Background: an optimization exercise with open tools, aiming at small area. Do not read the settings as production practice.
The RTL was checked by simulation tests, not by an equivalence proof against the original design.
Some runs may be left out. An edit can pass the tests and still lose a function that they never use.
Power figures rest on the tool's default switching activity, not on a simulated workload.

==> config.mk <==
export PLATFORM = sky130hd
export DESIGN_NAME = sdrc_top
export DESIGN_NICKNAME = sdrc_top
export VERILOG_FILES = /design/flow/design.v
export SDC_FILE = /design/flow/constraint.sdc
export NUM_CORES = 4
export LEC_CHECK = 0
export CAP_MARGIN = 20
export CORE_MARGIN = 2
export CORE_UTILIZATION = 40
export SLEW_MARGIN = 20
==> constraint.sdc <==
create_clock -name core_clock -period 12.0 [get_ports {sdram_clk}]
set_input_delay 2.4000 -clock core_clock [delete_from_list [all_inputs] [get_ports {sdram_clk}]]
set_output_delay 2.4000 -clock core_clock [all_outputs]
set_load 0.01 [all_outputs]
==> design.v <==
module sdrc_req_gen (clk,
		    reset_n,
		    cfg_colbits,
		    sdr_width,
		    req,	         
		    req_id,	         
		    req_addr,	         
		    req_len,	         
		    req_wrap,	         
		    req_wr_n,	         
		    req_ack,	         
		    r2x_idle,
		    r2b_req,	         
		    r2b_req_id,	         
		    r2b_start,	         
		    r2b_last,	         
		    r2b_wrap,	         
		    r2b_ba,	         
		    r2b_raddr,	         
		    r2b_caddr,	         
		    r2b_len,	         
		    r2b_write,	         
		    b2r_ack,
		    b2r_arb_ok
		    );
parameter  APP_AW   = 26;   
parameter  APP_DW   = 64;   
parameter  APP_BW   = 8;    
parameter  APP_RW   = 9;    
parameter  SDR_DW   = 64;   
parameter  SDR_BW   = 8;    
input                   clk           ;
input                   reset_n       ;
input [1:0]             cfg_colbits   ;  
input 			req           ;  
input [4-1:0] req_id      ;  
input [APP_AW-1:0] 	req_addr      ;  
input [APP_RW-1:0] 	req_len       ;  
input 			req_wr_n      ;  
input                   req_wrap      ;  
output 			req_ack       ;  
output 			r2x_idle      ; 
output                  r2b_req       ;  
output                  r2b_start     ;  
output                  r2b_last      ;  
output                  r2b_write     ;  
output                  r2b_wrap      ;  
output [4-1:0] 	r2b_req_id;
output [1:0] 		r2b_ba        ;  
output [12:0] 		r2b_raddr     ;  
output [12:0] 		r2b_caddr     ;  
output [(1'b1 == 1'b0) ? 6 : 12-1:0] 	r2b_len       ;  
input 			b2r_ack       ;  
input                   b2r_arb_ok    ;  
input [1:0] 	        sdr_width;  
   reg  [1:0]		req_st, next_req_st;
   reg 			r2x_idle, req_ack, r2b_req, r2b_start, 
			r2b_write, req_idle, req_ld, lcl_wrap;
   reg [4-1:0] 	r2b_req_id;
   reg [(1'b1 == 1'b0) ? 6 : 12-1:0] 	lcl_req_len;
   wire 		r2b_last, page_ovflw;
   reg page_ovflw_r;
   wire [(1'b1 == 1'b0) ? 6 : 12-1:0] 	r2b_len, next_req_len;
   wire [12:0] 	        max_r2b_len;
   reg  [12:0] 	        max_r2b_len_r;
   reg [1:0] 		r2b_ba;
   reg [12:0] 		r2b_raddr;
   reg [12:0] 		r2b_caddr;
   reg [APP_AW-1:0] 	curr_sdr_addr ;
   wire [APP_AW-1:0] 	next_sdr_addr ;
reg [APP_AW:0]           req_addr_int;
reg [APP_RW-1:0]         req_len_int;
always @(*) begin
   if(sdr_width == 2'b00) begin  
      req_addr_int     = {1'b0,req_addr};
      req_len_int      = req_len;
   end else if(sdr_width == 2'b01) begin  
      req_addr_int     = {req_addr,1'b0};
      req_len_int      = {req_len,1'b0};
   end else  begin  
      req_addr_int    = {req_addr,2'b0};
      req_len_int     = {req_len,2'b0};
   end
end
   assign max_r2b_len = (cfg_colbits == 2'b00) ? (12'h100 - {4'b0, req_addr_int[7:0]}) :
	                (cfg_colbits == 2'b01) ? (12'h200 - {3'b0, req_addr_int[8:0]}) :
			(cfg_colbits == 2'b10) ? (12'h400 - {2'b0, req_addr_int[9:0]}) : (12'h800 - {1'b0, req_addr_int[10:0]});
   assign page_ovflw = ({1'b0, req_len_int} > max_r2b_len) ? (req_ack && ~req_wrap) : 1'b0;  
   assign r2b_len = r2b_start ? ((page_ovflw_r) ? max_r2b_len_r : lcl_req_len) :
                      lcl_req_len;
   assign next_req_len = lcl_req_len - r2b_len;
   assign next_sdr_addr = curr_sdr_addr + r2b_len;
   assign r2b_wrap = lcl_wrap;
   assign r2b_last = (r2b_start & !page_ovflw_r) | (req_st == 2'b10);
   always @ (posedge clk) begin
      page_ovflw_r   <= (req_ack) ? page_ovflw: 'h0;
      max_r2b_len_r  <= (req_ack) ? max_r2b_len: 'h0;
      r2b_start      <= (req_ack) ? 1'b1 :
		        (b2r_ack) ? 1'b0 : r2b_start;
      r2b_write      <= (req_ack) ? ~req_wr_n : r2b_write;
      r2b_req_id     <= (req_ack) ? req_id : r2b_req_id;
      lcl_wrap       <= (req_ack) ? req_wrap : lcl_wrap;
      lcl_req_len    <= (req_ack) ? req_len_int  :
		        (req_ld) ? next_req_len : lcl_req_len;
      curr_sdr_addr  <= (req_ack) ? req_addr_int :
		        (req_ld) ? next_sdr_addr : curr_sdr_addr;
   end  
   always @ (*) begin
      r2x_idle    = 1'b0;
      req_idle    = 1'b0;
      req_ack     = 1'b0;
      req_ld      = 1'b0;
      r2b_req     = 1'b0;
      next_req_st = 2'b00;
      case (req_st)      
	2'b00 : begin
	   r2x_idle = ~req;
	   req_idle = 1'b1;
	   req_ack = req & b2r_arb_ok;
	   req_ld = 1'b0;
	   r2b_req = 1'b0;
	   next_req_st = (req & b2r_arb_ok) ? 2'b01 : 2'b00;
	end  
	2'b01 : begin
	   r2x_idle = 1'b0;
	   req_idle = 1'b0;
	   req_ack = 1'b0;
	   req_ld = b2r_ack;
	   r2b_req = 1'b1;                        
	   next_req_st = (b2r_ack ) ? ((page_ovflw_r) ? 2'b10 :2'b00) : 2'b01;
	end  
	2'b10 : begin
	   r2x_idle = 1'b0;
	   req_idle = 1'b0;
	   req_ack  = 1'b0;
	   req_ld = b2r_ack;
	   r2b_req = 1'b1;                        
	   next_req_st = (b2r_ack) ? 2'b00 : 2'b10;
	end  
      endcase  
   end  
   always @ (posedge clk)
      if (~reset_n) begin
	 req_st <= 2'b00;
      end  
      else begin
	 req_st <= next_req_st;
      end  
wire [APP_AW-1:0] 	map_address ;
assign      map_address  = (req_ack) ? req_addr_int :
		           (req_ld)  ? next_sdr_addr : curr_sdr_addr;
always @ (posedge clk) begin
    r2b_ba <= (cfg_colbits == 2'b00) ? {map_address[9:8]}   :
	      (cfg_colbits == 2'b01) ? {map_address[10:9]}  :
	      (cfg_colbits == 2'b10) ? {map_address[11:10]} : map_address[12:11];
    r2b_caddr <= (cfg_colbits == 2'b00) ? {5'b0, map_address[7:0]} :
	         (cfg_colbits == 2'b01) ? {4'b0, map_address[8:0]} :
	         (cfg_colbits == 2'b10) ? {3'b0, map_address[9:0]} : {2'b0, map_address[10:0]};
    r2b_raddr <= (cfg_colbits == 2'b00)  ? map_address[22:10] :
	         (cfg_colbits == 2'b01)  ? map_address[23:11] :
	         (cfg_colbits == 2'b10)  ? map_address[24:12] : map_address[25:13];
end	   
endmodule  
module sdrc_bank_fsm (clk,
		     reset_n,
		     r2b_req,	    
		     r2b_req_id,    
		     r2b_start,	    
		     r2b_last,	    
		     r2b_wrap,
		     r2b_raddr,	    
		     r2b_caddr,	    
		     r2b_len,	    
		     r2b_write,	    
		     b2r_ack,
                     sdr_dma_last,
		     b2x_req,	    
		     b2x_start,	    
		     b2x_last,	    
		     b2x_wrap,
		     b2x_id,	    
		     b2x_addr,	    
		     b2x_len,	    
		     b2x_cmd,	    
		     x2b_ack,	    
		     tras_ok,       
		     xfr_ok,
		     x2b_refresh,   
		     x2b_pre_ok,    
		     x2b_act_ok,    
		     x2b_rdok,	    
		     x2b_wrok,	    
		     bank_row,
		     tras_delay,    
		     trp_delay,	    
		     trcd_delay);   
parameter  SDR_DW   = 64;   
parameter  SDR_BW   = 8;    
   input                        clk, reset_n;
   input 			r2b_req, r2b_start, r2b_last,
				r2b_write, r2b_wrap;
   input [4-1:0] 	r2b_req_id;
   input [12:0] 		r2b_raddr;
   input [12:0] 		r2b_caddr;
   input [(1'b1 == 1'b0) ? 6 : 12-1:0] 	r2b_len;
   output 			b2r_ack;
   input                        sdr_dma_last;
   output 			b2x_req, b2x_start, b2x_last,
				tras_ok, b2x_wrap;
   output [4-1:0] 	b2x_id;
   output [12:0] 		b2x_addr;
   output [(1'b1 == 1'b0) ? 6 : 12-1:0] 	b2x_len;
   output [1:0] 		b2x_cmd;
   input 			x2b_ack;
   input 			x2b_refresh, x2b_act_ok, x2b_rdok,
				x2b_wrok, x2b_pre_ok, xfr_ok;
   input [3:0] 			tras_delay, trp_delay, trcd_delay;
   output [12:0] 			bank_row;
   reg [2:0] 			bank_st, next_bank_st;
   wire 			b2x_start, b2x_last;
   reg 				l_start, l_last;
   reg 				b2x_req, b2r_ack;
   wire [4-1:0] 	b2x_id;
   reg [4-1:0] 	l_id;
   reg [12:0] 			b2x_addr;
   reg [(1'b1 == 1'b0) ? 6 : 12-1:0] 	l_len;
   wire [(1'b1 == 1'b0) ? 6 : 12-1:0] 	b2x_len;
   reg [1:0] 			b2x_cmd_t;
   reg  			bank_valid;
   reg [12:0] 			bank_row;
   reg [3:0] 			tras_cntr, timer0;
   reg 				l_wrap, l_write;
   wire 			b2x_wrap;
   reg [12:0] 			l_raddr;
   reg [12:0] 			l_caddr;
   reg                          l_sdr_dma_last;
   reg                          bank_prech_page_closed;
   wire  			tras_ok_internal, tras_ok, activate_bank;
   wire 			page_hit, timer0_tc_t, ld_trp, ld_trcd;
   reg	x2b_wrok_r, xfr_ok_r , x2b_rdok_r;
   reg [1:0] b2x_cmd_r,timer0_tc_r,tras_ok_r,x2b_pre_ok_r,x2b_act_ok_r;
   always @ (posedge clk)
      if (~reset_n) begin
	 x2b_wrok_r <= 1'b0;
	 xfr_ok_r   <= 1'b0;
	 x2b_rdok_r <= 1'b0;
	 b2x_cmd_r  <= 2'b0;
	 timer0_tc_r  <= 1'b0;
	 tras_ok_r    <= 1'b0;
	 x2b_pre_ok_r <= 1'b0;
	 x2b_act_ok_r <= 1'b0;
      end
      else begin
	 x2b_wrok_r <= x2b_wrok;
	 xfr_ok_r   <= xfr_ok;
	 x2b_rdok_r <= x2b_rdok;
	 b2x_cmd_r  <= b2x_cmd_t;
	 timer0_tc_r <= (ld_trp | ld_trcd) ? 1'b0 : timer0_tc_t;
	 tras_ok_r   <= tras_ok_internal;
	 x2b_pre_ok_r  <= x2b_pre_ok;
	 x2b_act_ok_r  <= x2b_act_ok;
      end
 wire  x2b_wrok_t     = (1'b1 == 1'b0) ? x2b_wrok_r : x2b_wrok;
 wire  xfr_ok_t       = (1'b1 == 1'b0) ? xfr_ok_r : xfr_ok;
 wire  x2b_rdok_t     = (1'b1 == 1'b0) ? x2b_rdok_r : x2b_rdok;
 wire [1:0] b2x_cmd   = (1'b1 == 1'b0) ? b2x_cmd_r : b2x_cmd_t;
 wire  timer0_tc      = (1'b1 == 1'b0) ? timer0_tc_r : timer0_tc_t;
 assign  tras_ok      = (1'b1 == 1'b0) ? tras_ok_r : tras_ok_internal;
 wire  x2b_pre_ok_t   = (1'b1 == 1'b0) ? x2b_pre_ok_r : x2b_pre_ok;
 wire  x2b_act_ok_t   = (1'b1 == 1'b0) ? x2b_act_ok_r : x2b_act_ok;
   always @ (posedge clk)
      if (~reset_n) begin
	 bank_valid <= 1'b0;
	 tras_cntr <= 4'b0;
	 timer0 <= 4'b0;
	 bank_st <= 3'b000;
      end  
      else begin
	 bank_valid <= (x2b_refresh || bank_prech_page_closed) ? 1'b0 :   
		       (activate_bank) ? 1'b1 : bank_valid;
	 tras_cntr <= (activate_bank) ? tras_delay :
		      (~tras_ok_internal) ? tras_cntr - 4'b1 : 4'b0;
	 timer0 <= (ld_trp) ? trp_delay :
		   (ld_trcd) ? trcd_delay :
		   (timer0 != 'h0) ? timer0 - 4'b1 : timer0;
	 bank_st <= next_bank_st;
      end  
   always @ (posedge clk) begin 
      bank_row <= (bank_st == 3'b010) ? b2x_addr : bank_row;
      if (~reset_n) begin
	 l_start <= 1'b0;
	 l_last <= 1'b0;
	 l_id <= 1'b0;
	 l_len <= 1'b0;
	 l_wrap <= 1'b0;
	 l_write <= 1'b0;
	 l_raddr <= 1'b0;
	 l_caddr <= 1'b0;
         l_sdr_dma_last <= 1'b0;
      end
      else begin
        if (b2r_ack) begin
  	   l_start <= r2b_start;
  	   l_last <= r2b_last;
  	   l_id <= r2b_req_id;
  	   l_len <= r2b_len;
  	   l_wrap <= r2b_wrap;
  	   l_write <= r2b_write;
  	   l_raddr <= r2b_raddr;
  	   l_caddr <= r2b_caddr;
           l_sdr_dma_last <= sdr_dma_last;
        end  
      end
   end  
   assign tras_ok_internal = ~|tras_cntr;
   assign activate_bank = (b2x_cmd == 2'b01) & x2b_ack;
   assign page_hit = (r2b_raddr == bank_row) ? bank_valid : 1'b0;     
   assign timer0_tc_t = ~|timer0;
   assign ld_trp = (b2x_cmd == 2'b00) ? x2b_ack : 1'b0;
   assign ld_trcd = (b2x_cmd == 2'b01) ? x2b_ack : 1'b0;
   always @ (*) begin
       bank_prech_page_closed = 1'b0;
       b2x_req = 1'b0;
       b2x_cmd_t = 2'bx;
       b2r_ack = 1'b0;
       b2x_addr = 13'bx;
       next_bank_st = bank_st;
      case (bank_st)
	3'b000 : begin
		if(1'b1 == 1'b0) begin  
	             if (~r2b_req) begin
	                next_bank_st = 3'b000;
	             end  
	             else if (page_hit) begin 
	                b2r_ack = 1'b1;
	                b2x_cmd_t = (r2b_write) ? 2'b11 : 2'b10;
	                next_bank_st = 3'b011;  
	             end  
	             else begin   
	                b2r_ack = 1'b1;
	                b2x_cmd_t = 2'b00;
	                next_bank_st = 3'b001;   
	             end  
		end else begin  
	             if (~r2b_req) begin
                        bank_prech_page_closed = 1'b0;
	                b2x_req = 1'b0;
	                b2x_cmd_t = 2'bx;
	                b2r_ack = 1'b0;
	                b2x_addr = 13'bx;
	                next_bank_st = 3'b000;
	             end  
	             else if (page_hit) begin 
	                b2x_req = (r2b_write) ? x2b_wrok_t & xfr_ok_t : 
			                       x2b_rdok_t & xfr_ok_t;
	                b2x_cmd_t = (r2b_write) ? 2'b11 : 2'b10;
	                b2r_ack = 1'b1;
	                b2x_addr = r2b_caddr;
	                next_bank_st = (x2b_ack) ? 3'b000 : 3'b011;   
	             end  
	             else begin   
	                b2x_req = tras_ok & x2b_pre_ok_t;
	                b2x_cmd_t = 2'b00;
	                b2r_ack = 1'b1;
	                b2x_addr = r2b_raddr & 13'hBFF;	    
	                next_bank_st = (l_sdr_dma_last) ? 3'b001 : (x2b_ack) ? 3'b010 : 3'b001;   
	             end  
	        end
	end  
	3'b001 : begin
	   b2x_req = tras_ok & x2b_pre_ok_t;
	   b2x_cmd_t = 2'b00;
	   b2r_ack = 1'b0;
	   b2x_addr = l_raddr & 13'hBFF;	    
           bank_prech_page_closed = 1'b0;
	   next_bank_st = (x2b_ack) ? 3'b010 : 3'b001;
	end  
	3'b010 : begin
	   b2x_req = timer0_tc & x2b_act_ok_t;
	   b2x_cmd_t = 2'b01;
	   b2r_ack = 1'b0;
	   b2x_addr = l_raddr;
           bank_prech_page_closed = 1'b0;
	   next_bank_st = (x2b_ack) ? 3'b011 : 3'b010;
	end  
	3'b011 : begin
	   b2x_req = (l_write) ? timer0_tc & x2b_wrok_t & xfr_ok_t :
		     timer0_tc & x2b_rdok_t & xfr_ok_t; 
	   b2x_cmd_t = (l_write) ? 2'b11 : 2'b10;
	   b2r_ack = 1'b0;
	   b2x_addr = l_caddr;
           bank_prech_page_closed = 1'b0;
	   next_bank_st = (x2b_refresh) ? 3'b010 : 
                          (x2b_ack & l_sdr_dma_last) ? 3'b100 :
			  (x2b_ack) ? 3'b000 : 3'b011;
	end  
        3'b100 : begin
	   b2x_req = tras_ok & x2b_pre_ok_t;
	   b2x_cmd_t = 2'b00;
	   b2r_ack = 1'b0;
	   b2x_addr = l_raddr & 13'hBFF;	    
           bank_prech_page_closed = 1'b1;
	   next_bank_st = (x2b_ack) ? 3'b000 : 3'b100;
	end  
      endcase  
   end  
   assign b2x_start = (bank_st == 3'b000) ? r2b_start : l_start;
   assign b2x_last = (bank_st == 3'b000) ? r2b_last : l_last;
   assign b2x_id = (bank_st == 3'b000) ? r2b_req_id : l_id;
   assign b2x_len = (bank_st == 3'b000) ? r2b_len : l_len;
   assign b2x_wrap = (bank_st == 3'b000) ? r2b_wrap : l_wrap;
endmodule  
module sdrc_bank_ctl (clk,
		     reset_n,
		     a2b_req_depth,   
		     r2b_req,	    
		     r2b_req_id,    
		     r2b_start,	    
		     r2b_last,	    
		     r2b_wrap,
		     r2b_ba,	    
		     r2b_raddr,	    
		     r2b_caddr,	    
		     r2b_len,	    
		     r2b_write,	    
		     b2r_arb_ok,    
		     b2r_ack,
		     b2x_idle,	    
		     b2x_req,	    
		     b2x_start,	    
		     b2x_last,	    
		     b2x_wrap,
		     b2x_id,	    
		     b2x_ba,	    
		     b2x_addr,	    
		     b2x_len,	    
		     b2x_cmd,	    
		     x2b_ack,	    
		     b2x_tras_ok,   
		     x2b_refresh,   
		     x2b_pre_ok,    
		     x2b_act_ok,    
		     x2b_rdok,	    
		     x2b_wrok,	    
		     xfr_bank_sel,
                     sdr_req_norm_dma_last,
		     tras_delay,    
		     trp_delay,	    
		     trcd_delay);   
parameter  SDR_DW   = 64;   
parameter  SDR_BW   = 8;    
   input                        clk, reset_n;
   input [1:0] 			a2b_req_depth;
   input 			r2b_req, r2b_start, r2b_last,
				r2b_write, r2b_wrap;
   input [4-1:0] 	r2b_req_id;
   input [1:0] 			r2b_ba;
   input [12:0] 		r2b_raddr;
   input [12:0] 		r2b_caddr;
   input [(1'b1 == 1'b0) ? 6 : 12-1:0] 	        r2b_len;
   output 			b2r_arb_ok, b2r_ack;
   input                        sdr_req_norm_dma_last;
   output 			b2x_idle, b2x_req, b2x_start, b2x_last,
				b2x_tras_ok, b2x_wrap;
   output [4-1:0] 	b2x_id;
   output [1:0] 		b2x_ba;
   output [12:0] 		b2x_addr;
   output [(1'b1 == 1'b0) ? 6 : 12-1:0] 	b2x_len;
   output [1:0] 		b2x_cmd;
   input 			x2b_ack;
   input [3:0] 			x2b_pre_ok;
   input 			x2b_refresh, x2b_act_ok, x2b_rdok,
				x2b_wrok;
   input [3:0] 			tras_delay, trp_delay, trcd_delay;
   input [1:0] xfr_bank_sel;
   wire [3:0] 			r2i_req, i2r_ack, i2x_req, 
				i2x_start, i2x_last, i2x_wrap, tras_ok;
   wire [12:0] 			i2x_addr0, i2x_addr1, i2x_addr2, i2x_addr3;
   wire [(1'b1 == 1'b0) ? 6 : 12-1:0] 	i2x_len0, i2x_len1, i2x_len2, i2x_len3;
   wire [1:0] 			i2x_cmd0, i2x_cmd1, i2x_cmd2, i2x_cmd3;
   wire [4-1:0] 	i2x_id0, i2x_id1, i2x_id2, i2x_id3;
   reg 				b2x_req;
   wire 			b2x_idle, b2x_start, b2x_last, b2x_wrap;
   wire [4-1:0] 	b2x_id;
   wire [12:0] 			b2x_addr;
   wire [(1'b1 == 1'b0) ? 6 : 12-1:0] 	b2x_len;
   wire [1:0] 			b2x_cmd;
   wire [3:0] 			x2i_ack;
   reg [1:0] 			b2x_ba;
   reg [4-1:0] 	curr_id;
   wire [1:0] 			xfr_ba;
   wire  			xfr_ba_last;
   wire [3:0] 			xfr_ok;
   reg [7:0] 			rank_ba;
   reg [3:0] 			rank_ba_last;
   reg [2:0] 			rank_cnt;
   wire [3:0] 			rank_req, rank_wr_sel;
   wire 			rank_fifo_wr, rank_fifo_rd;
   wire 			rank_fifo_full, rank_fifo_mt;
   wire [12:0] bank0_row, bank1_row, bank2_row, bank3_row;
   assign  b2x_tras_ok        = &tras_ok;
   assign r2i_req[0] = (r2b_ba == 2'b00) ? r2b_req & ~rank_fifo_full : 1'b0;
   assign r2i_req[1] = (r2b_ba == 2'b01) ? r2b_req & ~rank_fifo_full : 1'b0;
   assign r2i_req[2] = (r2b_ba == 2'b10) ? r2b_req & ~rank_fifo_full : 1'b0;
   assign r2i_req[3] = (r2b_ba == 2'b11) ? r2b_req & ~rank_fifo_full : 1'b0;
   assign b2r_ack  =|i2r_ack; 
   assign b2r_arb_ok = ~rank_fifo_full;
   assign xfr_ba = (1'b1 == 1'b0) ? rank_ba[1:0]:
	           ((rank_fifo_mt) ? r2b_ba : rank_ba[1:0]);
   assign xfr_ba_last = (1'b1 == 1'b0) ? rank_ba_last[0]:
	                ((rank_fifo_mt) ? sdr_req_norm_dma_last : rank_ba_last[0]);
   assign rank_req[0] = i2x_req[xfr_ba];      
   assign rank_req[1] = (rank_cnt < 3'h2) ? 1'b0 :
			(rank_ba[3:2] == 2'b00) ? i2x_req[0] & ~i2x_cmd0[1] :
			(rank_ba[3:2] == 2'b01) ? i2x_req[1] & ~i2x_cmd1[1] :
			(rank_ba[3:2] == 2'b10) ? i2x_req[2] & ~i2x_cmd2[1] : 
			i2x_req[3] & ~i2x_cmd3[1];
   assign rank_req[2] = (rank_cnt < 3'h3) ? 1'b0 :
			(rank_ba[5:4] == 2'b00) ? i2x_req[0] & ~i2x_cmd0[1] :
			(rank_ba[5:4] == 2'b01) ? i2x_req[1] & ~i2x_cmd1[1] :
			(rank_ba[5:4] == 2'b10) ? i2x_req[2] & ~i2x_cmd2[1] : 
			i2x_req[3] & ~i2x_cmd3[1];
   assign rank_req[3] = (rank_cnt < 3'h4) ? 1'b0 :
			(rank_ba[7:6] == 2'b00) ? i2x_req[0] & ~i2x_cmd0[1] :
			(rank_ba[7:6] == 2'b01) ? i2x_req[1] & ~i2x_cmd1[1] :
			(rank_ba[7:6] == 2'b10) ? i2x_req[2] & ~i2x_cmd2[1] : 
			i2x_req[3] & ~i2x_cmd3[1];
   always @ (*) begin
      b2x_req = 1'b0;
      b2x_ba =   xfr_ba;
      if(1'b1 == 1'b1) begin  
         if (rank_req[0]) begin 
	    b2x_req = 1'b1;
	    b2x_ba = xfr_ba;
         end  
	 else if (rank_req[1]) begin 
	   b2x_req = 1'b1;
	   b2x_ba = rank_ba[3:2];
        end  
        else if (rank_req[2]) begin 
	  b2x_req = 1'b1;
	  b2x_ba = rank_ba[5:4];
        end  
        else if (rank_req[3]) begin 
	  b2x_req = 1'b1;
	  b2x_ba = rank_ba[7:6];
        end  
      end else begin  
         if (rank_req[0]) begin 
	    b2x_req = 1'b1;
	 end
      end
  end  
   assign b2x_idle = rank_fifo_mt;
   assign b2x_start = i2x_start[b2x_ba];
   assign b2x_last = i2x_last[b2x_ba];
   assign b2x_wrap = i2x_wrap[b2x_ba];
   assign b2x_addr = (b2x_ba == 2'b11) ? i2x_addr3 :
		     (b2x_ba == 2'b10) ? i2x_addr2 :
		     (b2x_ba == 2'b01) ? i2x_addr1 : i2x_addr0;
   assign b2x_len = (b2x_ba == 2'b11) ? i2x_len3 :
		    (b2x_ba == 2'b10) ? i2x_len2 :
		    (b2x_ba == 2'b01) ? i2x_len1 : i2x_len0;
   assign b2x_cmd = (b2x_ba == 2'b11) ? i2x_cmd3 :
		    (b2x_ba == 2'b10) ? i2x_cmd2 :
		    (b2x_ba == 2'b01) ? i2x_cmd1 : i2x_cmd0;
   assign b2x_id = (b2x_ba == 2'b11) ? i2x_id3 :
		   (b2x_ba == 2'b10) ? i2x_id2 :
		   (b2x_ba == 2'b01) ? i2x_id1 : i2x_id0;
   assign x2i_ack[0] = (b2x_ba == 2'b00) ? x2b_ack : 1'b0;
   assign x2i_ack[1] = (b2x_ba == 2'b01) ? x2b_ack : 1'b0;
   assign x2i_ack[2] = (b2x_ba == 2'b10) ? x2b_ack : 1'b0;
   assign x2i_ack[3] = (b2x_ba == 2'b11) ? x2b_ack : 1'b0;
   assign rank_fifo_wr = b2r_ack;
   assign rank_fifo_rd = b2x_req & b2x_cmd[1] & x2b_ack;
   assign rank_wr_sel[0] = (rank_cnt == 3'h0) ? rank_fifo_wr : 
			   (rank_cnt == 3'h1) ? rank_fifo_wr & rank_fifo_rd : 
			   1'b0;
   assign rank_wr_sel[1] = (rank_cnt == 3'h1) ? rank_fifo_wr & ~rank_fifo_rd :
			   (rank_cnt == 3'h2) ? rank_fifo_wr & rank_fifo_rd :
			   1'b0; 
   assign rank_wr_sel[2] = (rank_cnt == 3'h2) ? rank_fifo_wr & ~rank_fifo_rd :
			   (rank_cnt == 3'h3) ? rank_fifo_wr & rank_fifo_rd :
			   1'b0; 
   assign rank_wr_sel[3] = (rank_cnt == 3'h3) ? rank_fifo_wr & ~rank_fifo_rd :
			   (rank_cnt == 3'h4) ? rank_fifo_wr & rank_fifo_rd :
			   1'b0; 
   assign rank_fifo_mt = (rank_cnt == 3'b0) ? 1'b1 : 1'b0;
   assign rank_fifo_full = (rank_cnt[2]) ? 1'b1 : 
			   (rank_cnt[1:0] == a2b_req_depth) ? 1'b1 : 1'b0; 
   always @ (posedge clk)
      if (~reset_n) begin
	 rank_cnt <= 3'b0;
	 rank_ba <= 8'b0;
	 rank_ba_last <= 4'b0;
      end  
      else begin
	 rank_cnt <= (rank_fifo_wr & ~rank_fifo_rd) ? rank_cnt + 3'b1 :
		     (~rank_fifo_wr & rank_fifo_rd) ? rank_cnt - 3'b1 :
		     rank_cnt;
	 rank_ba[1:0] <= (rank_wr_sel[0]) ? r2b_ba :
			 (rank_fifo_rd) ? rank_ba[3:2] : rank_ba[1:0];
	 rank_ba[3:2] <= (rank_wr_sel[1]) ? r2b_ba :
			 (rank_fifo_rd) ? rank_ba[5:4] : rank_ba[3:2];
	 rank_ba[5:4] <= (rank_wr_sel[2]) ? r2b_ba :
			 (rank_fifo_rd) ? rank_ba[7:6] : rank_ba[5:4];
	 rank_ba[7:6] <= (rank_wr_sel[3]) ? r2b_ba :
			 (rank_fifo_rd) ? 2'b00 : rank_ba[7:6];
	 if(1'b1 == 1'b1) begin  
            rank_ba_last[0] <= (rank_wr_sel[0]) ? sdr_req_norm_dma_last :
                            (rank_fifo_rd) ?  rank_ba_last[1] : rank_ba_last[0];
            rank_ba_last[1] <= (rank_wr_sel[1]) ? sdr_req_norm_dma_last :
                               (rank_fifo_rd) ?  rank_ba_last[2] : rank_ba_last[1];
            rank_ba_last[2] <= (rank_wr_sel[2]) ? sdr_req_norm_dma_last :
                               (rank_fifo_rd) ?  rank_ba_last[3] : rank_ba_last[2];
            rank_ba_last[3] <= (rank_wr_sel[3]) ? sdr_req_norm_dma_last :
                               (rank_fifo_rd) ?  1'b0 : rank_ba_last[3];
         end
      end  
   assign xfr_ok[0] = (xfr_ba == 2'b00) ? 1'b1 : 1'b0;
   assign xfr_ok[1] = (xfr_ba == 2'b01) ? 1'b1 : 1'b0;
   assign xfr_ok[2] = (xfr_ba == 2'b10) ? 1'b1 : 1'b0;
   assign xfr_ok[3] = (xfr_ba == 2'b11) ? 1'b1 : 1'b0;
   sdrc_bank_fsm bank0_fsm (.clk (clk),
			   .reset_n (reset_n),
			   .r2b_req (r2i_req[0]),
			   .r2b_req_id (r2b_req_id),
			   .r2b_start (r2b_start),
			   .r2b_last (r2b_last),
			   .r2b_wrap (r2b_wrap),
			   .r2b_raddr (r2b_raddr),
			   .r2b_caddr (r2b_caddr),
			   .r2b_len (r2b_len),
			   .r2b_write (r2b_write),
			   .b2r_ack (i2r_ack[0]),
                           .sdr_dma_last(rank_ba_last[0]),
			   .b2x_req (i2x_req[0]),
			   .b2x_start (i2x_start[0]),
			   .b2x_last (i2x_last[0]),
			   .b2x_wrap (i2x_wrap[0]),
			   .b2x_id (i2x_id0),
			   .b2x_addr (i2x_addr0),
			   .b2x_len (i2x_len0),
			   .b2x_cmd (i2x_cmd0),
			   .x2b_ack (x2i_ack[0]),
			   .tras_ok (tras_ok[0]),
			   .xfr_ok (xfr_ok[0]),
			   .x2b_refresh (x2b_refresh),
			   .x2b_pre_ok (x2b_pre_ok[0]),
			   .x2b_act_ok (x2b_act_ok),
			   .x2b_rdok (x2b_rdok),
			   .x2b_wrok (x2b_wrok),
			   .bank_row(bank0_row),
			   .tras_delay (tras_delay),
			   .trp_delay (trp_delay),
			   .trcd_delay (trcd_delay));
   sdrc_bank_fsm bank1_fsm (.clk (clk),
			   .reset_n (reset_n),
			   .r2b_req (r2i_req[1]),
			   .r2b_req_id (r2b_req_id),
			   .r2b_start (r2b_start),
			   .r2b_last (r2b_last),
			   .r2b_wrap (r2b_wrap),
			   .r2b_raddr (r2b_raddr),
			   .r2b_caddr (r2b_caddr),
			   .r2b_len (r2b_len),
			   .r2b_write (r2b_write),
			   .b2r_ack (i2r_ack[1]),
                           .sdr_dma_last(rank_ba_last[1]),
			   .b2x_req (i2x_req[1]),
			   .b2x_start (i2x_start[1]),
			   .b2x_last (i2x_last[1]),
			   .b2x_wrap (i2x_wrap[1]),
			   .b2x_id (i2x_id1),
			   .b2x_addr (i2x_addr1),
			   .b2x_len (i2x_len1),
			   .b2x_cmd (i2x_cmd1),
			   .x2b_ack (x2i_ack[1]),
			   .tras_ok (tras_ok[1]),           
			   .xfr_ok (xfr_ok[1]),
			   .x2b_refresh (x2b_refresh),
			   .x2b_pre_ok (x2b_pre_ok[1]),
			   .x2b_act_ok (x2b_act_ok),
			   .x2b_rdok (x2b_rdok),
			   .x2b_wrok (x2b_wrok),
			   .bank_row(bank1_row),
			   .tras_delay (tras_delay),
			   .trp_delay (trp_delay),
			   .trcd_delay (trcd_delay));
   sdrc_bank_fsm bank2_fsm (.clk (clk),
			   .reset_n (reset_n),
			   .r2b_req (r2i_req[2]),
			   .r2b_req_id (r2b_req_id),
			   .r2b_start (r2b_start),
			   .r2b_last (r2b_last),
			   .r2b_wrap (r2b_wrap),
			   .r2b_raddr (r2b_raddr),
			   .r2b_caddr (r2b_caddr),
			   .r2b_len (r2b_len),
			   .r2b_write (r2b_write),
			   .b2r_ack (i2r_ack[2]),
                           .sdr_dma_last(rank_ba_last[2]),
			   .b2x_req (i2x_req[2]),
			   .b2x_start (i2x_start[2]),
			   .b2x_last (i2x_last[2]),
			   .b2x_wrap (i2x_wrap[2]),
			   .b2x_id (i2x_id2),
			   .b2x_addr (i2x_addr2),
			   .b2x_len (i2x_len2),
			   .b2x_cmd (i2x_cmd2),
			   .x2b_ack (x2i_ack[2]),
			   .tras_ok (tras_ok[2]),           
			   .xfr_ok (xfr_ok[2]),
			   .x2b_refresh (x2b_refresh),
			   .x2b_pre_ok (x2b_pre_ok[2]),
			   .x2b_act_ok (x2b_act_ok),
			   .x2b_rdok (x2b_rdok),
			   .x2b_wrok (x2b_wrok),
			   .bank_row(bank2_row),
			   .tras_delay (tras_delay),
			   .trp_delay (trp_delay),
			   .trcd_delay (trcd_delay));
   sdrc_bank_fsm bank3_fsm (.clk (clk),
			   .reset_n (reset_n),
			   .r2b_req (r2i_req[3]),
			   .r2b_req_id (r2b_req_id),
			   .r2b_start (r2b_start),
			   .r2b_last (r2b_last),
			   .r2b_wrap (r2b_wrap),
			   .r2b_raddr (r2b_raddr),
			   .r2b_caddr (r2b_caddr),
			   .r2b_len (r2b_len),
			   .r2b_write (r2b_write),
			   .b2r_ack (i2r_ack[3]),
                           .sdr_dma_last(rank_ba_last[3]),
			   .b2x_req (i2x_req[3]),
			   .b2x_start (i2x_start[3]),
			   .b2x_last (i2x_last[3]),
			   .b2x_wrap (i2x_wrap[3]),
			   .b2x_id (i2x_id3),
			   .b2x_addr (i2x_addr3),
			   .b2x_len (i2x_len3),
			   .b2x_cmd (i2x_cmd3),
			   .x2b_ack (x2i_ack[3]),
			   .tras_ok (tras_ok[3]),           
			   .xfr_ok (xfr_ok[3]),
			   .x2b_refresh (x2b_refresh),
			   .x2b_pre_ok (x2b_pre_ok[3]),
			   .x2b_act_ok (x2b_act_ok),
			   .x2b_rdok (x2b_rdok),
			   .x2b_wrok (x2b_wrok),
			   .bank_row(bank3_row),
			   .tras_delay (tras_delay),
			   .trp_delay (trp_delay),
			   .trcd_delay (trcd_delay));
wire [12:0] cur_row = (xfr_bank_sel==3) ? bank3_row:
			(xfr_bank_sel==2) ? bank2_row: 
			(xfr_bank_sel==1) ? bank1_row: bank0_row; 
endmodule  
module sdrc_xfr_ctl (clk,
		    reset_n,
		    r2x_idle,	    
		    b2x_idle,       
		    b2x_req,	    
		    b2x_start,	    
		    b2x_last,	    
		    b2x_id,	    
		    b2x_ba,	    
		    b2x_addr,	    
		    b2x_len,	    
		    b2x_cmd,	    
		    b2x_wrap,	    
		    x2b_ack,	    
		    b2x_tras_ok,    
		    x2b_refresh,    
		    x2b_pre_ok,	    
		    x2b_act_ok,	    
		    x2b_rdok,	    
		    x2b_wrok,	    
		    sdr_cs_n,
		    sdr_cke,
		    sdr_ras_n,
		    sdr_cas_n,
		    sdr_we_n,
		    sdr_dqm,
		    sdr_ba,
		    sdr_addr, 
		    sdr_din,
		    sdr_dout,
		    sdr_den_n,
		    x2a_rdstart,
		    x2a_wrstart,
		    x2a_rdlast,
		    x2a_wrlast,
		    x2a_id,
		    a2x_wrdt,
		    a2x_wren_n,
		    x2a_wrnext,
		    x2a_rddt,
		    x2a_rdok,
		    sdr_init_done,
		    sdram_enable,
		    sdram_mode_reg,
		    xfr_bank_sel,
		    cas_latency,
		    trp_delay,	    
		    trcar_delay,    
		    twr_delay,	    
		    rfsh_time,	    
		    rfsh_rmax);	    
parameter  SDR_DW   = 64;   
parameter  SDR_BW   = 8;    
input            clk, reset_n; 
input 			b2x_req, b2x_start, b2x_last, b2x_tras_ok,
				b2x_wrap, r2x_idle, b2x_idle; 
input [4-1:0] 	b2x_id;
input [1:0] 			b2x_ba;
input [12:0] 		b2x_addr;
input [(1'b1 == 1'b0) ? 6 : 12-1:0] 	b2x_len;
input [1:0] 			b2x_cmd;
output 			x2b_ack;
output [3:0] 		x2b_pre_ok;
output 			x2b_refresh, x2b_act_ok, x2b_rdok,
				x2b_wrok;
output 			x2a_rdstart, x2a_wrstart, x2a_rdlast, x2a_wrlast;
output [4-1:0] 	x2a_id;
input [SDR_DW-1:0] 	a2x_wrdt;
input [SDR_BW-1:0] 	a2x_wren_n;
output [SDR_DW-1:0] 	x2a_rddt;
output 			x2a_wrnext, x2a_rdok, sdr_init_done;
output 			sdr_cs_n, sdr_cke, sdr_ras_n, sdr_cas_n,
				sdr_we_n; 
output [SDR_BW-1:0] 	sdr_dqm;
output [1:0] 		sdr_ba;
output [12:0] 		sdr_addr;
input [SDR_DW-1:0] 	sdr_din;
output [SDR_DW-1:0] 	sdr_dout;
output [SDR_BW-1:0] 	sdr_den_n;
   output [1:0]			xfr_bank_sel;
   input 			sdram_enable;
   input [12:0] 		sdram_mode_reg;
   input [2:0] 			cas_latency;
   input [3:0] 			trp_delay, trcar_delay, twr_delay;
   input [12-1 : 0] rfsh_time;
   input [3-1:0] rfsh_rmax;
   reg init_delay_done;  
   reg mode_set;
   reg wr_mode_set;
   reg [1:0] 			xfr_st, next_xfr_st;
   reg [12:0] 			xfr_caddr;
   wire 			last_burst;
   wire 			x2a_rdstart, x2a_wrstart, x2a_rdlast, x2a_wrlast;
   reg 				l_start, l_last, l_wrap;
   wire [4-1:0] 	x2a_id;
   reg [4-1:0] 	l_id;
   wire [1:0] 			xfr_ba;
   reg [1:0] 			l_ba;
   wire [12:0] 			xfr_addr;
   wire [(1'b1 == 1'b0) ? 6 : 12-1:0] 	xfr_len, next_xfr_len;
   reg [(1'b1 == 1'b0) ? 6 : 12-1:0] 	l_len;
   reg 				mgmt_idle, mgmt_req;
   reg [3:0] 			mgmt_cmd;
   reg [12:0] 			mgmt_addr;
   reg [1:0] 			mgmt_ba;
   reg 				sel_mgmt, sel_b2x;
   reg 				cb_pre_ok, rdok, wrok, wr_next,
				rd_next, sdr_init_done, act_cmd, d_act_cmd;
   wire [3:0] 			b2x_sdr_cmd, xfr_cmd;
   reg [3:0] 			i_xfr_cmd;
   wire 			mgmt_ack, x2b_ack, b2x_read, b2x_write, 
				b2x_prechg, d_rd_next, dt_next, xfr_end,
				rd_pipe_mt, ld_xfr, rd_last, d_rd_last, 
				wr_last, l_xfr_end, rd_start, d_rd_start,
				wr_start, page_hit, burst_bdry, xfr_wrap,
				b2x_prechg_hit;
   reg [6:0] 			l_rd_next, l_rd_start, l_rd_last;
   reg[11:0]  rg_initial_delay;
   assign b2x_read = (b2x_cmd == 2'b10) ? 1'b1 : 1'b0;
   assign b2x_write = (b2x_cmd == 2'b11) ? 1'b1 : 1'b0;
   assign b2x_prechg = (b2x_cmd == 2'b00) ? 1'b1 : 1'b0;
   assign b2x_sdr_cmd = (b2x_cmd == 2'b00) ? 4'b0010 :
			(b2x_cmd == 2'b01) ? 4'b0011 :
			(b2x_cmd == 2'b10) ? 4'b0101 :
			(b2x_cmd == 2'b11) ? 4'b0100 : 4'b1111;
   assign page_hit = (b2x_ba == l_ba) ? 1'b1 : 1'b0;
   assign b2x_prechg_hit = b2x_prechg & page_hit;
   assign xfr_cmd = (sel_mgmt) ? mgmt_cmd :
		    (sel_b2x) ? b2x_sdr_cmd : i_xfr_cmd;
   assign xfr_addr = (sel_mgmt) ? mgmt_addr : 
		     (sel_b2x) ? b2x_addr : xfr_caddr+1;
   assign mgmt_ack = sel_mgmt;
   assign x2b_ack = sel_b2x;
   assign ld_xfr = sel_b2x & (b2x_read | b2x_write);
   assign xfr_len = (ld_xfr) ? b2x_len : l_len;
   assign next_xfr_len = (ld_xfr) ? b2x_len : 
	                 (l_xfr_end) ? l_len:  l_len - 1;
   assign d_rd_next = (cas_latency == 3'b001) ? l_rd_next[2] :
		      (cas_latency == 3'b010) ? l_rd_next[3] :
		      (cas_latency == 3'b011) ? l_rd_next[4] :
		      (cas_latency == 3'b100) ? l_rd_next[5] :
		      l_rd_next[6];
   assign d_rd_last = (cas_latency == 3'b001) ? l_rd_last[2] :
		      (cas_latency == 3'b010) ? l_rd_last[3] :
		      (cas_latency == 3'b011) ? l_rd_last[4] :
		      (cas_latency == 3'b100) ? l_rd_last[5] :
		      l_rd_last[6];
   assign d_rd_start = (cas_latency == 3'b001) ? l_rd_start[2] :
		       (cas_latency == 3'b010) ? l_rd_start[3] :
		       (cas_latency == 3'b011) ? l_rd_start[4] :
		       (cas_latency == 3'b100) ? l_rd_start[5] :
		       l_rd_start[6];
   assign rd_pipe_mt = (cas_latency == 3'b001) ? ~|l_rd_next[1:0] :
		       (cas_latency == 3'b010) ? ~|l_rd_next[2:0] :
		       (cas_latency == 3'b011) ? ~|l_rd_next[3:0] :
		       (cas_latency == 3'b100) ? ~|l_rd_next[4:0] :
		       ~|l_rd_next[5:0];
   assign dt_next = wr_next | d_rd_next;
   assign xfr_end = ~|xfr_len;
   assign l_xfr_end = ~|(l_len-1);
   assign rd_start = ld_xfr & b2x_read & b2x_start;
   assign wr_start = ld_xfr & b2x_write & b2x_start;
   assign rd_last = rd_next & last_burst & ~|xfr_len[(1'b1 == 1'b0) ? 6 : 12-1:1];
   assign wr_last = last_burst & ~|xfr_len[(1'b1 == 1'b0) ? 6 : 12-1:1];
   assign xfr_ba = (sel_mgmt) ? mgmt_ba : 
		   (sel_b2x) ? b2x_ba : l_ba;
   assign xfr_wrap = (ld_xfr) ? b2x_wrap : l_wrap;
   wire [1:0] xfr_caddr_lsb = (xfr_caddr[1:0]+1);
   assign burst_bdry = ~|(xfr_caddr_lsb[1:0]);
   always @ (posedge clk) begin
      if (~reset_n) begin
	 xfr_caddr <= 13'b0;
	 l_start <= 1'b0;
	 l_last <= 1'b0;
	 l_wrap <= 1'b0;
	 l_id <= 0;
	 l_ba <= 0;
	 l_len <= 0;
	 l_rd_next <= 7'b0;
	 l_rd_start <= 7'b0;
	 l_rd_last <= 7'b0;
	 act_cmd <= 1'b0;
	 d_act_cmd <= 1'b0;
	 xfr_st <= 2'b00;
      end  
      else begin
	 xfr_caddr <= (ld_xfr) ? b2x_addr :
		      (rd_next | wr_next) ? xfr_caddr + 1 : xfr_caddr; 
	 l_start <= (dt_next) ? 1'b0 : 
		   (ld_xfr) ? b2x_start : l_start;
	 l_last <= (ld_xfr) ? b2x_last : l_last;
	 l_wrap <= (ld_xfr) ? b2x_wrap : l_wrap;
	 l_id <= (ld_xfr) ? b2x_id : l_id;
	 l_ba <= (ld_xfr) ? b2x_ba : l_ba;
	 l_len <= next_xfr_len;
	 l_rd_next <= {l_rd_next[5:0], rd_next};
	 l_rd_start <= {l_rd_start[5:0], rd_start};
	 l_rd_last <= {l_rd_last[5:0], rd_last};
	 act_cmd <= (xfr_cmd == 4'b0011) ? 1'b1 : 1'b0;
	 d_act_cmd <= act_cmd;
	 xfr_st <= next_xfr_st;
      end  
   end  
   always @ (*) begin 
      case (xfr_st)
	2'b00 : begin
	   sel_mgmt = mgmt_req;
	   sel_b2x = ~mgmt_req & sdr_init_done & b2x_req;
	   i_xfr_cmd = 4'b1111;
	   rd_next = ~mgmt_req & sdr_init_done & b2x_req & b2x_read;
	   wr_next = ~mgmt_req & sdr_init_done & b2x_req & b2x_write;
	   rdok = ~mgmt_req;
	   cb_pre_ok = 1'b1;
	   wrok = ~mgmt_req;
	   next_xfr_st = (mgmt_req | ~sdr_init_done) ? 2'b00 :
			 (~b2x_req) ? 2'b00 :
			 (b2x_read) ? 2'b10 :
			 (b2x_write) ? 2'b01 : 2'b00;
	end  
	2'b10 : begin
	   rd_next = ~l_xfr_end |
		     l_xfr_end & ~mgmt_req & b2x_req & b2x_read;
	   wr_next = 1'b0;
	   rdok = l_xfr_end & ~mgmt_req;
	   cb_pre_ok = (1'b1 == 1'b0) ? 1'b0 : l_xfr_end;
	   wrok = 1'b0;
	   sel_mgmt = 1'b0;
	   if (l_xfr_end) begin		   
	      if (~l_wrap) begin
		 i_xfr_cmd = 4'b0110;
		 sel_b2x = b2x_req & ~mgmt_req & (b2x_read | b2x_prechg_hit);
	      end  
	      else begin
		 i_xfr_cmd = 4'b1111;
		 sel_b2x = b2x_req & ~mgmt_req & ~b2x_write;
	      end  
	      next_xfr_st = (sdr_init_done) ? ((b2x_req & ~mgmt_req & b2x_read) ? 2'b10 : 2'b11) : 2'b00;
	   end  
	   else begin
	      i_xfr_cmd = (burst_bdry & ~l_wrap) ? 4'b0101 : 4'b1111;
	      sel_b2x = ~(burst_bdry & ~l_wrap) & b2x_req;
	      next_xfr_st = 2'b10;
	   end  
	end  
	2'b11 : begin 
	   rd_next = ~mgmt_req & b2x_req & b2x_read;
	   wr_next = rd_pipe_mt & ~mgmt_req & b2x_req & b2x_write;
	   rdok = ~mgmt_req;
	   cb_pre_ok = 1'b1;
	   wrok = rd_pipe_mt & ~mgmt_req;
	   sel_mgmt = mgmt_req;
	   sel_b2x = ~mgmt_req & b2x_req;
	   i_xfr_cmd = 4'b1111;
	   next_xfr_st = (~mgmt_req & b2x_req & b2x_read) ? 2'b10 : 
			 (~rd_pipe_mt) ? 2'b11 :
			 (~mgmt_req & b2x_req & b2x_write) ? 2'b01 : 
			 2'b00;
	end  
	2'b01 : begin
	   rd_next = l_xfr_end & ~mgmt_req & b2x_req & b2x_read;
	   wr_next = ~l_xfr_end |
		     l_xfr_end & ~mgmt_req & b2x_req & b2x_write;
	   rdok = l_xfr_end & ~mgmt_req;
	   cb_pre_ok = 1'b0;
	   wrok = l_xfr_end & ~mgmt_req;
	   sel_mgmt = 1'b0;
	   if (l_xfr_end) begin		   
	      if (~l_wrap) begin
		 sel_b2x = b2x_req & ~mgmt_req & (b2x_read | b2x_write);
		 i_xfr_cmd = 4'b0110;
	      end  
	      else begin
		 sel_b2x = b2x_req & ~mgmt_req & ~b2x_prechg_hit;
		 i_xfr_cmd = 4'b1111;
	      end  
	      next_xfr_st = (~mgmt_req & b2x_req & b2x_read) ? 2'b10 : 
			    (~mgmt_req & b2x_req & b2x_write) ? 2'b01 : 
			    2'b00;
	   end  
	   else begin
	      if (burst_bdry & ~l_wrap) begin
		 sel_b2x = 1'b0;
		 i_xfr_cmd = 4'b0100;
	      end  
	      else begin
		 sel_b2x = b2x_req & ~mgmt_req;
		 i_xfr_cmd = 4'b1111;
	      end  
	      next_xfr_st = 2'b01;
	   end  
	end  
      endcase  
   end  
   assign x2b_refresh = (xfr_cmd == 4'b0001) ? 1'b1 : 1'b0;
   assign x2b_act_ok = ~act_cmd & ~d_act_cmd;
   assign x2b_rdok = rdok;
   assign x2b_wrok = wrok;
   assign x2b_pre_ok[0] = cb_pre_ok;
   assign x2b_pre_ok[1] = cb_pre_ok;
   assign x2b_pre_ok[2] = cb_pre_ok;
   assign x2b_pre_ok[3] = cb_pre_ok;
   assign last_burst = (ld_xfr) ? b2x_last : l_last;
   wire [SDR_DW-1:0] 	x2a_rddt;
   assign x2a_rdstart = d_rd_start;
   assign x2a_wrstart = wr_start;
   assign x2a_rdlast = d_rd_last;
   assign x2a_wrlast = wr_last;
   assign x2a_id = (ld_xfr) ? b2x_id : l_id;
   assign x2a_rddt = sdr_din;
   assign x2a_wrnext = wr_next;
   assign x2a_rdok = d_rd_next;
   reg 				sdr_cs_n, sdr_cke, sdr_ras_n, sdr_cas_n,
				sdr_we_n; 
   reg [SDR_BW-1:0] 	sdr_dqm;
   reg [1:0] 			sdr_ba;
   reg [12:0] 			sdr_addr;
   reg [SDR_DW-1:0] 	sdr_dout;
   reg [SDR_BW-1:0] 	sdr_den_n;
   always @ (posedge clk)
      if (~reset_n) begin
	 sdr_cs_n <= 1'b1;
	 sdr_cke <= 1'b1;
	 sdr_ras_n <= 1'b1;
	 sdr_cas_n <= 1'b1;
	 sdr_we_n <= 1'b1;
	 sdr_dqm   <= {SDR_BW{1'b1}};
	 sdr_den_n <= {SDR_BW{1'b1}};
      end  
      else begin
	 sdr_cs_n <= xfr_cmd[3];
	 sdr_ras_n <= xfr_cmd[2];
	 sdr_cas_n <= xfr_cmd[1];
     sdr_we_n <= xfr_cmd[0];
    if(init_delay_done) begin
         sdr_dqm <= (wr_next) ? a2x_wren_n : {SDR_BW{1'b0}};
         sdr_cke <= 1'b1;
     end
     sdr_den_n <= (wr_next) ? {SDR_BW{1'b0}} : {SDR_BW{1'b1}};
      end  
   always @ (posedge clk) begin 
      if (~xfr_cmd[3]) begin 
	 sdr_addr <= xfr_addr;
	 sdr_ba <= xfr_ba;
      end  
      sdr_dout <= (wr_next) ? a2x_wrdt : sdr_dout;
  end  
   reg [3:0]       mgmt_st, next_mgmt_st;
   reg [3:0] 	   tmr0, tmr0_d;
   reg [3:0] 	   cntr1, cntr1_d;
   wire 	   tmr0_tc, cntr1_tc, rfsh_timer_tc, ref_req, precharge_ok;
   reg 		   ld_tmr0, ld_cntr1, dec_cntr1, set_sdr_init_done;
   reg [12-1 : 0]  rfsh_timer;
   reg [3-1:0]  rfsh_row_cnt;
   always @ (posedge clk) 
      if (~reset_n) begin
	 mgmt_st <= 4'b0010;
	 tmr0 <= 4'b0;
	 cntr1 <= 4'h7;
	 rfsh_timer <= 0;
	 rfsh_row_cnt <= 0;
	 sdr_init_done <= 1'b0;
      end  
      else begin
	 mgmt_st <= next_mgmt_st;
	 tmr0 <= (ld_tmr0) ? tmr0_d :
		  (~tmr0_tc) ? tmr0 - 1 : tmr0;
	 cntr1 <= (ld_cntr1) ? cntr1_d :
		  (dec_cntr1) ? cntr1 - 1 : cntr1;
	 sdr_init_done <= (set_sdr_init_done | sdr_init_done) & sdram_enable;
	 rfsh_timer <= (rfsh_timer_tc) ? 0 : rfsh_timer + 1;
	 rfsh_row_cnt <= (~set_sdr_init_done) ? 0 :
			 (rfsh_timer_tc) ? rfsh_row_cnt + 1 : rfsh_row_cnt;
      end  
   assign tmr0_tc = ~|tmr0;
   assign cntr1_tc = ~|cntr1;
   assign rfsh_timer_tc = (rfsh_timer == rfsh_time) ? 1'b1 : 1'b0;
   assign ref_req = (rfsh_row_cnt >= rfsh_rmax) ? 1'b1 : 1'b0;
   assign precharge_ok = cb_pre_ok & b2x_tras_ok;
   assign xfr_bank_sel = l_ba;
   always @ (posedge clk) begin
       if(~reset_n) begin
           rg_initial_delay <= 0;
           init_delay_done <= 0;
       end
       else if(rg_initial_delay < 2048)  begin
            rg_initial_delay <= rg_initial_delay + 1;
            init_delay_done <= 0;
        end
        else begin 
         init_delay_done <= 1;
        end
    end
    always@(posedge clk) begin
        if(~reset_n) begin
           mode_set <= 0;
       end
       else
          mode_set <= wr_mode_set;
    end
   always @ (*) begin  
      case (mgmt_st)          
	4'b0010 : begin
	   mgmt_idle = 1'b0;
	   mgmt_req = 1'b0;
	   mgmt_cmd = 4'b1111;
	   mgmt_ba = 2'b0;
	   mgmt_addr = 13'h400;     
	   ld_tmr0 = 1'b0;
	   tmr0_d = 4'b0;
	   dec_cntr1 = 1'b0;
	   ld_cntr1 = 1'b1;
	   cntr1_d = 4'hf;  
	   set_sdr_init_done = 1'b0;
       wr_mode_set = 1'b0; 
	   next_mgmt_st = (sdram_enable) ? 4'b0000 : 4'b0010; 
	end  
	4'b0000 : begin	    
	   mgmt_idle = 1'b0;  
       set_sdr_init_done = 1'b0;
       wr_mode_set = 1'b0;
       mgmt_req = 0;
       mgmt_cmd =4'b1111;
       mgmt_ba = 2'bx;
       mgmt_addr = 13'bx;
       ld_tmr0 = 1'b0;
       tmr0_d = 4'h0;        
       ld_cntr1 = 1'b0;
       dec_cntr1 = 1'b0;
       cntr1_d = 4'b0;
	   next_mgmt_st = (init_delay_done) ? 4'b0001 : 4'b0000;
	end  
	4'b0001 : begin	    
	   mgmt_idle = 1'b0;
	   mgmt_req = 1'b1;
	   mgmt_cmd = 4'b0111;
	   mgmt_ba = 2'b0;
	   mgmt_addr = 13'h400;	    
	   wr_mode_set = 1'b0;
	   ld_tmr0 = mgmt_ack;
	   tmr0_d = trp_delay;
	   ld_cntr1 = 1'b0;
	   cntr1_d = 4'h7;
	   dec_cntr1 = 1'b0;
	   set_sdr_init_done = 1'b0;
	   next_mgmt_st = (mgmt_ack) ? 4'b0011 : 4'b0001;
	end  
	4'b0011 : begin	    
	   mgmt_idle = 1'b0;
	   mgmt_req = 1'b1;
	   mgmt_cmd = (precharge_ok) ? 4'b0010 : 4'b1111;
	   mgmt_ba = 2'b0;
	   mgmt_addr = 13'h400;	    
	   ld_tmr0 = mgmt_ack;
	   tmr0_d = trp_delay;
	   ld_cntr1 = 1'b0;
	   cntr1_d = 4'h7;
	   wr_mode_set = 1'b0;
	   dec_cntr1 = 1'b0;
	   set_sdr_init_done = 1'b0;
	   next_mgmt_st = (precharge_ok & mgmt_ack) ? 4'b0100 : 4'b0011;
	end  
	4'b0100 : begin	    
	   mgmt_idle = 1'b0;
	   mgmt_req = 1'b1;
	   mgmt_cmd = 4'b1111;
	   mgmt_ba = 2'b0;
	   mgmt_addr = 13'h400;	    
	   ld_tmr0 = 1'b0;
	   tmr0_d = trp_delay;
	   ld_cntr1 = 1'b0;
	   cntr1_d = 4'b0;
	   wr_mode_set = 1'b0;
	   dec_cntr1 = 1'b0;
	   set_sdr_init_done = 1'b0;
	   next_mgmt_st = (tmr0_tc) ? 4'b0101 : 4'b0100;
	end  
	4'b0101 : begin	    
	   mgmt_idle = 1'b0;
	   mgmt_req = 1'b1;
	   mgmt_cmd = 4'b0001;
	   mgmt_ba = 2'b0;
	   mgmt_addr = 13'h400;	    
	   ld_tmr0 = mgmt_ack;
	   tmr0_d = trcar_delay;
	   dec_cntr1 = mgmt_ack;
	   ld_cntr1 = 1'b0;
	   cntr1_d = 4'h7;
	   wr_mode_set = mode_set;
	   set_sdr_init_done = 1'b0;
	   next_mgmt_st = (mgmt_ack) ? 4'b0110 : 4'b0101;
	end  
	4'b0110 : begin	    
	   mgmt_idle = 1'b0;
	   mgmt_req = 1'b1;
	   mgmt_cmd = 4'b1111;
	   mgmt_ba = 2'b0;
	   mgmt_addr = 13'h400;	    
	   ld_tmr0 = 1'b0;
	   tmr0_d = trcar_delay;
	   dec_cntr1 = 1'b0;
	   ld_cntr1 = 1'b0;
	   wr_mode_set = mode_set;
	   cntr1_d = 4'h7;
	   set_sdr_init_done = 1'b0;
	   next_mgmt_st = (~tmr0_tc) ? 4'b0110 : 
			  (~cntr1_tc) ? 4'b0101 :
			  (sdr_init_done) ? 4'b1011 : (mode_set) ? 4'b1011 : 4'b0111;
	end  
	4'b0111 : begin	    
	   mgmt_idle = 1'b0;
	   mgmt_req = 1'b1;
	   mgmt_cmd = 4'b0000;
	   mgmt_ba = {1'b0, sdram_mode_reg[11]};
	   mgmt_addr = sdram_mode_reg;
	   ld_tmr0 = mgmt_ack;
	   tmr0_d = 4'h7;
	   dec_cntr1 = 1'b0;
	   ld_cntr1 = 1'b0;
	   wr_mode_set = 1'b0;
	   cntr1_d = 4'h7;
	   set_sdr_init_done = 1'b0;
	   next_mgmt_st = (mgmt_ack) ? 4'b1000 : 4'b0111;
	end  
	4'b1000 : begin	    
	   mgmt_idle = 1'b0;
	   mgmt_req = 1'b1;
	   mgmt_cmd = 4'b1111;
	   mgmt_ba = 2'bx;
	   mgmt_addr = 13'bx;
	   ld_tmr0 = 1'b0;
	   tmr0_d = 4'h7;
	   dec_cntr1 = 1'b0;
	   ld_cntr1 = 1'b0;
	   cntr1_d = 4'h7;
	   wr_mode_set = 1'b0;
	   set_sdr_init_done = 1'b0;
	   next_mgmt_st = (~tmr0_tc) ? 4'b1000 : 4'b1001;
	end  
	4'b1001 : begin	    
	   mgmt_idle = 1'b0;
	   mgmt_req = 1'b1;
	   mgmt_cmd = 4'b0000;
	   mgmt_ba = 2'b10;
	   mgmt_addr = 0; 
	   ld_tmr0 = mgmt_ack;
	   tmr0_d = 4'h7;
	   dec_cntr1 = 1'b0;
	   ld_cntr1 = 1'b0;
	   wr_mode_set = 1'b0;
	   cntr1_d = 4'h7;
	   set_sdr_init_done = 1'b0;
	   next_mgmt_st = (mgmt_ack) ? 4'b1010 : 4'b1001;
	end  
	4'b1010 : begin	    
	   mgmt_idle = 1'b0;
	   mgmt_req = 1'b1;
	   mgmt_cmd = 4'b1111;
	   mgmt_ba = 2'bx;
	   mgmt_addr = 13'bx;
	   ld_tmr0 = 1'b0;
	   tmr0_d = 4'h7;
	   dec_cntr1 = 1'b0;
	   ld_cntr1 = 1'b0;
	   cntr1_d = 4'h7;
       wr_mode_set = 1'b1;
	   set_sdr_init_done = 1'b0;
	   next_mgmt_st = (~tmr0_tc) ? 4'b1010 : 4'b0101;
	end  
	4'b1011 : begin	    
	   mgmt_idle = ~ref_req;
	   mgmt_req = 1'b0;
	   mgmt_cmd = 4'b1111;
	   mgmt_ba = 2'bx;
	   mgmt_addr = 13'bx;
	   ld_tmr0 = 1'b0;
	   tmr0_d = 4'h7;
	   dec_cntr1 = 1'b0;
	   ld_cntr1 = ref_req;
	   wr_mode_set = 1'b0;
	   cntr1_d = rfsh_row_cnt;
	   set_sdr_init_done = 1'b1;
	   next_mgmt_st =  (~sdram_enable) ? 4'b0010 :
                           (ref_req) ? 4'b0011 : 4'b1011;
     end  
      default: begin
           mgmt_idle = 0;
           mgmt_req = 0;
           mgmt_cmd =4'b1111;
           mgmt_ba = 2'bx;
           mgmt_addr = 13'bx;
           ld_tmr0 = 1'b0;
           tmr0_d = 4'h0;
           wr_mode_set = 0; 
           ld_cntr1 = 1'b0;
           dec_cntr1 = 1'b0;
           cntr1_d = 4'b0;    
           set_sdr_init_done = 1'b0;
           next_mgmt_st = 4'b0010;
	   end  
      endcase  
   end  
endmodule  
module sdrc_bs_convert (
                    clk                 ,
                    reset_n             ,
                    sdr_width           ,
                    x2a_rdstart         ,
                    x2a_wrstart         ,
                    x2a_rdlast          ,
                    x2a_wrlast          ,
                    x2a_rddt            ,
                    x2a_rdok            ,
                    a2x_wrdt            ,
                    a2x_wren_n          ,
                    x2a_wrnext          ,
                    app_wr_data         ,
                    app_wr_en_n         ,
                    app_wr_next         ,
                    app_last_wr         ,
                    app_rd_data         ,
                    app_rd_valid        ,
		    app_last_rd
		);
parameter  APP_AW   = 30;   
parameter  APP_DW   = 64;   
parameter  APP_BW   = 8;    
parameter  SDR_DW   = 64;   
parameter  SDR_BW   = 8;    
input                    clk              ;
input                    reset_n          ;
input [1:0]              sdr_width        ;  
input                    x2a_rdstart      ;  
input                    x2a_rdlast       ;  
input [SDR_DW-1:0]       x2a_rddt         ;
input                    x2a_rdok         ;
input                    x2a_wrstart      ;  
input                    x2a_wrlast       ;  
input                    x2a_wrnext       ;
output [SDR_DW-1:0]      a2x_wrdt         ;
output [SDR_BW-1:0]      a2x_wren_n       ;
input  [APP_DW-1:0]      app_wr_data      ;
input  [APP_BW-1:0]      app_wr_en_n      ;
output                   app_wr_next      ;
output                   app_last_wr      ;  
output [APP_DW-1:0]      app_rd_data      ;
output                   app_rd_valid     ;
output                   app_last_rd      ;  
reg [APP_DW-1:0]         app_rd_data      ;
reg                      app_rd_valid     ;
reg [SDR_DW-1:0]         a2x_wrdt         ;
reg [SDR_BW-1:0]         a2x_wren_n       ;
reg                      app_wr_next      ;
reg [23:0]               saved_rd_data    ;
reg [1:0]                rd_xfr_count     ;
reg [1:0]                wr_xfr_count     ;
assign  app_last_wr = x2a_wrlast;
assign  app_last_rd = x2a_rdlast;
always @(*) begin
        if(sdr_width == 2'b00)  
          begin
            a2x_wrdt             = app_wr_data;
            a2x_wren_n           = app_wr_en_n;
            app_wr_next          = x2a_wrnext;
            app_rd_data          = x2a_rddt;
            app_rd_valid         = x2a_rdok;
          end
        else if(sdr_width == 2'b01)  
        begin
            app_wr_next          = (x2a_wrnext & wr_xfr_count[0]);
            app_rd_valid         = (x2a_rdok & rd_xfr_count[0]);
            if(wr_xfr_count[0] == 1'b1)
              begin
                a2x_wren_n      = app_wr_en_n[3:2];
                a2x_wrdt        = app_wr_data[31:16];
              end
            else
              begin
                a2x_wren_n      = app_wr_en_n[1:0];
                a2x_wrdt        = app_wr_data[15:0];
              end
            app_rd_data = {x2a_rddt,saved_rd_data[15:0]};
        end else   
        begin
            app_wr_next         = (x2a_wrnext & (wr_xfr_count[1:0]== 2'b11));
            app_rd_valid        = (x2a_rdok &   (rd_xfr_count[1:0]== 2'b11));
            if(wr_xfr_count[1:0] == 2'b11)
            begin
                a2x_wren_n      = app_wr_en_n[3];
                a2x_wrdt        = app_wr_data[31:24];
            end
            else if(wr_xfr_count[1:0] == 2'b10)
            begin
                a2x_wren_n      = app_wr_en_n[2];
                a2x_wrdt        = app_wr_data[23:16];
            end
            else if(wr_xfr_count[1:0] == 2'b01)
            begin
                a2x_wren_n      = app_wr_en_n[1];
                a2x_wrdt        = app_wr_data[15:8];
            end
            else begin
                a2x_wren_n      = app_wr_en_n[0];
                a2x_wrdt        = app_wr_data[7:0];
            end
            app_rd_data         = {x2a_rddt,saved_rd_data[23:0]};
          end
     end
always @(posedge clk)
  begin
    if(!reset_n)
      begin
        rd_xfr_count    <= 8'b0;
        wr_xfr_count    <= 8'b0;
	saved_rd_data   <= 24'h0;
      end
    else begin
        if(x2a_wrlast) begin
           wr_xfr_count    <= 0;
        end
        else if(x2a_wrnext) begin
           wr_xfr_count <= wr_xfr_count + 1'b1;
        end
        if(x2a_rdlast) begin
           rd_xfr_count    <= 0;
        end
        else if(x2a_rdok) begin
           rd_xfr_count   <= rd_xfr_count + 1'b1;
	end
        if(x2a_rdok) begin
	   if(sdr_width == 2'b01)  
	      saved_rd_data[15:0]  <= x2a_rddt;
            else begin 
	       if(rd_xfr_count[1:0] == 2'b00)      saved_rd_data[7:0]   <= x2a_rddt[7:0];
	       else if(rd_xfr_count[1:0] == 2'b01) saved_rd_data[15:8]  <= x2a_rddt[7:0];
	       else if(rd_xfr_count[1:0] == 2'b10) saved_rd_data[23:16] <= x2a_rddt[7:0];
	    end
        end
    end
end
endmodule  
module sdrc_core 
           (
		clk,
                pad_clk,
		reset_n,
                sdr_width,
		cfg_colbits,
		app_req,	         
		app_req_addr,	         
		app_req_len,	         
		app_req_wrap,	         
		app_req_wr_n,	         
		app_req_ack,	         
		cfg_req_depth,	         
		app_wr_data,
                app_wr_en_n,
		app_last_wr,
		app_rd_data,
		app_rd_valid,
		app_last_rd,
		app_wr_next_req,
		sdr_init_done,
		app_req_dma_last,
		sdr_cs_n,
		sdr_cke,
		sdr_ras_n,
		sdr_cas_n,
		sdr_we_n,
		sdr_dqm,
		sdr_ba,
		sdr_addr, 
		pad_sdr_din,
		sdr_dout,
		sdr_den_n,
		cfg_sdr_en,
		cfg_sdr_mode_reg,
		cfg_sdr_tras_d,
		cfg_sdr_trp_d,
		cfg_sdr_trcd_d,
		cfg_sdr_cas,
		cfg_sdr_trcar_d,
		cfg_sdr_twr_d,
		cfg_sdr_rfsh,
		cfg_sdr_rfmax);
parameter  APP_AW   = 26;   
parameter  APP_DW   = 64;   
parameter  APP_BW   = 8;    
parameter  APP_RW   = 9;    
parameter  SDR_DW   = 64;   
parameter  SDR_BW   = 8;    
input                   clk                 ;  
input                   pad_clk             ;  
input                   reset_n             ;  
input [1:0]             sdr_width           ;  
input [1:0]             cfg_colbits         ;  
input 			app_req             ;  
input [APP_AW-1:0] 	app_req_addr        ;  
input 			app_req_wr_n        ;  
input                   app_req_wrap        ;  
output                  app_req_ack         ;  
input [APP_DW-1:0] 	app_wr_data         ;  
output 		        app_wr_next_req     ;  
input [APP_BW-1:0] 	app_wr_en_n         ;  
output                  app_last_wr         ;  
output [APP_DW-1:0] 	app_rd_data         ;  
output                  app_rd_valid        ;  
output                  app_last_rd         ;  
output                  sdr_cke             ;  
output 			sdr_cs_n            ;  
output                  sdr_ras_n           ;  
output                  sdr_cas_n           ;  
output			sdr_we_n            ;  
output [SDR_BW-1:0] 	sdr_dqm             ;  
output [1:0] 		sdr_ba              ;  
output [12:0] 		sdr_addr            ;  
input [SDR_DW-1:0] 	pad_sdr_din         ;  
output [SDR_DW-1:0] 	sdr_dout            ;  
output [SDR_BW-1:0] 	sdr_den_n           ;  
output                  sdr_init_done       ;  
input [3:0] 		cfg_sdr_tras_d      ;  
input [3:0]             cfg_sdr_trp_d       ;  
input [3:0]             cfg_sdr_trcd_d      ;  
input 			cfg_sdr_en          ;  
input [1:0] 		cfg_req_depth       ;  
input [APP_RW-1:0]	app_req_len         ;  
input [12:0] 		cfg_sdr_mode_reg    ;
input [2:0] 		cfg_sdr_cas         ;  
input [3:0] 		cfg_sdr_trcar_d     ;  
input [3:0]             cfg_sdr_twr_d       ;  
input [12-1 : 0] cfg_sdr_rfsh;
input [3 -1 : 0] cfg_sdr_rfmax;
input                   app_req_dma_last;     
wire [4-1:0]r2b_req_id;
wire [1:0] 		r2b_ba;
wire [12:0] 		r2b_raddr;
wire [12:0] 		r2b_caddr;
wire [(1'b1 == 1'b0) ? 6 : 12-1:0] 	r2b_len;
wire [4-1:0]b2x_id;
wire [1:0] 		b2x_ba;
wire [12:0] 		b2x_addr;
wire [(1'b1 == 1'b0) ? 6 : 12-1:0] 	b2x_len;
wire [1:0] 		b2x_cmd;
wire [3:0] 		x2b_pre_ok;
wire [4-1:0]xfr_id;
wire [APP_DW-1:0] 	app_rd_data;
wire 			sdr_cs_n, sdr_cke, sdr_ras_n, sdr_cas_n, sdr_we_n; 
wire [SDR_BW-1:0] 	sdr_dqm;
wire [1:0] 		sdr_ba;
wire [12:0] 		sdr_addr;
wire [SDR_DW-1:0] 	sdr_dout;
wire [SDR_DW-1:0] 	sdr_dout_int;
wire [SDR_BW-1:0] 	sdr_den_n;
wire [SDR_BW-1:0] 	sdr_den_n_int;
wire [1:0] 		xfr_bank_sel;
wire [APP_AW-1:0]        app_req_addr;
wire [APP_RW-1:0]        app_req_len;
wire [APP_DW-1:0]        app_wr_data;
wire [SDR_DW-1:0]        a2x_wrdt       ;
wire [APP_BW-1:0]        app_wr_en_n;
wire [SDR_BW-1:0]        a2x_wren_n;
wire [SDR_DW-1:0]        x2a_rddt;
   wire [3:0]           sdr_cmd;
   assign sdr_cmd = {sdr_cs_n, sdr_ras_n, sdr_cas_n, sdr_we_n}; 
assign sdr_den_n = sdr_den_n_int ; 
assign sdr_dout  = sdr_dout_int ;
reg [SDR_DW-1:0] pad_sdr_din1;
reg [SDR_DW-1:0] pad_sdr_din2;
always@(posedge pad_clk) begin
   pad_sdr_din1 <= pad_sdr_din;
end
always@(posedge clk) begin
   pad_sdr_din2 <= pad_sdr_din1;
end
sdrc_req_gen #(.SDR_DW(SDR_DW) , .SDR_BW(SDR_BW)) u_req_gen (
          .clk                (clk          ),
          .reset_n            (reset_n            ),
    	  .cfg_colbits        (cfg_colbits        ),
          .sdr_width          (sdr_width          ),
          .r2x_idle           (r2x_idle           ),
          .req                (app_req            ),
          .req_id             (4'b0               ),
          .req_addr           (app_req_addr       ),
          .req_len            (app_req_len        ),
          .req_wrap           (app_req_wrap       ),
          .req_wr_n           (app_req_wr_n       ),
          .req_ack            (app_req_ack        ),
          .r2b_req            (r2b_req            ),
          .r2b_req_id         (r2b_req_id         ),
          .r2b_start          (r2b_start          ),
          .r2b_last           (r2b_last           ),
          .r2b_wrap           (r2b_wrap           ),
          .r2b_ba             (r2b_ba             ),
          .r2b_raddr          (r2b_raddr          ),
          .r2b_caddr          (r2b_caddr          ),
          .r2b_len            (r2b_len            ),
          .r2b_write          (r2b_write          ),
          .b2r_ack            (b2r_ack            ),
          .b2r_arb_ok         (b2r_arb_ok         )
     );
sdrc_bank_ctl #(.SDR_DW(SDR_DW) ,  .SDR_BW(SDR_BW)) u_bank_ctl (
          .clk                (clk          ),
          .reset_n            (reset_n            ),
          .a2b_req_depth      (cfg_req_depth      ),
          .r2b_req            (r2b_req            ),
          .r2b_req_id         (r2b_req_id         ),
          .r2b_start          (r2b_start          ),
          .r2b_last           (r2b_last           ),
          .r2b_wrap           (r2b_wrap           ),
          .r2b_ba             (r2b_ba             ),
          .r2b_raddr          (r2b_raddr          ),
          .r2b_caddr          (r2b_caddr          ),
          .r2b_len            (r2b_len            ),
          .r2b_write          (r2b_write          ),
          .b2r_arb_ok         (b2r_arb_ok         ),
          .b2r_ack            (b2r_ack            ),
          .b2x_idle           (b2x_idle           ),
          .b2x_req            (b2x_req            ),
          .b2x_start          (b2x_start          ),
          .b2x_last           (b2x_last           ),
          .b2x_wrap           (b2x_wrap           ),
          .b2x_id             (b2x_id             ),
          .b2x_ba             (b2x_ba             ),
          .b2x_addr           (b2x_addr           ),
          .b2x_len            (b2x_len            ),
          .b2x_cmd            (b2x_cmd            ),
          .x2b_ack            (x2b_ack            ),
          .b2x_tras_ok        (b2x_tras_ok        ),
          .x2b_refresh        (x2b_refresh        ),
          .x2b_pre_ok         (x2b_pre_ok         ),
          .x2b_act_ok         (x2b_act_ok         ),
          .x2b_rdok           (x2b_rdok           ),
          .x2b_wrok           (x2b_wrok           ),
          .sdr_req_norm_dma_last(app_req_dma_last),
          .xfr_bank_sel       (xfr_bank_sel       ),
          .tras_delay         (cfg_sdr_tras_d     ),
          .trp_delay          (cfg_sdr_trp_d      ),
          .trcd_delay         (cfg_sdr_trcd_d     )
      );
sdrc_xfr_ctl #(.SDR_DW(SDR_DW) ,  .SDR_BW(SDR_BW)) u_xfr_ctl (
          .clk                (clk          ),
          .reset_n            (reset_n            ),
          .r2x_idle           (r2x_idle           ),
          .b2x_idle           (b2x_idle           ),
          .b2x_req            (b2x_req            ),
          .b2x_start          (b2x_start          ),
          .b2x_last           (b2x_last           ),
          .b2x_wrap           (b2x_wrap           ),
          .b2x_id             (b2x_id             ),
          .b2x_ba             (b2x_ba             ),
          .b2x_addr           (b2x_addr           ),
          .b2x_len            (b2x_len            ),
          .b2x_cmd            (b2x_cmd            ),
          .x2b_ack            (x2b_ack            ),
          .b2x_tras_ok        (b2x_tras_ok        ),
          .x2b_refresh        (x2b_refresh        ),
          .x2b_pre_ok         (x2b_pre_ok         ),
          .x2b_act_ok         (x2b_act_ok         ),
          .x2b_rdok           (x2b_rdok           ),
          .x2b_wrok           (x2b_wrok           ),
          .sdr_cs_n           (sdr_cs_n           ),
          .sdr_cke            (sdr_cke            ),
          .sdr_ras_n          (sdr_ras_n          ),
          .sdr_cas_n          (sdr_cas_n          ),
          .sdr_we_n           (sdr_we_n           ),
          .sdr_dqm            (sdr_dqm            ),
          .sdr_ba             (sdr_ba             ),
          .sdr_addr           (sdr_addr           ),
          .sdr_din            (pad_sdr_din2       ),
          .sdr_dout           (sdr_dout_int       ),
          .sdr_den_n          (sdr_den_n_int      ),
          .x2a_rdstart        (x2a_rdstart        ),
          .x2a_wrstart        (x2a_wrstart        ),
          .x2a_id             (xfr_id             ),
          .x2a_rdlast         (x2a_rdlast         ),
          .x2a_wrlast         (x2a_wrlast         ),
          .a2x_wrdt           (a2x_wrdt           ),
          .a2x_wren_n         (a2x_wren_n         ),
          .x2a_wrnext         (x2a_wrnext         ),
          .x2a_rddt           (x2a_rddt           ),
          .x2a_rdok           (x2a_rdok           ),
          .sdr_init_done      (sdr_init_done      ),
          .sdram_enable       (cfg_sdr_en         ),
          .sdram_mode_reg     (cfg_sdr_mode_reg   ),
          .xfr_bank_sel       (xfr_bank_sel       ),
          .cas_latency        (cfg_sdr_cas        ),
          .trp_delay          (cfg_sdr_trp_d      ),
          .trcar_delay        (cfg_sdr_trcar_d    ),
          .twr_delay          (cfg_sdr_twr_d      ),
          .rfsh_time          (cfg_sdr_rfsh       ),
          .rfsh_rmax          (cfg_sdr_rfmax      )
    );
sdrc_bs_convert #(.SDR_DW(SDR_DW) ,  .SDR_BW(SDR_BW)) u_bs_convert (
          .clk                (clk          ),
          .reset_n            (reset_n            ),
          .sdr_width          (sdr_width          ),
          .x2a_rdstart        (x2a_rdstart        ),
          .x2a_rdlast         (x2a_rdlast         ),
          .x2a_rdok           (x2a_rdok           ),
          .x2a_rddt           (x2a_rddt           ),
          .x2a_wrstart        (x2a_wrstart        ),
          .x2a_wrlast         (x2a_wrlast         ),
          .x2a_wrnext         (x2a_wrnext         ),
          .a2x_wrdt           (a2x_wrdt           ),
          .a2x_wren_n         (a2x_wren_n         ),
          .app_wr_data        (app_wr_data        ),
          .app_wr_en_n        (app_wr_en_n        ),
          .app_wr_next        (app_wr_next_req    ),
	  .app_last_wr        (app_last_wr        ),
          .app_rd_data        (app_rd_data        ),
          .app_rd_valid       (app_rd_valid       ),
	  .app_last_rd        (app_last_rd        )
       );   
endmodule  
`timescale 1ns/1ps
module sdrc_top 
           (
                   cfg_sdr_width       ,
                   cfg_colbits         ,
                    app_req        ,                   
                    app_req_addr   ,
                    app_req_len    ,
                    app_req_wr_n   ,
                    app_req_wrap   ,
                    app_req_ack    ,                  
                    app_wr_en_n    ,                   
                    app_wr_next_req,                   
                    app_rd_valid   ,                   
                    app_last_rd    ,                    
                    app_last_wr,
                    app_wr_data    ,
                    app_rd_data    ,
                    sdram_clk           ,
                    sdram_resetn        ,
                    sdr_cs_n            ,
                    sdr_cke             ,
                    sdr_ras_n           ,
                    sdr_cas_n           ,
                    sdr_we_n            ,
                    sdr_dqm             ,
                    sdr_ba              ,
                    sdr_addr            , 
                    pad_sdr_din         ,  
                    sdr_dout            ,  
                    sdr_den_n           ,  
                    sdr_init_done       ,
                    cfg_req_depth       ,	         
                    cfg_sdr_en          ,
                    cfg_sdr_mode_reg    ,
                    cfg_sdr_tras_d      ,
                    cfg_sdr_trp_d       ,
                    cfg_sdr_trcd_d      ,
                    cfg_sdr_cas         ,
                    cfg_sdr_trcar_d     ,
                    cfg_sdr_twr_d       ,
                    cfg_sdr_rfsh        ,
    	            cfg_sdr_rfmax
	    );
parameter      APP_AW   = 26;   
parameter      APP_DW   = 64;   
parameter      APP_BW   = 8;    
parameter      APP_RW   = 9;    
parameter      SDR_DW   = 64;   
parameter      SDR_BW   = 8;    
parameter      dw       = 64;   
parameter      tw       = 8;    
parameter      bl       = 9;    
input                   sdram_clk          ;  
input                   sdram_resetn       ;  
input [1:0]             cfg_sdr_width      ;  
input [1:0]             cfg_colbits        ;  
output                  sdr_cke             ;  
output 			        sdr_cs_n            ;  
output                  sdr_ras_n           ;  
output                  sdr_cas_n           ;  
output			        sdr_we_n            ;  
output [SDR_BW-1:0] 	sdr_dqm             ;  
output [1:0] 		    sdr_ba              ;  
output [12:0] 		    sdr_addr            ;  
input [SDR_DW-1:0] 	    pad_sdr_din         ;  
output [SDR_DW-1:0] 	sdr_dout            ;  
output [SDR_BW-1:0] 	sdr_den_n           ;  
output                           sdr_init_done       ;  
input [3:0] 	                 cfg_sdr_tras_d      ;  
input [3:0]                      cfg_sdr_trp_d       ;  
input [3:0]                      cfg_sdr_trcd_d      ;  
input 			                 cfg_sdr_en          ;  
input [1:0] 		             cfg_req_depth       ;  
input [12:0]       		         cfg_sdr_mode_reg    ;
input [2:0] 			         cfg_sdr_cas         ;  
input [3:0]       			     cfg_sdr_trcar_d     ;  
input [3:0]                      cfg_sdr_twr_d       ;  
input [12-1 : 0]  cfg_sdr_rfsh;
input [3 -1 : 0] cfg_sdr_rfmax;
input                  app_req            ;  
input                  app_req_wrap       ;  
input [APP_AW-1:0]     app_req_addr       ;  
input [bl-1:0]         app_req_len        ;
input                  app_req_wr_n       ;  
output                 app_req_ack        ;  
wire                   app_busy_n         ;  
input [dw/8-1:0]       app_wr_en_n        ;  
output                 app_wr_next_req    ;  
output                 app_rd_valid       ;  
output                 app_last_rd        ;  
output                 app_last_wr        ;  
input [dw-1:0]         app_wr_data        ;  
output  [dw-1:0]       app_rd_data        ;  
wire sdram_pad_clk;
assign sdram_pad_clk = sdram_clk;
sdrc_core #(.SDR_DW(SDR_DW) , .SDR_BW(SDR_BW)) u_sdrc_core (
          .clk                (sdram_clk          ) ,
          .pad_clk            (sdram_pad_clk      ) ,
          .reset_n            (sdram_resetn       ) ,
          .sdr_width          (cfg_sdr_width      ) ,
          .cfg_colbits        (cfg_colbits        ) ,
          .app_req            (app_req            ) , 
          .app_req_addr       (app_req_addr       ) , 
          .app_req_len        (app_req_len        ) , 
          .app_req_wrap       (app_req_wrap       ) , 
          .app_req_wr_n	      (app_req_wr_n       ) , 
          .app_req_ack        (app_req_ack        ) , 
          .cfg_req_depth      (cfg_req_depth      ) , 
          .app_wr_data        (app_wr_data        ) ,
          .app_wr_en_n        (app_wr_en_n        ) ,
          .app_rd_data        (app_rd_data        ) ,
          .app_rd_valid       (app_rd_valid       ) ,
		  .app_last_rd        (app_last_rd        ) ,
          .app_last_wr        (app_last_wr        ) ,
          .app_wr_next_req    (app_wr_next_req    ) ,
          .sdr_init_done      (sdr_init_done      ) ,
          .app_req_dma_last   (app_req            ) ,
          .sdr_cs_n           (sdr_cs_n           ) ,
          .sdr_cke            (sdr_cke            ) ,
          .sdr_ras_n          (sdr_ras_n          ) ,
          .sdr_cas_n          (sdr_cas_n          ) ,
          .sdr_we_n           (sdr_we_n           ) ,
          .sdr_dqm            (sdr_dqm            ) ,
          .sdr_ba             (sdr_ba             ) ,
          .sdr_addr           (sdr_addr           ) , 
          .pad_sdr_din        (pad_sdr_din        ) ,
          .sdr_dout           (sdr_dout           ) ,
          .sdr_den_n          (sdr_den_n          ) ,
          .cfg_sdr_en         (cfg_sdr_en         ) ,
          .cfg_sdr_mode_reg   (cfg_sdr_mode_reg   ) ,
          .cfg_sdr_tras_d     (cfg_sdr_tras_d     ) ,
          .cfg_sdr_trp_d      (cfg_sdr_trp_d      ) ,
          .cfg_sdr_trcd_d     (cfg_sdr_trcd_d     ) ,
          .cfg_sdr_cas        (cfg_sdr_cas        ) ,
          .cfg_sdr_trcar_d    (cfg_sdr_trcar_d    ) ,
          .cfg_sdr_twr_d      (cfg_sdr_twr_d      ) ,
          .cfg_sdr_rfsh       (cfg_sdr_rfsh       ) ,
          .cfg_sdr_rfmax      (cfg_sdr_rfmax      ) 
	       );
endmodule  
==> run.sh <==
#!/bin/bash
# synth_recipe.tcl (not shown) runs the flow's synth.tcl, then flattens the netlist and writes it again
# the make line also repeats each setting of config.mk as NAME=value (left out here)
make -C /OpenROAD-flow-scripts/flow DESIGN_CONFIG=/design/flow/config.mk WORK_HOME=/design/flow/orfs CLKGATE_MAP_FILE= SYNTH_SCRIPT=/design/flow/synth_recipe.tcl finish
==> impl.org, run 1 <==
** Routing
- For this block, the initial DRC count from the detailed router was 2,627.
- Drt wl/cell :: 20.22 um
- DRC violations left :: 0
- Using the TritonRoute via totals, the vias-per-cell ratio works out to 5.501.
- For this block, wires on met1 add up to 51,260 um.
- The first TritonRoute pass finished after 6 iterations.
- Max layer used :: met4
- Met2 WL post-DR :: 51,080 um
- Met3 wire len :: 7760 um

** GRT
- Initial antenna violation count :: 2
- Wire length of the first global-routing pass :: 172,700 um
- Total routing resource utilization after global routing :: 24.21%
- Met2 usage in global routing :: 38.64%
- Largest net degree at the start of global routing :: 138
- Most crowded layer after global routing :: met2

** Clock tree
- Maximum buffer depth of the clock tree :: 3
- Number of buffers inserted during clock tree synthesis :: 78
- Clock-pin slew of the registers on the worst-case setup and hold paths :: 0.07 ns
- Root Driver :: sky130_fd_sc_hd__clkbuf_16
- Number of clock sinks :: 686
- Resize count post-CTS :: 0
- The H-tree was split into 3 levels.

** Pwr
- In this run, the combinational gates consume 40.6% of the power.
- Internal power :: 5.502 mW
- Share of total power in sequential cells :: 33.1%
- Worst voltage drop across the vdd grid :: 201.3 uV
- Summed over all nets, the switching power comes to 3.822 mW.
- In this run the power density over the cells is 216.6 nW/um^2.
- The clock network is responsible for 26.3% of the overall power.
- Net switching is 40.99% of the power.

** Synth
- Fraction of synthesized cell area in xor and xnor cells :: 4.395%
- Cell area after synthesis :: 35,420 um^2
- Of the total synthesized cell area, the portion taken by AND, OR, NAND and NOR gates is 18.81%.
- Counting every net in the synthesized netlist gives 4,410.
- The share of the Yosys chip area taken by registers is 43.01%.
- FFs w/ async S/R, synth :: 0%
- Summing the areas of all compound-gate instances in the mapped netlist gives 18.12% of the synthesized area.
- Multiplexer area fraction after synthesis :: 8.153%
- Number of cells produced by synthesis :: 4,093
- Commonest cells in the synthesized netlist :: sky130_fd_sc_hd__nand2_1 (615), sky130_fd_sc_hd__dfxtp_1 (536), sky130_fd_sc_hd__nor2_1 (396)
- The most used flip-flop cell after synthesis is sky130_fd_sc_hd__dfxtp_1.
- Sorting the synthesized cells by area gives the leading types as sky130_fd_sc_hd__dfxtp_1 (30%), sky130_fd_sc_hd__edfxtp_1 (13%), sky130_fd_sc_hd__mux2i_1 (6.8%), sky130_fd_sc_hd__nand2_1 (6.5%), sky130_fd_sc_hd__a21oi_1 (4.5%).
- The synthesized netlist devotes 2.974% of its cell area to adder and majority cells.
- Number of register bits inferred by synthesis :: 686
- Mean instance size in the synthesized netlist :: 8.654 um^2
- Post-synth EDFFs :: 150

** Worst hold path
- The tightest min-delay check is of the reg2reg type.

** Floorplan
- Count of pins on the block boundary :: 404
- Once the floorplan was initialized, standard cells occupied 40.20% of the core.
- From bottom edge to top edge, the die measures 301.6 um.
- The floorplan step defined a die boundary enclosing 90,940 um^2.
- Cell Rows :: 109

** Flow run
- # Max-Cap Violations :: 0

** Final layout
- Relative to the synthesized area, the layout overhead comes to 21.56%.
- Share of final-layout standard cells stronger than drive strength 1 :: 7.314%
- Fill cells in the final layout number 8,426.
- Footprint of the multi-input gates :: 18,740 um^2

** Timing
- Worst Max-Slew Pin Slew :: 1.096 ns
- Final worst hold slack :: 0.3200 ns
- For this run, the top clock speed supported by timing is 87.48 MHz.
- Final setup viols :: 0
- Setup TNS after final layout :: 0 ns
- Across the routed clock network, the largest skew measured is 0.05784 ns.
- The final count of pins violating max slew was 0.

** Place
- Area post-placement :: 40,360 um^2
- Timing analysis after detailed placement gives a worst setup slack of 0.09343 ns.

** Setup path
- R2R depth :: 33
- The startpoint identified for the worst register-to-register timing path is u_sdrc_core.u_xfr_ctl.l_len[0].
- Setup Crit Path Kind :: in2out
- Critical Path End :: app_last_wr
- Required time of the critical path :: 9.60 ns
- Critical Path Start :: cfg_sdr_cas[0]
- Critical path arrival :: 9.03 ns
- Of all nets on the critical path, the largest fanout is 8.
- Across all register-to-register paths, the minimum setup slack is 3.35 ns.

** Status
- The run finished with no timing, DRC or antenna violations.
run 1: critical path, cell delays in order:
cell	delay, ns
sky130_fd_sc_hd__clkdlybuf4s50_1	0.56
sky130_fd_sc_hd__or4b_2	0.68
sky130_fd_sc_hd__o211a_1	0.16
sky130_fd_sc_hd__o32ai_2	0.31
sky130_fd_sc_hd__a31oi_2	0.27
sky130_fd_sc_hd__and3_1	0.25
sky130_fd_sc_hd__o21a_1	0.22
sky130_fd_sc_hd__a32oi_4	0.34
sky130_fd_sc_hd__a211oi_4	0.13
sky130_fd_sc_hd__a21oi_4	0.26
sky130_fd_sc_hd__buf_4	0.22
sky130_fd_sc_hd__nor2_1	0.07
sky130_fd_sc_hd__a211oi_1	0.24
sky130_fd_sc_hd__nor2_1	0.08
sky130_fd_sc_hd__nor2_2	0.18
sky130_fd_sc_hd__inv_1	0.13
sky130_fd_sc_hd__ha_1	0.30
sky130_fd_sc_hd__nor2_2	0.20
sky130_fd_sc_hd__o31ai_1	0.09
sky130_fd_sc_hd__a21oi_1	0.20
sky130_fd_sc_hd__o21ai_0	0.13
sky130_fd_sc_hd__a31oi_1	0.31
sky130_fd_sc_hd__a31oi_2	0.24
sky130_fd_sc_hd__nor2_1	0.17
sky130_fd_sc_hd__a41o_1	0.23
sky130_fd_sc_hd__clkdlybuf4s50_1	0.63
run 1: how the worst min path moves through the flow:
stage,from,endpoint,depth (start not counted)
final,u_sdrc_core.pad_sdr_din1[3],u_sdrc_core.pad_sdr_din2[3],0
after global routing,u_sdrc_core.pad_sdr_din1[3],u_sdrc_core.pad_sdr_din2[3],0
after CTS,u_sdrc_core.pad_sdr_din1[25],u_sdrc_core.pad_sdr_din2[25],0
after detailed placement,u_sdrc_core.pad_sdr_din1[24],u_sdrc_core.pad_sdr_din2[24],0
after global placement,u_sdrc_core.pad_sdr_din1[6],u_sdrc_core.pad_sdr_din2[6],0
after floorplan,u_sdrc_core.pad_sdr_din1[0],u_sdrc_core.pad_sdr_din2[0],0
run 1: stage by stage:
stage | power, mW | utilization [%]
3_3_place_gp | 6.798 | 45.81
6_report | 9.323 | 48.87
5_1_grt | 9.812 | 48.87
4_1_cts | 9.311 | 48.83
2_1_floorplan | 5.584 | -
3_5_place_dp | 6.836 | 45.81
run 1: power groups by stage:
stage          Sequential [mW]  Combinational [mW]  Clock (mW)
4_1_cts                   3.08                3.74        2.49
5_1_grt                   3.12                4.11        2.58
3_5_place_dp              3.13                3.71           0
6_report                  3.09                3.78        2.45
2_1_floorplan             2.86                2.73           0
3_3_place_gp              3.12                3.68           0
run 1: sequential cells by signal (all words and copies together), names as in the netlist, 24 cells and up:
| signal | count |
|---|---|
| u_sdrc_core.pad_sdr_din1 | 64 |
| u_sdrc_core.u_bs_convert.saved_rd_data | 24 |
| u_sdrc_core.u_xfr_ctl.sdr_dout | 64 |
| u_sdrc_core.u_req_gen.curr_sdr_addr | 26 |
| u_sdrc_core.pad_sdr_din2 | 64 |
run 1: cell usage in the layout, fill, tap and decap left out, drive strengths merged, types with 9 or more instances in the layout:
| cell type | count |
|---|---|
| nand2 | 616 |
| dfxtp | 536 |
| nor2 | 397 |
| clkdlybuf4s50 | 395 |
| a21oi | 322 |
| mux2i | 239 |
| o21ai | 223 |
| edfxtp | 150 |
| a211oi | 134 |
| xnor2 | 133 |
| inv | 111 |
| clkbuf | 104 |
| nand3 | 91 |
| and2 | 88 |
| ha | 81 |
| buf | 77 |
| nand4 | 46 |
| nor3 | 44 |
| xor2 | 43 |
| and3 | 43 |
| mux2 | 38 |
| a31oi | 37 |
| o211ai | 34 |
| clkinv | 33 |
| o22ai | 30 |
| nor2b | 29 |
| nand2b | 28 |
| a221oi | 26 |
| nor4 | 26 |
| a311oi | 22 |
| or3 | 20 |
| o31ai | 17 |
| a21o | 16 |
| o21bai | 12 |
| a22oi | 11 |
| nor3b | 10 |
| o21a | 9 |
| a2bb2o | 9 |
run 1: area by class of cell:
class / count / area share [%]
Timing Repair Buffer: 472 / 10.52
Multi-Input combinational cell: 3002 / 43.53
Inverter: 113 / 1.003
Clock buffer: 104 / 5.016
Clock inverter: 39 / 1.160
Antenna cell: 1 / 0.005812
Tap cell: 1165 / 3.386
Sequential cell: 686 / 35.39
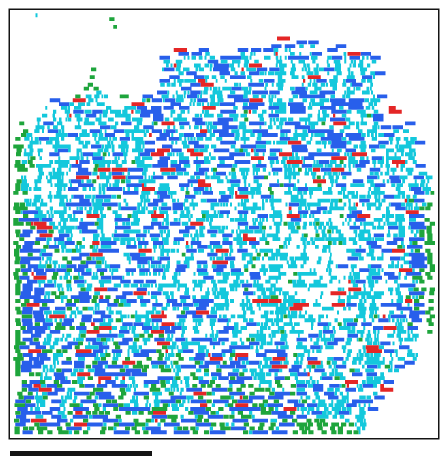
Run 1: placement by cell class
Scale bar: 100 um.
- green: other buffers and delay cells (cells 472)
- red: clock drivers and dummy loads (cells 143)
- cyan: all other logic (cells 3,115)
- blue: flip-flops (cells 686)
placeable core region: 88,100 um^2
Non-Filler Cell Area, Final: 43,050 um^2
post-route core utilization: 48.87%

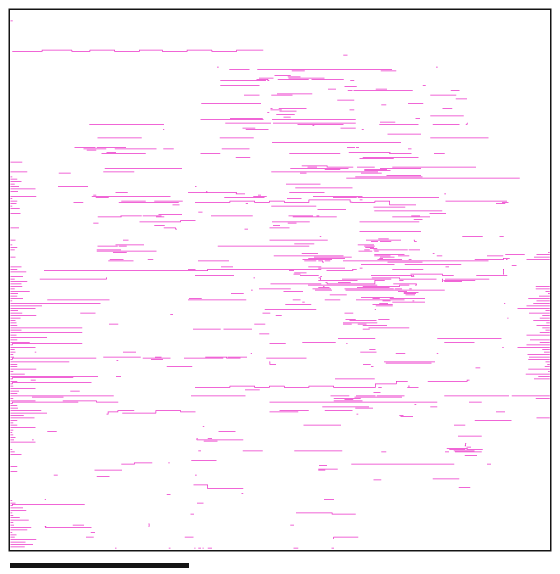
Run 1: the metal 3 layer
Scale bar: 100 um.
- main direction: horizontal
- share of all routed wire: 6.9%
- longest straight run: 96.6 um
- nets with wire on the layer: 436
total number of vias: 30,704
met3 demand-to-capacity share in global routing: 4.258%
final wirelength: 112,900 um

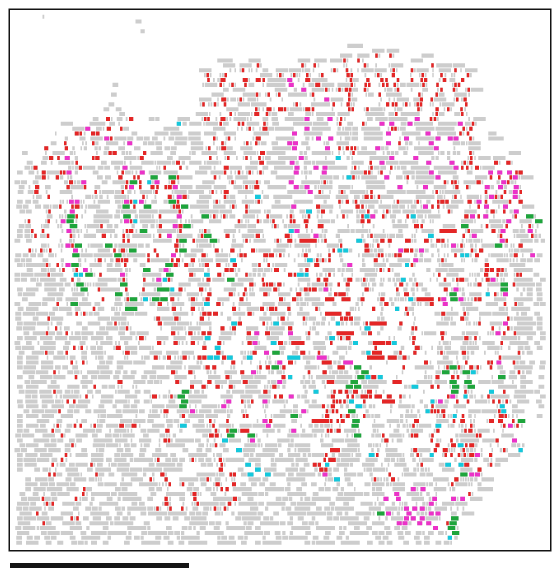
Run 1: selected gate families
Scale bar: 100 um.
- red: inverting AOI/OAI gates (cells 906; most used a21oi_1; where widely spread)
- magenta: XOR/XNOR gates (cells 176; most used xnor2_1; where widely spread)
- green: adder and majority cells (cells 83; most used ha_1)
- cyan: AND-OR and OR-AND gates (cells 81; most used a21o_1)
Final Non-Filler Cells: 5,582
multi-input logic portion of the cell area: 43.53%
most common cell after layout, fill and taps aside: sky130_fd_sc_hd__nand2_1

## Run 2: files that changed since run 1, shown whole
==> design.v <==
`timescale 1ns/1ps
module sdrc_req_gen (
   input             clk,
   input             reset_n,
   input [1:0]       cfg_colbits,
   input [1:0]       sdr_width,
   input             req,
   input [25:0]      req_addr,
   input [8:0]       req_len,
   input             req_wr_n,
   input             req_wrap,
   output reg        req_ack,
   output reg        r2x_idle,
   output reg        r2b_req,
   output reg        r2b_start,
   output            r2b_last,
   output reg        r2b_write,
   output            r2b_wrap,
   output reg [1:0]  r2b_ba,
   output reg [12:0] r2b_raddr,
   output reg [10:0] r2b_caddr,
   output [8:0]      r2b_len,
   input             b2r_ack,
   input             b2r_arb_ok
);
   localparam REQ_IDLE      = 2'b00;
   localparam REQ_ACTIVE    = 2'b01;
   localparam REQ_PAGE_WRAP = 2'b10;
   reg  [1:0]  req_st, next_req_st;
   reg         req_ld, lcl_wrap, page_ovflw_r;
   reg  [8:0]  lcl_req_len;
   reg  [8:0]  max_r2b_len_r;
   reg  [25:0] curr_sdr_addr;
   reg  [25:0] req_addr_int;
   reg  [8:0]  req_len_int;
   always @(*) begin
      if (sdr_width == 2'b00) begin
         req_addr_int = req_addr;
         req_len_int  = req_len;
      end else if (sdr_width == 2'b01) begin
         req_addr_int = {req_addr[24:0], 1'b0};
         req_len_int  = {req_len[7:0], 1'b0};
      end else begin
         req_addr_int = {req_addr[23:0], 2'b0};
         req_len_int  = {req_len[6:0], 2'b0};
      end
   end
   wire [11:0] max_r2b_len = (cfg_colbits == 2'b00) ? (12'h100 - {4'b0, req_addr_int[7:0]}) :
                             (cfg_colbits == 2'b01) ? (12'h200 - {3'b0, req_addr_int[8:0]}) :
                             (cfg_colbits == 2'b10) ? (12'h400 - {2'b0, req_addr_int[9:0]}) :
                                                      (12'h800 - {1'b0, req_addr_int[10:0]});
   wire page_ovflw = ({3'b0, req_len_int} > max_r2b_len) & ~req_wrap;
   assign r2b_len  = (r2b_start & page_ovflw_r) ? max_r2b_len_r : lcl_req_len;
   wire [8:0]  next_req_len  = lcl_req_len - r2b_len;
   wire [25:0] next_sdr_addr = curr_sdr_addr + {17'b0, r2b_len};
   assign r2b_wrap = lcl_wrap;
   assign r2b_last = (r2b_start & ~page_ovflw_r) | (req_st == REQ_PAGE_WRAP);
   always @ (posedge clk) begin
      page_ovflw_r  <= req_ack & page_ovflw;
      if (req_ack) begin
         max_r2b_len_r <= max_r2b_len[8:0];
         r2b_write     <= ~req_wr_n;
         lcl_wrap      <= req_wrap;
      end
      r2b_start     <= (req_ack) ? 1'b1 : (b2r_ack) ? 1'b0 : r2b_start;
      lcl_req_len   <= (req_ack) ? req_len_int :
                       (req_ld) ? next_req_len : lcl_req_len;
      curr_sdr_addr <= (req_ack) ? req_addr_int :
                       (req_ld) ? next_sdr_addr : curr_sdr_addr;
   end
   always @ (*) begin
      r2x_idle    = 1'b0;
      req_ack     = 1'b0;
      req_ld      = 1'b0;
      r2b_req     = 1'b0;
      next_req_st = REQ_IDLE;
      case (req_st)
         REQ_IDLE : begin
            r2x_idle = ~req;
            req_ack = req & b2r_arb_ok;
            next_req_st = (req & b2r_arb_ok) ? REQ_ACTIVE : REQ_IDLE;
         end
         REQ_ACTIVE : begin
            req_ld = b2r_ack;
            r2b_req = 1'b1;
            next_req_st = (b2r_ack) ? ((page_ovflw_r) ? REQ_PAGE_WRAP : REQ_IDLE) : REQ_ACTIVE;
         end
         REQ_PAGE_WRAP : begin
            req_ld = b2r_ack;
            r2b_req = 1'b1;
            next_req_st = (b2r_ack) ? REQ_IDLE : REQ_PAGE_WRAP;
         end
         default : ;
      endcase
   end
   always @ (posedge clk)
      if (~reset_n) req_st <= REQ_IDLE;
      else          req_st <= next_req_st;
   always @ (*) begin
      case (cfg_colbits)
         2'b00: begin
            r2b_ba    = curr_sdr_addr[9:8];
            r2b_caddr = {3'b0, curr_sdr_addr[7:0]};
            r2b_raddr = curr_sdr_addr[22:10];
         end
         2'b01: begin
            r2b_ba    = curr_sdr_addr[10:9];
            r2b_caddr = {2'b0, curr_sdr_addr[8:0]};
            r2b_raddr = curr_sdr_addr[23:11];
         end
         2'b10: begin
            r2b_ba    = curr_sdr_addr[11:10];
            r2b_caddr = {1'b0, curr_sdr_addr[9:0]};
            r2b_raddr = curr_sdr_addr[24:12];
         end
         default: begin
            r2b_ba    = curr_sdr_addr[12:11];
            r2b_caddr = curr_sdr_addr[10:0];
            r2b_raddr = curr_sdr_addr[25:13];
         end
      endcase
   end
endmodule
`timescale 1ns/1ps
module sdrc_bank_fsm (
   input             clk,
   input             reset_n,
   input             r2b_req,
   input             r2b_start,
   input             r2b_last,
   input             r2b_wrap,
   input [12:0]      r2b_raddr,
   input [10:0]      r2b_caddr,
   input [8:0]       r2b_len,
   input             r2b_write,
   output reg        b2r_ack,
   input             sdr_dma_last,
   output reg        b2x_req,
   output            b2x_start,
   output            b2x_last,
   output            b2x_wrap,
   output reg [12:0] b2x_addr,
   output [8:0]      b2x_len,
   output reg [1:0]  b2x_cmd,
   input             x2b_ack,
   output            tras_ok,
   input             xfr_ok,
   input             x2b_refresh,
   input             x2b_pre_ok,
   input             x2b_act_ok,
   input             x2b_rdok,
   input             x2b_wrok,
   input [3:0]       tras_delay,
   input [3:0]       trp_delay,
   input [3:0]       trcd_delay
);
   localparam BANK_IDLE         = 3'b000;
   localparam BANK_PRE          = 3'b001;
   localparam BANK_ACT          = 3'b010;
   localparam BANK_XFR          = 3'b011;
   localparam BANK_DMA_LAST_PRE = 3'b100;
   reg [2:0]  bank_st, next_bank_st;
   reg        bank_valid;
   reg [3:0]  tras_cntr, timer0;
   reg        bank_prech_page_closed;
   reg        l_start, l_last, l_wrap, l_write;
   reg [8:0]  l_len;
   reg [12:0] l_raddr;
   reg [10:0] l_caddr;
   reg        l_sdr_dma_last;
   wire idle = (bank_st == BANK_IDLE);
   assign tras_ok = ~|tras_cntr;
   wire timer0_tc = ~|timer0;
   wire activate_bank = (b2x_cmd == 2'b01) & x2b_ack;
   wire ld_trp  = (b2x_cmd == 2'b00) & x2b_ack;
   wire page_hit = (r2b_raddr == l_raddr) & bank_valid;
   always @ (posedge clk)
      if (~reset_n) begin
         bank_valid <= 1'b0;
         tras_cntr <= 4'b0;
         timer0 <= 4'b0;
         bank_st <= BANK_IDLE;
         l_sdr_dma_last <= 1'b0;
      end
      else begin
         bank_valid <= (x2b_refresh || bank_prech_page_closed) ? 1'b0 :
                       (activate_bank) ? 1'b1 : bank_valid;
         tras_cntr <= (activate_bank) ? tras_delay :
                      (~tras_ok) ? tras_cntr - 4'b1 : 4'b0;
         timer0 <= (ld_trp) ? trp_delay :
                   (activate_bank) ? trcd_delay :
                   (~timer0_tc) ? timer0 - 4'b1 : timer0;
         bank_st <= next_bank_st;
         if (b2r_ack) l_sdr_dma_last <= sdr_dma_last;
      end
   always @ (posedge clk)
      if (b2r_ack) begin
         l_start <= r2b_start;
         l_last  <= r2b_last;
         l_len   <= r2b_len;
         l_wrap  <= r2b_wrap;
         l_write <= r2b_write;
         l_raddr <= r2b_raddr;
         l_caddr <= r2b_caddr;
      end
   always @ (*) begin
      bank_prech_page_closed = 1'b0;
      b2x_req = 1'b0;
      b2x_cmd = 2'b00;
      b2r_ack = 1'b0;
      b2x_addr = {2'b0, l_caddr};
      next_bank_st = bank_st;
      case (bank_st)
         BANK_IDLE : begin
            if (r2b_req) begin
               b2r_ack = 1'b1;
               if (page_hit) begin
                  b2x_req = xfr_ok & ((r2b_write) ? x2b_wrok : x2b_rdok);
                  b2x_cmd = {1'b1, r2b_write};
                  b2x_addr = {2'b0, r2b_caddr};
                  next_bank_st = (x2b_ack) ? BANK_IDLE : BANK_XFR;
               end
               else begin
                  b2x_req = tras_ok & x2b_pre_ok;
                  b2x_cmd = 2'b00;
                  b2x_addr = r2b_raddr & 13'hBFF;
                  next_bank_st = (~l_sdr_dma_last & x2b_ack) ? BANK_ACT : BANK_PRE;
               end
            end
         end
         BANK_PRE : begin
            b2x_req = tras_ok & x2b_pre_ok;
            b2x_cmd = 2'b00;
            b2x_addr = l_raddr & 13'hBFF;
            next_bank_st = (x2b_ack) ? BANK_ACT : BANK_PRE;
         end
         BANK_ACT : begin
            b2x_req = timer0_tc & x2b_act_ok;
            b2x_cmd = 2'b01;
            b2x_addr = l_raddr;
            next_bank_st = (x2b_ack) ? BANK_XFR : BANK_ACT;
         end
         BANK_XFR : begin
            b2x_req = timer0_tc & xfr_ok & ((l_write) ? x2b_wrok : x2b_rdok);
            b2x_cmd = {1'b1, l_write};
            b2x_addr = {2'b0, l_caddr};
            next_bank_st = (x2b_refresh) ? BANK_ACT :
                           (x2b_ack & l_sdr_dma_last) ? BANK_DMA_LAST_PRE :
                           (x2b_ack) ? BANK_IDLE : BANK_XFR;
         end
         BANK_DMA_LAST_PRE : begin
            b2x_req = tras_ok & x2b_pre_ok;
            b2x_cmd = 2'b00;
            b2x_addr = l_raddr & 13'hBFF;
            bank_prech_page_closed = 1'b1;
            next_bank_st = (x2b_ack) ? BANK_IDLE : BANK_DMA_LAST_PRE;
         end
         default : begin
            b2x_cmd = 2'b00;
         end
      endcase
   end
   assign b2x_start = idle ? r2b_start : l_start;
   assign b2x_last  = idle ? r2b_last  : l_last;
   assign b2x_len   = idle ? r2b_len   : l_len;
   assign b2x_wrap  = idle ? r2b_wrap  : l_wrap;
endmodule
`timescale 1ns/1ps
module sdrc_bank_ctl (
   input             clk,
   input             reset_n,
   input [1:0]       a2b_req_depth,
   input             r2b_req,
   input             r2b_start,
   input             r2b_last,
   input             r2b_wrap,
   input [1:0]       r2b_ba,
   input [12:0]      r2b_raddr,
   input [10:0]      r2b_caddr,
   input [8:0]       r2b_len,
   input             r2b_write,
   output            b2r_arb_ok,
   output            b2r_ack,
   output            b2x_idle,
   output reg        b2x_req,
   output            b2x_start,
   output            b2x_last,
   output            b2x_wrap,
   output reg [1:0]  b2x_ba,
   output [12:0]     b2x_addr,
   output [8:0]      b2x_len,
   output [1:0]      b2x_cmd,
   input             x2b_ack,
   output            b2x_tras_ok,
   input             x2b_refresh,
   input             x2b_pre_ok,
   input             x2b_act_ok,
   input             x2b_rdok,
   input             x2b_wrok,
   input             sdr_req_norm_dma_last,
   input [3:0]       tras_delay,
   input [3:0]       trp_delay,
   input [3:0]       trcd_delay
);
   wire [3:0]  r2i_req, i2r_ack, i2x_req, i2x_start, i2x_last, i2x_wrap, tras_ok;
   wire [12:0] i2x_addr [0:3];
   wire [8:0]  i2x_len  [0:3];
   wire [1:0]  i2x_cmd  [0:3];
   wire [3:0]  x2i_ack, xfr_ok;
   reg [1:0]   rank_cnt;
   reg [1:0]   rank_ba0, rank_ba1, rank_ba2;
   reg [2:0]   rank_ba_last;
   wire rank_fifo_mt   = (rank_cnt == 2'b00);
   wire rank_fifo_full = (rank_cnt == a2b_req_depth);
   assign b2x_tras_ok = &tras_ok;
   assign b2r_arb_ok  = ~rank_fifo_full;
   assign b2r_ack     = |i2r_ack;
   assign b2x_idle    = rank_fifo_mt;
   wire [1:0] xfr_ba = rank_fifo_mt ? r2b_ba : rank_ba0;
   genvar g;
   generate for (g = 0; g < 4; g = g + 1) begin : gb
      assign r2i_req[g] = (r2b_ba == g) & r2b_req & ~rank_fifo_full;
      assign x2i_ack[g] = (b2x_ba == g) & x2b_ack;
      assign xfr_ok[g]  = (xfr_ba == g);
   end endgenerate
   wire [3:0] pa_req = i2x_req & {~i2x_cmd[3][1], ~i2x_cmd[2][1], ~i2x_cmd[1][1], ~i2x_cmd[0][1]};
   wire rank_req0 = i2x_req[xfr_ba];
   wire rank_req1 = rank_cnt[1] & pa_req[rank_ba1];
   wire rank_req2 = (rank_cnt == 2'd3) & pa_req[rank_ba2];
   always @ (*) begin
      b2x_req = 1'b1;
      if (rank_req0)      b2x_ba = xfr_ba;
      else if (rank_req1) b2x_ba = rank_ba1;
      else if (rank_req2) b2x_ba = rank_ba2;
      else begin
         b2x_req = 1'b0;
         b2x_ba = xfr_ba;
      end
   end
   assign b2x_start = i2x_start[b2x_ba];
   assign b2x_last  = i2x_last[b2x_ba];
   assign b2x_wrap  = i2x_wrap[b2x_ba];
   assign b2x_addr  = i2x_addr[b2x_ba];
   assign b2x_len   = i2x_len[b2x_ba];
   assign b2x_cmd   = i2x_cmd[b2x_ba];
   wire rank_fifo_wr = b2r_ack;
   wire rank_fifo_rd = b2x_req & b2x_cmd[1] & x2b_ack;
   wire [2:0] rank_wr_sel;
   assign rank_wr_sel[0] = (rank_cnt == 2'd0) ? rank_fifo_wr :
                           (rank_cnt == 2'd1) ? rank_fifo_wr & rank_fifo_rd : 1'b0;
   assign rank_wr_sel[1] = (rank_cnt == 2'd1) ? rank_fifo_wr & ~rank_fifo_rd :
                           (rank_cnt == 2'd2) ? rank_fifo_wr & rank_fifo_rd : 1'b0;
   assign rank_wr_sel[2] = (rank_cnt == 2'd2) ? rank_fifo_wr & ~rank_fifo_rd :
                           (rank_cnt == 2'd3) ? rank_fifo_wr & rank_fifo_rd : 1'b0;
   always @ (posedge clk)
      if (~reset_n) begin
         rank_cnt <= 2'b0;
         rank_ba0 <= 2'b0;
         rank_ba1 <= 2'b0;
         rank_ba2 <= 2'b0;
         rank_ba_last <= 3'b0;
      end
      else begin
         rank_cnt <= (rank_fifo_wr & ~rank_fifo_rd) ? rank_cnt + 2'b1 :
                     (~rank_fifo_wr & rank_fifo_rd) ? rank_cnt - 2'b1 : rank_cnt;
         rank_ba0 <= (rank_wr_sel[0]) ? r2b_ba : (rank_fifo_rd) ? rank_ba1 : rank_ba0;
         rank_ba1 <= (rank_wr_sel[1]) ? r2b_ba : (rank_fifo_rd) ? rank_ba2 : rank_ba1;
         rank_ba2 <= (rank_wr_sel[2]) ? r2b_ba : (rank_fifo_rd) ? 2'b00 : rank_ba2;
         rank_ba_last[0] <= (rank_wr_sel[0]) ? sdr_req_norm_dma_last :
                            (rank_fifo_rd) ? rank_ba_last[1] : rank_ba_last[0];
         rank_ba_last[1] <= (rank_wr_sel[1]) ? sdr_req_norm_dma_last :
                            (rank_fifo_rd) ? rank_ba_last[2] : rank_ba_last[1];
         rank_ba_last[2] <= (rank_wr_sel[2]) ? sdr_req_norm_dma_last :
                            (rank_fifo_rd) ? 1'b0 : rank_ba_last[2];
      end
   wire [3:0] dma_last_i;
   generate for (g = 0; g < 4; g = g + 1) begin : gf
      sdrc_bank_fsm u_fsm (
         .clk (clk), .reset_n (reset_n),
         .r2b_req (r2i_req[g]), .r2b_start (r2b_start), .r2b_last (r2b_last),
         .r2b_wrap (r2b_wrap), .r2b_raddr (r2b_raddr), .r2b_caddr (r2b_caddr),
         .r2b_len (r2b_len), .r2b_write (r2b_write), .b2r_ack (i2r_ack[g]),
         .sdr_dma_last (dma_last_i[g]),
         .b2x_req (i2x_req[g]), .b2x_start (i2x_start[g]), .b2x_last (i2x_last[g]),
         .b2x_wrap (i2x_wrap[g]), .b2x_addr (i2x_addr[g]), .b2x_len (i2x_len[g]),
         .b2x_cmd (i2x_cmd[g]), .x2b_ack (x2i_ack[g]),
         .tras_ok (tras_ok[g]), .xfr_ok (xfr_ok[g]), .x2b_refresh (x2b_refresh),
         .x2b_pre_ok (x2b_pre_ok), .x2b_act_ok (x2b_act_ok),
         .x2b_rdok (x2b_rdok), .x2b_wrok (x2b_wrok),
         .tras_delay (tras_delay), .trp_delay (trp_delay), .trcd_delay (trcd_delay));
   end endgenerate
   assign dma_last_i = {1'b0, rank_ba_last};
endmodule
`timescale 1ns/1ps
module sdrc_xfr_ctl (
   input             clk,
   input             reset_n,
   input             b2x_req,
   input             b2x_start,
   input             b2x_last,
   input             b2x_wrap,
   input [1:0]       b2x_ba,
   input [12:0]      b2x_addr,
   input [8:0]       b2x_len,
   input [1:0]       b2x_cmd,
   input             b2x_tras_ok,
   output            x2b_ack,
   output            x2b_refresh,
   output            x2b_pre_ok,
   output            x2b_act_ok,
   output            x2b_rdok,
   output            x2b_wrok,
   output reg        sdr_cs_n,
   output reg        sdr_ras_n,
   output reg        sdr_cas_n,
   output reg        sdr_we_n,
   output reg [7:0]  sdr_dqm,
   output reg [1:0]  sdr_ba,
   output reg [12:0] sdr_addr,
   output reg [63:0] sdr_dout,
   output reg        sdr_den_n,
   output            x2a_rdlast,
   output            x2a_wrlast,
   input [63:0]      a2x_wrdt,
   input [7:0]       a2x_wren_n,
   output            x2a_wrnext,
   output            x2a_rdok,
   output reg        sdr_init_done,
   input             sdram_enable,
   input [12:0]      sdram_mode_reg,
   input             cas_latency_3,
   input [3:0]       trp_delay,
   input [3:0]       trcar_delay,
   input [11:0]      rfsh_time,
   input [2:0]       rfsh_rmax
);
   localparam SDR_DESEL     = 4'b1111;
   localparam SDR_NOOP      = 4'b0111;
   localparam SDR_ACTIVATE  = 4'b0011;
   localparam SDR_READ      = 4'b0101;
   localparam SDR_WRITE     = 4'b0100;
   localparam SDR_BT        = 4'b0110;
   localparam SDR_PRECHARGE = 4'b0010;
   localparam SDR_REFRESH   = 4'b0001;
   localparam SDR_MODE      = 4'b0000;
   localparam XFR_IDLE  = 2'b00;
   localparam XFR_WRITE = 2'b01;
   localparam XFR_READ  = 2'b10;
   localparam XFR_RDWT  = 2'b11;
   reg [1:0]   xfr_st, next_xfr_st;
   reg [12:0]  xfr_caddr;
   reg         l_last, l_wrap;
   reg [1:0]   l_ba;
   reg [11:0]  l_len;
   reg         mgmt_req;
   reg [3:0]   mgmt_cmd;
   reg [12:0]  mgmt_addr;
   reg [1:0]   mgmt_ba;
   reg         sel_mgmt, sel_b2x;
   reg         cb_pre_ok, rdok, wrok, wr_next, rd_next, act_cmd, d_act_cmd;
   reg [3:0]   i_xfr_cmd;
   reg [4:0]   l_rd_next, l_rd_last;
   reg         init_delay_done;
   wire b2x_read   = (b2x_cmd == 2'b10);
   wire b2x_write  = (b2x_cmd == 2'b11);
   wire b2x_prechg = (b2x_cmd == 2'b00);
   wire [3:0] b2x_sdr_cmd = {1'b0, b2x_cmd[1], ~b2x_cmd[1], b2x_cmd[1] ^ b2x_cmd[0]};
   wire b2x_prechg_hit = b2x_prechg & (b2x_ba == l_ba);
   wire [3:0]  xfr_cmd  = (sel_mgmt) ? mgmt_cmd : (sel_b2x) ? b2x_sdr_cmd : i_xfr_cmd;
   wire [12:0] xfr_addr = (sel_mgmt) ? mgmt_addr : (sel_b2x) ? b2x_addr : xfr_caddr + 13'd1;
   wire [1:0]  xfr_ba   = (sel_mgmt) ? mgmt_ba : (sel_b2x) ? b2x_ba : l_ba;
   wire mgmt_ack = sel_mgmt;
   assign x2b_ack = sel_b2x;
   wire ld_xfr = sel_b2x & b2x_cmd[1];
   wire [11:0] xfr_len  = (ld_xfr) ? {3'b0, b2x_len} : l_len;
   wire [11:0] l_len_m1 = l_len - 12'd1;
   wire l_xfr_end = ~|l_len_m1;
   wire [11:0] next_xfr_len = (ld_xfr) ? {3'b0, b2x_len} : (l_xfr_end) ? l_len : l_len_m1;
   wire d_rd_next  = cas_latency_3 ? l_rd_next[4] : l_rd_next[3];
   wire d_rd_last  = cas_latency_3 ? l_rd_last[4] : l_rd_last[3];
   wire rd_pipe_mt = ~|l_rd_next[2:0] & ~(cas_latency_3 & l_rd_next[3]);
   wire last_burst = (ld_xfr) ? b2x_last : l_last;
   wire len_le1 = ~|xfr_len[11:1];
   wire rd_last = rd_next & last_burst & len_le1;
   wire wr_last = last_burst & len_le1;
   wire burst_bdry = &xfr_caddr[1:0];
   always @ (posedge clk) begin
      xfr_caddr <= (ld_xfr) ? b2x_addr : (rd_next | wr_next) ? xfr_caddr + 13'd1 : xfr_caddr;
      if (ld_xfr) begin
         l_wrap <= b2x_wrap;
         l_ba <= b2x_ba;
      end
      l_len <= next_xfr_len;
      act_cmd <= (xfr_cmd == SDR_ACTIVATE);
      d_act_cmd <= act_cmd;
   end
   always @ (posedge clk)
      if (~reset_n) begin
         l_last <= 1'b0;
         l_rd_next <= 5'b0;
         l_rd_last <= 5'b0;
         xfr_st <= XFR_IDLE;
      end
      else begin
         l_last <= last_burst;
         l_rd_next <= {l_rd_next[3:0], rd_next};
         l_rd_last <= {l_rd_last[3:0], rd_last};
         xfr_st <= next_xfr_st;
      end
   always @ (*) begin
      case (xfr_st)
         XFR_IDLE : begin
            sel_mgmt = mgmt_req;
            sel_b2x = ~mgmt_req & sdr_init_done & b2x_req;
            i_xfr_cmd = SDR_DESEL;
            rd_next = ~mgmt_req & sdr_init_done & b2x_req & b2x_read;
            wr_next = ~mgmt_req & sdr_init_done & b2x_req & b2x_write;
            rdok = ~mgmt_req;
            cb_pre_ok = 1'b1;
            wrok = ~mgmt_req;
            next_xfr_st = (mgmt_req | ~sdr_init_done) ? XFR_IDLE :
                          (~b2x_req) ? XFR_IDLE :
                          (b2x_read) ? XFR_READ :
                          (b2x_write) ? XFR_WRITE : XFR_IDLE;
         end
         XFR_READ : begin
            rd_next = ~l_xfr_end | ~mgmt_req & b2x_req & b2x_read;
            wr_next = 1'b0;
            rdok = l_xfr_end & ~mgmt_req;
            cb_pre_ok = l_xfr_end;
            wrok = 1'b0;
            sel_mgmt = 1'b0;
            if (l_xfr_end) begin
               if (~l_wrap) begin
                  i_xfr_cmd = SDR_BT;
                  sel_b2x = b2x_req & ~mgmt_req & (b2x_read | b2x_prechg_hit);
               end
               else begin
                  i_xfr_cmd = SDR_DESEL;
                  sel_b2x = b2x_req & ~mgmt_req & ~b2x_write;
               end
               next_xfr_st = (sdr_init_done) ? ((b2x_req & ~mgmt_req & b2x_read) ? XFR_READ : XFR_RDWT) : XFR_IDLE;
            end
            else begin
               i_xfr_cmd = (burst_bdry & ~l_wrap) ? SDR_READ : SDR_DESEL;
               sel_b2x = ~(burst_bdry & ~l_wrap) & b2x_req;
               next_xfr_st = XFR_READ;
            end
         end
         XFR_RDWT : begin
            rd_next = ~mgmt_req & b2x_req & b2x_read;
            wr_next = rd_pipe_mt & ~mgmt_req & b2x_req & b2x_write;
            rdok = ~mgmt_req;
            cb_pre_ok = 1'b1;
            wrok = rd_pipe_mt & ~mgmt_req;
            sel_mgmt = mgmt_req;
            sel_b2x = ~mgmt_req & b2x_req;
            i_xfr_cmd = SDR_DESEL;
            next_xfr_st = (~mgmt_req & b2x_req & b2x_read) ? XFR_READ :
                          (~rd_pipe_mt) ? XFR_RDWT :
                          (~mgmt_req & b2x_req & b2x_write) ? XFR_WRITE : XFR_IDLE;
         end
         default : begin  
            rd_next = l_xfr_end & ~mgmt_req & b2x_req & b2x_read;
            wr_next = ~l_xfr_end | ~mgmt_req & b2x_req & b2x_write;
            rdok = l_xfr_end & ~mgmt_req;
            cb_pre_ok = 1'b0;
            wrok = l_xfr_end & ~mgmt_req;
            sel_mgmt = 1'b0;
            if (l_xfr_end) begin
               if (~l_wrap) begin
                  sel_b2x = b2x_req & ~mgmt_req & (b2x_read | b2x_write);
                  i_xfr_cmd = SDR_BT;
               end
               else begin
                  sel_b2x = b2x_req & ~mgmt_req & ~b2x_prechg_hit;
                  i_xfr_cmd = SDR_DESEL;
               end
               next_xfr_st = (~mgmt_req & b2x_req & b2x_read) ? XFR_READ :
                             (~mgmt_req & b2x_req & b2x_write) ? XFR_WRITE : XFR_IDLE;
            end
            else begin
               if (burst_bdry & ~l_wrap) begin
                  sel_b2x = 1'b0;
                  i_xfr_cmd = SDR_WRITE;
               end
               else begin
                  sel_b2x = b2x_req & ~mgmt_req;
                  i_xfr_cmd = SDR_DESEL;
               end
               next_xfr_st = XFR_WRITE;
            end
         end
      endcase
   end
   assign x2b_refresh = (xfr_cmd == SDR_REFRESH);
   assign x2b_act_ok  = ~act_cmd & ~d_act_cmd;
   assign x2b_rdok    = rdok;
   assign x2b_wrok    = wrok;
   assign x2b_pre_ok  = cb_pre_ok;
   assign x2a_rdlast = d_rd_last;
   assign x2a_wrlast = wr_last;
   assign x2a_wrnext = wr_next;
   assign x2a_rdok   = d_rd_next;
   always @ (posedge clk)
      if (~reset_n) begin
         sdr_cs_n  <= 1'b1;
         sdr_ras_n <= 1'b1;
         sdr_cas_n <= 1'b1;
         sdr_we_n  <= 1'b1;
         sdr_dqm   <= 8'hff;
         sdr_den_n <= 1'b1;
      end
      else begin
         sdr_cs_n  <= xfr_cmd[3];
         sdr_ras_n <= xfr_cmd[2];
         sdr_cas_n <= xfr_cmd[1];
         sdr_we_n  <= xfr_cmd[0];
         if (init_delay_done)
            sdr_dqm <= (wr_next) ? a2x_wren_n : 8'h00;
         sdr_den_n <= ~wr_next;
      end
   always @ (posedge clk) begin
      sdr_addr <= xfr_addr;
      sdr_ba   <= xfr_ba;
      sdr_dout <= a2x_wrdt;
   end
   localparam MGM_INIT_DELAY   = 4'b0000;
   localparam MGM_INIT_NOOP    = 4'b0001;
   localparam MGM_POWERUP      = 4'b0010;
   localparam MGM_PRECHARGE    = 4'b0011;
   localparam MGM_PCHWT        = 4'b0100;
   localparam MGM_REFRESH      = 4'b0101;
   localparam MGM_REFWT        = 4'b0110;
   localparam MGM_MODE_REG     = 4'b0111;
   localparam MGM_MODE_WT      = 4'b1000;
   localparam MGM_MODE_EXT_REG = 4'b1001;
   localparam MGM_MODE_EXT_WT  = 4'b1010;
   localparam MGM_ACTIVE       = 4'b1011;
   reg [3:0]  mgmt_st, next_mgmt_st;
   reg [3:0]  tmr0, tmr0_d;
   reg [3:0]  cntr1, cntr1_d;
   reg        ld_tmr0, ld_cntr1, dec_cntr1, set_sdr_init_done;
   reg [11:0] rfsh_timer;
   reg [2:0]  rfsh_row_cnt;
   reg [11:0] rg_initial_delay;
   reg        mode_set, wr_mode_set;
   wire tmr0_tc = ~|tmr0;
   wire cntr1_tc = ~|cntr1;
   wire rfsh_timer_tc = (rfsh_timer == rfsh_time);
   wire ref_req = (rfsh_row_cnt >= rfsh_rmax);
   wire precharge_ok = cb_pre_ok & b2x_tras_ok;
   always @ (posedge clk)
      if (~reset_n) begin
         mgmt_st <= MGM_POWERUP;
         tmr0 <= 4'b0;
         cntr1 <= 4'h7;
         rfsh_timer <= 12'b0;
         rfsh_row_cnt <= 3'b0;
         sdr_init_done <= 1'b0;
         rg_initial_delay <= 12'b0;
         init_delay_done <= 1'b0;
         mode_set <= 1'b0;
      end
      else begin
         mgmt_st <= next_mgmt_st;
         tmr0 <= (ld_tmr0) ? tmr0_d : (~tmr0_tc) ? tmr0 - 4'd1 : tmr0;
         cntr1 <= (ld_cntr1) ? cntr1_d : (dec_cntr1) ? cntr1 - 4'd1 : cntr1;
         sdr_init_done <= (set_sdr_init_done | sdr_init_done) & sdram_enable;
         rfsh_timer <= (rfsh_timer_tc) ? 12'b0 : rfsh_timer + 12'd1;
         rfsh_row_cnt <= (~set_sdr_init_done) ? 3'b0 :
                         (rfsh_timer_tc) ? rfsh_row_cnt + 3'd1 : rfsh_row_cnt;
         if (~rg_initial_delay[11])
            rg_initial_delay <= rg_initial_delay + 12'd1;
         init_delay_done <= rg_initial_delay[11];
         mode_set <= wr_mode_set;
      end
   always @ (*) begin
      mgmt_req = 1'b1;
      mgmt_cmd = SDR_DESEL;
      mgmt_ba = 2'b0;
      mgmt_addr = 13'h400;
      ld_tmr0 = 1'b0;
      tmr0_d = 4'h7;
      ld_cntr1 = 1'b0;
      dec_cntr1 = 1'b0;
      cntr1_d = {1'b0, rfsh_row_cnt};
      set_sdr_init_done = 1'b0;
      wr_mode_set = 1'b0;
      next_mgmt_st = MGM_POWERUP;
      case (mgmt_st)
         MGM_POWERUP : begin
            mgmt_req = 1'b0;
            ld_cntr1 = 1'b1;
            cntr1_d = 4'hf;
            next_mgmt_st = (sdram_enable) ? MGM_INIT_DELAY : MGM_POWERUP;
         end
         MGM_INIT_DELAY : begin
            mgmt_req = 1'b0;
            next_mgmt_st = (init_delay_done) ? MGM_INIT_NOOP : MGM_INIT_DELAY;
         end
         MGM_INIT_NOOP : begin
            mgmt_cmd = SDR_NOOP;
            ld_tmr0 = mgmt_ack;
            tmr0_d = trp_delay;
            next_mgmt_st = (mgmt_ack) ? MGM_PRECHARGE : MGM_INIT_NOOP;
         end
         MGM_PRECHARGE : begin
            mgmt_cmd = (precharge_ok) ? SDR_PRECHARGE : SDR_DESEL;
            ld_tmr0 = mgmt_ack;
            tmr0_d = trp_delay;
            next_mgmt_st = (precharge_ok & mgmt_ack) ? MGM_PCHWT : MGM_PRECHARGE;
         end
         MGM_PCHWT : begin
            next_mgmt_st = (tmr0_tc) ? MGM_REFRESH : MGM_PCHWT;
         end
         MGM_REFRESH : begin
            mgmt_cmd = SDR_REFRESH;
            ld_tmr0 = mgmt_ack;
            tmr0_d = trcar_delay;
            dec_cntr1 = mgmt_ack;
            wr_mode_set = mode_set;
            next_mgmt_st = (mgmt_ack) ? MGM_REFWT : MGM_REFRESH;
         end
         MGM_REFWT : begin
            wr_mode_set = mode_set;
            next_mgmt_st = (~tmr0_tc) ? MGM_REFWT :
                           (~cntr1_tc) ? MGM_REFRESH :
                           (sdr_init_done | mode_set) ? MGM_ACTIVE : MGM_MODE_REG;
         end
         MGM_MODE_REG : begin
            mgmt_cmd = SDR_MODE;
            mgmt_ba = {1'b0, sdram_mode_reg[11]};
            mgmt_addr = sdram_mode_reg;
            ld_tmr0 = mgmt_ack;
            next_mgmt_st = (mgmt_ack) ? MGM_MODE_WT : MGM_MODE_REG;
         end
         MGM_MODE_WT : begin
            next_mgmt_st = (~tmr0_tc) ? MGM_MODE_WT : MGM_MODE_EXT_REG;
         end
         MGM_MODE_EXT_REG : begin
            mgmt_cmd = SDR_MODE;
            mgmt_ba = 2'b10;
            mgmt_addr = 13'h0;
            ld_tmr0 = mgmt_ack;
            next_mgmt_st = (mgmt_ack) ? MGM_MODE_EXT_WT : MGM_MODE_EXT_REG;
         end
         MGM_MODE_EXT_WT : begin
            wr_mode_set = 1'b1;
            next_mgmt_st = (~tmr0_tc) ? MGM_MODE_EXT_WT : MGM_REFRESH;
         end
         MGM_ACTIVE : begin
            mgmt_req = 1'b0;
            ld_cntr1 = ref_req;
            set_sdr_init_done = 1'b1;
            next_mgmt_st = (~sdram_enable) ? MGM_POWERUP :
                           (ref_req) ? MGM_PRECHARGE : MGM_ACTIVE;
         end
         default : begin
            mgmt_req = 1'b0;
            next_mgmt_st = MGM_POWERUP;
         end
      endcase
   end
endmodule
`timescale 1ns/1ps
module sdrc_bs_convert (
   input             clk,
   input             reset_n,
   input [1:0]       sdr_width,
   input             x2a_rdlast,
   input [63:0]      x2a_rddt,
   input             x2a_rdok,
   input             x2a_wrlast,
   input             x2a_wrnext,
   output reg [63:0] a2x_wrdt,
   output reg [7:0]  a2x_wren_n,
   input [63:0]      app_wr_data,
   input [7:0]       app_wr_en_n,
   output reg        app_wr_next,
   output reg [63:0] app_rd_data,
   output reg        app_rd_valid
);
   reg [23:0] saved_rd_data;
   reg [1:0]  rd_xfr_count;
   reg [1:0]  wr_xfr_count;
   always @(*) begin
      if (sdr_width == 2'b00) begin
         a2x_wrdt     = app_wr_data;
         a2x_wren_n   = app_wr_en_n;
         app_wr_next  = x2a_wrnext;
         app_rd_data  = x2a_rddt;
         app_rd_valid = x2a_rdok;
      end
      else if (sdr_width == 2'b01) begin
         app_wr_next  = x2a_wrnext & wr_xfr_count[0];
         app_rd_valid = x2a_rdok & rd_xfr_count[0];
         if (wr_xfr_count[0]) begin
            a2x_wren_n = {6'b0, app_wr_en_n[3:2]};
            a2x_wrdt   = {48'b0, app_wr_data[31:16]};
         end
         else begin
            a2x_wren_n = {6'b0, app_wr_en_n[1:0]};
            a2x_wrdt   = {48'b0, app_wr_data[15:0]};
         end
         app_rd_data = {x2a_rddt[47:0], saved_rd_data[15:0]};
      end
      else begin
         app_wr_next  = x2a_wrnext & (wr_xfr_count == 2'b11);
         app_rd_valid = x2a_rdok & (rd_xfr_count == 2'b11);
         case (wr_xfr_count)
            2'b11: begin a2x_wren_n = {7'b0, app_wr_en_n[3]}; a2x_wrdt = {56'b0, app_wr_data[31:24]}; end
            2'b10: begin a2x_wren_n = {7'b0, app_wr_en_n[2]}; a2x_wrdt = {56'b0, app_wr_data[23:16]}; end
            2'b01: begin a2x_wren_n = {7'b0, app_wr_en_n[1]}; a2x_wrdt = {56'b0, app_wr_data[15:8]}; end
            default: begin a2x_wren_n = {7'b0, app_wr_en_n[0]}; a2x_wrdt = {56'b0, app_wr_data[7:0]}; end
         endcase
         app_rd_data = {x2a_rddt[39:0], saved_rd_data[23:0]};
      end
   end
   always @(posedge clk) begin
      if (!reset_n) begin
         rd_xfr_count  <= 2'b0;
         wr_xfr_count  <= 2'b0;
      end
      else begin
         if (x2a_wrlast)      wr_xfr_count <= 2'b0;
         else if (x2a_wrnext) wr_xfr_count <= wr_xfr_count + 2'b1;
         if (x2a_rdlast)      rd_xfr_count <= 2'b0;
         else if (x2a_rdok)   rd_xfr_count <= rd_xfr_count + 2'b1;
      end
      if (x2a_rdok) begin
            if (sdr_width == 2'b01)
               saved_rd_data[15:0] <= x2a_rddt[15:0];
            else begin
               if (rd_xfr_count == 2'b00)      saved_rd_data[7:0]   <= x2a_rddt[7:0];
               else if (rd_xfr_count == 2'b01) saved_rd_data[15:8]  <= x2a_rddt[7:0];
               else if (rd_xfr_count == 2'b10) saved_rd_data[23:16] <= x2a_rddt[7:0];
            end
      end
   end
endmodule
`timescale 1ns/1ps
module sdrc_core (
   input         clk,
   input         reset_n,
   input  [1:0]  sdr_width,
   input  [1:0]  cfg_colbits,
   input         app_req,
   input  [25:0] app_req_addr,
   input  [8:0]  app_req_len,
   input         app_req_wrap,
   input         app_req_wr_n,
   output        app_req_ack,
   input  [1:0]  cfg_req_depth,
   input  [63:0] app_wr_data,
   input  [7:0]  app_wr_en_n,
   output [63:0] app_rd_data,
   output        app_rd_valid,
   output        app_last_rd,
   output        app_last_wr,
   output        app_wr_next_req,
   output        sdr_init_done,
   output        sdr_cs_n,
   output        sdr_cke,
   output        sdr_ras_n,
   output        sdr_cas_n,
   output        sdr_we_n,
   output [7:0]  sdr_dqm,
   output [1:0]  sdr_ba,
   output [12:0] sdr_addr,
   input  [63:0] pad_sdr_din,
   output [63:0] sdr_dout,
   output [7:0]  sdr_den_n,
   input         cfg_sdr_en,
   input  [12:0] cfg_sdr_mode_reg,
   input  [3:0]  cfg_sdr_tras_d,
   input  [3:0]  cfg_sdr_trp_d,
   input  [3:0]  cfg_sdr_trcd_d,
   input  [2:0]  cfg_sdr_cas,
   input  [3:0]  cfg_sdr_trcar_d,
   input  [3:0]  cfg_sdr_twr_d,
   input  [11:0] cfg_sdr_rfsh,
   input  [2:0]  cfg_sdr_rfmax
);
   wire        r2b_req, r2b_start, r2b_last, r2b_wrap, r2b_write, r2x_idle;
   wire [1:0]  r2b_ba;
   wire [12:0] r2b_raddr;
   wire [10:0] r2b_caddr;
   wire [8:0]  r2b_len;
   wire        b2r_ack, b2r_arb_ok;
   wire        b2x_idle, b2x_req, b2x_start, b2x_last, b2x_wrap, b2x_tras_ok;
   wire [1:0]  b2x_ba, b2x_cmd;
   wire [12:0] b2x_addr;
   wire [8:0]  b2x_len;
   wire        x2b_ack, x2b_refresh, x2b_pre_ok, x2b_act_ok, x2b_rdok, x2b_wrok;
   wire        x2a_rdlast, x2a_wrlast, x2a_wrnext, x2a_rdok;
   wire [63:0] a2x_wrdt;
   wire [7:0]  a2x_wren_n;
   wire        den_n;
   reg [63:0] pad_sdr_din1, pad_sdr_din2;
   always @ (posedge clk) begin
      pad_sdr_din1 <= pad_sdr_din;
      pad_sdr_din2 <= pad_sdr_din1;
   end
   assign sdr_cke   = 1'b1;
   assign sdr_den_n = {8{den_n}};
   assign app_last_wr = x2a_wrlast;
   assign app_last_rd = x2a_rdlast;
   sdrc_req_gen u_req_gen (
      .clk (clk), .reset_n (reset_n), .cfg_colbits (cfg_colbits), .sdr_width (sdr_width),
      .req (app_req), .req_addr (app_req_addr), .req_len (app_req_len),
      .req_wr_n (app_req_wr_n), .req_wrap (app_req_wrap), .req_ack (app_req_ack),
      .r2x_idle (r2x_idle),
      .r2b_req (r2b_req), .r2b_start (r2b_start), .r2b_last (r2b_last),
      .r2b_write (r2b_write), .r2b_wrap (r2b_wrap), .r2b_ba (r2b_ba),
      .r2b_raddr (r2b_raddr), .r2b_caddr (r2b_caddr), .r2b_len (r2b_len),
      .b2r_ack (b2r_ack), .b2r_arb_ok (b2r_arb_ok));
   sdrc_bank_ctl u_bank_ctl (
      .clk (clk), .reset_n (reset_n), .a2b_req_depth (cfg_req_depth),
      .r2b_req (r2b_req), .r2b_start (r2b_start), .r2b_last (r2b_last),
      .r2b_wrap (r2b_wrap), .r2b_ba (r2b_ba), .r2b_raddr (r2b_raddr),
      .r2b_caddr (r2b_caddr), .r2b_len (r2b_len), .r2b_write (r2b_write),
      .b2r_arb_ok (b2r_arb_ok), .b2r_ack (b2r_ack),
      .b2x_idle (b2x_idle), .b2x_req (b2x_req), .b2x_start (b2x_start),
      .b2x_last (b2x_last), .b2x_wrap (b2x_wrap), .b2x_ba (b2x_ba),
      .b2x_addr (b2x_addr), .b2x_len (b2x_len), .b2x_cmd (b2x_cmd),
      .x2b_ack (x2b_ack), .b2x_tras_ok (b2x_tras_ok), .x2b_refresh (x2b_refresh),
      .x2b_pre_ok (x2b_pre_ok), .x2b_act_ok (x2b_act_ok), .x2b_rdok (x2b_rdok),
      .x2b_wrok (x2b_wrok), .sdr_req_norm_dma_last (app_req),
      .tras_delay (cfg_sdr_tras_d), .trp_delay (cfg_sdr_trp_d), .trcd_delay (cfg_sdr_trcd_d));
   sdrc_xfr_ctl u_xfr_ctl (
      .clk (clk), .reset_n (reset_n),
      .b2x_req (b2x_req), .b2x_start (b2x_start), .b2x_last (b2x_last),
      .b2x_wrap (b2x_wrap), .b2x_ba (b2x_ba), .b2x_addr (b2x_addr),
      .b2x_len (b2x_len), .b2x_cmd (b2x_cmd), .b2x_tras_ok (b2x_tras_ok),
      .x2b_ack (x2b_ack), .x2b_refresh (x2b_refresh), .x2b_pre_ok (x2b_pre_ok),
      .x2b_act_ok (x2b_act_ok), .x2b_rdok (x2b_rdok), .x2b_wrok (x2b_wrok),
      .sdr_cs_n (sdr_cs_n), .sdr_ras_n (sdr_ras_n), .sdr_cas_n (sdr_cas_n),
      .sdr_we_n (sdr_we_n), .sdr_dqm (sdr_dqm), .sdr_ba (sdr_ba), .sdr_addr (sdr_addr),
      .sdr_dout (sdr_dout), .sdr_den_n (den_n),
      .x2a_rdlast (x2a_rdlast), .x2a_wrlast (x2a_wrlast), .a2x_wrdt (a2x_wrdt),
      .a2x_wren_n (a2x_wren_n), .x2a_wrnext (x2a_wrnext), .x2a_rdok (x2a_rdok),
      .sdr_init_done (sdr_init_done),
      .sdram_enable (cfg_sdr_en), .sdram_mode_reg (cfg_sdr_mode_reg),
      .cas_latency_3 (cfg_sdr_cas[0]), .trp_delay (cfg_sdr_trp_d),
      .trcar_delay (cfg_sdr_trcar_d), .rfsh_time (cfg_sdr_rfsh), .rfsh_rmax (cfg_sdr_rfmax));
   sdrc_bs_convert u_bs_convert (
      .clk (clk), .reset_n (reset_n), .sdr_width (sdr_width),
      .x2a_rdlast (x2a_rdlast), .x2a_rddt (pad_sdr_din2), .x2a_rdok (x2a_rdok),
      .x2a_wrlast (x2a_wrlast), .x2a_wrnext (x2a_wrnext),
      .a2x_wrdt (a2x_wrdt), .a2x_wren_n (a2x_wren_n),
      .app_wr_data (app_wr_data), .app_wr_en_n (app_wr_en_n),
      .app_wr_next (app_wr_next_req), .app_rd_data (app_rd_data),
      .app_rd_valid (app_rd_valid));
endmodule
`timescale 1ns/1ps
module sdrc_top 
           (
                   cfg_sdr_width       ,
                   cfg_colbits         ,
                    app_req        ,                   
                    app_req_addr   ,
                    app_req_len    ,
                    app_req_wr_n   ,
                    app_req_wrap   ,
                    app_req_ack    ,                  
                    app_wr_en_n    ,                   
                    app_wr_next_req,                   
                    app_rd_valid   ,                   
                    app_last_rd    ,                    
                    app_last_wr,
                    app_wr_data    ,
                    app_rd_data    ,
                    sdram_clk           ,
                    sdram_resetn        ,
                    sdr_cs_n            ,
                    sdr_cke             ,
                    sdr_ras_n           ,
                    sdr_cas_n           ,
                    sdr_we_n            ,
                    sdr_dqm             ,
                    sdr_ba              ,
                    sdr_addr            , 
                    pad_sdr_din         ,  
                    sdr_dout            ,  
                    sdr_den_n           ,  
                    sdr_init_done       ,
                    cfg_req_depth       ,	         
                    cfg_sdr_en          ,
                    cfg_sdr_mode_reg    ,
                    cfg_sdr_tras_d      ,
                    cfg_sdr_trp_d       ,
                    cfg_sdr_trcd_d      ,
                    cfg_sdr_cas         ,
                    cfg_sdr_trcar_d     ,
                    cfg_sdr_twr_d       ,
                    cfg_sdr_rfsh        ,
    	            cfg_sdr_rfmax
	    );
parameter      APP_AW   = 26;   
parameter      APP_DW   = 64;   
parameter      APP_BW   = 8;    
parameter      APP_RW   = 9;    
parameter      SDR_DW   = 64;   
parameter      SDR_BW   = 8;    
parameter      dw       = 64;   
parameter      tw       = 8;    
parameter      bl       = 9;    
input                   sdram_clk          ;  
input                   sdram_resetn       ;  
input [1:0]             cfg_sdr_width      ;  
input [1:0]             cfg_colbits        ;  
output                  sdr_cke             ;  
output 			        sdr_cs_n            ;  
output                  sdr_ras_n           ;  
output                  sdr_cas_n           ;  
output			        sdr_we_n            ;  
output [SDR_BW-1:0] 	sdr_dqm             ;  
output [1:0] 		    sdr_ba              ;  
output [12:0] 		    sdr_addr            ;  
input [SDR_DW-1:0] 	    pad_sdr_din         ;  
output [SDR_DW-1:0] 	sdr_dout            ;  
output [SDR_BW-1:0] 	sdr_den_n           ;  
output                           sdr_init_done       ;  
input [3:0] 	                 cfg_sdr_tras_d      ;  
input [3:0]                      cfg_sdr_trp_d       ;  
input [3:0]                      cfg_sdr_trcd_d      ;  
input 			                 cfg_sdr_en          ;  
input [1:0] 		             cfg_req_depth       ;  
input [12:0]       		         cfg_sdr_mode_reg    ;
input [2:0] 			         cfg_sdr_cas         ;  
input [3:0]       			     cfg_sdr_trcar_d     ;  
input [3:0]                      cfg_sdr_twr_d       ;  
input [12-1 : 0]  cfg_sdr_rfsh;
input [3 -1 : 0] cfg_sdr_rfmax;
input                  app_req            ;  
input                  app_req_wrap       ;  
input [APP_AW-1:0]     app_req_addr       ;  
input [bl-1:0]         app_req_len        ;
input                  app_req_wr_n       ;  
output                 app_req_ack        ;  
wire                   app_busy_n         ;  
input [dw/8-1:0]       app_wr_en_n        ;  
output                 app_wr_next_req    ;  
output                 app_rd_valid       ;  
output                 app_last_rd        ;  
output                 app_last_wr        ;  
input [dw-1:0]         app_wr_data        ;  
output  [dw-1:0]       app_rd_data        ;  
sdrc_core u_sdrc_core (
   .clk (sdram_clk), .reset_n (sdram_resetn), .sdr_width (cfg_sdr_width), .cfg_colbits (cfg_colbits),
   .app_req (app_req), .app_req_addr (app_req_addr), .app_req_len (app_req_len),
   .app_req_wrap (app_req_wrap), .app_req_wr_n (app_req_wr_n), .app_req_ack (app_req_ack),
   .cfg_req_depth (cfg_req_depth), .app_wr_data (app_wr_data), .app_wr_en_n (app_wr_en_n),
   .app_rd_data (app_rd_data), .app_rd_valid (app_rd_valid), .app_last_rd (app_last_rd),
   .app_last_wr (app_last_wr), .app_wr_next_req (app_wr_next_req), .sdr_init_done (sdr_init_done),
   .sdr_cs_n (sdr_cs_n), .sdr_cke (sdr_cke), .sdr_ras_n (sdr_ras_n), .sdr_cas_n (sdr_cas_n),
   .sdr_we_n (sdr_we_n), .sdr_dqm (sdr_dqm), .sdr_ba (sdr_ba), .sdr_addr (sdr_addr),
   .pad_sdr_din (pad_sdr_din), .sdr_dout (sdr_dout), .sdr_den_n (sdr_den_n),
   .cfg_sdr_en (cfg_sdr_en), .cfg_sdr_mode_reg (cfg_sdr_mode_reg), .cfg_sdr_tras_d (cfg_sdr_tras_d),
   .cfg_sdr_trp_d (cfg_sdr_trp_d), .cfg_sdr_trcd_d (cfg_sdr_trcd_d), .cfg_sdr_cas (cfg_sdr_cas),
   .cfg_sdr_trcar_d (cfg_sdr_trcar_d), .cfg_sdr_twr_d (cfg_sdr_twr_d), .cfg_sdr_rfsh (cfg_sdr_rfsh),
   .cfg_sdr_rfmax (cfg_sdr_rfmax));
endmodule  
==> config.mk <==
export PLATFORM = sky130hd
export DESIGN_NAME = sdrc_top
export DESIGN_NICKNAME = sdrc_top
export VERILOG_FILES = /design/flow/design.v
export SDC_FILE = /design/flow/constraint.sdc
export NUM_CORES = 4
export LEC_CHECK = 0
export ABC_AREA = 1
export CAP_MARGIN = 20
export CORE_MARGIN = 2
export CORE_UTILIZATION = 40
export SLEW_MARGIN = 20
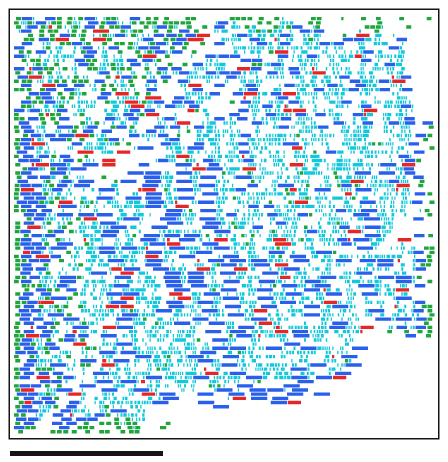
Run 2: placement by cell class
Scale bar: 100 um.
- cyan: all other logic (cells 3,068)
- green: other buffers and delay cells (cells 462)
- red: clock drivers and dummy loads (cells 128)
- blue: flip-flops (cells 589)
Non-Filler Cell Area, Final: 37,740 um^2
placeable core region: 74,700 um^2
post-route core utilization: 50.53%

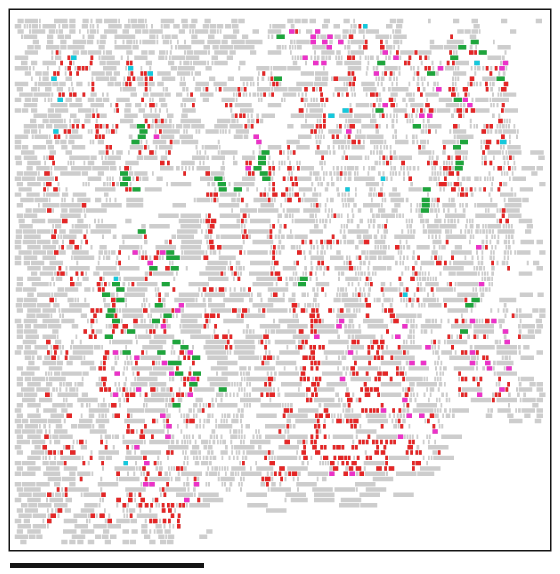
Run 2: selected gate families
Scale bar: 100 um.
- cyan: AND-OR and OR-AND gates (cells 16; most used o22a_1)
- green: adder and majority cells (cells 72; most used ha_1)
- magenta: XOR/XNOR gates (cells 84; most used xor2_1; where widely spread)
- red: inverting AOI/OAI gates (cells 828; most used o21ai_0; where widely spread)
multi-input logic portion of the cell area: 35.83%
Final Non-Filler Cells: 5,216

==> run 2 against run 1 <==
Against the previous run:
- sequential cell count shrank 97
- critical path depth is 18 higher
- die area decreased by 14%
- register-to-register slack improved by 1.6 ns
- highest routed layer unchanged
- synthesized cell count is 7.0% lower
- final area decreased by 12%
- total power is 12% lower
- still clean on timing, DRC and antenna
- wire length down 11%
- largest cell class is now registers
- core utilization grew 1.7 points
- clock-buffer cell count down 6
- clock power down 9.4%
==> impl.org, run 2 <==
** Status
- Status: complete, no violations (unchanged).

** Timing
- The slew of the pin with the lowest slew margin was 1.019 ns (was 1.096 ns).
- Slew Limit Fails :: 0 (unchanged)
- The largest clock skew in the final design is 0.02689 ns (was 0.05784 ns).
- The upper clock frequency limit came to 87.21 MHz (was 87.48 MHz).
- The number of setup violations in the final report was 0 (unchanged).
- The setup TNS was 0 ns (unchanged).

** GRT
- The number of antenna violations at the first check in global routing came to 2 (unchanged).
- Wire length of the first global-routing pass :: 154,200 um (was 172,700 um)

** Routing
- The first-pass detailed-route iteration total was 6 (unchanged).
- The detailed-route via count was 27,397 (was 30,704).
- The initial DRC count was 2,282 (was 2,627).
- Drt wl/cell :: 19.24 um (was 20.22 um)
- Routed via count divided by cell count :: 5.252 (was 5.501)

** Final layout
- The area growth from synthesis to layout is 24.78% (was 21.56%).
- Biggest registers after layout :: u_sdrc_core.pad_sdr_din1 x64, u_sdrc_core.pad_sdr_din2 x64, u_sdrc_core.u_xfr_ctl.sdr_dout x64 (unchanged)
- The number of diodes is 0 (was 1).
- Most common cell after layout, fill and taps aside :: sky130_fd_sc_hd__nand2_1 (unchanged)
- The share of post-route cells with drive strength above 1 came to 7.441% (was 7.314%).

** Pwr
- The cell area power density is 216.8 nW/um^2 (was 216.6 nW/um^2).
- Worst voltage drop across the vdd grid :: 121.7 uV (was 201.3 uV)

** Setup path
- Setup Crit Path Kind :: in2out (unchanged)
- The internal reg-to-reg setup slack is 4.98 ns (was 3.35 ns).
- Maximum fanout along the worst path :: 13 (was 8)
- The arrival time of data at the critical path endpoint was 9.07 ns (was 9.03 ns).
- The data required time at the worst endpoint came to 9.60 ns (about the same).
- Critical Path Start :: cfg_colbits[0] (was cfg_sdr_cas[0])
- Crit-path most repeated cell :: sky130_fd_sc_hd__nand2_1 (was sky130_fd_sc_hd__nor2_1)
- Critical register-to-register path startpoint :: u_sdrc_core.u_xfr_ctl.l_len[0] (unchanged)
- The critical-path cell with the highest stage delay is sky130_fd_sc_hd__clkdlybuf4s50_1 (was sky130_fd_sc_hd__or4b_2).
- Max stage delay on crit path :: 0.55 ns (was 0.68 ns)

** Clock tree
- Number of clock sinks :: 589 (was 686)
- Number of buffers inserted during clock tree synthesis :: 70 (was 78)

** Synth
- Number of register bits inferred by synthesis :: 589 (was 686)
- The sequential share of the synthesized area is 46.89% (was 43.01%).
- Predominant post-synthesis flop cell :: sky130_fd_sc_hd__dfxtp_1 (unchanged)
- Biggest area contributors in the synthesized netlist :: sky130_fd_sc_hd__edfxtp_1 (24%), sky130_fd_sc_hd__dfxtp_1 (23%), sky130_fd_sc_hd__nand2_1 (9.5%), sky130_fd_sc_hd__inv_1 (6.1%), sky130_fd_sc_hd__o21ai_0 (5.5%) (was sky130_fd_sc_hd__dfxtp_1 (30%), sky130_fd_sc_hd__edfxtp_1 (13%), sky130_fd_sc_hd__mux2i_1 (6.8%), sky130_fd_sc_hd__nand2_1 (6.5%), sky130_fd_sc_hd__a21oi_1 (4.5%))
- Number of cells produced by synthesis :: 3,807 (was 4,093)
- The net count after synthesis was 4,113 (was 4,410).

** Floorplan
- Effective utilization at floorplan :: 40.50% (was 40.20%)
- Die Outline Area :: 77,840 um^2 (was 90,940 um^2)

** Worst hold path
- The startpoint of the worst hold path is u_sdrc_core.pad_sdr_din1[46] (was u_sdrc_core.pad_sdr_din1[3]).
- Worst hold path endpoint :: u_sdrc_core.pad_sdr_din2[46] (was u_sdrc_core.pad_sdr_din2[3])

** Place
- The post-placement cell area is 35,250 um^2 (was 40,360 um^2).
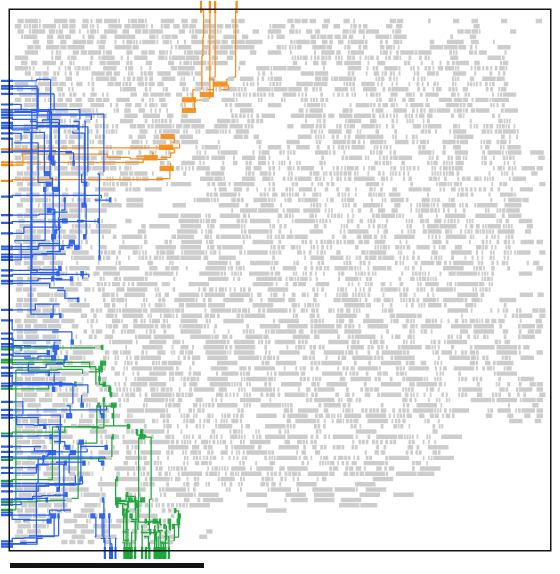
Run 2: wires at chosen ports, followed through buffers
Scale bar: 100 um.
- orange: `sdr_dqm` (bits 8; direction output; end cells 8; buffers 8; wire 574 um)
- green: `app_req_addr` (bits 26; direction input; end cells 44; buffers 26; wire 1,140 um)
- blue: `app_rd_data` (bits 64; direction output; end cells 64; buffers 64; wire 3,210 um)
number of I/O port buffers: 396
count of pins on the block boundary: 404

[run 2: how the worst max path moves through the flow]
stage / slack (ns) / depth (start not counted) / end
final: 0.53 / 44 / app_last_wr
after global routing: 0.002 / 46 / app_last_wr
after CTS: 0.25 / 40 / app_last_wr
after detailed placement: 0.27 / 40 / app_last_wr
after global placement: 0.36 / 40 / app_last_wr
after floorplan: 1.26 / 37 / app_last_wr
[run 2: final cells by class]
type	count	area, um^2
Fill cell	7102	36950
Clock buffer	98	2048
Clock inverter	30	354.1
Inverter	522	1973
Multi-Input combinational cell	2546	13520
Tap cell	969	1212
Timing Repair Buffer	462	4449
Sequential cell	589	14180
[run 2: stage by stage]
step / power, mW / hold WS (ns) / instances / worst slack (ns)
after floorplan: 4.755 / 0.3096 / 3807 / 1.263
after global placement: 5.887 / 0.3095 / 5086 / 0.3630
after detailed placement: 5.921 / 0.3121 / 5086 / 0.2695
after CTS: 8.163 / 0.3050 / 5214 / 0.2530
after global routing: 8.688 / 0.3239 / 5216 / 0.001533
final: 8.184 / 0.3088 / 5216 / 0.5335
[run 2: worst max-delay path: cells and delay by family]
family / cells / cell delay [ns]
compound gates: 5 / 1.08
fa+ha+maj: 1 / 0.24
buf+inv: 10 / 2.09
simple gates: 28 / 3.23
[run 2: logic make-up (layout without fill, tap and decap cells)]
| logic type | Yosys count | after routing | synth area share, % |
|---|---|---|---|
| multiplexers | 4 | 4 | 0.1448 |
| AND/OR/NAND/NOR | 1541 | 1541 | 22.45 |
| buffers and inverters | 672 | 1112 | 8.748 |
| adder cells (fa/ha/maj) | 72 | 72 | 3.028 |
| other | 1 | 1 | 0.01240 |
| AO/OA/AOI/OAI | 844 | 844 | 16.29 |
| XOR/XNOR | 84 | 84 | 2.432 |
| flip-flops | 589 | 589 | 46.89 |
[run 2: timing repair]
item | CTS | global route
buffers inserted | 0 | 2
endpoints found under the setup margin | 0 | 1
resized for setup | 0 | 18
hold buffers | 0 | 0
[run 2: where the power goes]
| group | internal (mW) | total [mW] | switching [mW] |
|---|---|---|---|
| sequential | 2.51 | 2.73 | 0.220 |
| clock | 1.32 | 2.22 | 0.904 |
| combinational | 1.05 | 3.23 | 2.18 |
| total | 4.88 | 8.18 | 3.30 |
[run 2: routing by layer]
metal	global-route usage [%]	part of all wire, %	vias to the layer above
met5	0	0	-
li1	-	-	13565
met3	6.158	8.6	162
met2	41.65	46	991
met4	7.182	2.3	0
met1	33.20	43	12679
--- run 3 (diff from run 2) ---
--- a/design.v
+++ b/design.v
@@ -126,22 +126,17 @@
    input             clk,
    input             reset_n,
    input             r2b_req,
-   input             r2b_start,
-   input             r2b_last,
-   input             r2b_wrap,
    input [12:0]      r2b_raddr,
-   input [10:0]      r2b_caddr,
-   input [8:0]       r2b_len,
    input             r2b_write,
-   output reg        b2r_ack,
+   input             page_hit,
+   output            b2r_ack,
    input             sdr_dma_last,
+   input             h_write,
    output reg        b2x_req,
-   output            b2x_start,
-   output            b2x_last,
-   output            b2x_wrap,
-   output reg [12:0] b2x_addr,
-   output [8:0]      b2x_len,
    output reg [1:0]  b2x_cmd,
+   output            idle,
+   output reg [12:0] l_raddr,
+   output reg        bank_valid,
    input             x2b_ack,
    output            tras_ok,
    input             xfr_ok,
@@ -160,20 +155,15 @@
    localparam BANK_XFR          = 3'b011;
    localparam BANK_DMA_LAST_PRE = 3'b100;
    reg [2:0]  bank_st, next_bank_st;
-   reg        bank_valid;
    reg [3:0]  tras_cntr, timer0;
-   reg        bank_prech_page_closed;
-   reg        l_start, l_last, l_wrap, l_write;
-   reg [8:0]  l_len;
-   reg [12:0] l_raddr;
-   reg [10:0] l_caddr;
    reg        l_sdr_dma_last;
-   wire idle = (bank_st == BANK_IDLE);
+   assign idle = (bank_st == BANK_IDLE);
+   assign b2r_ack = idle & r2b_req;
    assign tras_ok = ~|tras_cntr;
    wire timer0_tc = ~|timer0;
    wire activate_bank = (b2x_cmd == 2'b01) & x2b_ack;
    wire ld_trp  = (b2x_cmd == 2'b00) & x2b_ack;
-   wire page_hit = (r2b_raddr == l_raddr) & bank_valid;
+   wire closed = (bank_st == BANK_DMA_LAST_PRE);
    always @ (posedge clk)
       if (~reset_n) begin
          bank_valid <= 1'b0;
@@ -183,7 +173,7 @@
          l_sdr_dma_last <= 1'b0;
       end
       else begin
-         bank_valid <= (x2b_refresh || bank_prech_page_closed) ? 1'b0 :
+         bank_valid <= (x2b_refresh | closed) ? 1'b0 :
                        (activate_bank) ? 1'b1 : bank_valid;
          tras_cntr <= (activate_bank) ? tras_delay :
                       (~tras_ok) ? tras_cntr - 4'b1 : 4'b0;
@@ -194,76 +184,48 @@
          if (b2r_ack) l_sdr_dma_last <= sdr_dma_last;
       end
    always @ (posedge clk)
-      if (b2r_ack) begin
-         l_start <= r2b_start;
-         l_last  <= r2b_last;
-         l_len   <= r2b_len;
-         l_wrap  <= r2b_wrap;
-         l_write <= r2b_write;
-         l_raddr <= r2b_raddr;
-         l_caddr <= r2b_caddr;
-      end
+      if (b2r_ack) l_raddr <= r2b_raddr;
    always @ (*) begin
-      bank_prech_page_closed = 1'b0;
       b2x_req = 1'b0;
       b2x_cmd = 2'b00;
-      b2r_ack = 1'b0;
-      b2x_addr = {2'b0, l_caddr};
       next_bank_st = bank_st;
       case (bank_st)
          BANK_IDLE : begin
             if (r2b_req) begin
-               b2r_ack = 1'b1;
                if (page_hit) begin
                   b2x_req = xfr_ok & ((r2b_write) ? x2b_wrok : x2b_rdok);
                   b2x_cmd = {1'b1, r2b_write};
-                  b2x_addr = {2'b0, r2b_caddr};
                   next_bank_st = (x2b_ack) ? BANK_IDLE : BANK_XFR;
                end
                else begin
                   b2x_req = tras_ok & x2b_pre_ok;
-                  b2x_cmd = 2'b00;
-                  b2x_addr = r2b_raddr & 13'hBFF;
                   next_bank_st = (~l_sdr_dma_last & x2b_ack) ? BANK_ACT : BANK_PRE;
                end
             end
          end
          BANK_PRE : begin
             b2x_req = tras_ok & x2b_pre_ok;
-            b2x_cmd = 2'b00;
-            b2x_addr = l_raddr & 13'hBFF;
             next_bank_st = (x2b_ack) ? BANK_ACT : BANK_PRE;
          end
          BANK_ACT : begin
             b2x_req = timer0_tc & x2b_act_ok;
             b2x_cmd = 2'b01;
-            b2x_addr = l_raddr;
             next_bank_st = (x2b_ack) ? BANK_XFR : BANK_ACT;
          end
          BANK_XFR : begin
-            b2x_req = timer0_tc & xfr_ok & ((l_write) ? x2b_wrok : x2b_rdok);
-            b2x_cmd = {1'b1, l_write};
-            b2x_addr = {2'b0, l_caddr};
+            b2x_req = timer0_tc & xfr_ok & ((h_write) ? x2b_wrok : x2b_rdok);
+            b2x_cmd = {1'b1, h_write};
             next_bank_st = (x2b_refresh) ? BANK_ACT :
                            (x2b_ack & l_sdr_dma_last) ? BANK_DMA_LAST_PRE :
                            (x2b_ack) ? BANK_IDLE : BANK_XFR;
          end
          BANK_DMA_LAST_PRE : begin
             b2x_req = tras_ok & x2b_pre_ok;
-            b2x_cmd = 2'b00;
-            b2x_addr = l_raddr & 13'hBFF;
-            bank_prech_page_closed = 1'b1;
             next_bank_st = (x2b_ack) ? BANK_IDLE : BANK_DMA_LAST_PRE;
          end
-         default : begin
-            b2x_cmd = 2'b00;
-         end
+         default : ;
       endcase
    end
-   assign b2x_start = idle ? r2b_start : l_start;
-   assign b2x_last  = idle ? r2b_last  : l_last;
-   assign b2x_len   = idle ? r2b_len   : l_len;
-   assign b2x_wrap  = idle ? r2b_wrap  : l_wrap;
 endmodule
 `timescale 1ns/1ps
 module sdrc_bank_ctl (
@@ -302,14 +264,16 @@
    input [3:0]       trp_delay,
    input [3:0]       trcd_delay
 );
-   wire [3:0]  r2i_req, i2r_ack, i2x_req, i2x_start, i2x_last, i2x_wrap, tras_ok;
-   wire [12:0] i2x_addr [0:3];
-   wire [8:0]  i2x_len  [0:3];
-   wire [1:0]  i2x_cmd  [0:3];
+   wire [3:0]  r2i_req, i2r_ack, i2x_req, tras_ok, idle, valid;
+   wire [12:0] row [0:3];
+   wire [1:0]  i2x_cmd [0:3];
    wire [3:0]  x2i_ack, xfr_ok;
    reg [1:0]   rank_cnt;
    reg [1:0]   rank_ba0, rank_ba1, rank_ba2;
    reg [2:0]   rank_ba_last;
+   reg [10:0]  f_caddr0, f_caddr1, f_caddr2;
+   reg [8:0]   f_len0, f_len1, f_len2;
+   reg [3:0]   f_flg0, f_flg1, f_flg2;    
    wire rank_fifo_mt   = (rank_cnt == 2'b00);
    wire rank_fifo_full = (rank_cnt == a2b_req_depth);
    assign b2x_tras_ok = &tras_ok;
@@ -323,6 +287,7 @@
       assign x2i_ack[g] = (b2x_ba == g) & x2b_ack;
       assign xfr_ok[g]  = (xfr_ba == g);
    end endgenerate
+   wire page_hit = valid[r2b_ba] & (r2b_raddr == row[r2b_ba]);
    wire [3:0] pa_req = i2x_req & {~i2x_cmd[3][1], ~i2x_cmd[2][1], ~i2x_cmd[1][1], ~i2x_cmd[0][1]};
    wire rank_req0 = i2x_req[xfr_ba];
    wire rank_req1 = rank_cnt[1] & pa_req[rank_ba1];
@@ -337,12 +302,16 @@
          b2x_ba = xfr_ba;
       end
    end
-   assign b2x_start = i2x_start[b2x_ba];
-   assign b2x_last  = i2x_last[b2x_ba];
-   assign b2x_wrap  = i2x_wrap[b2x_ba];
-   assign b2x_addr  = i2x_addr[b2x_ba];
-   assign b2x_len   = i2x_len[b2x_ba];
-   assign b2x_cmd   = i2x_cmd[b2x_ba];
+   assign b2x_cmd = i2x_cmd[b2x_ba];
+   wire [10:0] caddr = rank_fifo_mt ? r2b_caddr : f_caddr0;
+   assign b2x_len   = rank_fifo_mt ? r2b_len   : f_len0;
+   assign b2x_start = rank_fifo_mt ? r2b_start : f_flg0[3];
+   assign b2x_last  = rank_fifo_mt ? r2b_last  : f_flg0[2];
+   assign b2x_wrap  = rank_fifo_mt ? r2b_wrap  : f_flg0[1];
+   wire   h_write   = f_flg0[0];
+   wire [12:0] sel_row = idle[b2x_ba] ? r2b_raddr : row[b2x_ba];
+   assign b2x_addr = b2x_cmd[1] ? {2'b0, caddr} :
+                     {sel_row[12] & b2x_cmd[0], sel_row[11], sel_row[10] & b2x_cmd[0], sel_row[9:0]};
    wire rank_fifo_wr = b2r_ack;
    wire rank_fifo_rd = b2x_req & b2x_cmd[1] & x2b_ack;
    wire [2:0] rank_wr_sel;
@@ -373,23 +342,36 @@
          rank_ba_last[2] <= (rank_wr_sel[2]) ? sdr_req_norm_dma_last :
                             (rank_fifo_rd) ? 1'b0 : rank_ba_last[2];
       end
-   wire [3:0] dma_last_i;
+   wire [3:0] r2b_flg = {r2b_start, r2b_last, r2b_wrap, r2b_write};
+   always @ (posedge clk) begin
+      if (rank_wr_sel[0]) begin
+         f_caddr0 <= r2b_caddr; f_len0 <= r2b_len; f_flg0 <= r2b_flg;
+      end else if (rank_fifo_rd) begin
+         f_caddr0 <= f_caddr1; f_len0 <= f_len1; f_flg0 <= f_flg1;
+      end
+      if (rank_wr_sel[1]) begin
+         f_caddr1 <= r2b_caddr; f_len1 <= r2b_len; f_flg1 <= r2b_flg;
+      end else if (rank_fifo_rd) begin
+         f_caddr1 <= f_caddr2; f_len1 <= f_len2; f_flg1 <= f_flg2;
+      end
+      if (rank_wr_sel[2]) begin
+         f_caddr2 <= r2b_caddr; f_len2 <= r2b_len; f_flg2 <= r2b_flg;
+      end
+   end
+   wire [3:0] dma_last_i = {1'b0, rank_ba_last};
    generate for (g = 0; g < 4; g = g + 1) begin : gf
       sdrc_bank_fsm u_fsm (
          .clk (clk), .reset_n (reset_n),
-         .r2b_req (r2i_req[g]), .r2b_start (r2b_start), .r2b_last (r2b_last),
-         .r2b_wrap (r2b_wrap), .r2b_raddr (r2b_raddr), .r2b_caddr (r2b_caddr),
-         .r2b_len (r2b_len), .r2b_write (r2b_write), .b2r_ack (i2r_ack[g]),
-         .sdr_dma_last (dma_last_i[g]),
-         .b2x_req (i2x_req[g]), .b2x_start (i2x_start[g]), .b2x_last (i2x_last[g]),
-         .b2x_wrap (i2x_wrap[g]), .b2x_addr (i2x_addr[g]), .b2x_len (i2x_len[g]),
-         .b2x_cmd (i2x_cmd[g]), .x2b_ack (x2i_ack[g]),
+         .r2b_req (r2i_req[g]), .r2b_raddr (r2b_raddr), .r2b_write (r2b_write),
+         .page_hit (page_hit), .b2r_ack (i2r_ack[g]), .sdr_dma_last (dma_last_i[g]),
+         .h_write (h_write),
+         .b2x_req (i2x_req[g]), .b2x_cmd (i2x_cmd[g]), .idle (idle[g]),
+         .l_raddr (row[g]), .bank_valid (valid[g]), .x2b_ack (x2i_ack[g]),
          .tras_ok (tras_ok[g]), .xfr_ok (xfr_ok[g]), .x2b_refresh (x2b_refresh),
          .x2b_pre_ok (x2b_pre_ok), .x2b_act_ok (x2b_act_ok),
          .x2b_rdok (x2b_rdok), .x2b_wrok (x2b_wrok),
          .tras_delay (tras_delay), .trp_delay (trp_delay), .trcd_delay (trcd_delay));
    end endgenerate
-   assign dma_last_i = {1'b0, rank_ba_last};
 endmodule
 `timescale 1ns/1ps
 module sdrc_xfr_ctl (
@@ -643,7 +625,7 @@
    reg        ld_tmr0, ld_cntr1, dec_cntr1, set_sdr_init_done;
    reg [11:0] rfsh_timer;
    reg [2:0]  rfsh_row_cnt;
-   reg [11:0] rg_initial_delay;
+   reg [11:0] init_lfsr;
    reg        mode_set, wr_mode_set;
    wire tmr0_tc = ~|tmr0;
    wire cntr1_tc = ~|cntr1;
@@ -658,7 +640,7 @@
          rfsh_timer <= 12'b0;
          rfsh_row_cnt <= 3'b0;
          sdr_init_done <= 1'b0;
-         rg_initial_delay <= 12'b0;
+         init_lfsr <= 12'h001;
          init_delay_done <= 1'b0;
          mode_set <= 1'b0;
       end
@@ -670,9 +652,8 @@
          rfsh_timer <= (rfsh_timer_tc) ? 12'b0 : rfsh_timer + 12'd1;
          rfsh_row_cnt <= (~set_sdr_init_done) ? 3'b0 :
                          (rfsh_timer_tc) ? rfsh_row_cnt + 3'd1 : rfsh_row_cnt;
-         if (~rg_initial_delay[11])
-            rg_initial_delay <= rg_initial_delay + 12'd1;
-         init_delay_done <= rg_initial_delay[11];
+         init_lfsr <= {init_lfsr[10:0], init_lfsr[11] ^ init_lfsr[5] ^ init_lfsr[3] ^ init_lfsr[0]};
+         init_delay_done <= init_delay_done | (init_lfsr == 12'hc83);
          mode_set <= wr_mode_set;
       end
    always @ (*) begin
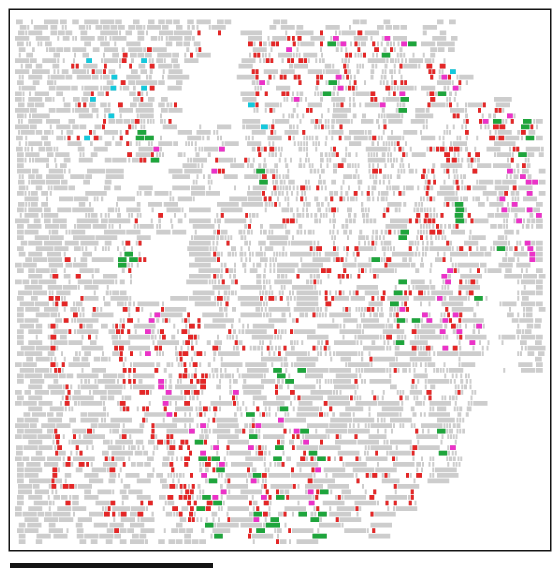
Run 3: selected gate families
Scale bar: 100 um.
- magenta: XOR/XNOR gates (cells 77; most used xor2_1; where widely spread)
- cyan: AND-OR and OR-AND gates (cells 11; most used a22o_1; where top left)
- green: adder and majority cells (cells 73; most used ha_1)
- red: inverting AOI/OAI gates (cells 586; most used o21ai_0; where widely spread)
Final Non-Filler Cells: 4,718
multi-input logic portion of the cell area: 33.43%

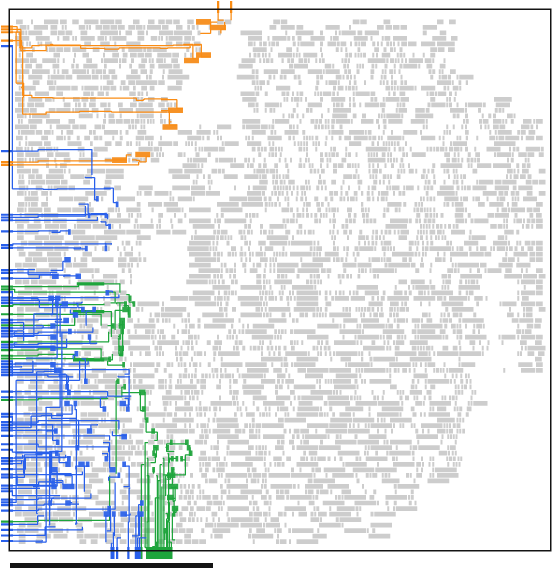
Run 3: wires at chosen ports, followed through buffers
Scale bar: 100 um.
- blue: `app_rd_data` (bits 64; direction output; end cells 64; buffers 64; wire 3,150 um)
- green: `app_req_addr` (bits 26; direction input; end cells 45; buffers 26; wire 1,470 um)
- orange: `sdr_dqm` (bits 8; direction output; end cells 8; buffers 8; wire 677 um)

==> run 3 against run 2 <==
Against the previous run:
- sequential share of layout area is 1.4 points higher
- sequential power barely moved
- via count is 13% lower
- largest cell class unchanged
- die area fell by 9.4%
- critical path type unchanged
- cell count is 9.5% lower
- highest routed layer is now met5
- final area fell by 8.2%
- still clean
- register-to-register slack worse by 0.39 ns
- critical endpoint unchanged
- core utilization up 0.78 points
- total power increased by 1.5%
==> impl.org, run 3 <==
** Status
- Status :: complete, no violations (unchanged)

** Pwr
- The clock power share was 26.3% (was 27.1%).
- Comb power frac :: 40.7% (was 39.5%)
- The cell area power density was 239.9 nW/um^2 (was 216.8 nW/um^2).
- Switching portion of total power :: 40.28% (was 40.35%)
- Worst voltage drop across the vdd grid :: 147.9 uV (was 121.7 uV)
- Power dissipated by switching net loads :: 3.347 mW (was 3.302 mW)
- Internal power :: 4.963 mW (was 4.882 mW)
- Share of total power in sequential cells :: 33.0% (was 33.4%)

** Timing
- The number of setup violations in the final report came to 0 (unchanged).
- Slew Limit Fails :: 0 (unchanged)
- Worst Max-Slew Pin Slew :: 0.8901 ns (was 1.019 ns)
- The setup TNS was 0 ns (unchanged).
- RSZ-0062 raised after global routing :: no (unchanged)
- Final min period :: 11.29 ns (was 11.47 ns)
- Max Clock Skew :: 0.02742 ns (was 0.02689 ns)
- Fmax :: 88.57 MHz (was 87.21 MHz)

** Synth
- Cell area after synthesis :: 27,370 um^2 (was 30,250 um^2)
- Mean instance size in the synthesized netlist :: 8.044 um^2 (was 7.946 um^2)
- The sequential share of the synthesized area came to 49.29% (was 46.89%).
- Predominant post-synthesis flop cell :: sky130_fd_sc_hd__dfxtp_1 (unchanged)
- FFs w/ async S/R, synth :: 0% (unchanged)
- Number of cells produced by synthesis :: 3,403 (was 3,807)
- Syn. warnings :: 6 (unchanged)
- Number of register bits inferred by synthesis :: 566 (was 589)
- Nets in the synthesized netlist :: 3,710 (was 4,113)
- Biggest area contributors in the synthesized netlist :: sky130_fd_sc_hd__dfxtp_1 (26%), sky130_fd_sc_hd__edfxtp_1 (24%), sky130_fd_sc_hd__nand2_1 (12%), sky130_fd_sc_hd__inv_1 (6.0%), sky130_fd_sc_hd__o21ai_0 (4.6%) (was sky130_fd_sc_hd__edfxtp_1 (24%), sky130_fd_sc_hd__dfxtp_1 (23%), sky130_fd_sc_hd__nand2_1 (9.5%), sky130_fd_sc_hd__inv_1 (6.1%), sky130_fd_sc_hd__o21ai_0 (5.5%))
- Cell taking the most area after synthesis :: sky130_fd_sc_hd__dfxtp_1 (was sky130_fd_sc_hd__edfxtp_1)
- The count of flip-flops with a built-in enable after synthesis is 216 (was 239).
- Commonest cells in the synthesized netlist :: sky130_fd_sc_hd__nand2_1 (864), sky130_fd_sc_hd__inv_1 (437), sky130_fd_sc_hd__dfxtp_1 (350) (was sky130_fd_sc_hd__nand2_1 (766), sky130_fd_sc_hd__inv_1 (489), sky130_fd_sc_hd__nor2_1 (360))

** GRT
- Initial antenna violation count :: 6 (was 2)
- The total global routing overflow was 0 (unchanged).
- The pin count of the biggest net entering global routing came to 71 (was 79).
- Total routing resource utilization after global routing :: 23.50% (was 25.36%)
- The first-pass GRT wire length is 130,300 um (was 154,200 um).

** Floorplan
- Cell Rows :: 95 (was 100)
- The total I/O pin count is 404 (unchanged).
- The effective utilization at floorplan came to 40.54% (was 40.50%).
- Die Span Y :: 265.6 um (was 279.0 um)
- The full die area was 70,540 um^2 (was 77,840 um^2).
- Placeable core region :: 67,510 um^2 (was 74,700 um^2)

** Setup path
- The type of the worst setup path is in2out (unchanged).
- The data required time at the worst endpoint is 9.60 ns (about the same).
- Maximum fanout along the worst path :: 12 (was 13)
- The critical-path cell with the highest stage delay is sky130_fd_sc_hd__clkdlybuf4s50_1 (unchanged).
- Crit-path most repeated cell :: sky130_fd_sc_hd__nand2_1 (unchanged)
- Max stage delay on crit path :: 0.54 ns (was 0.55 ns)
- The length in cells of the worst reg-to-reg path came to 47 (was 45).
- Critical path arrival :: 8.89 ns (was 9.07 ns)

** Place
- The global placement routability congestion came to 0.9393 (was 0.9520).
- HPWL after DPL :: 61,050 um (was 73,950 um)
- Number of I/O port buffers :: 396 (unchanged)

** Final layout
- The share of post-route cells with drive strength above 1 came to 6.322% (was 7.441%).
- Biggest registers after layout :: u_sdrc_core.pad_sdr_din1 x64, u_sdrc_core.pad_sdr_din2 x64, u_sdrc_core.u_xfr_ctl.sdr_dout x64 (unchanged)
- Final nets :: 4,099 (was 4,497)
- The area growth from synthesis to layout came to 26.56% (was 24.78%).
- Top library cells by usage in the layout, fill and taps aside: sky130_fd_sc_hd__nand2_1 (863), sky130_fd_sc_hd__inv_1 (436), sky130_fd_sc_hd__clkdlybuf4s50_1 (393), sky130_fd_sc_hd__dfxtp_1 (350), sky130_fd_sc_hd__nor2_1 (282) (was sky130_fd_sc_hd__nand2_1 (764), sky130_fd_sc_hd__inv_1 (486), sky130_fd_sc_hd__clkdlybuf4s50_1 (393), sky130_fd_sc_hd__nor2_1 (352), sky130_fd_sc_hd__dfxtp_1 (350)).
- Most common cell after layout, fill and taps aside :: sky130_fd_sc_hd__nand2_1 (unchanged)

** Worst hold path
- The number of stages on the worst hold path was 0 (unchanged).
- The path type of the worst min-delay path is reg2reg (unchanged).

** Routing
- Pre-Repair DR Iteration Count :: 6 (unchanged)
- The average routed wire per standard cell was 17.77 um (was 19.24 um).
- The residual DRC count is 0 (unchanged).
- Number of DRC violations after detailed-routing iteration 0 :: 1,597 (was 2,282)
- Routed via count divided by cell count :: 5.060 (was 5.252)
- Final wirelength :: 83,830 um (was 100,400 um)
- The detailed-route via count is 23,874 (was 27,397).

** Clock tree
- The number of CTS-inserted buffers is 67 (was 70).
- Number of hold buffers added after CTS :: 0 (unchanged)
- The buffer levels on the longest clock path was 3 (unchanged).
- Clock-pin slew of the registers on the worst-case setup and hold paths :: 0.06 ns (about the same)
- The number of sinks driven by the clock tree was 566 (was 589).
- The number of levels in the clock H-tree was 3 (unchanged).
- The buffer cell driving the clock tree root is sky130_fd_sc_hd__clkbuf_16 (unchanged).

** Flow run
- The number of maximum-capacitance constraint violations came to 0 (unchanged).
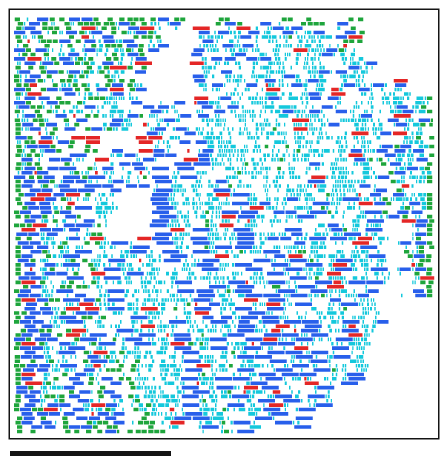
Run 3: placement by cell class
Scale bar: 100 um.
- blue: flip-flops (cells 566)
- red: clock drivers and dummy loads (cells 121)
- green: other buffers and delay cells (cells 446)
- cyan: all other logic (cells 2,711)
share of cell area taken by flip-flops and latches: 38.95%
post-route core utilization: 51.31%
Non-Filler Cell Area, Final: 34,640 um^2

[run 3: cell count changes after synthesis, moves of 23 or more]
| cell | previous run | this run |
|---|---|---|
| sky130_fd_sc_hd__o21ai_0 | 333 | 254 |
| sky130_fd_sc_hd__nor2_1 | 360 | 284 |
| sky130_fd_sc_hd__a21oi_1 | 204 | 121 |
| sky130_fd_sc_hd__inv_1 | 489 | 437 |
| sky130_fd_sc_hd__edfxtp_1 | 239 | 216 |
| sky130_fd_sc_hd__nand3_1 | 201 | 169 |
| sky130_fd_sc_hd__clkbuf_1 | 105 | 78 |
| sky130_fd_sc_hd__nand2_1 | 766 | 864 |
[run 3: through the flow]
| step | std cells | power, mW | cell area, um^2 | setup slack, ns | hold WS, ns |
|---|---|---|---|---|---|
| finish | 4718 | 8.309 | 34640 | 0.7092 | 0.3204 |
| global placement | 4592 | 6.077 | 32180 | 0.4692 | 0.3098 |
| detailed placement | 4592 | 6.113 | 32190 | 0.3302 | 0.3121 |
| CTS | 4713 | 8.329 | 34600 | 0.3103 | 0.3211 |
| floorplan | 3403 | 4.963 | 27370 | 2.813 | 0.3096 |
| global route | 4717 | 8.878 | 34640 | 0.01483 | 0.3310 |
[run 3: final timing paths]
kind	start	end	slack, ns
worst min-delay path	u_sdrc_core.pad_sdr_din1[3]	u_sdrc_core.pad_sdr_din2[3]	0.32
worst min register to register	u_sdrc_core.pad_sdr_din1[3]	u_sdrc_core.pad_sdr_din2[3]	0.32
worst max-delay path	cfg_colbits[0]	app_last_wr	0.71
worst max register to register	u_sdrc_core.u_xfr_ctl.l_len[0]	u_sdrc_core.u_bank_ctl.rank_ba_last[0]	4.59
[run 3: area by class of cell]
cell class,count,area [um^2]
inverter,457,1725
clock buffer,95,1999
timing repair buffer,446,4332
clock inverter,26,415.4
fill,6436,32870
multi-input combinational,2254,11580
antenna,1,2.502
tap,873,1092
sequential,566,13490
[run 3: timing repair]
action                                  CTS  global route
endpoints found under the setup margin    0             2
gates resized for setup                   0             3
setup buffers                             0             3
[run 3: worst max-delay path: cells and delay by family]
family	cells	cell delay, ns
AOI/OAI and AO/OA	2	0.24
adders and majority gates	1	0.15
buffers and inverters	7	1.67
and+or+nand+nor	36	4.38
[run 3: power by group through the flow]
stage / Combinational, mW / Sequential, mW / Clock (mW)
2_1_floorplan: 2.23 / 2.73 / 0
3_3_place_gp: 3.30 / 2.77 / 0
3_5_place_dp: 3.33 / 2.78 / 0
4_1_cts: 3.36 / 2.74 / 2.23
5_1_grt: 3.80 / 2.78 / 2.30
6_report: 3.38 / 2.75 / 2.18
[run 3: cell families (layout without fill, tap and decap cells)]
group                      after synthesis  count (layout)  share of synthesized area, %
AOI/OAI and AO/OA                      597             597                         12.70
muxes                                    3               3                        0.1143
DFF                                    566             566                         49.29
adders and majority gates               73              73                         3.392
buffers and inverters                  583            1024                         8.488
other                                    1               2                       0.01370
and+or+nand+nor                       1503            1503                         23.54
xor gates and xnor gates                77              77                         2.464
[run 3: per-layer routing]
metal  up-vias  wire (um)  global-route usage [%]  share of wire, %
li1      12013          -                       -                 -
met1     10906      36200                   30.12                43
met2       820      38430                   38.49                46
met3       127       7002                   6.851               8.4
met4         8       2147                   6.757               2.6
met5         -         53                       0             0.063
--- run 4 (diff from run 3) ---
--- a/design.v
+++ b/design.v
@@ -16,9 +16,9 @@
    output            r2b_last,
    output reg        r2b_write,
    output            r2b_wrap,
-   output reg [1:0]  r2b_ba,
-   output reg [12:0] r2b_raddr,
-   output reg [10:0] r2b_caddr,
+   output [1:0]      r2b_ba,
+   output [12:0]     r2b_raddr,
+   output [10:0]     r2b_caddr,
    output [8:0]      r2b_len,
    input             b2r_ack,
    input             b2r_arb_ok
@@ -29,44 +29,60 @@
    reg  [1:0]  req_st, next_req_st;
    reg         req_ld, lcl_wrap, page_ovflw_r;
    reg  [8:0]  lcl_req_len;
-   reg  [8:0]  max_r2b_len_r;
-   reg  [25:0] curr_sdr_addr;
-   reg  [25:0] req_addr_int;
+   reg  [10:0] curr_col;     
+   reg  [14:0] curr_rb;      
+   wire [10:0] col_mask = {cfg_colbits == 2'b11, cfg_colbits[1], |cfg_colbits, 8'hff};
+   reg  [10:0] col_sh;
    reg  [8:0]  req_len_int;
    always @(*) begin
-      if (sdr_width == 2'b00) begin
-         req_addr_int = req_addr;
-         req_len_int  = req_len;
-      end else if (sdr_width == 2'b01) begin
-         req_addr_int = {req_addr[24:0], 1'b0};
-         req_len_int  = {req_len[7:0], 1'b0};
-      end else begin
-         req_addr_int = {req_addr[23:0], 2'b0};
-         req_len_int  = {req_len[6:0], 2'b0};
-      end
-   end
-   wire [11:0] max_r2b_len = (cfg_colbits == 2'b00) ? (12'h100 - {4'b0, req_addr_int[7:0]}) :
-                             (cfg_colbits == 2'b01) ? (12'h200 - {3'b0, req_addr_int[8:0]}) :
-                             (cfg_colbits == 2'b10) ? (12'h400 - {2'b0, req_addr_int[9:0]}) :
-                                                      (12'h800 - {1'b0, req_addr_int[10:0]});
-   wire page_ovflw = ({3'b0, req_len_int} > max_r2b_len) & ~req_wrap;
-   assign r2b_len  = (r2b_start & page_ovflw_r) ? max_r2b_len_r : lcl_req_len;
-   wire [8:0]  next_req_len  = lcl_req_len - r2b_len;
-   wire [25:0] next_sdr_addr = curr_sdr_addr + {17'b0, r2b_len};
-   assign r2b_wrap = lcl_wrap;
-   assign r2b_last = (r2b_start & ~page_ovflw_r) | (req_st == REQ_PAGE_WRAP);
+      case (sdr_width)
+         2'b00:   begin col_sh = req_addr[10:0];         req_len_int = req_len;               end
+         2'b01:   begin col_sh = {req_addr[9:0], 1'b0};  req_len_int = {req_len[7:0], 1'b0};  end
+         default: begin col_sh = {req_addr[8:0], 2'b0};  req_len_int = {req_len[6:0], 2'b0};  end
+      endcase
+   end
+   wire [10:0] col_in = col_sh & col_mask;
+   wire [1:0] w = (sdr_width == 2'b00) ? 2'd0 : (sdr_width == 2'b01) ? 2'd1 : 2'd2;
+   wire [3:0] s = 4'd8 + {2'b0, cfg_colbits} - {2'b0, w};
+   reg  [14:0] rb_in;
+   always @(*) begin
+      case (s)
+         4'd6:    rb_in = req_addr[20:6];
+         4'd7:    rb_in = req_addr[21:7];
+         4'd8:    rb_in = req_addr[22:8];
+         4'd9:    rb_in = req_addr[23:9];
+         4'd10:   rb_in = req_addr[24:10];
+         default: rb_in = req_addr[25:11];
+      endcase
+   end
+   wire [11:0] page   = 12'h100 << cfg_colbits;
+   wire [11:0] end_in = {1'b0, col_in} + {3'b0, req_len_int};
+   wire page_ovflw = (end_in > page) & ~req_wrap;
+   wire [11:0] room = page - {1'b0, curr_col};
+   assign r2b_len  = (r2b_start & page_ovflw_r) ? room[8:0] : lcl_req_len;
+   wire [8:0]  next_req_len = lcl_req_len - r2b_len;
+   wire [11:0] next_sum = {1'b0, curr_col} + {3'b0, r2b_len};
+   wire [10:0] next_col = next_sum[10:0] & col_mask;
+   wire [1:0]  next_cy  = (cfg_colbits == 2'b00) ? next_sum[9:8] :
+                          (cfg_colbits == 2'b01) ? {1'b0, next_sum[9]} :
+                          (cfg_colbits == 2'b10) ? {1'b0, next_sum[10]} : {1'b0, next_sum[11]};
+   wire [14:0] next_rb  = curr_rb + {13'b0, next_cy};
+   assign r2b_wrap  = lcl_wrap;
+   assign r2b_last  = (r2b_start & ~page_ovflw_r) | (req_st == REQ_PAGE_WRAP);
+   assign r2b_ba    = curr_rb[1:0];
+   assign r2b_raddr = curr_rb[14:2];
+   assign r2b_caddr = curr_col;
    always @ (posedge clk) begin
       page_ovflw_r  <= req_ack & page_ovflw;
       if (req_ack) begin
-         max_r2b_len_r <= max_r2b_len[8:0];
          r2b_write     <= ~req_wr_n;
          lcl_wrap      <= req_wrap;
       end
-      r2b_start     <= (req_ack) ? 1'b1 : (b2r_ack) ? 1'b0 : r2b_start;
-      lcl_req_len   <= (req_ack) ? req_len_int :
-                       (req_ld) ? next_req_len : lcl_req_len;
-      curr_sdr_addr <= (req_ack) ? req_addr_int :
-                       (req_ld) ? next_sdr_addr : curr_sdr_addr;
+      r2b_start   <= (req_ack) ? 1'b1 : (b2r_ack) ? 1'b0 : r2b_start;
+      lcl_req_len <= (req_ack) ? req_len_int :
+                     (req_ld) ? next_req_len : lcl_req_len;
+      curr_col    <= (req_ack) ? col_in : (req_ld) ? next_col : curr_col;
+      curr_rb     <= (req_ack) ? rb_in  : (req_ld) ? next_rb  : curr_rb;
    end
    always @ (*) begin
       r2x_idle    = 1'b0;
@@ -96,30 +112,6 @@
    always @ (posedge clk)
       if (~reset_n) req_st <= REQ_IDLE;
       else          req_st <= next_req_st;
-   always @ (*) begin
-      case (cfg_colbits)
-         2'b00: begin
-            r2b_ba    = curr_sdr_addr[9:8];
-            r2b_caddr = {3'b0, curr_sdr_addr[7:0]};
-            r2b_raddr = curr_sdr_addr[22:10];
-         end
-         2'b01: begin
-            r2b_ba    = curr_sdr_addr[10:9];
-            r2b_caddr = {2'b0, curr_sdr_addr[8:0]};
-            r2b_raddr = curr_sdr_addr[23:11];
-         end
-         2'b10: begin
-            r2b_ba    = curr_sdr_addr[11:10];
-            r2b_caddr = {1'b0, curr_sdr_addr[9:0]};
-            r2b_raddr = curr_sdr_addr[24:12];
-         end
-         default: begin
-            r2b_ba    = curr_sdr_addr[12:11];
-            r2b_caddr = curr_sdr_addr[10:0];
-            r2b_raddr = curr_sdr_addr[25:13];
-         end
-      endcase
-   end
 endmodule
 `timescale 1ns/1ps
 module sdrc_bank_fsm (
@@ -883,12 +875,19 @@
       pad_sdr_din1 <= pad_sdr_din;
       pad_sdr_din2 <= pad_sdr_din1;
    end
+   reg [1:0] cfg_req_depth_r, cfg_colbits_r;
+   reg       cfg_cas3_r;
+   always @ (posedge clk) begin
+      cfg_req_depth_r <= cfg_req_depth;
+      cfg_colbits_r   <= cfg_colbits;
+      cfg_cas3_r      <= cfg_sdr_cas[0];
+   end
    assign sdr_cke   = 1'b1;
    assign sdr_den_n = {8{den_n}};
    assign app_last_wr = x2a_wrlast;
    assign app_last_rd = x2a_rdlast;
    sdrc_req_gen u_req_gen (
-      .clk (clk), .reset_n (reset_n), .cfg_colbits (cfg_colbits), .sdr_width (sdr_width),
+      .clk (clk), .reset_n (reset_n), .cfg_colbits (cfg_colbits_r), .sdr_width (sdr_width),
       .req (app_req), .req_addr (app_req_addr), .req_len (app_req_len),
       .req_wr_n (app_req_wr_n), .req_wrap (app_req_wrap), .req_ack (app_req_ack),
       .r2x_idle (r2x_idle),
@@ -897,7 +896,7 @@
       .r2b_raddr (r2b_raddr), .r2b_caddr (r2b_caddr), .r2b_len (r2b_len),
       .b2r_ack (b2r_ack), .b2r_arb_ok (b2r_arb_ok));
    sdrc_bank_ctl u_bank_ctl (
-      .clk (clk), .reset_n (reset_n), .a2b_req_depth (cfg_req_depth),
+      .clk (clk), .reset_n (reset_n), .a2b_req_depth (cfg_req_depth_r),
       .r2b_req (r2b_req), .r2b_start (r2b_start), .r2b_last (r2b_last),
       .r2b_wrap (r2b_wrap), .r2b_ba (r2b_ba), .r2b_raddr (r2b_raddr),
       .r2b_caddr (r2b_caddr), .r2b_len (r2b_len), .r2b_write (r2b_write),
@@ -923,7 +922,7 @@
       .a2x_wren_n (a2x_wren_n), .x2a_wrnext (x2a_wrnext), .x2a_rdok (x2a_rdok),
       .sdr_init_done (sdr_init_done),
       .sdram_enable (cfg_sdr_en), .sdram_mode_reg (cfg_sdr_mode_reg),
-      .cas_latency_3 (cfg_sdr_cas[0]), .trp_delay (cfg_sdr_trp_d),
+      .cas_latency_3 (cfg_cas3_r), .trp_delay (cfg_sdr_trp_d),
       .trcar_delay (cfg_sdr_trcar_d), .rfsh_time (cfg_sdr_rfsh), .rfsh_rmax (cfg_sdr_rfmax));
    sdrc_bs_convert u_bs_convert (
       .clk (clk), .reset_n (reset_n), .sdr_width (sdr_width),
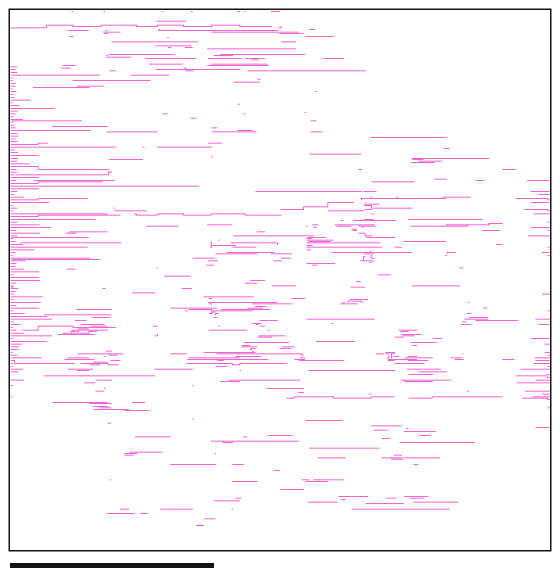
Run 4: the metal 3 layer
Scale bar: 100 um.
- nets with wire on the layer: 396
- longest straight run: 92.2 um
- main direction: horizontal
- wire length on this layer: 6,050 um
total number of vias: 23,938
final wirelength: 84,870 um
met3 demand-to-capacity share in global routing: 4.747%

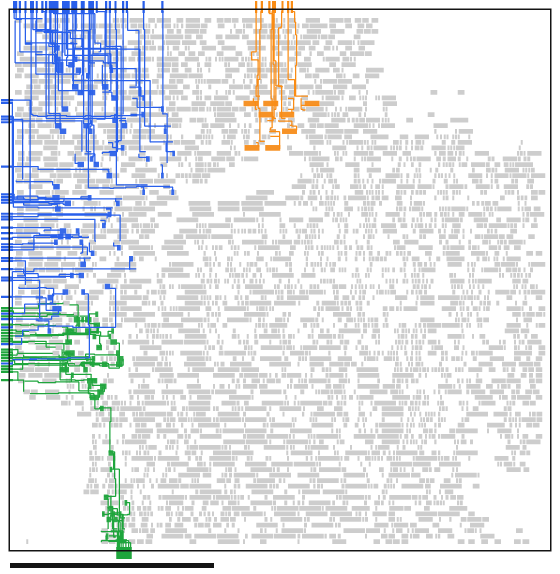
Run 4: wires at chosen ports, followed through buffers
Scale bar: 100 um.
- blue: `app_rd_data` (bits 64; direction output; end cells 64; buffers 64; wire 3,940 um)
- orange: `sdr_dqm` (bits 8; direction output; end cells 8; buffers 8; wire 528 um)
- green: `app_req_addr` (bits 26; direction input; end cells 53; buffers 26; wire 1,270 um)

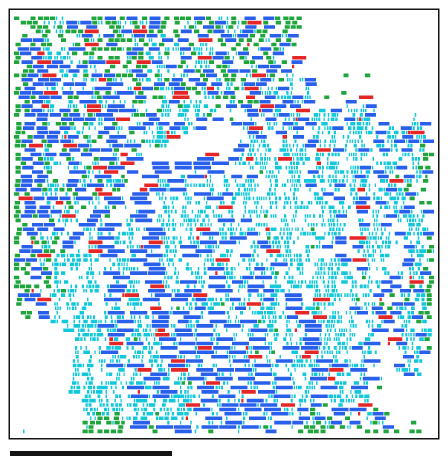
Run 4: placement by cell class
Scale bar: 100 um.
- green: other buffers and delay cells (cells 425)
- red: clock drivers and dummy loads (cells 119)
- cyan: all other logic (cells 2,681)
- blue: flip-flops (cells 562)
Cell Rows: 95
share of cell area taken by flip-flops and latches: 38.93%
placeable core region: 67,280 um^2
Non-Filler Cell Area, Final: 34,220 um^2

==> run 4 against run 3 <==
Against the previous run:
- still clean
- sequential cell count decreased by 4
- die area decreased by 0.58%
- wire length increased by 1.2%
- fmax increased by 4.6%
- global-route usage increased by 0.19 points
- worst hold slack got worse by 0.00078 ns
- combinational power decreased by 15%
- critical path depth decreased by 7
- final area decreased by 1.2%
- core utilization decreased by 0.44 points
==> impl.org, run 4 <==
** Timing
- Final worst hold slack :: 0.3196 ns (was 0.3204 ns)
- Setup TNS after final layout :: 0 ns (unchanged)
- Worst Max-Slew Pin Slew :: 1.086 ns (was 0.8901 ns)
- Fmax :: 92.66 MHz (was 88.57 MHz)
- The largest clock skew in the final design was 0.03445 ns (was 0.02742 ns).
- RSZ-0062 raised after global routing: no (unchanged).
- Slew Limit Fails :: 0 (unchanged)

** Routing
- Pre-Repair DR Iteration Count :: 5 (was 6)
- Number of DRC violations after detailed-routing iteration 0 :: 2,104 (was 1,597)
- Drt wl/cell :: 18.21 um (was 17.77 um)

** Final layout
- Share of final-layout standard cells stronger than drive strength 1 :: 5.677% (was 6.322%)
- The area growth from synthesis to layout was 25.76% (was 26.56%).
- Final nets :: 4,053 (was 4,099)
- Final Non-Filler Cells :: 4,660 (was 4,718)
- Number of inserted diodes :: 0 (was 1)
- Most common cell after layout, fill and taps aside :: sky130_fd_sc_hd__nand2_1 (unchanged)
- Top library cells by usage in the layout, fill and taps aside: sky130_fd_sc_hd__nand2_1 (809), sky130_fd_sc_hd__inv_1 (422), sky130_fd_sc_hd__clkdlybuf4s50_1 (395), sky130_fd_sc_hd__dfxtp_1 (355), sky130_fd_sc_hd__nor2_1 (299) (was sky130_fd_sc_hd__nand2_1 (863), sky130_fd_sc_hd__inv_1 (436), sky130_fd_sc_hd__clkdlybuf4s50_1 (393), sky130_fd_sc_hd__dfxtp_1 (350), sky130_fd_sc_hd__nor2_1 (282)).

** Synth
- The number of flip-flops and latches in the synthesized netlist came to 562 (was 566).
- The cell type contributing the most total cell area after synthesis was sky130_fd_sc_hd__dfxtp_1 (unchanged).
- Syn. warnings :: 6 (unchanged)
- The net count after synthesis came to 3,671 (was 3,710).
- Mean instance size in the synthesized netlist :: 8.113 um^2 (was 8.044 um^2)
- The count of flip-flops with a built-in enable after synthesis was 207 (was 216).

** Flow run
- # Max-Cap Violations :: 0 (unchanged)

** Setup path
- Master of the slowest instance on the critical path :: sky130_fd_sc_hd__edfxtp_1 (was sky130_fd_sc_hd__clkdlybuf4s50_1)
- Kind of cell adding the most delay to the critical path :: simple AND/OR/NAND/NOR gates (unchanged)
- The data required time at the worst endpoint came to 9.60 ns (about the same).
- The most frequent cell on the critical path is sky130_fd_sc_hd__nand2_1 (unchanged).
- The combined buffer and inverter count along the critical path was 9 (was 7).
- Max stage delay on crit path :: 0.61 ns (was 0.54 ns)
- The largest driver fanout on the critical path is 36 (was 12).
- The type of the worst setup path is reg2out (was in2out).
- The arrival time of data at the critical path endpoint is 8.39 ns (was 8.89 ns).

** Status
- Status: complete, no violations (unchanged).

** GRT
- Wire length of the first global-routing pass :: 130,100 um (was 130,300 um)
- The total global routing overflow came to 0 (unchanged).
- Total routing resource utilization after global routing :: 23.70% (was 23.50%)
- The pin count of the biggest net entering global routing is 63 (was 71).
- Initial antenna violation count :: 3 (was 6)

** Floorplan
- Die Outline Area :: 70,130 um^2 (was 70,540 um^2)
- Effective utilization at floorplan :: 40.45% (was 40.54%)
- Die Span Y :: 264.8 um (was 265.6 um)
- The total I/O pin count is 404 (unchanged).

** Clock tree
- The post-CTS setup buffer count came to 0 (unchanged).
- The number of sinks driven by the clock tree is 562 (was 566).
- The clock-pin slew on the worst setup and hold paths came to 0.06 ns (about the same).
- Number of H-tree branching levels :: 3 (unchanged)
- Maximum buffer depth of the clock tree :: 3 (unchanged)
- Root Driver :: sky130_fd_sc_hd__clkbuf_16 (unchanged)

** Place
- Number of I/O port buffers :: 396 (unchanged)
- HPWL after DPL :: 63,370 um (was 61,050 um)
- Cell count after placement :: 4,541 (was 4,592)

** Pwr
- Worst voltage drop across the vdd grid :: 134.6 uV (was 147.9 uV)
- Power, Total :: 7.587 mW (was 8.309 mW)
- Cell Pwr Density :: 221.7 nW/um^2 (was 239.9 nW/um^2)
==> run 4: area by class of cell <==
class | instances | area, um^2
Fill cell | 6426 | 33060
Sequential cell | 562 | 13320
Multi-Input combinational cell | 2225 | 11670
Timing Repair Buffer | 425 | 4177
Clock buffer | 99 | 1991
Inverter | 456 | 1713
Tap cell | 873 | 1092
Clock inverter | 20 | 254.0
==> run 4: layer usage <==
layer	vias up	global-route usage (%)	share of wire [%]
met5	-	0	0.015
met4	2	5.802	1.9
met3	124	4.747	7.1
met2	826	38.05	45
met1	11073	32.76	46
li1	11913	-	-
==> run 4: worst paths after layout <==
check                                            end                              from  depth (start not counted)  slack, ns
setup / recovery                         app_last_wr  u_sdrc_core.u_req_gen.curr_rb[1]                         39       1.21
hold / removal          u_sdrc_core.pad_sdr_din2[45]      u_sdrc_core.pad_sdr_din1[45]                          0       0.32
setup reg to reg  u_sdrc_core.u_bank_ctl.rank_ba1[1]  u_sdrc_core.u_req_gen.curr_rb[1]                         45       3.44
hold reg to reg         u_sdrc_core.pad_sdr_din2[45]      u_sdrc_core.pad_sdr_din1[45]                          0       0.32
==> run 4: per-stage QoR <==
stage                     utilization, %  setup slack, ns
after detailed placement           47.53            1.869
after CTS                          50.87            1.220
after global routing               50.87           0.5051
after global placement             47.53            2.019
after floorplan                        -            4.967
final                              50.87            1.208
==> run 4: cells by family after synthesis <==
kind of cell | share of synthesized area (%)
and+or+nand+nor | 21.85
DFF | 48.96
adders and majority gates | 3.954
xor gates and xnor gates | 2.704
other | 0.01378
muxes | 0.1885
AOI/OAI and AO/OA | 14.10
buffers and inverters | 8.235
==> run 4: power breakdown <==
group	switching, mW	internal [mW]	total (mW)
clock	0.828	1.21	2.03
combinational	1.92	0.933	2.86
sequential	0.233	2.46	2.70
--- run 5 (diff from run 4) ---
==> flow/run.sh (new file) <==
#!/bin/bash
# Own layout flow: the standard ORFS layout (standard.sh), with
#  - synthesis by flow/synth.tcl: the standard synthesis script with an
#    area-oriented ABC script for the combinational logic;
#  - every input and output port buffered with sky130_fd_sc_hd__buf_1;
#  - clock tree built from sky130_fd_sc_hd__clkbuf_8 without dummy loads.
# make's full output goes to flow_make.log; ORFS keeps each step's log
# under orfs/logs/.
set -euo pipefail
W=$(pwd)
export OWN_ABC_SCRIPT=$W/flow/abc_area.script
bash standard.sh \
  SYNTH_SCRIPT=$W/flow/synth.tcl \
  "BUFFER_PORTS_ARGS=-buffer_cell sky130_fd_sc_hd__buf_1" \
  "CTS_ARGS=-sink_clustering_enable -repair_clock_nets -dont_use_dummy_load -buf_list sky130_fd_sc_hd__clkbuf_8" \
  finish > $W/flow_make.log 2>&1
grep -q "own flow abc" $W/orfs/logs/*/sdrc_top/base/1_2_yosys.log
test -s $W/out/final.def
==> flow/abc_area.script (new file) <==
strash
&get -n
&fraig -x
&put
scorr
dc2
strash
&get -n
&dch -f
&nf -R 1000
&put
==> flow/synth.tcl (new file) <==
# The standard synthesis (synth_recipe.tcl), except that ABC maps the
# combinational logic with flow/abc_area.script (an area-oriented &nf
# mapping) instead of ORFS's abc script. Registers are mapped before ABC
# runs, so they keep the standard synthesis's cells and names.
proc synth {args} { yosys synth -nofsm -noshare {*}$args }
proc abc {args} {
  set newargs {}
  set skip 0
  foreach a $args {
    if {$skip} { set skip 0; lappend newargs $::env(OWN_ABC_SCRIPT); continue }
    if {$a eq "-script"} { set skip 1 }
    lappend newargs $a
  }
  puts "own flow abc: $newargs"
  yosys abc {*}$newargs
}
source $::env(SCRIPTS_DIR)/synth.tcl
# left out here: clear keep_hierarchy, flatten, clean up, hide names made inside functions, write 1_2_yosys.v
==> standard.sh (new file) <==
#!/bin/bash
# synth_recipe.tcl (not shown) runs the flow's synth.tcl, then flattens the netlist and writes it again
# the make line also repeats each setting of config.mk as NAME=value (left out here)
make -C /OpenROAD-flow-scripts/flow DESIGN_CONFIG=/design/flow/config.mk WORK_HOME=/design/flow/orfs CLKGATE_MAP_FILE= SYNTH_SCRIPT=/design/flow/synth_recipe.tcl "${@:-finish}"
removed: run.sh
==> run 5 against run 4 <==
Against the previous run:
- wire length is 8.2% lower
- largest cell class unchanged
- sequential share of layout area is 6.2 points higher
- fmax is 4.6% lower
- critical path type unchanged
- critical path depth is 2 higher
==> impl.org, run 5 <==
** Pwr
- The internal power summed over all cells came to 4.091 mW (was 4.603 mW).
- The power share of the combinational group is 40.8% (was 37.6%).
- Power dissipated by switching net loads :: 2.746 mW (was 2.985 mW)
- Clock network power share :: 20.3% (was 26.8%)
- The leakage component of the power was 10.71 nW (was 14.68 nW).
- The sequential share of power was 38.9% (was 35.5%).
- Cell Pwr Density :: 231.5 nW/um^2 (was 221.7 nW/um^2)
- Switching portion of total power :: 40.16% (was 39.34%)
- Worst voltage drop across the vdd grid :: 145.9 uV (was 134.6 uV)
- The overall power of the completed layout is 6.838 mW (was 7.587 mW).

** Setup path
- The most frequent cell on the critical path is sky130_fd_sc_hd__clkinv_1 (was sky130_fd_sc_hd__nand2_1).
- The startpoint kind of the worst setup timing path was a register (unchanged).
- The category of cells accounting for the largest share of critical-path delay is compound AO/OA/AOI/OAI gates (was simple AND/OR/NAND/NOR gates).
- Maximum fanout along the worst path :: 9 (was 36)
- The data required time at the worst endpoint was 9.60 ns (about the same).
- The combined buffer and inverter count along the critical path came to 7 (was 9).
- Max stage delay on crit path :: 0.47 ns (was 0.61 ns)
- Setup Crit Path Kind :: reg2out (unchanged)
- Critical path arrival :: 8.91 ns (was 8.39 ns)
- Kind of end point of the critical path :: output port (unchanged)
- The critical-path cell with the highest stage delay was sky130_fd_sc_hd__edfxtp_1 (unchanged).

** Routing
- The initial DRC count came to 2,381 (was 2,104).
- The first-pass detailed-route iteration total came to 10 (was 5).
- Drt wl/cell :: 19.74 um (was 18.21 um)
- Routed via count divided by cell count :: 5.571 (was 5.137)
- The post-detailed-route count of antenna-violating nets came to 0 (unchanged).
- DRC violations left :: 0 (unchanged)

** Place
- HPWL after DPL :: 56,960 um (was 63,370 um)
- The port buffer count came to 396 (unchanged).
- The global placement routability congestion came to 0.9272 (was 0.9214).

** Final layout
- The post-layout utilization of the core was 47.08% (was 50.87%).
- The share of post-route cells with drive strength above 1 is 5.326% (was 5.677%).
- The number of nets in the layout was 3,417 (was 4,053).
- Top library cells by usage in the layout, fill and taps aside: sky130_fd_sc_hd__buf_1 (393), sky130_fd_sc_hd__dfxtp_1 (355), sky130_fd_sc_hd__nand2_1 (327), sky130_fd_sc_hd__nor2_1 (236), sky130_fd_sc_hd__edfxtp_1 (207) (was sky130_fd_sc_hd__nand2_1 (809), sky130_fd_sc_hd__inv_1 (422), sky130_fd_sc_hd__clkdlybuf4s50_1 (395), sky130_fd_sc_hd__dfxtp_1 (355), sky130_fd_sc_hd__nor2_1 (299)).
- Biggest registers after layout :: u_sdrc_core.pad_sdr_din1 x64, u_sdrc_core.pad_sdr_din2 x64, u_sdrc_core.u_xfr_ctl.sdr_dout x64 (unchanged)
- Synth-to-Final Area Change :: 16.93% (was 25.76%)

** Synth
- Biggest area contributors in the synthesized netlist :: sky130_fd_sc_hd__dfxtp_1 (28%), sky130_fd_sc_hd__edfxtp_1 (25%), sky130_fd_sc_hd__nand2_1 (4.9%), sky130_fd_sc_hd__ha_1 (3.9%), sky130_fd_sc_hd__o21ai_0 (3.6%) (was sky130_fd_sc_hd__dfxtp_1 (26%), sky130_fd_sc_hd__edfxtp_1 (23%), sky130_fd_sc_hd__nand2_1 (11%), sky130_fd_sc_hd__inv_1 (5.9%), sky130_fd_sc_hd__o21ai_0 (4.8%))
- Cell area after synthesis :: 25,260 um^2 (was 27,210 um^2)
- Portion of the post-synthesis area used by sequential elements :: 52.75% (was 48.96%)
- The proportion of synthesized flip-flops having asynchronous set or reset is 0% (unchanged).
- Number of register bits inferred by synthesis :: 562 (unchanged)
- The count of flip-flops with a built-in enable after synthesis is 207 (unchanged).
- Post-synth cell types :: 65 (was 67)
- The Yosys warning count is 6 (unchanged).
- The mean post-synth cell area is 9.839 um^2 (was 8.113 um^2).
- Cell taking the most area after synthesis :: sky130_fd_sc_hd__dfxtp_1 (unchanged)
- The instance count of the mapped netlist came to 2,567 (was 3,354).
- Synth top area share :: 28.14% (was 26.12%)
- The net count after synthesis was 2,884 (was 3,671).
- Commonest cells in the synthesized netlist: sky130_fd_sc_hd__dfxtp_1 (355), sky130_fd_sc_hd__nand2_1 (328), sky130_fd_sc_hd__nor2_1 (239) (was sky130_fd_sc_hd__nand2_1 (809), sky130_fd_sc_hd__inv_1 (425), sky130_fd_sc_hd__dfxtp_1 (355)).
- Predominant post-synthesis flop cell :: sky130_fd_sc_hd__dfxtp_1 (unchanged)
- The most used standard cell by instance count after synthesis was sky130_fd_sc_hd__dfxtp_1 (was sky130_fd_sc_hd__nand2_1).

** Clock tree
- Root Driver :: sky130_fd_sc_hd__clkbuf_8 (was sky130_fd_sc_hd__clkbuf_16)
- The TritonCTS clock tree was built (unchanged).
- Number of buffers inserted during clock tree synthesis :: 96 (was 66)
- The clock latency on the worst-skew pair was 0.74 ns (was 0.62 ns).
- Maximum buffer depth of the clock tree :: 3 (unchanged)
- Clock-pin slew of the registers on the worst-case setup and hold paths :: 0.06 ns (about the same)
- Number of hold buffers added after CTS :: 0 (unchanged)
- Number of H-tree branching levels :: 3 (unchanged)
- Number of clock sinks :: 562 (unchanged)

** Timing
- The number of setup violations in the final report was 0 (unchanged).
- The final number of hold-violating endpoints is 0 (unchanged).
- The largest clock skew in the final design came to 0.1601 ns (was 0.03445 ns).
- The relative max-transition margin came to 29.71% (was 26.87%).
- The upper clock frequency limit came to 88.44 MHz (was 92.66 MHz).
- The slew of the pin with the lowest slew margin came to 1.050 ns (was 1.086 ns).
- Fraction of the cycle the final worst path needs :: 94.23% (was 89.93%)
- The final count of pins violating max slew is 0 (unchanged).
- The final critical delay including setup and external delays was 11.31 ns (was 10.79 ns).

** Status
- Status: complete, no violations (unchanged).

** GRT
- Largest net degree at the start of global routing :: 86 (was 63)
- Initial antenna violation count :: 5 (was 3)
- The first-pass GRT wire length is 118,400 um (was 130,100 um).
- Vias in the first global route :: 21,330 (was 22,442)
- The total global routing overflow was 0 (unchanged).
- Total routing resource utilization after global routing :: 23.41% (was 23.70%)

** Floorplan
- Effective utilization at floorplan :: 40.26% (was 40.45%)
- The die outline height is 255.3 um (was 264.8 um).
- The die span in x came to 255.3 um (was 264.8 um).
- The full die area was 65,170 um^2 (was 70,130 um^2).
- Count of pins on the block boundary :: 404 (unchanged)

** Worst hold path
- The path type of the worst min-delay path is reg2reg (unchanged).

** Flow run
- The number of maximum-capacitance constraint violations was 0 (unchanged).
-- run 5: kinds of logic (layout without fill, tap and decap cells) --
family | Yosys count | in the layout | share of synthesized area (%)
fa+ha+maj | 83 | 83 | 4.260
simple gates | 903 | 903 | 16.53
compound gates | 713 | 713 | 18.77
buf+inv | 167 | 698 | 2.616
xor+xnor | 100 | 100 | 3.468
mux | 38 | 38 | 1.600
other cells | 1 | 4 | 0.01485
flops | 562 | 562 | 52.75
-- run 5: repair_timing --
action / in CTS / in global routing
buffers inserted: 0 / 1
resized for setup: 1 / 13
setup endpoints to repair: 1 / 1
-- run 5: per-stage QoR --
step / TNS, ns / cell area (um^2) / cells / setup slack (ns) / hold slack (ns)
4_1_cts: 0 / 29460 / 3942 / 0.1901 / 0.3192
6_report: 0 / 29530 / 3947 / 0.6928 / 0.3180
3_3_place_gp: 0 / 28120 / 3846 / 0.8515 / 0.3100
2_1_floorplan: 0 / 25280 / 2567 / 0.1007 / 0.3096
5_1_grt: -0.03239 / 29530 / 3947 / -0.03239 / 0.3263
3_5_place_dp: 0 / 28130 / 3846 / 0.6866 / 0.3128
-- run 5: final timing paths --
path / startpoint / end / slack (ns) / depth (start not counted)
worst max-delay path: u_sdrc_core.u_req_gen.curr_rb[0] / app_last_wr / 0.69 / 41
worst max register to register: u_sdrc_core.u_req_gen.curr_rb[0] / u_sdrc_core.u_bank_ctl.f_caddr0[7] / 2.47 / 41
worst min register to register: u_sdrc_core.pad_sdr_din1[1] / u_sdrc_core.pad_sdr_din2[1] / 0.32 / 0
worst min-delay path: u_sdrc_core.pad_sdr_din1[1] / u_sdrc_core.pad_sdr_din2[1] / 0.32 / 0
-- run 5: routing by layer --
metal  up-vias  share of wire (%)  track usage, %
li1      10521                  -               -
met3       146                7.3           5.105
met1     10465                 43           30.38
met5         -              0.015               0
met2       855                 47           37.71
met4         2                3.4           9.958
-- run 5: final cells by class --
class / count / area (um^2)
fillers: 6017 / 33200
flip-flops and latches: 562 / 13320
clock buffers: 96 / 1321
repair buffers: 444 / 1858
inverters: 158 / 593.1
well taps: 846 / 1059
diodes: 3 / 7.507
multi-input cells: 1838 / 11370
-- run 5: power by group through the flow --
stage | logic [mW] | clock network (mW) | registers, mW
after CTS | 2.74 | 1.43 | 2.66
after global routing | 3.10 | 1.52 | 2.69
after detailed placement | 2.72 | 0 | 2.70
after global placement | 2.67 | 0 | 2.68
final | 2.79 | 1.39 | 2.66
after floorplan | 1.86 | 0 | 2.61
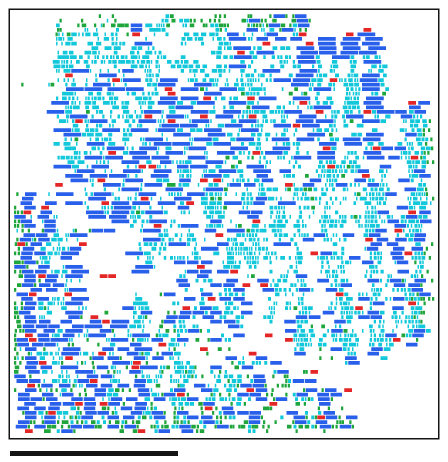
Run 5: placement by cell class
Scale bar: 100 um.
- cyan: all other logic (cells 1,996)
- blue: flip-flops (cells 562)
- green: other buffers and delay cells (cells 444)
- red: cells driving clock nets (cells 96)
placeable core region: 62,740 um^2
share of cell area taken by flip-flops and latches: 45.11%
Cell Rows: 92

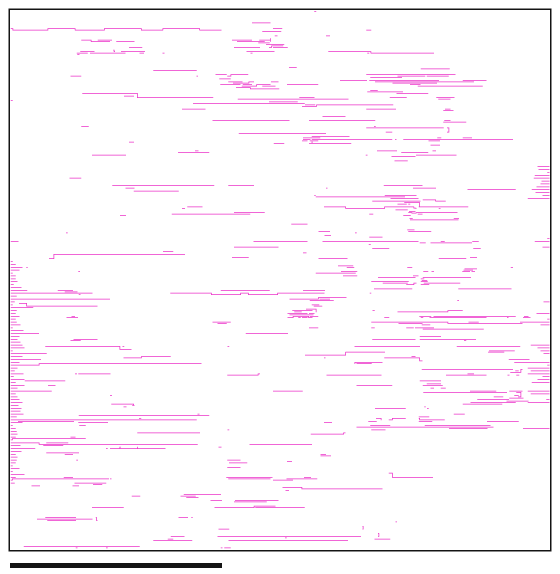
Run 5: the metal 3 layer
Scale bar: 100 um.
- nets with wire on the layer: 370
- wire length on this layer: 5,700 um
- longest straight run: 87.6 um
- main direction: horizontal
- share of all routed wire: 7.3%
met3 demand-to-capacity share in global routing: 5.105%
final wirelength: 77,910 um
total number of vias: 21,989

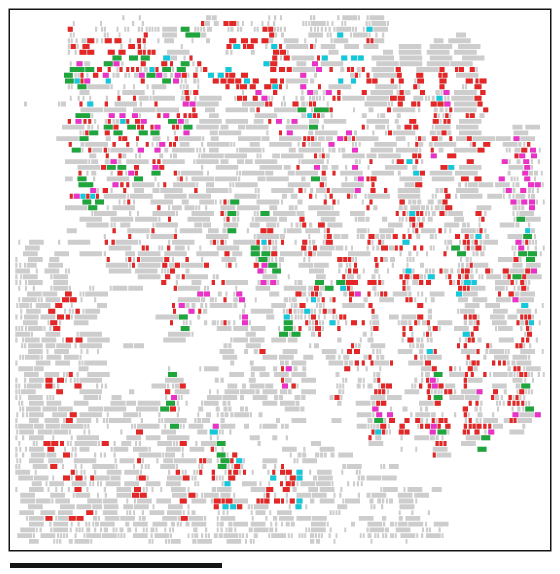
Run 5: selected gate families
Scale bar: 100 um.
- red: inverting AOI/OAI gates (cells 654; most used o21ai_0; where widely spread)
- magenta: XOR/XNOR gates (cells 100; most used xnor2_1)
- cyan: AND-OR and OR-AND gates (cells 59; most used a22o_1)
- green: adder and majority cells (cells 83; most used ha_1; where widely spread)
most common cell after layout, fill and taps aside: sky130_fd_sc_hd__buf_1
multi-input logic portion of the cell area: 38.51%
Final Non-Filler Cells: 3,947

Run 5, wires at chosen ports, followed through buffers:
Scale bar: 100 um.
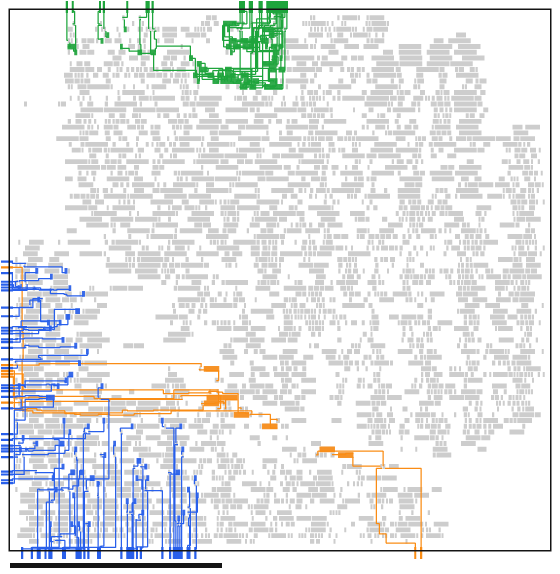

--- run 6 (diff from run 5) ---
--- a/design.v
+++ b/design.v
@@ -590,8 +590,7 @@
          sdr_ras_n <= xfr_cmd[2];
          sdr_cas_n <= xfr_cmd[1];
          sdr_we_n  <= xfr_cmd[0];
-         if (init_delay_done)
-            sdr_dqm <= (wr_next) ? a2x_wren_n : 8'h00;
+         sdr_dqm <= (~init_delay_done) ? 8'hff : (wr_next) ? a2x_wren_n : 8'h00;
          sdr_den_n <= ~wr_next;
       end
    always @ (posedge clk) begin
==> flow/run.sh (replaced) <==
#!/bin/bash
# Own layout flow: the standard ORFS layout (standard.sh), with
#  - synthesis by flow/synth.tcl: the standard synthesis script, except that
#    ABC maps the combinational logic with flow/abc_area.script;
#  - every input and output port buffered with sky130_fd_sc_hd__buf_1;
#  - the clock tree built from sky130_fd_sc_hd__clkbuf_4, without dummy loads.
# make's full output goes to flow_make.log; ORFS keeps each step's own log
# under orfs/logs/.
set -euo pipefail
W=$(pwd)
export OWN_ABC_SCRIPT=$W/flow/abc_area.script
bash standard.sh \
  SYNTH_SCRIPT=$W/flow/synth.tcl \
  "BUFFER_PORTS_ARGS=-buffer_cell sky130_fd_sc_hd__buf_1" \
  "CTS_ARGS=-sink_clustering_enable -repair_clock_nets -dont_use_dummy_load -buf_list sky130_fd_sc_hd__clkbuf_4" \
  finish > $W/flow_make.log 2>&1
grep -q "own flow abc" $W/orfs/logs/*/sdrc_top/base/1_2_yosys.log
test -s $W/out/final.def
==> flow/abc_area.script (replaced) <==
strash
&get -n
&fraig -x
&put
scorr
dc2
strash
dch -f
dc2
strash
&get -n
&dch -f
&nf -R 1000
&put
strash
&get -n
&dch -f
&nf -R 1000
&put
strash
&get -n
&dch -f
&nf -R 1000
&put
--- a/config.mk
+++ b/config.mk
@@ -8,5 +8,5 @@
 export ABC_AREA = 1
 export CAP_MARGIN = 20
 export CORE_MARGIN = 2
-export CORE_UTILIZATION = 40
+export CORE_UTILIZATION = 60
 export SLEW_MARGIN = 20
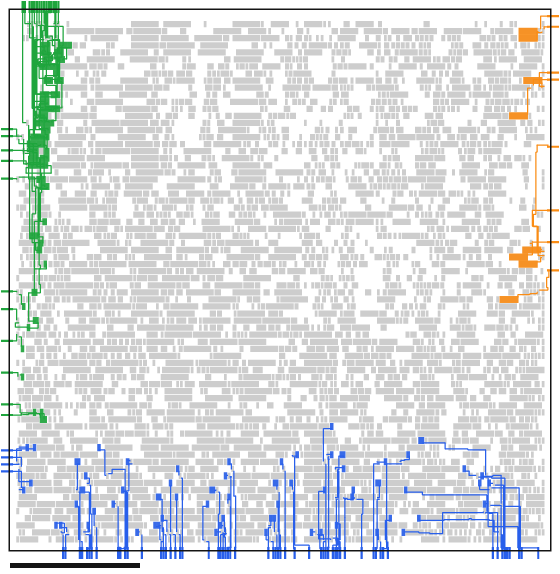
Run 6: wires at chosen ports, followed through buffers
Scale bar: 50 um.
- orange: `sdr_dqm` (bits 8; direction output; end cells 8; buffers 8; wire 169 um)
- blue: `app_rd_data` (bits 64; direction output; end cells 64; buffers 64; wire 1,620 um)
- green: `app_req_addr` (bits 26; direction input; end cells 48; buffers 26; wire 1,270 um)

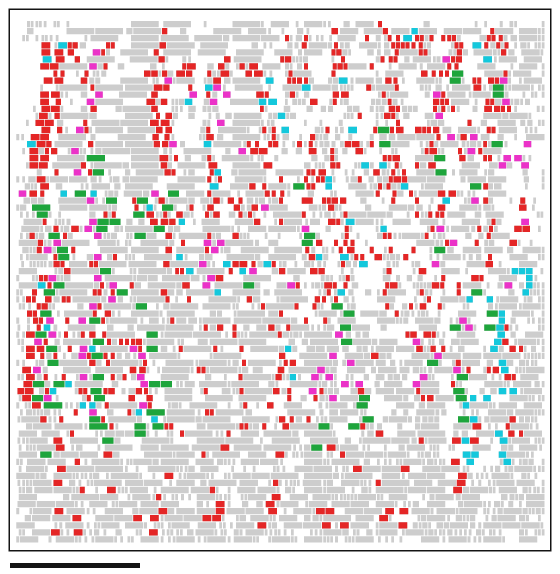
Run 6: selected gate families
Scale bar: 50 um.
- magenta: XOR/XNOR gates (cells 90; most used xnor2_1)
- green: adder and majority cells (cells 83; most used ha_1)
- cyan: AND-OR and OR-AND gates (cells 83; most used a22o_1; where widely spread)
- red: inverting AOI/OAI gates (cells 642; most used a21oi_1; where widely spread)
multi-input logic portion of the cell area: 38.74%
Final Non-Filler Cells: 3,629

==> run 6 against run 5 <==
Against the previous run:
- cell count is 8.1% lower
- die area shrank 34%
- critical path type unchanged
- register-to-register slack worse by 0.27 ns
==> impl.org, run 6 <==
** GRT
- Wire length of the first global-routing pass :: 110,300 um (was 118,400 um)
- The pin count of the biggest net entering global routing is 70 (was 86).
- The total global routing overflow is 0 (unchanged).
- Total routing resource utilization after global routing :: 32.33% (was 23.41%)
- Vias in the first global route :: 21,184 (was 21,330)
- The number of antenna violations at the first check in global routing was 3 (was 5).

** Timing
- Setup TNS after final layout :: 0 ns (unchanged)
- The minimum setup slack in the final design was 0.5108 ns (was 0.6928 ns).
- The final critical delay including setup and external delays was 11.49 ns (was 11.31 ns).
- Slew Limit Fails :: 0 (unchanged)
- Final worst hold slack :: 0.3126 ns (was 0.3180 ns)
- The final number of hold-violating endpoints was 0 (unchanged).
- The number of setup violations in the final report was 0 (unchanged).
- The share of the clock period used by the worst path after layout came to 95.74% (was 94.23%).
- The slew of the pin with the lowest slew margin was 0.9857 ns (was 1.050 ns).
- Fmax :: 87.04 MHz (was 88.44 MHz)
- Max Clock Skew :: 0.08568 ns (was 0.1601 ns)
- The relative max-transition margin came to 34.28% (was 29.71%).

** Synth
- The net count after synthesis is 2,831 (was 2,884).
- Post-synth EDFFs :: 207 (unchanged)
- The instance count of the mapped netlist is 2,514 (was 2,567).
- Biggest area contributors in the synthesized netlist: sky130_fd_sc_hd__dfxtp_1 (28%), sky130_fd_sc_hd__edfxtp_1 (25%), sky130_fd_sc_hd__nand2_1 (4.9%), sky130_fd_sc_hd__ha_1 (3.9%), sky130_fd_sc_hd__a21oi_1 (3.7%) (was sky130_fd_sc_hd__dfxtp_1 (28%), sky130_fd_sc_hd__edfxtp_1 (25%), sky130_fd_sc_hd__nand2_1 (4.9%), sky130_fd_sc_hd__ha_1 (3.9%), sky130_fd_sc_hd__o21ai_0 (3.6%)).
- The count of distinct cell types in the synthesized netlist came to 64 (was 65).
- The proportion of synthesized flip-flops having asynchronous set or reset is 0% (unchanged).
- The most used standard cell by instance count after synthesis is sky130_fd_sc_hd__dfxtp_1 (unchanged).
- The number of flip-flops and latches in the synthesized netlist came to 562 (unchanged).
- Predominant post-synthesis flop cell :: sky130_fd_sc_hd__dfxtp_1 (unchanged)
- The top-area cell type share of the netlist area is 28.44% (was 28.14%).
- Commonest cells in the synthesized netlist :: sky130_fd_sc_hd__dfxtp_1 (355), sky130_fd_sc_hd__nand2_1 (326), sky130_fd_sc_hd__edfxtp_1 (207) (was sky130_fd_sc_hd__dfxtp_1 (355), sky130_fd_sc_hd__nand2_1 (328), sky130_fd_sc_hd__nor2_1 (239))
- The sequential share of the synthesized area came to 53.31% (was 52.75%).
- Syn. warnings :: 6 (unchanged)
- The mean post-synth cell area came to 9.940 um^2 (was 9.839 um^2).
- Cell area after synthesis :: 24,990 um^2 (was 25,260 um^2)
- The cell type contributing the most total cell area after synthesis is sky130_fd_sc_hd__dfxtp_1 (unchanged).

** Place
- The post-detailed-placement half-perimeter wirelength was 51,700 um (was 56,960 um).
- The instance count after placement with tap cells included came to 3,475 (was 3,846).
- Number of I/O port buffers :: 396 (unchanged)
- The global placement routability congestion was 0.9723 (was 0.9272).
- The post-placement cell area is 27,410 um^2 (was 28,130 um^2).
- Worst setup slack before clock tree synthesis :: 1.037 ns (was 0.6866 ns)

** Routing
- Routed via count divided by cell count :: 6.099 (was 5.571)
- The residual DRC count is 0 (unchanged).
- Routed Antenna Nets :: 0 (unchanged)
- Total number of vias :: 22,132 (was 21,989)
- The sum of routed wire length over all layers is 71,010 um (was 77,910 um).
- The average routed wire per standard cell is 19.57 um (was 19.74 um).
- Pre-Repair DR Iteration Count :: 9 (was 10)
- The initial DRC count is 2,331 (was 2,381).

** Setup path
- Kind of end point of the critical path :: output port (unchanged)
- Required time of the critical path :: 9.60 ns (about the same)
- Sum of buffers and inverters on the critical path :: 6 (was 7)
- Max stage delay on crit path :: 0.63 ns (was 0.47 ns)
- CP Launch Type :: register (unchanged)
- Crit-path most repeated cell :: sky130_fd_sc_hd__nor2_1 (was sky130_fd_sc_hd__clkinv_1)
- Master of the slowest instance on the critical path :: sky130_fd_sc_hd__or4b_4 (was sky130_fd_sc_hd__edfxtp_1)
- Setup Crit Path Kind :: reg2out (unchanged)
- The largest driver fanout on the critical path is 13 (was 9).
- Kind of cell adding the most delay to the critical path :: simple AND/OR/NAND/NOR gates (was compound AO/OA/AOI/OAI gates)
- Critical path arrival :: 9.09 ns (was 8.91 ns)

** Floorplan
- The effective utilization at floorplan came to 60.92% (was 40.26%).
- The full die area came to 43,300 um^2 (was 65,170 um^2).
- The total I/O pin count came to 404 (unchanged).
- Placeable core region :: 41,020 um^2 (was 62,740 um^2)
- The row count is 74 (was 92).
- The die outline height came to 208.1 um (was 255.3 um).
- Die W :: 208.1 um (was 255.3 um)

** Pwr
- Leakage power figure :: 10.62 nW (was 10.71 nW)
- The maximum vdd ir drop came to 121.7 uV (was 145.9 uV).
- The cell area power density came to 223.5 nW/um^2 (was 231.5 nW/um^2).

** Clock tree
- The number of sinks driven by the clock tree is 562 (unchanged).
- The cts-stage hold buffer count is 0 (unchanged).
- Root Driver :: sky130_fd_sc_hd__clkbuf_4 (was sky130_fd_sc_hd__clkbuf_8)
- Maximum buffer depth of the clock tree :: 3 (unchanged)
- The clock latency on the worst-skew pair came to 1.00 ns (was 0.74 ns).
- The TritonCTS clock tree is built (unchanged).
- Number of buffers inserted during clock tree synthesis :: 145 (was 96)
- Clock-pin slew of the registers on the worst-case setup and hold paths :: 0.06 ns (about the same)
- The number of levels in the clock H-tree is 4 (was 3).

** Flow run
- The number of maximum-capacitance constraint violations came to 0 (unchanged).

** Status
- Status :: complete, no violations (unchanged)

** Final layout
- Final nets :: 3,409 (was 3,417)
- Biggest registers after layout :: u_sdrc_core.pad_sdr_din1 x64, u_sdrc_core.pad_sdr_din2 x64, u_sdrc_core.u_xfr_ctl.sdr_dout x64 (unchanged)
- Top library cells by usage in the layout, fill and taps aside: sky130_fd_sc_hd__buf_1 (395), sky130_fd_sc_hd__dfxtp_1 (355), sky130_fd_sc_hd__nand2_1 (326), sky130_fd_sc_hd__edfxtp_1 (207), sky130_fd_sc_hd__nor2_1 (202) (was sky130_fd_sc_hd__buf_1 (393), sky130_fd_sc_hd__dfxtp_1 (355), sky130_fd_sc_hd__nand2_1 (327), sky130_fd_sc_hd__nor2_1 (236), sky130_fd_sc_hd__edfxtp_1 (207)).
- The most frequent standard cell in the layout excluding fill and tap cells was sky130_fd_sc_hd__buf_1 (unchanged).
- Share of final-layout standard cells stronger than drive strength 1 :: 6.634% (was 5.326%)
- Synth-to-Final Area Change :: 14.26% (was 16.93%)

** Worst hold path
- The path type of the worst min-delay path is reg2reg (unchanged).
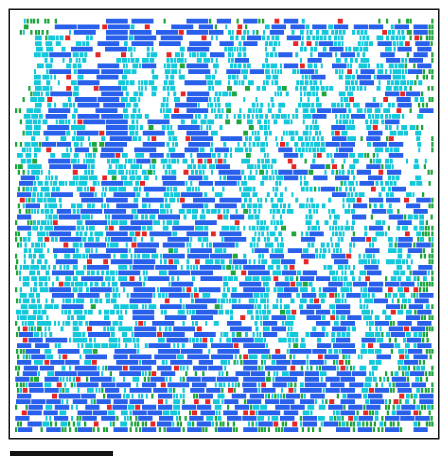
Run 6: placement by cell class
Scale bar: 50 um.
- green: other buffers and delay cells (cells 440)
- blue: flip-flops (cells 562)
- cyan: all other logic (cells 1,943)
- red: cells driving clock nets (cells 145)
Non-Filler Cell Area, Final: 28,550 um^2
post-route core utilization: 69.61%

[run 6: worst paths after layout]
path | start | endpoint | slack, ns | depth (start not counted)
worst max-delay path | u_sdrc_core.u_xfr_ctl.l_len[0] | app_last_wr | 0.51 | 39
worst max register to register | u_sdrc_core.u_xfr_ctl.l_len[0] | u_sdrc_core.u_bank_ctl.f_len1[8] | 2.20 | 38
worst min-delay path | u_sdrc_core.pad_sdr_din1[0] | u_sdrc_core.pad_sdr_din2[0] | 0.31 | 0
worst min register to register | u_sdrc_core.pad_sdr_din1[0] | u_sdrc_core.pad_sdr_din2[0] | 0.31 | 0
[run 6: cells by family after synthesis]
group,Yosys count,synth area share [%]
other,1,0.01501
and+or+nand+nor,858,15.90
xor gates and xnor gates,90,3.154
AOI/OAI and AO/OA,725,19.39
DFF,562,53.31
buffers and inverters,164,2.599
adders and majority gates,83,4.306
muxes,31,1.317
[run 6: area by class of cell]
class,count,area [um^2]
diodes,7,17.52
clock buffers,145,1089
fillers,3322,12460
inverters,155,581.8
multi-input cells,1788,11060
flip-flops and latches,562,13320
well taps,532,665.6
repair buffers,440,1815
[run 6: worst register-to-register path: cells and delay by family (launching register included)]
family                   cells  cell delay, ns
AO/OA/AOI/OAI               10            2.32
buffers and inverters        6            1.71
AND/OR/NAND/NOR             16            3.37
multiplexers                 2            0.51
adder cells (fa/ha/maj)      3            0.65
XOR/XNOR                     1            0.22
flip-flops                   1            0.43
[run 6: per-layer routing]
metal,track usage [%],wire length (um),up-vias
li1,-,-,10470
met3,7.668,6076,157
met2,53.69,33890,1116
met4,13.97,2482,0
met1,40.48,28560,10389
met5,0,0,-
[run 6: power breakdown]
group          internal [mW]  switching, mW  leakage, nW  total (mW)
Sequential              2.38          0.266         4.84        2.65
Clock                  0.548          0.666        0.667        1.21
Combinational          0.920           1.60         5.11        2.52
Total                   3.85           2.53         10.6        6.38
[run 6: stage by stage]
step	power (mW)	utilization [%]
floorplan	4.294	-
global placement	5.033	66.82
detailed placement	5.133	66.83
CTS	6.356	69.49
global route	6.809	69.59
finish	6.381	69.61
[run 6: timing repair]
item / in CTS / in global routing
gates resized for setup: 1 / 8
setup buffers: 0 / 2
gates cloned: 0 / 0
setup endpoints to repair: 1 / 1
pin swaps: 0 / 2
--- run 7 (diff from run 6) ---
--- a/design.v
+++ b/design.v
@@ -59,13 +59,16 @@
    wire [11:0] end_in = {1'b0, col_in} + {3'b0, req_len_int};
    wire page_ovflw = (end_in > page) & ~req_wrap;
    wire [11:0] room = page - {1'b0, curr_col};
-   assign r2b_len  = (r2b_start & page_ovflw_r) ? room[8:0] : lcl_req_len;
-   wire [8:0]  next_req_len = lcl_req_len - r2b_len;
-   wire [11:0] next_sum = {1'b0, curr_col} + {3'b0, r2b_len};
-   wire [10:0] next_col = next_sum[10:0] & col_mask;
-   wire [1:0]  next_cy  = (cfg_colbits == 2'b00) ? next_sum[9:8] :
-                          (cfg_colbits == 2'b01) ? {1'b0, next_sum[9]} :
-                          (cfg_colbits == 2'b10) ? {1'b0, next_sum[10]} : {1'b0, next_sum[11]};
+   wire split = r2b_start & page_ovflw_r;
+   assign r2b_len  = split ? room[8:0] : lcl_req_len;
+   wire [11:0] end_sum = {1'b0, curr_col} + {3'b0, lcl_req_len};
+   wire [11:0] rest    = end_sum - page;
+   wire [8:0]  next_req_len = split ? rest[8:0] : 9'd0;
+   wire [10:0] next_col = split ? 11'd0 : (end_sum[10:0] & col_mask);
+   wire [1:0]  end_cy   = (cfg_colbits == 2'b00) ? end_sum[9:8] :
+                          (cfg_colbits == 2'b01) ? {1'b0, end_sum[9]} :
+                          (cfg_colbits == 2'b10) ? {1'b0, end_sum[10]} : {1'b0, end_sum[11]};
+   wire [1:0]  next_cy  = split ? 2'd1 : end_cy;
    wire [14:0] next_rb  = curr_rb + {13'b0, next_cy};
    assign r2b_wrap  = lcl_wrap;
    assign r2b_last  = (r2b_start & ~page_ovflw_r) | (req_st == REQ_PAGE_WRAP);
==> flow/run.sh (replaced) <==
#!/bin/bash
# Own layout flow: the standard ORFS layout (standard.sh), with
#  - synthesis by flow/synth.tcl: the standard synthesis script, except that
#    ABC maps the combinational logic with flow/abc_area.script;
#  - every input and output port buffered with sky130_fd_sc_hd__buf_1;
#  - the clock tree built from sky130_fd_sc_hd__clkbuf_8 in sink clusters of
#    up to 16 flip-flops within 50 um, without dummy loads.
# make's full output goes to flow_make.log; ORFS keeps each step's own log
# under orfs/logs/.
set -euo pipefail
W=$(pwd)
export OWN_ABC_SCRIPT=$W/flow/abc_area.script
bash standard.sh \
  SYNTH_SCRIPT=$W/flow/synth.tcl \
  "BUFFER_PORTS_ARGS=-buffer_cell sky130_fd_sc_hd__buf_1" \
  "CTS_ARGS=-sink_clustering_enable -repair_clock_nets -dont_use_dummy_load -buf_list sky130_fd_sc_hd__clkbuf_8 -sink_clustering_size 16 -sink_clustering_max_diameter 50" \
  finish > $W/flow_make.log 2>&1
grep -q "own flow abc" $W/orfs/logs/*/sdrc_top/base/1_2_yosys.log
test -s $W/out/final.def
==> run 7 against run 6 <==
Against the previous run:
- core utilization fell by 1.1 points
- die area fell by 1.5%
- synthesized cell count is 3.5% lower
- highest routed layer is now met5
- still clean
- largest cell class unchanged
- critical path type unchanged
- sequential power about the same
- clock power is 21% lower
- combinational power shrank 3%
- final area fell by 2.5%
- critical path depth up 3
- non-clock buffer count up 2
==> impl.org, run 7 <==
** Status
- Status :: complete, no violations (unchanged)

** Pwr
- The cell area power density is 217.4 nW/um^2 (was 223.5 nW/um^2).
- The sequential share of power is 43.8% (was 41.5%).
- The internal power summed over all cells came to 3.648 mW (was 3.847 mW).
- The power spent charging and discharging nets came to 2.406 mW (was 2.534 mW).
- Clock network power share :: 15.8% (was 19.0%)
- Comb power frac :: 40.4% (was 39.5%)
- Worst voltage drop across the vdd grid :: 131.5 uV (was 121.7 uV)
- Switching portion of total power :: 39.74% (was 39.72%)

** Timing
- Fmax :: 89.16 MHz (was 87.04 MHz)
- The relative max-transition margin came to 31.14% (was 34.28%).
- The final number of hold-violating endpoints is 0 (unchanged).
- Max Clock Skew :: 0.09299 ns (was 0.08568 ns)
- Final setup viols :: 0 (unchanged)
- The share of the clock period used by the worst path after layout was 93.47% (was 95.74%).
- Worst Max-Slew Pin Slew :: 1.033 ns (was 0.9857 ns)
- Final setup slack of the worst path :: 0.7842 ns (was 0.5108 ns)
- Slew Limit Fails :: 0 (unchanged)

** Setup path
- Maximum fanout along the worst path :: 16 (was 13)
- Critical path arrival :: 8.82 ns (was 9.09 ns)
- Critical Path Start :: u_sdrc_core.u_req_gen.curr_rb[0] (was u_sdrc_core.u_xfr_ctl.l_len[0])
- The type of the worst setup path is reg2out (unchanged).
- Required time of the critical path :: 9.60 ns (about the same)
- Master of the slowest instance on the critical path :: sky130_fd_sc_hd__edfxtp_1 (was sky130_fd_sc_hd__or4b_4)
- Max stage delay on crit path :: 0.51 ns (was 0.63 ns)
- The worst flop-to-flop path startpoint is u_sdrc_core.u_req_gen.curr_rb[0] (was u_sdrc_core.u_xfr_ctl.l_len[0]).
- CP Launch Type :: register (unchanged)
- Kind of end point of the critical path :: output port (unchanged)

** Clock tree
- The buffer cell driving the clock tree root was sky130_fd_sc_hd__clkbuf_8 (was sky130_fd_sc_hd__clkbuf_4).
- Maximum buffer depth of the clock tree :: 3 (unchanged)
- The clock-pin slew on the worst setup and hold paths came to 0.10 ns (was 0.06 ns).
- Number of clock sinks :: 562 (unchanged)
- The number of levels in the clock H-tree was 2 (was 4).
- Clock tree from TritonCTS :: built (unchanged)

** Floorplan
- Effective utilization at floorplan :: 60.54% (was 60.92%)
- The full die area came to 42,650 um^2 (was 43,300 um^2).
- The die outline height was 206.5 um (was 208.1 um).

** Routing
- DRC violations left :: 0 (unchanged)
- Routed Antenna Nets :: 0 (unchanged)
- Drt wl/cell :: 19.17 um (was 19.57 um)
- Number of DRC violations after detailed-routing iteration 0 :: 2,227 (was 2,331)

** Final layout
- The number of nets in the layout came to 3,220 (was 3,409).
- The most frequent standard cell in the layout excluding fill and tap cells is sky130_fd_sc_hd__buf_1 (unchanged).
- Share of final-layout standard cells stronger than drive strength 1 :: 4.195% (was 6.634%)
- Top library cells by usage in the layout, fill and taps aside: sky130_fd_sc_hd__buf_1 (394), sky130_fd_sc_hd__dfxtp_1 (355), sky130_fd_sc_hd__nand2_1 (267), sky130_fd_sc_hd__edfxtp_1 (207), sky130_fd_sc_hd__nor2_1 (186) (was sky130_fd_sc_hd__buf_1 (395), sky130_fd_sc_hd__dfxtp_1 (355), sky130_fd_sc_hd__nand2_1 (326), sky130_fd_sc_hd__edfxtp_1 (207), sky130_fd_sc_hd__nor2_1 (202)).

** GRT
- Wire length of the first global-routing pass :: 101,700 um (was 110,300 um)
- Largest net degree at the start of global routing :: 108 (was 70)
- The number of antenna violations at the first check in global routing came to 2 (was 3).
- Vias in the first global route :: 19,540 (was 21,184)
- The total global routing overflow was 0 (unchanged).
- Total routing resource utilization after global routing :: 30.16% (was 32.33%)

** Synth
- The top-area cell type share of the netlist area is 28.88% (was 28.44%).
- Post-synth cell types :: 63 (was 64)
- Mean instance size in the synthesized netlist :: 10.15 um^2 (was 9.940 um^2)
- The number of flip-flops and latches in the synthesized netlist is 562 (unchanged).
- Commonest cells in the synthesized netlist :: sky130_fd_sc_hd__dfxtp_1 (355), sky130_fd_sc_hd__nand2_1 (269), sky130_fd_sc_hd__edfxtp_1 (207) (was sky130_fd_sc_hd__dfxtp_1 (355), sky130_fd_sc_hd__nand2_1 (326), sky130_fd_sc_hd__edfxtp_1 (207))
- Portion of the post-synthesis area used by sequential elements :: 54.14% (was 53.31%)
- Biggest area contributors in the synthesized netlist: sky130_fd_sc_hd__dfxtp_1 (29%), sky130_fd_sc_hd__edfxtp_1 (25%), sky130_fd_sc_hd__nand2_1 (4.1%), sky130_fd_sc_hd__a21oi_1 (3.7%), sky130_fd_sc_hd__ha_1 (3.7%) (was sky130_fd_sc_hd__dfxtp_1 (28%), sky130_fd_sc_hd__edfxtp_1 (25%), sky130_fd_sc_hd__nand2_1 (4.9%), sky130_fd_sc_hd__ha_1 (3.9%), sky130_fd_sc_hd__a21oi_1 (3.7%)).
- Number of cells produced by synthesis :: 2,425 (was 2,514)
- Cell area after synthesis :: 24,610 um^2 (was 24,990 um^2)
- Post-synth EDFFs :: 207 (unchanged)
- Most frequently used cell type in the post-synthesis netlist :: sky130_fd_sc_hd__dfxtp_1 (unchanged)
- The cell type contributing the most total cell area after synthesis was sky130_fd_sc_hd__dfxtp_1 (unchanged).
- Syn. warnings :: 6 (unchanged)

** Place
- The global placement routability congestion came to 0.9133 (was 0.9723).
- HPWL after DPL :: 47,860 um (was 51,700 um)
- The worst setup slack after placement came to 0.7507 ns (was 1.037 ns).
- Number of I/O port buffers :: 396 (unchanged)

** Worst hold path
- The startpoint of the worst hold path was u_sdrc_core.pad_sdr_din1[34] (was u_sdrc_core.pad_sdr_din1[0]).
- The path type of the worst min-delay path is reg2reg (unchanged).
-- run 7: cell count changes after synthesis, moves of 10 or more --
cell / before / now
sky130_fd_sc_hd__o21ai_0: 168 / 155
sky130_fd_sc_hd__nand2_1: 326 / 269
sky130_fd_sc_hd__a22oi_1: 36 / 46
sky130_fd_sc_hd__nor2_1: 204 / 191
sky130_fd_sc_hd__clkinv_1: 155 / 141
sky130_fd_sc_hd__o22ai_1: 15 / 29
-- run 7: worst paths after layout --
| check | end | slack (ns) | cells after the start |
|---|---|---|---|
| worst max-delay path | app_last_wr | 0.78 | 42 |
| worst min-delay path | u_sdrc_core.pad_sdr_din2[34] | 0.27 | 0 |
| worst max register to register | u_sdrc_core.u_bank_ctl.f_flg0[0] | 2.10 | 44 |
| worst min register to register | u_sdrc_core.pad_sdr_din2[34] | 0.27 | 0 |
-- run 7: cell families (layout without fill, tap and decap cells) --
| group | after synthesis | after routing | synth area share (%) |
|---|---|---|---|
| AO/OA/AOI/OAI | 726 | 726 | 19.75 |
| XOR/XNOR | 80 | 80 | 2.847 |
| adder cells (fa/ha/maj) | 76 | 76 | 3.986 |
| buffers and inverters | 150 | 633 | 2.425 |
| flip-flops | 562 | 562 | 54.14 |
| multiplexers | 45 | 45 | 1.993 |
| other | 1 | 2 | 0.01524 |
| AND/OR/NAND/NOR | 785 | 785 | 14.85 |
-- run 7: metrics by stage --
| stage | instances | power (mW) | TNS, ns | hold WS, ns | instance area [um^2] |
|---|---|---|---|---|---|
| after floorplan | 2425 | 4.251 | 0 | 0.3096 | 24640 |
| after global placement | 3382 | 4.970 | 0 | 0.3101 | 27050 |
| after detailed placement | 3382 | 5.055 | 0 | 0.3121 | 27050 |
| final | 3441 | 6.054 | 0 | 0.2672 | 27840 |
| after CTS | 3432 | 6.007 | 0 | 0.2689 | 27740 |
| after global routing | 3441 | 6.423 | -0.04786 | 0.2762 | 27840 |
-- run 7: what timing repair did --
item	in CTS	in global routing
endpoints found under the setup margin	1	1
gates resized for setup	1	7
pin swaps	0	2
setup buffers	0	7
-- run 7: power by group through the flow --
stage / combinational, mW / sequential (mW) / clock [mW]
3_5_place_dp: 2.36 / 2.69 / 0
5_1_grt: 2.70 / 2.68 / 1.04
2_1_floorplan: 1.64 / 2.61 / 0
3_3_place_gp: 2.30 / 2.67 / 0
4_1_cts: 2.38 / 2.65 / 0.982
6_report: 2.44 / 2.65 / 0.960
-- run 7: routing by layer --
metal | GRT usage (%) | routed length (um) | up-vias
li1 | - | - | 10000
met1 | 39.50 | 27070 | 9989
met2 | 50.90 | 31810 | 950
met3 | 4.778 | 5304 | 108
met4 | 10.56 | 1775 | 2
met5 | 0 | 17 | -
-- run 7: layout make-up --
type	count	area [um^2]
tap	532	665.6
inverter	141	530.5
sequential	562	13320
clock buffer	50	688.2
multi-input combinational	1713	10800
fill	3196	12800
antenna	1	2.502
timing repair buffer	442	1832
-- run 7: worst max-delay path, delay by kind of cell, from the launching register on --
family | cells | cell delay, ns
multiplexers | 1 | 0.26
adder cells (fa/ha/maj) | 1 | 0.23
AND/OR/NAND/NOR | 13 | 1.96
AO/OA/AOI/OAI | 16 | 3.09
flip-flops | 1 | 0.51
buffers and inverters | 11 | 2.05
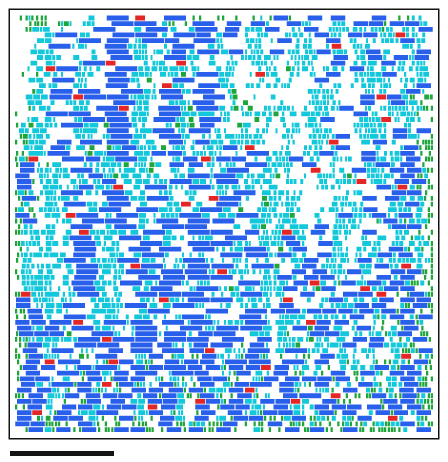
Run 7: placement by cell class
Scale bar: 50 um.
- blue: flip-flops (cells 562)
- red: cells driving clock nets (cells 50)
- cyan: all other logic (cells 1,854)
- green: other buffers and delay cells (cells 442)
post-route core utilization: 68.50%
share of cell area taken by flip-flops and latches: 47.85%
Non-Filler Cell Area, Final: 27,840 um^2
placeable core region: 40,650 um^2
Cell Rows: 74

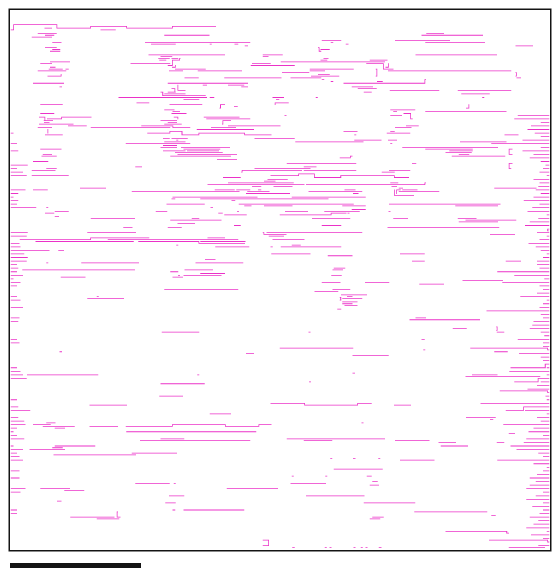
Run 7: the metal 3 layer
Scale bar: 50 um.
- share of all routed wire: 8.0%
- wire length on this layer: 5,300 um
- main direction: horizontal
- nets with wire on the layer: 439
- longest straight run: 49.7 um
final wirelength: 65,980 um
total number of vias: 21,049
met3 demand-to-capacity share in global routing: 4.778%

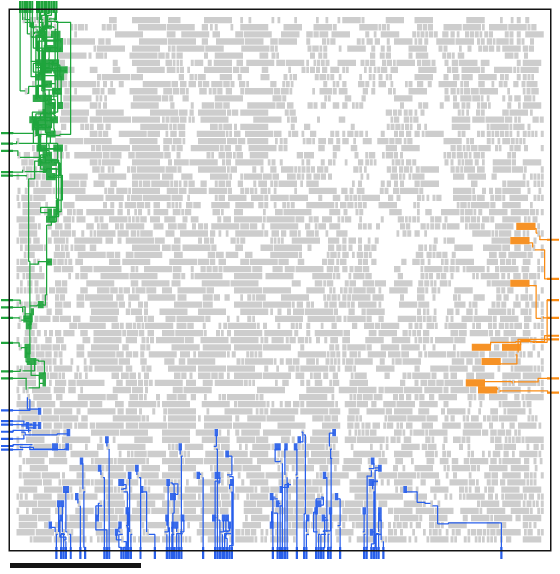
Run 7: wires at chosen ports, followed through buffers
Scale bar: 50 um.
- orange: `sdr_dqm` (bits 8; direction output; end cells 8; buffers 8; wire 174 um)
- green: `app_req_addr` (bits 26; direction input; end cells 49; buffers 26; wire 1,350 um)
- blue: `app_rd_data` (bits 64; direction output; end cells 64; buffers 64; wire 1,490 um)

--- run 8 (diff from run 7) ---
--- a/flow/run.sh
+++ b/flow/run.sh
@@ -1,7 +1,8 @@
 #!/bin/bash
 # Own layout flow: the standard ORFS layout (standard.sh), with
 #  - synthesis by flow/synth.tcl: the standard synthesis script, except that
-#    ABC maps the combinational logic with flow/abc_area.script;
+#    ABC maps the combinational logic with flow/abc_area.script, and adders
+#    are left to ABC too (ADDER_MAP_FILE empty: no half/full-adder cells);
 #  - every input and output port buffered with sky130_fd_sc_hd__buf_1;
 #  - the clock tree built from sky130_fd_sc_hd__clkbuf_8 in sink clusters of
 #    up to 16 flip-flops within 50 um, without dummy loads.
@@ -12,6 +13,7 @@
 export OWN_ABC_SCRIPT=$W/flow/abc_area.script
 bash standard.sh \
   SYNTH_SCRIPT=$W/flow/synth.tcl \
+  ADDER_MAP_FILE= \
   "BUFFER_PORTS_ARGS=-buffer_cell sky130_fd_sc_hd__buf_1" \
   "CTS_ARGS=-sink_clustering_enable -repair_clock_nets -dont_use_dummy_load -buf_list sky130_fd_sc_hd__clkbuf_8 -sink_clustering_size 16 -sink_clustering_max_diameter 50" \
   finish > $W/flow_make.log 2>&1
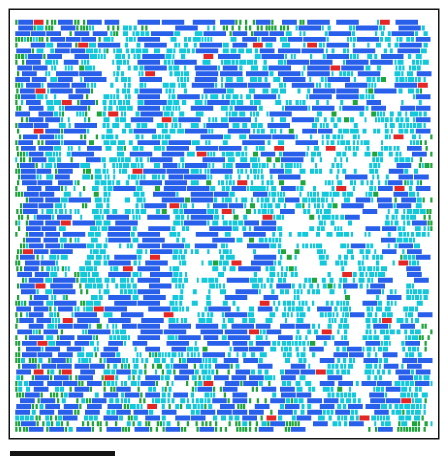
Run 8: placement by cell class
Scale bar: 50 um.
- cyan: all other logic (cells 1,818)
- red: cells driving clock nets (cells 50)
- blue: flip-flops (cells 562)
- green: other buffers and delay cells (cells 440)
post-route core utilization: 69.31%
Cell Rows: 72

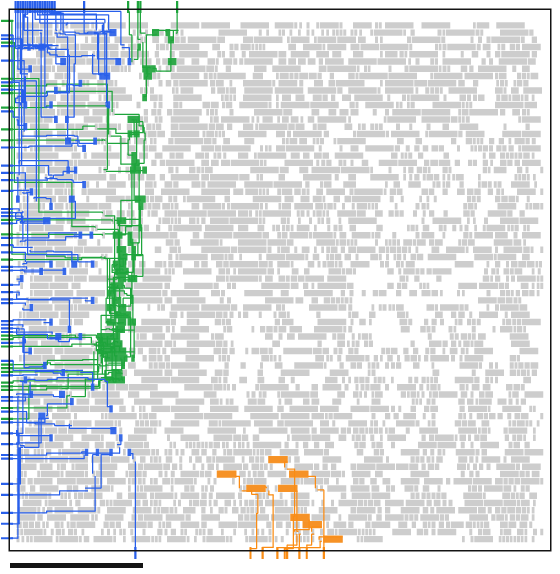
Run 8: wires at chosen ports, followed through buffers
Scale bar: 50 um.
- blue: `app_rd_data` (bits 64; direction output; end cells 64; buffers 64; wire 2,330 um)
- green: `app_req_addr` (bits 26; direction input; end cells 65; buffers 26; wire 2,160 um)
- orange: `sdr_dqm` (bits 8; direction output; end cells 8; buffers 8; wire 220 um)

==> run 8 against run 7 <==
Against the previous run:
- fmax grew 0.33%
- synthesized cell count down 1.5%
- sequential share of layout area is 1.7 points higher
- total power decreased by 10%
- sequential cell count did not move
==> impl.org, run 8 <==
** Timing
- The largest clock skew in the final design was 0.07482 ns (was 0.09299 ns).
- Final setup viols :: 0 (unchanged)
- The smallest hold slack was 0.3010 ns (was 0.2672 ns).
- RSZ-0062 raised after global routing :: no
- The slew of the pin with the lowest slew margin is 1.141 ns (was 1.033 ns).
- The final number of hold-violating endpoints came to 0 (unchanged).
- The final critical delay including setup and external delays is 11.18 ns (was 11.22 ns).
- Fmax :: 89.45 MHz (was 89.16 MHz)
- Fraction of the cycle the final worst path needs :: 93.16% (was 93.47%)
- The final count of pins violating max slew was 0 (unchanged).
- The setup TNS was 0 ns (unchanged).
- The relative max-transition margin came to 23.95% (was 31.14%).

** Synth
- Mean instance size in the synthesized netlist :: 9.944 um^2 (was 10.15 um^2)
- Portion of the post-synthesis area used by sequential elements :: 56.08% (was 54.14%)
- The simple logic cell fraction of the synthesized area is 17.71% (was 14.85%).
- Biggest area contributors in the synthesized netlist: sky130_fd_sc_hd__dfxtp_1 (30%), sky130_fd_sc_hd__edfxtp_1 (26%), sky130_fd_sc_hd__nand2_1 (4.8%), sky130_fd_sc_hd__nor2_1 (4.1%), sky130_fd_sc_hd__o21ai_0 (3.4%) (was sky130_fd_sc_hd__dfxtp_1 (29%), sky130_fd_sc_hd__edfxtp_1 (25%), sky130_fd_sc_hd__nand2_1 (4.1%), sky130_fd_sc_hd__a21oi_1 (3.7%), sky130_fd_sc_hd__ha_1 (3.7%)).
- The most used standard cell by instance count after synthesis is sky130_fd_sc_hd__dfxtp_1 (unchanged).
- The post-synthesis mux area share came to 1.722% (was 1.993%).
- Compound-cell area share of the yosys netlist :: 19.45% (was 19.75%)
- The most used flip-flop cell after synthesis is sky130_fd_sc_hd__dfxtp_1 (unchanged).
- The cell type contributing the most total cell area after synthesis is sky130_fd_sc_hd__dfxtp_1 (unchanged).
- The count of distinct cell types in the synthesized netlist was 62 (was 63).
- Largest family of logic cells by synthesized area :: compound AO/OA/AOI/OAI gates (unchanged)
- Nets in the synthesized netlist :: 2,623 (was 2,735)
- Commonest cells in the synthesized netlist :: sky130_fd_sc_hd__dfxtp_1 (355), sky130_fd_sc_hd__nand2_1 (303), sky130_fd_sc_hd__nor2_1 (259) (was sky130_fd_sc_hd__dfxtp_1 (355), sky130_fd_sc_hd__nand2_1 (269), sky130_fd_sc_hd__edfxtp_1 (207))
- The post-synthesis instance area was 23,760 um^2 (was 24,610 um^2).
- The count of flip-flops with a built-in enable after synthesis came to 207 (unchanged).
- The synthesized-area fraction occupied by adder cells came to 0.2107% (was 3.986%).

** Routing
- The post-detailed-route count of antenna-violating nets was 0 (unchanged).
- Number of DRC violations after detailed-routing iteration 0 :: 2,153 (was 2,227)
- Drt wl/cell :: 20.02 um (was 19.17 um)
- Pre-Repair DR Iteration Count :: 9 (was 10)
- DRC violations left :: 0 (unchanged)
- Routed via count divided by cell count :: 6.135 (was 6.117)
- Final wirelength :: 67,860 um (was 65,980 um)

** Place
- Routability-driven placement congestion ratio :: 0.9192 (was 0.9133)
- The post-detailed-placement half-perimeter wirelength is 49,240 um (was 47,860 um).
- Number of I/O port buffers :: 396 (unchanged)
- The instance count after placement with tap cells included is 3,338 (was 3,382).

** Pwr
- The maximum vdd ir drop was 124.6 uV (was 131.5 uV).
- The cell area power density came to 202.2 nW/um^2 (was 217.4 nW/um^2).
- The leakage component of the power came to 9.635 nW (was 10.17 nW).

** Final layout
- The count of filler cells inserted in the layout is 3,081 (was 3,196).
- Storage cell area :: 13,320 um^2 (unchanged)
- Biggest registers after layout :: u_sdrc_core.pad_sdr_din1 x64, u_sdrc_core.pad_sdr_din2 x64, u_sdrc_core.u_xfr_ctl.sdr_dout x64 (unchanged)
- Top library cells by usage in the layout, fill and taps aside: sky130_fd_sc_hd__buf_1 (394), sky130_fd_sc_hd__dfxtp_1 (355), sky130_fd_sc_hd__nand2_1 (303), sky130_fd_sc_hd__nor2_1 (258), sky130_fd_sc_hd__edfxtp_1 (207) (was sky130_fd_sc_hd__buf_1 (394), sky130_fd_sc_hd__dfxtp_1 (355), sky130_fd_sc_hd__nand2_1 (267), sky130_fd_sc_hd__edfxtp_1 (207), sky130_fd_sc_hd__nor2_1 (186)).
- Share of final-layout standard cells stronger than drive strength 1 :: 3.693% (was 4.195%)
- Final nets :: 3,106 (was 3,220)
- Synth-to-Final Area Change :: 13.28% (was 13.14%)
- The most frequent standard cell in the layout excluding fill and tap cells is sky130_fd_sc_hd__buf_1 (unchanged).

** Clock tree
- Number of hold buffers added after CTS :: 0 (unchanged)
- Number of H-tree branching levels :: 2 (unchanged)
- Number of clock sinks :: 562 (unchanged)
- The clock latency on the worst-skew pair came to 0.66 ns (was 0.67 ns).
- Clock tree from TritonCTS :: built (unchanged)
- The clock-pin slew on the worst setup and hold paths was 0.10 ns (about the same).
- Number of buffers inserted during clock tree synthesis :: 50 (unchanged)
- Root Driver :: sky130_fd_sc_hd__clkbuf_8 (unchanged)
- The buffer levels on the longest clock path is 3 (unchanged).

** GRT
- Total routing resource utilization after global routing :: 32.16% (was 30.16%)
- The number of antenna violations at the first check in global routing came to 1 (was 2).
- Vias in the first global route :: 19,826 (was 19,540)
- The total global routing overflow came to 0 (unchanged).
- The pin count of the biggest net entering global routing is 118 (was 108).

** Setup path
- The combined buffer and inverter count along the critical path is 3 (was 11).
- Max stage delay on crit path :: 0.47 ns (was 0.51 ns)
- Kind of cell adding the most delay to the critical path :: simple AND/OR/NAND/NOR gates (was compound AO/OA/AOI/OAI gates)
- Critical path arrival :: 8.78 ns (was 8.82 ns)
- Setup Crit Path Kind :: reg2out (unchanged)
- The largest driver fanout on the critical path is 15 (was 16).
- The critical-path cell with the highest stage delay is sky130_fd_sc_hd__or3_1 (was sky130_fd_sc_hd__edfxtp_1).
- In this design, the critical path's most frequently occurring cell is sky130_fd_sc_hd__nand2_1.
- The capturing element type of the critical path is an output port (unchanged).

** Floorplan
- Count of pins on the block boundary :: 404 (unchanged)
- The full die area is 41,200 um^2 (was 42,650 um^2).
- The effective utilization at floorplan is 61.18% (was 60.54%).
- Die W :: 203.0 um (was 206.5 um)
- The die outline height was 203.0 um (was 206.5 um).

** Worst hold path
- The path type of the worst min-delay path was reg2reg (unchanged).

** Status
- Status: complete, no violations (unchanged).
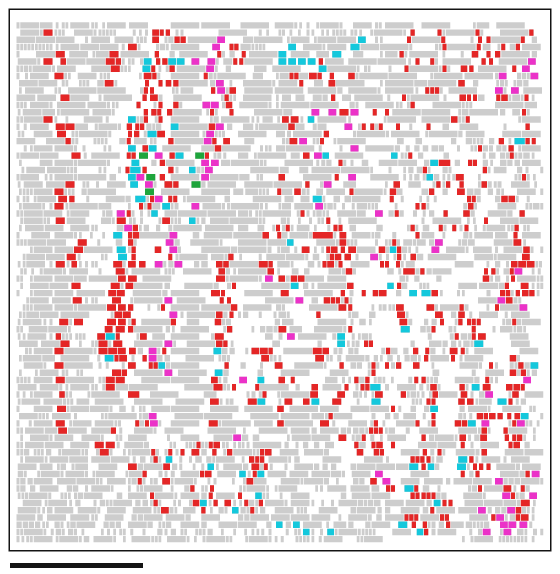
Run 8: selected gate families
Scale bar: 50 um.
- magenta: XOR/XNOR gates (cells 82; most used xnor2_1; where widely spread)
- red: inverting AOI/OAI gates (cells 600; most used o21ai_0; where widely spread)
- green: adder and majority cells (cells 5; most used maj3_1)
- cyan: AND-OR and OR-AND gates (cells 84; most used a21o_1)
Final Non-Filler Cells: 3,389
multi-input logic portion of the cell area: 37.43%

[run 8: cell types whose count changed after synthesis, moves of 9 or more]
cell	delta
sky130_fd_sc_hd__nor2_1	+68
sky130_fd_sc_hd__nand2_1	+34
sky130_fd_sc_hd__a211oi_1	-9
sky130_fd_sc_hd__a221oi_1	+15
sky130_fd_sc_hd__o22a_1	+9
sky130_fd_sc_hd__a222oi_1	-19
sky130_fd_sc_hd__ha_1	-72
sky130_fd_sc_hd__a22o_1	-16
sky130_fd_sc_hd__a21oi_1	-34
sky130_fd_sc_hd__clkinv_1	-46
sky130_fd_sc_hd__nor2b_1	+12
sky130_fd_sc_hd__nand4_1	-9
sky130_fd_sc_hd__nor3_1	-11
[run 8: final timing paths]
path | startpoint | slack, ns | endpoint | cells after the start
hold reg to reg | u_sdrc_core.pad_sdr_din1[31] | 0.30 | u_sdrc_core.pad_sdr_din2[31] | 0
setup reg to reg | u_sdrc_core.u_xfr_ctl.l_len[1] | 2.59 | u_sdrc_core.u_bank_ctl.f_len1[0] | 33
hold / removal | u_sdrc_core.pad_sdr_din1[31] | 0.30 | u_sdrc_core.pad_sdr_din2[31] | 0
setup / recovery | u_sdrc_core.u_xfr_ctl.l_len[1] | 0.82 | app_last_wr | 36
[run 8: timing repair]
| action | 4_1_cts | 5_1_grt |
|---|---|---|
| endpoints found under the setup margin | 0 | 1 |
| resized for setup | 0 | 1 |
| buffers inserted | 0 | 0 |
[run 8: cells by family after synthesis]
family	Yosys count
AND/OR/NAND/NOR	912
AO/OA/AOI/OAI	684
flip-flops	562
buffers and inverters	104
XOR/XNOR	82
multiplexers	39
adder cells (fa/ha/maj)	5
other	1
[run 8: power by group]
part           total, mW  internal [mW]  switching [mW]
logic               1.90          0.656            1.24
clock network      0.964          0.371           0.593
registers           2.58           2.33           0.253
total               5.44           3.35            2.09
[run 8: per-layer routing]
| layer | track usage [%] | part of all wire [%] |
|---|---|---|
| met5 | 0 | 0 |
| met4 | 10.51 | 2.9 |
| met3 | 6.051 | 8.7 |
| met2 | 55.27 | 48 |
| met1 | 41.05 | 40 |
[run 8: worst reg2reg max path: cells and delay by family, from the launching register on]
family / cells / cell delay (ns)
XOR/XNOR: 1 / 0.41
buffers and inverters: 3 / 1.46
AO/OA/AOI/OAI: 9 / 1.94
flip-flops: 1 / 0.43
AND/OR/NAND/NOR: 20 / 4.62
[run 8: final cells by class]
| cell class | instances | share of cell area, % |
|---|---|---|
| antenna | 1 | 0.009299 |
| multi-input combinational | 1723 | 37.43 |
| timing repair buffer | 440 | 6.760 |
| clock buffer | 50 | 2.557 |
| sequential | 562 | 49.51 |
| tap | 518 | 2.408 |
| inverter | 95 | 1.325 |
[run 8: stage by stage]
step,instance area (um^2),power [mW],worst slack [ns]
after floorplan,23760,3.767,0.4612
after global placement,26200,4.405,1.584
after detailed placement,26210,4.474,1.364
after CTS,26900,5.423,0.6338
after global routing,26910,5.732,0.1369
final,26910,5.442,0.8207
--- run 9 (diff from run 8) ---
--- a/config.mk
+++ b/config.mk
@@ -8,5 +8,5 @@
 export ABC_AREA = 1
 export CAP_MARGIN = 20
 export CORE_MARGIN = 2
-export CORE_UTILIZATION = 60
+export CORE_UTILIZATION = 66
 export SLEW_MARGIN = 20
==> run 9 against run 8 <==
Against the previous run:
- fmax is essentially flat
- register-to-register slack gained 0.02 ns
- cell count shrank 1.6%
- clock skew shrank 0.0047 ns
- sequential share of layout area grew 0.15 points
- combinational power grew 3%
- critical path type unchanged
- highest routed layer unchanged
- setup slack gained 0.0055 ns
- still clean on timing, DRC and antenna
- clock-buffer cell count shrank 1
- first-iteration DRC count shrank 0.93%
==> impl.org, run 9 <==
** GRT
- Total routing resource utilization after global routing :: 35.54% (was 32.16%)

** Synth
- Number of register bits inferred by synthesis :: 562 (unchanged)
- Mean instance size in the synthesized netlist :: 9.944 um^2 (unchanged)

** Pwr
- Cell Pwr Density :: 204.2 nW/um^2 (was 202.2 nW/um^2)

** Final layout
- The share of post-route cells with drive strength above 1 is 3.693% (unchanged).
- The area growth from synthesis to layout was 12.95% (was 13.28%).

** Timing
- Max Clock Skew :: 0.07009 ns (was 0.07482 ns)
- Final hold violations :: 0 (unchanged)

** Status
- Status: complete, no violations (unchanged).

** Setup path
- Master of the slowest instance on the critical path :: sky130_fd_sc_hd__or3_1 (unchanged)
- Register-to-register path setup slack :: 2.61 ns (was 2.59 ns)
- The endpoint of the lowest-slack register-to-register path was u_sdrc_core.u_bank_ctl.f_flg1[2] (was u_sdrc_core.u_bank_ctl.f_len1[0]).
- Sum of buffers and inverters on the critical path :: 5 (was 3)
- Critical path arrival :: 8.77 ns (was 8.78 ns)
- R2R depth :: 35 (was 33)
- Max stage delay on crit path :: 0.45 ns (was 0.47 ns)

** Place
- The port buffer count came to 396 (unchanged).
- Area post-placement :: 26,150 um^2 (was 26,210 um^2)
- The post-detailed-placement half-perimeter wirelength is 50,040 um (was 49,240 um).

** Routing
- The post-detailed-route count of antenna-violating nets was 0 (unchanged).
- The residual DRC count is 0 (unchanged).

** Worst hold path
- Worst min-delay path startpoint :: u_sdrc_core.pad_sdr_din1[31] (unchanged)

** Clock tree
- Number of hold buffers added after CTS :: 0 (unchanged)
- The TritonCTS clock tree was built (unchanged).

** Floorplan
- Placeable core region :: 35,480 um^2 (was 38,830 um^2)
==> run 9: how the worst max path moves through the flow <==
stage,start,end,depth (start not counted)
4_1_cts,u_sdrc_core.u_xfr_ctl.l_len[1],app_last_wr,38
2_1_floorplan,u_sdrc_core.u_req_gen.curr_rb[0],app_last_wr,32
3_5_place_dp,u_sdrc_core.u_xfr_ctl.l_len[1],app_last_wr,38
5_1_grt,u_sdrc_core.u_xfr_ctl.l_len[1],app_last_wr,37
3_3_place_gp,u_sdrc_core.u_xfr_ctl.l_len[1],app_last_wr,38
6_report,u_sdrc_core.u_xfr_ctl.l_len[1],app_last_wr,38
==> run 9: layout make-up <==
class	count	area, um^2	share of cell area, %
flip-flops and latches	562	13320	49.65
multi-input cells	1723	10070	37.52
repair buffers	441	1827	6.808
clock buffers	49	674.4	2.513
well taps	461	576.8	2.150
inverters	95	356.6	1.329
diodes	3	7.507	0.02798
==> run 9: worst reg2reg max path, delay by kind of cell, from the launching register on <==
family | cells | cell delay (ns)
xor+xnor | 1 | 0.34
buf+inv | 5 | 2.01
flops | 1 | 0.44
mux | 1 | 0.13
compound gates | 9 | 1.88
simple gates | 19 | 4.00
==> run 9: logic make-up after synthesis <==
group	share of synthesized area, %
flops	56.08
fa+ha+maj	0.2107
buf+inv	1.785
other cells	0.01579
mux	1.722
simple gates	17.71
xor+xnor	3.023
compound gates	19.45
==> run 9: routing by layer <==
| metal | global-route usage, % | share of wire [%] | vias to the layer above |
|---|---|---|---|
| met4 | 16.45 | 4.1 | 0 |
| met1 | 44.34 | 38 | 9973 |
| met3 | 6.297 | 9.6 | 203 |
| li1 | - | - | 9810 |
| met2 | 60.40 | 48 | 1264 |
| met5 | 0 | 0 | - |
==> run 9: where the power goes <==
part           internal (mW)  leakage [nW]  total (mW)  switching (mW)
Clock                  0.364         0.352       0.950           0.586
Combinational          0.667          4.43        1.95            1.28
Sequential              2.33          4.84        2.58           0.259
==> run 9: through the flow <==
step           instances  worst slack, ns  hold slack [ns]  util (%)
5_1_grt             3332           0.1870           0.3243     75.61
3_5_place_dp        3282            1.645           0.3121     73.68
2_1_floorplan       2389           0.4612           0.3096         -
4_1_cts             3331           0.9068           0.3170     75.58
3_3_place_gp        3282            1.894           0.3098     73.68
6_report            3334           0.8262           0.3166     75.62
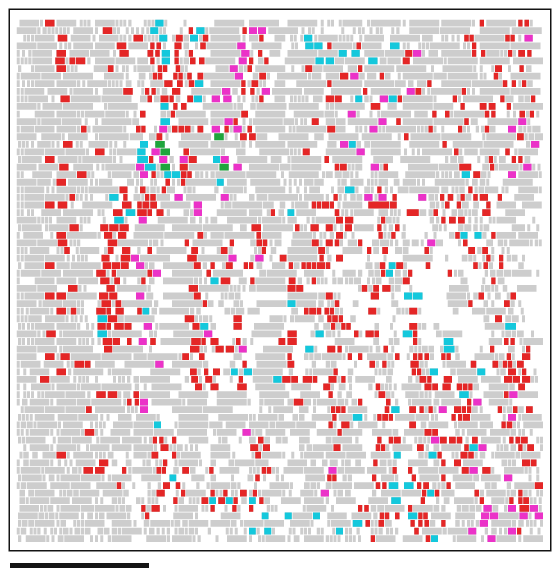
Run 9: selected gate families
Scale bar: 50 um.
- magenta: XOR/XNOR gates (cells 82; most used xnor2_1; where widely spread)
- red: inverting AOI/OAI gates (cells 600; most used o21ai_0; where widely spread)
- cyan: AND-OR and OR-AND gates (cells 84; most used a21o_1)
- green: adder and majority cells (cells 5; most used maj3_1)
Final Non-Filler Cells: 3,334
multi-input logic portion of the cell area: 37.52%

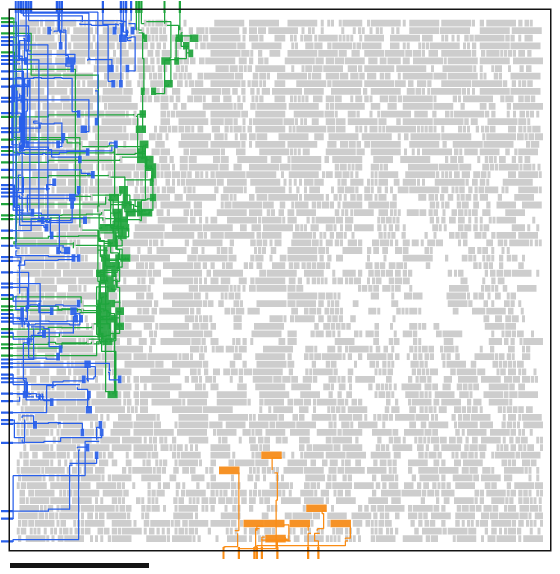
Run 9: wires at chosen ports, followed through buffers
Scale bar: 50 um.
- green: `app_req_addr` (bits 26; direction input; end cells 65; buffers 26; wire 1,970 um)
- orange: `sdr_dqm` (bits 8; direction output; end cells 8; buffers 8; wire 199 um)
- blue: `app_rd_data` (bits 64; direction output; end cells 64; buffers 64; wire 2,460 um)

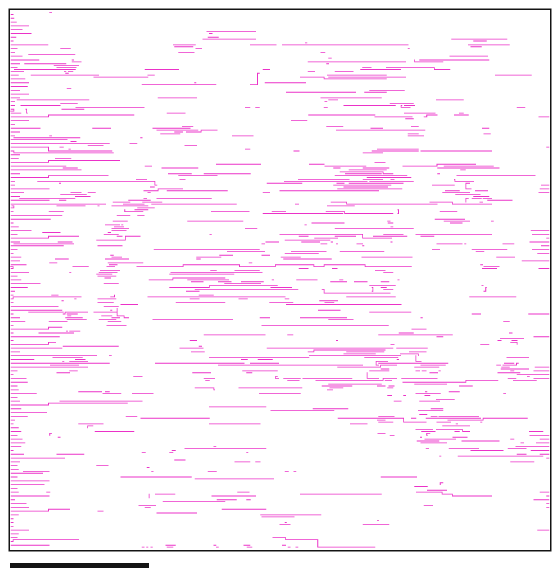
Run 9: the metal 3 layer
Scale bar: 50 um.
- nets with wire on the layer: 520
- share of all routed wire: 9.6%
total number of vias: 21,250
met3 demand-to-capacity share in global routing: 6.297%
final wirelength: 68,980 um


==> screenshots <==
The metal 3 layer.
image #1
Scale bar: 100 um.
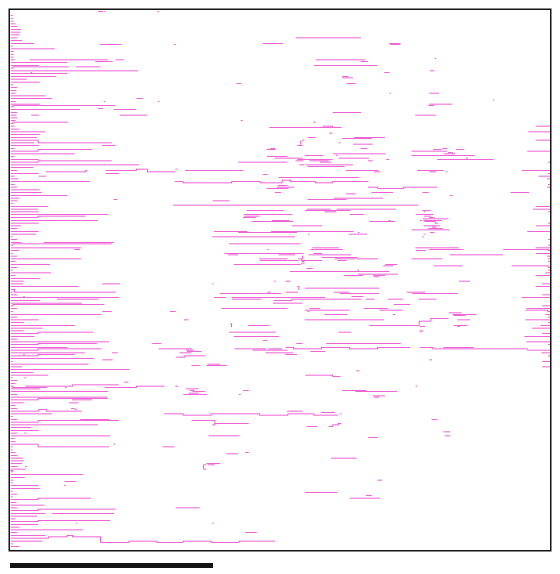
image #2
Scale bar: 100 um.
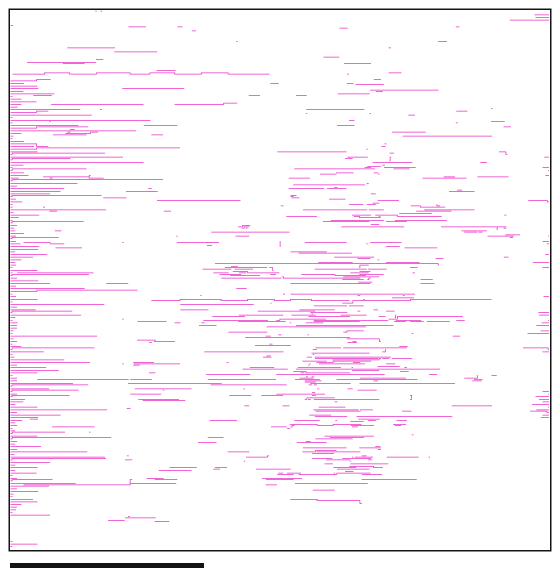
image #3
Scale bar: 50 um.
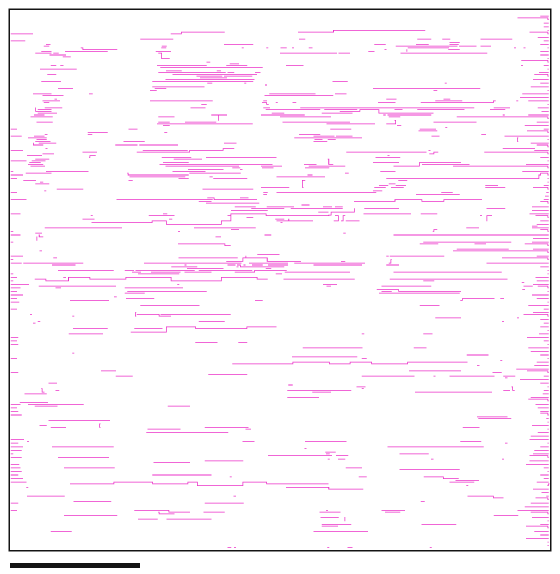
For run 6, see image #3.
For run 2, see image #2.
For run 3, see image #1.
Of these, smallest die: image #3

## what the ideal ports hide
In the flow no input, the clock included, has a driving cell. The finished layouts below were timed again as built, in two steps. Step 1: set_driving_cell puts a clkbuf_16 on sdram_clk and a buf_2 on each other input, an assumption about the parent block. Step 2 also shifts input and output timing later by t, the mid clock arrival at the registers, as if the neighbouring blocks saw the same clock. Slacks: ideal ports / drivers / drivers and shift; pairs: ideal ports / drivers.
run | t, ns | setup WS [ns] | cell pins on the clock port's net
run 1 | 0.726 | 0.569 / 0.529 / 0.529 | 1
run 2 | 0.684 | 0.534 / 0.507 / 0.507 | 1
run 3 | 0.688 | 0.709 / 0.654 / 0.654 | 1
run 4 | 0.673 | 1.208 / 1.140 / 1.813 | 1
run 5 | 0.723 | 0.693 / 0.629 / 1.352 | 1
run 6 | 1.017 | 0.511 / 0.453 / 1.470 | 1
run 7 | 0.678 | 0.784 / 0.734 / 1.412 | 1
run 8 | 0.675 | 0.821 / 0.776 / 1.451 | 1
run 9 | 0.678 | 0.826 / 0.785 / 1.463 | 1
After both steps setup and hold are still met in every run listed. For run 3, which loses most, drivers alone change the setup slack by -0.055 ns; drivers and shift together by -0.055 ns.
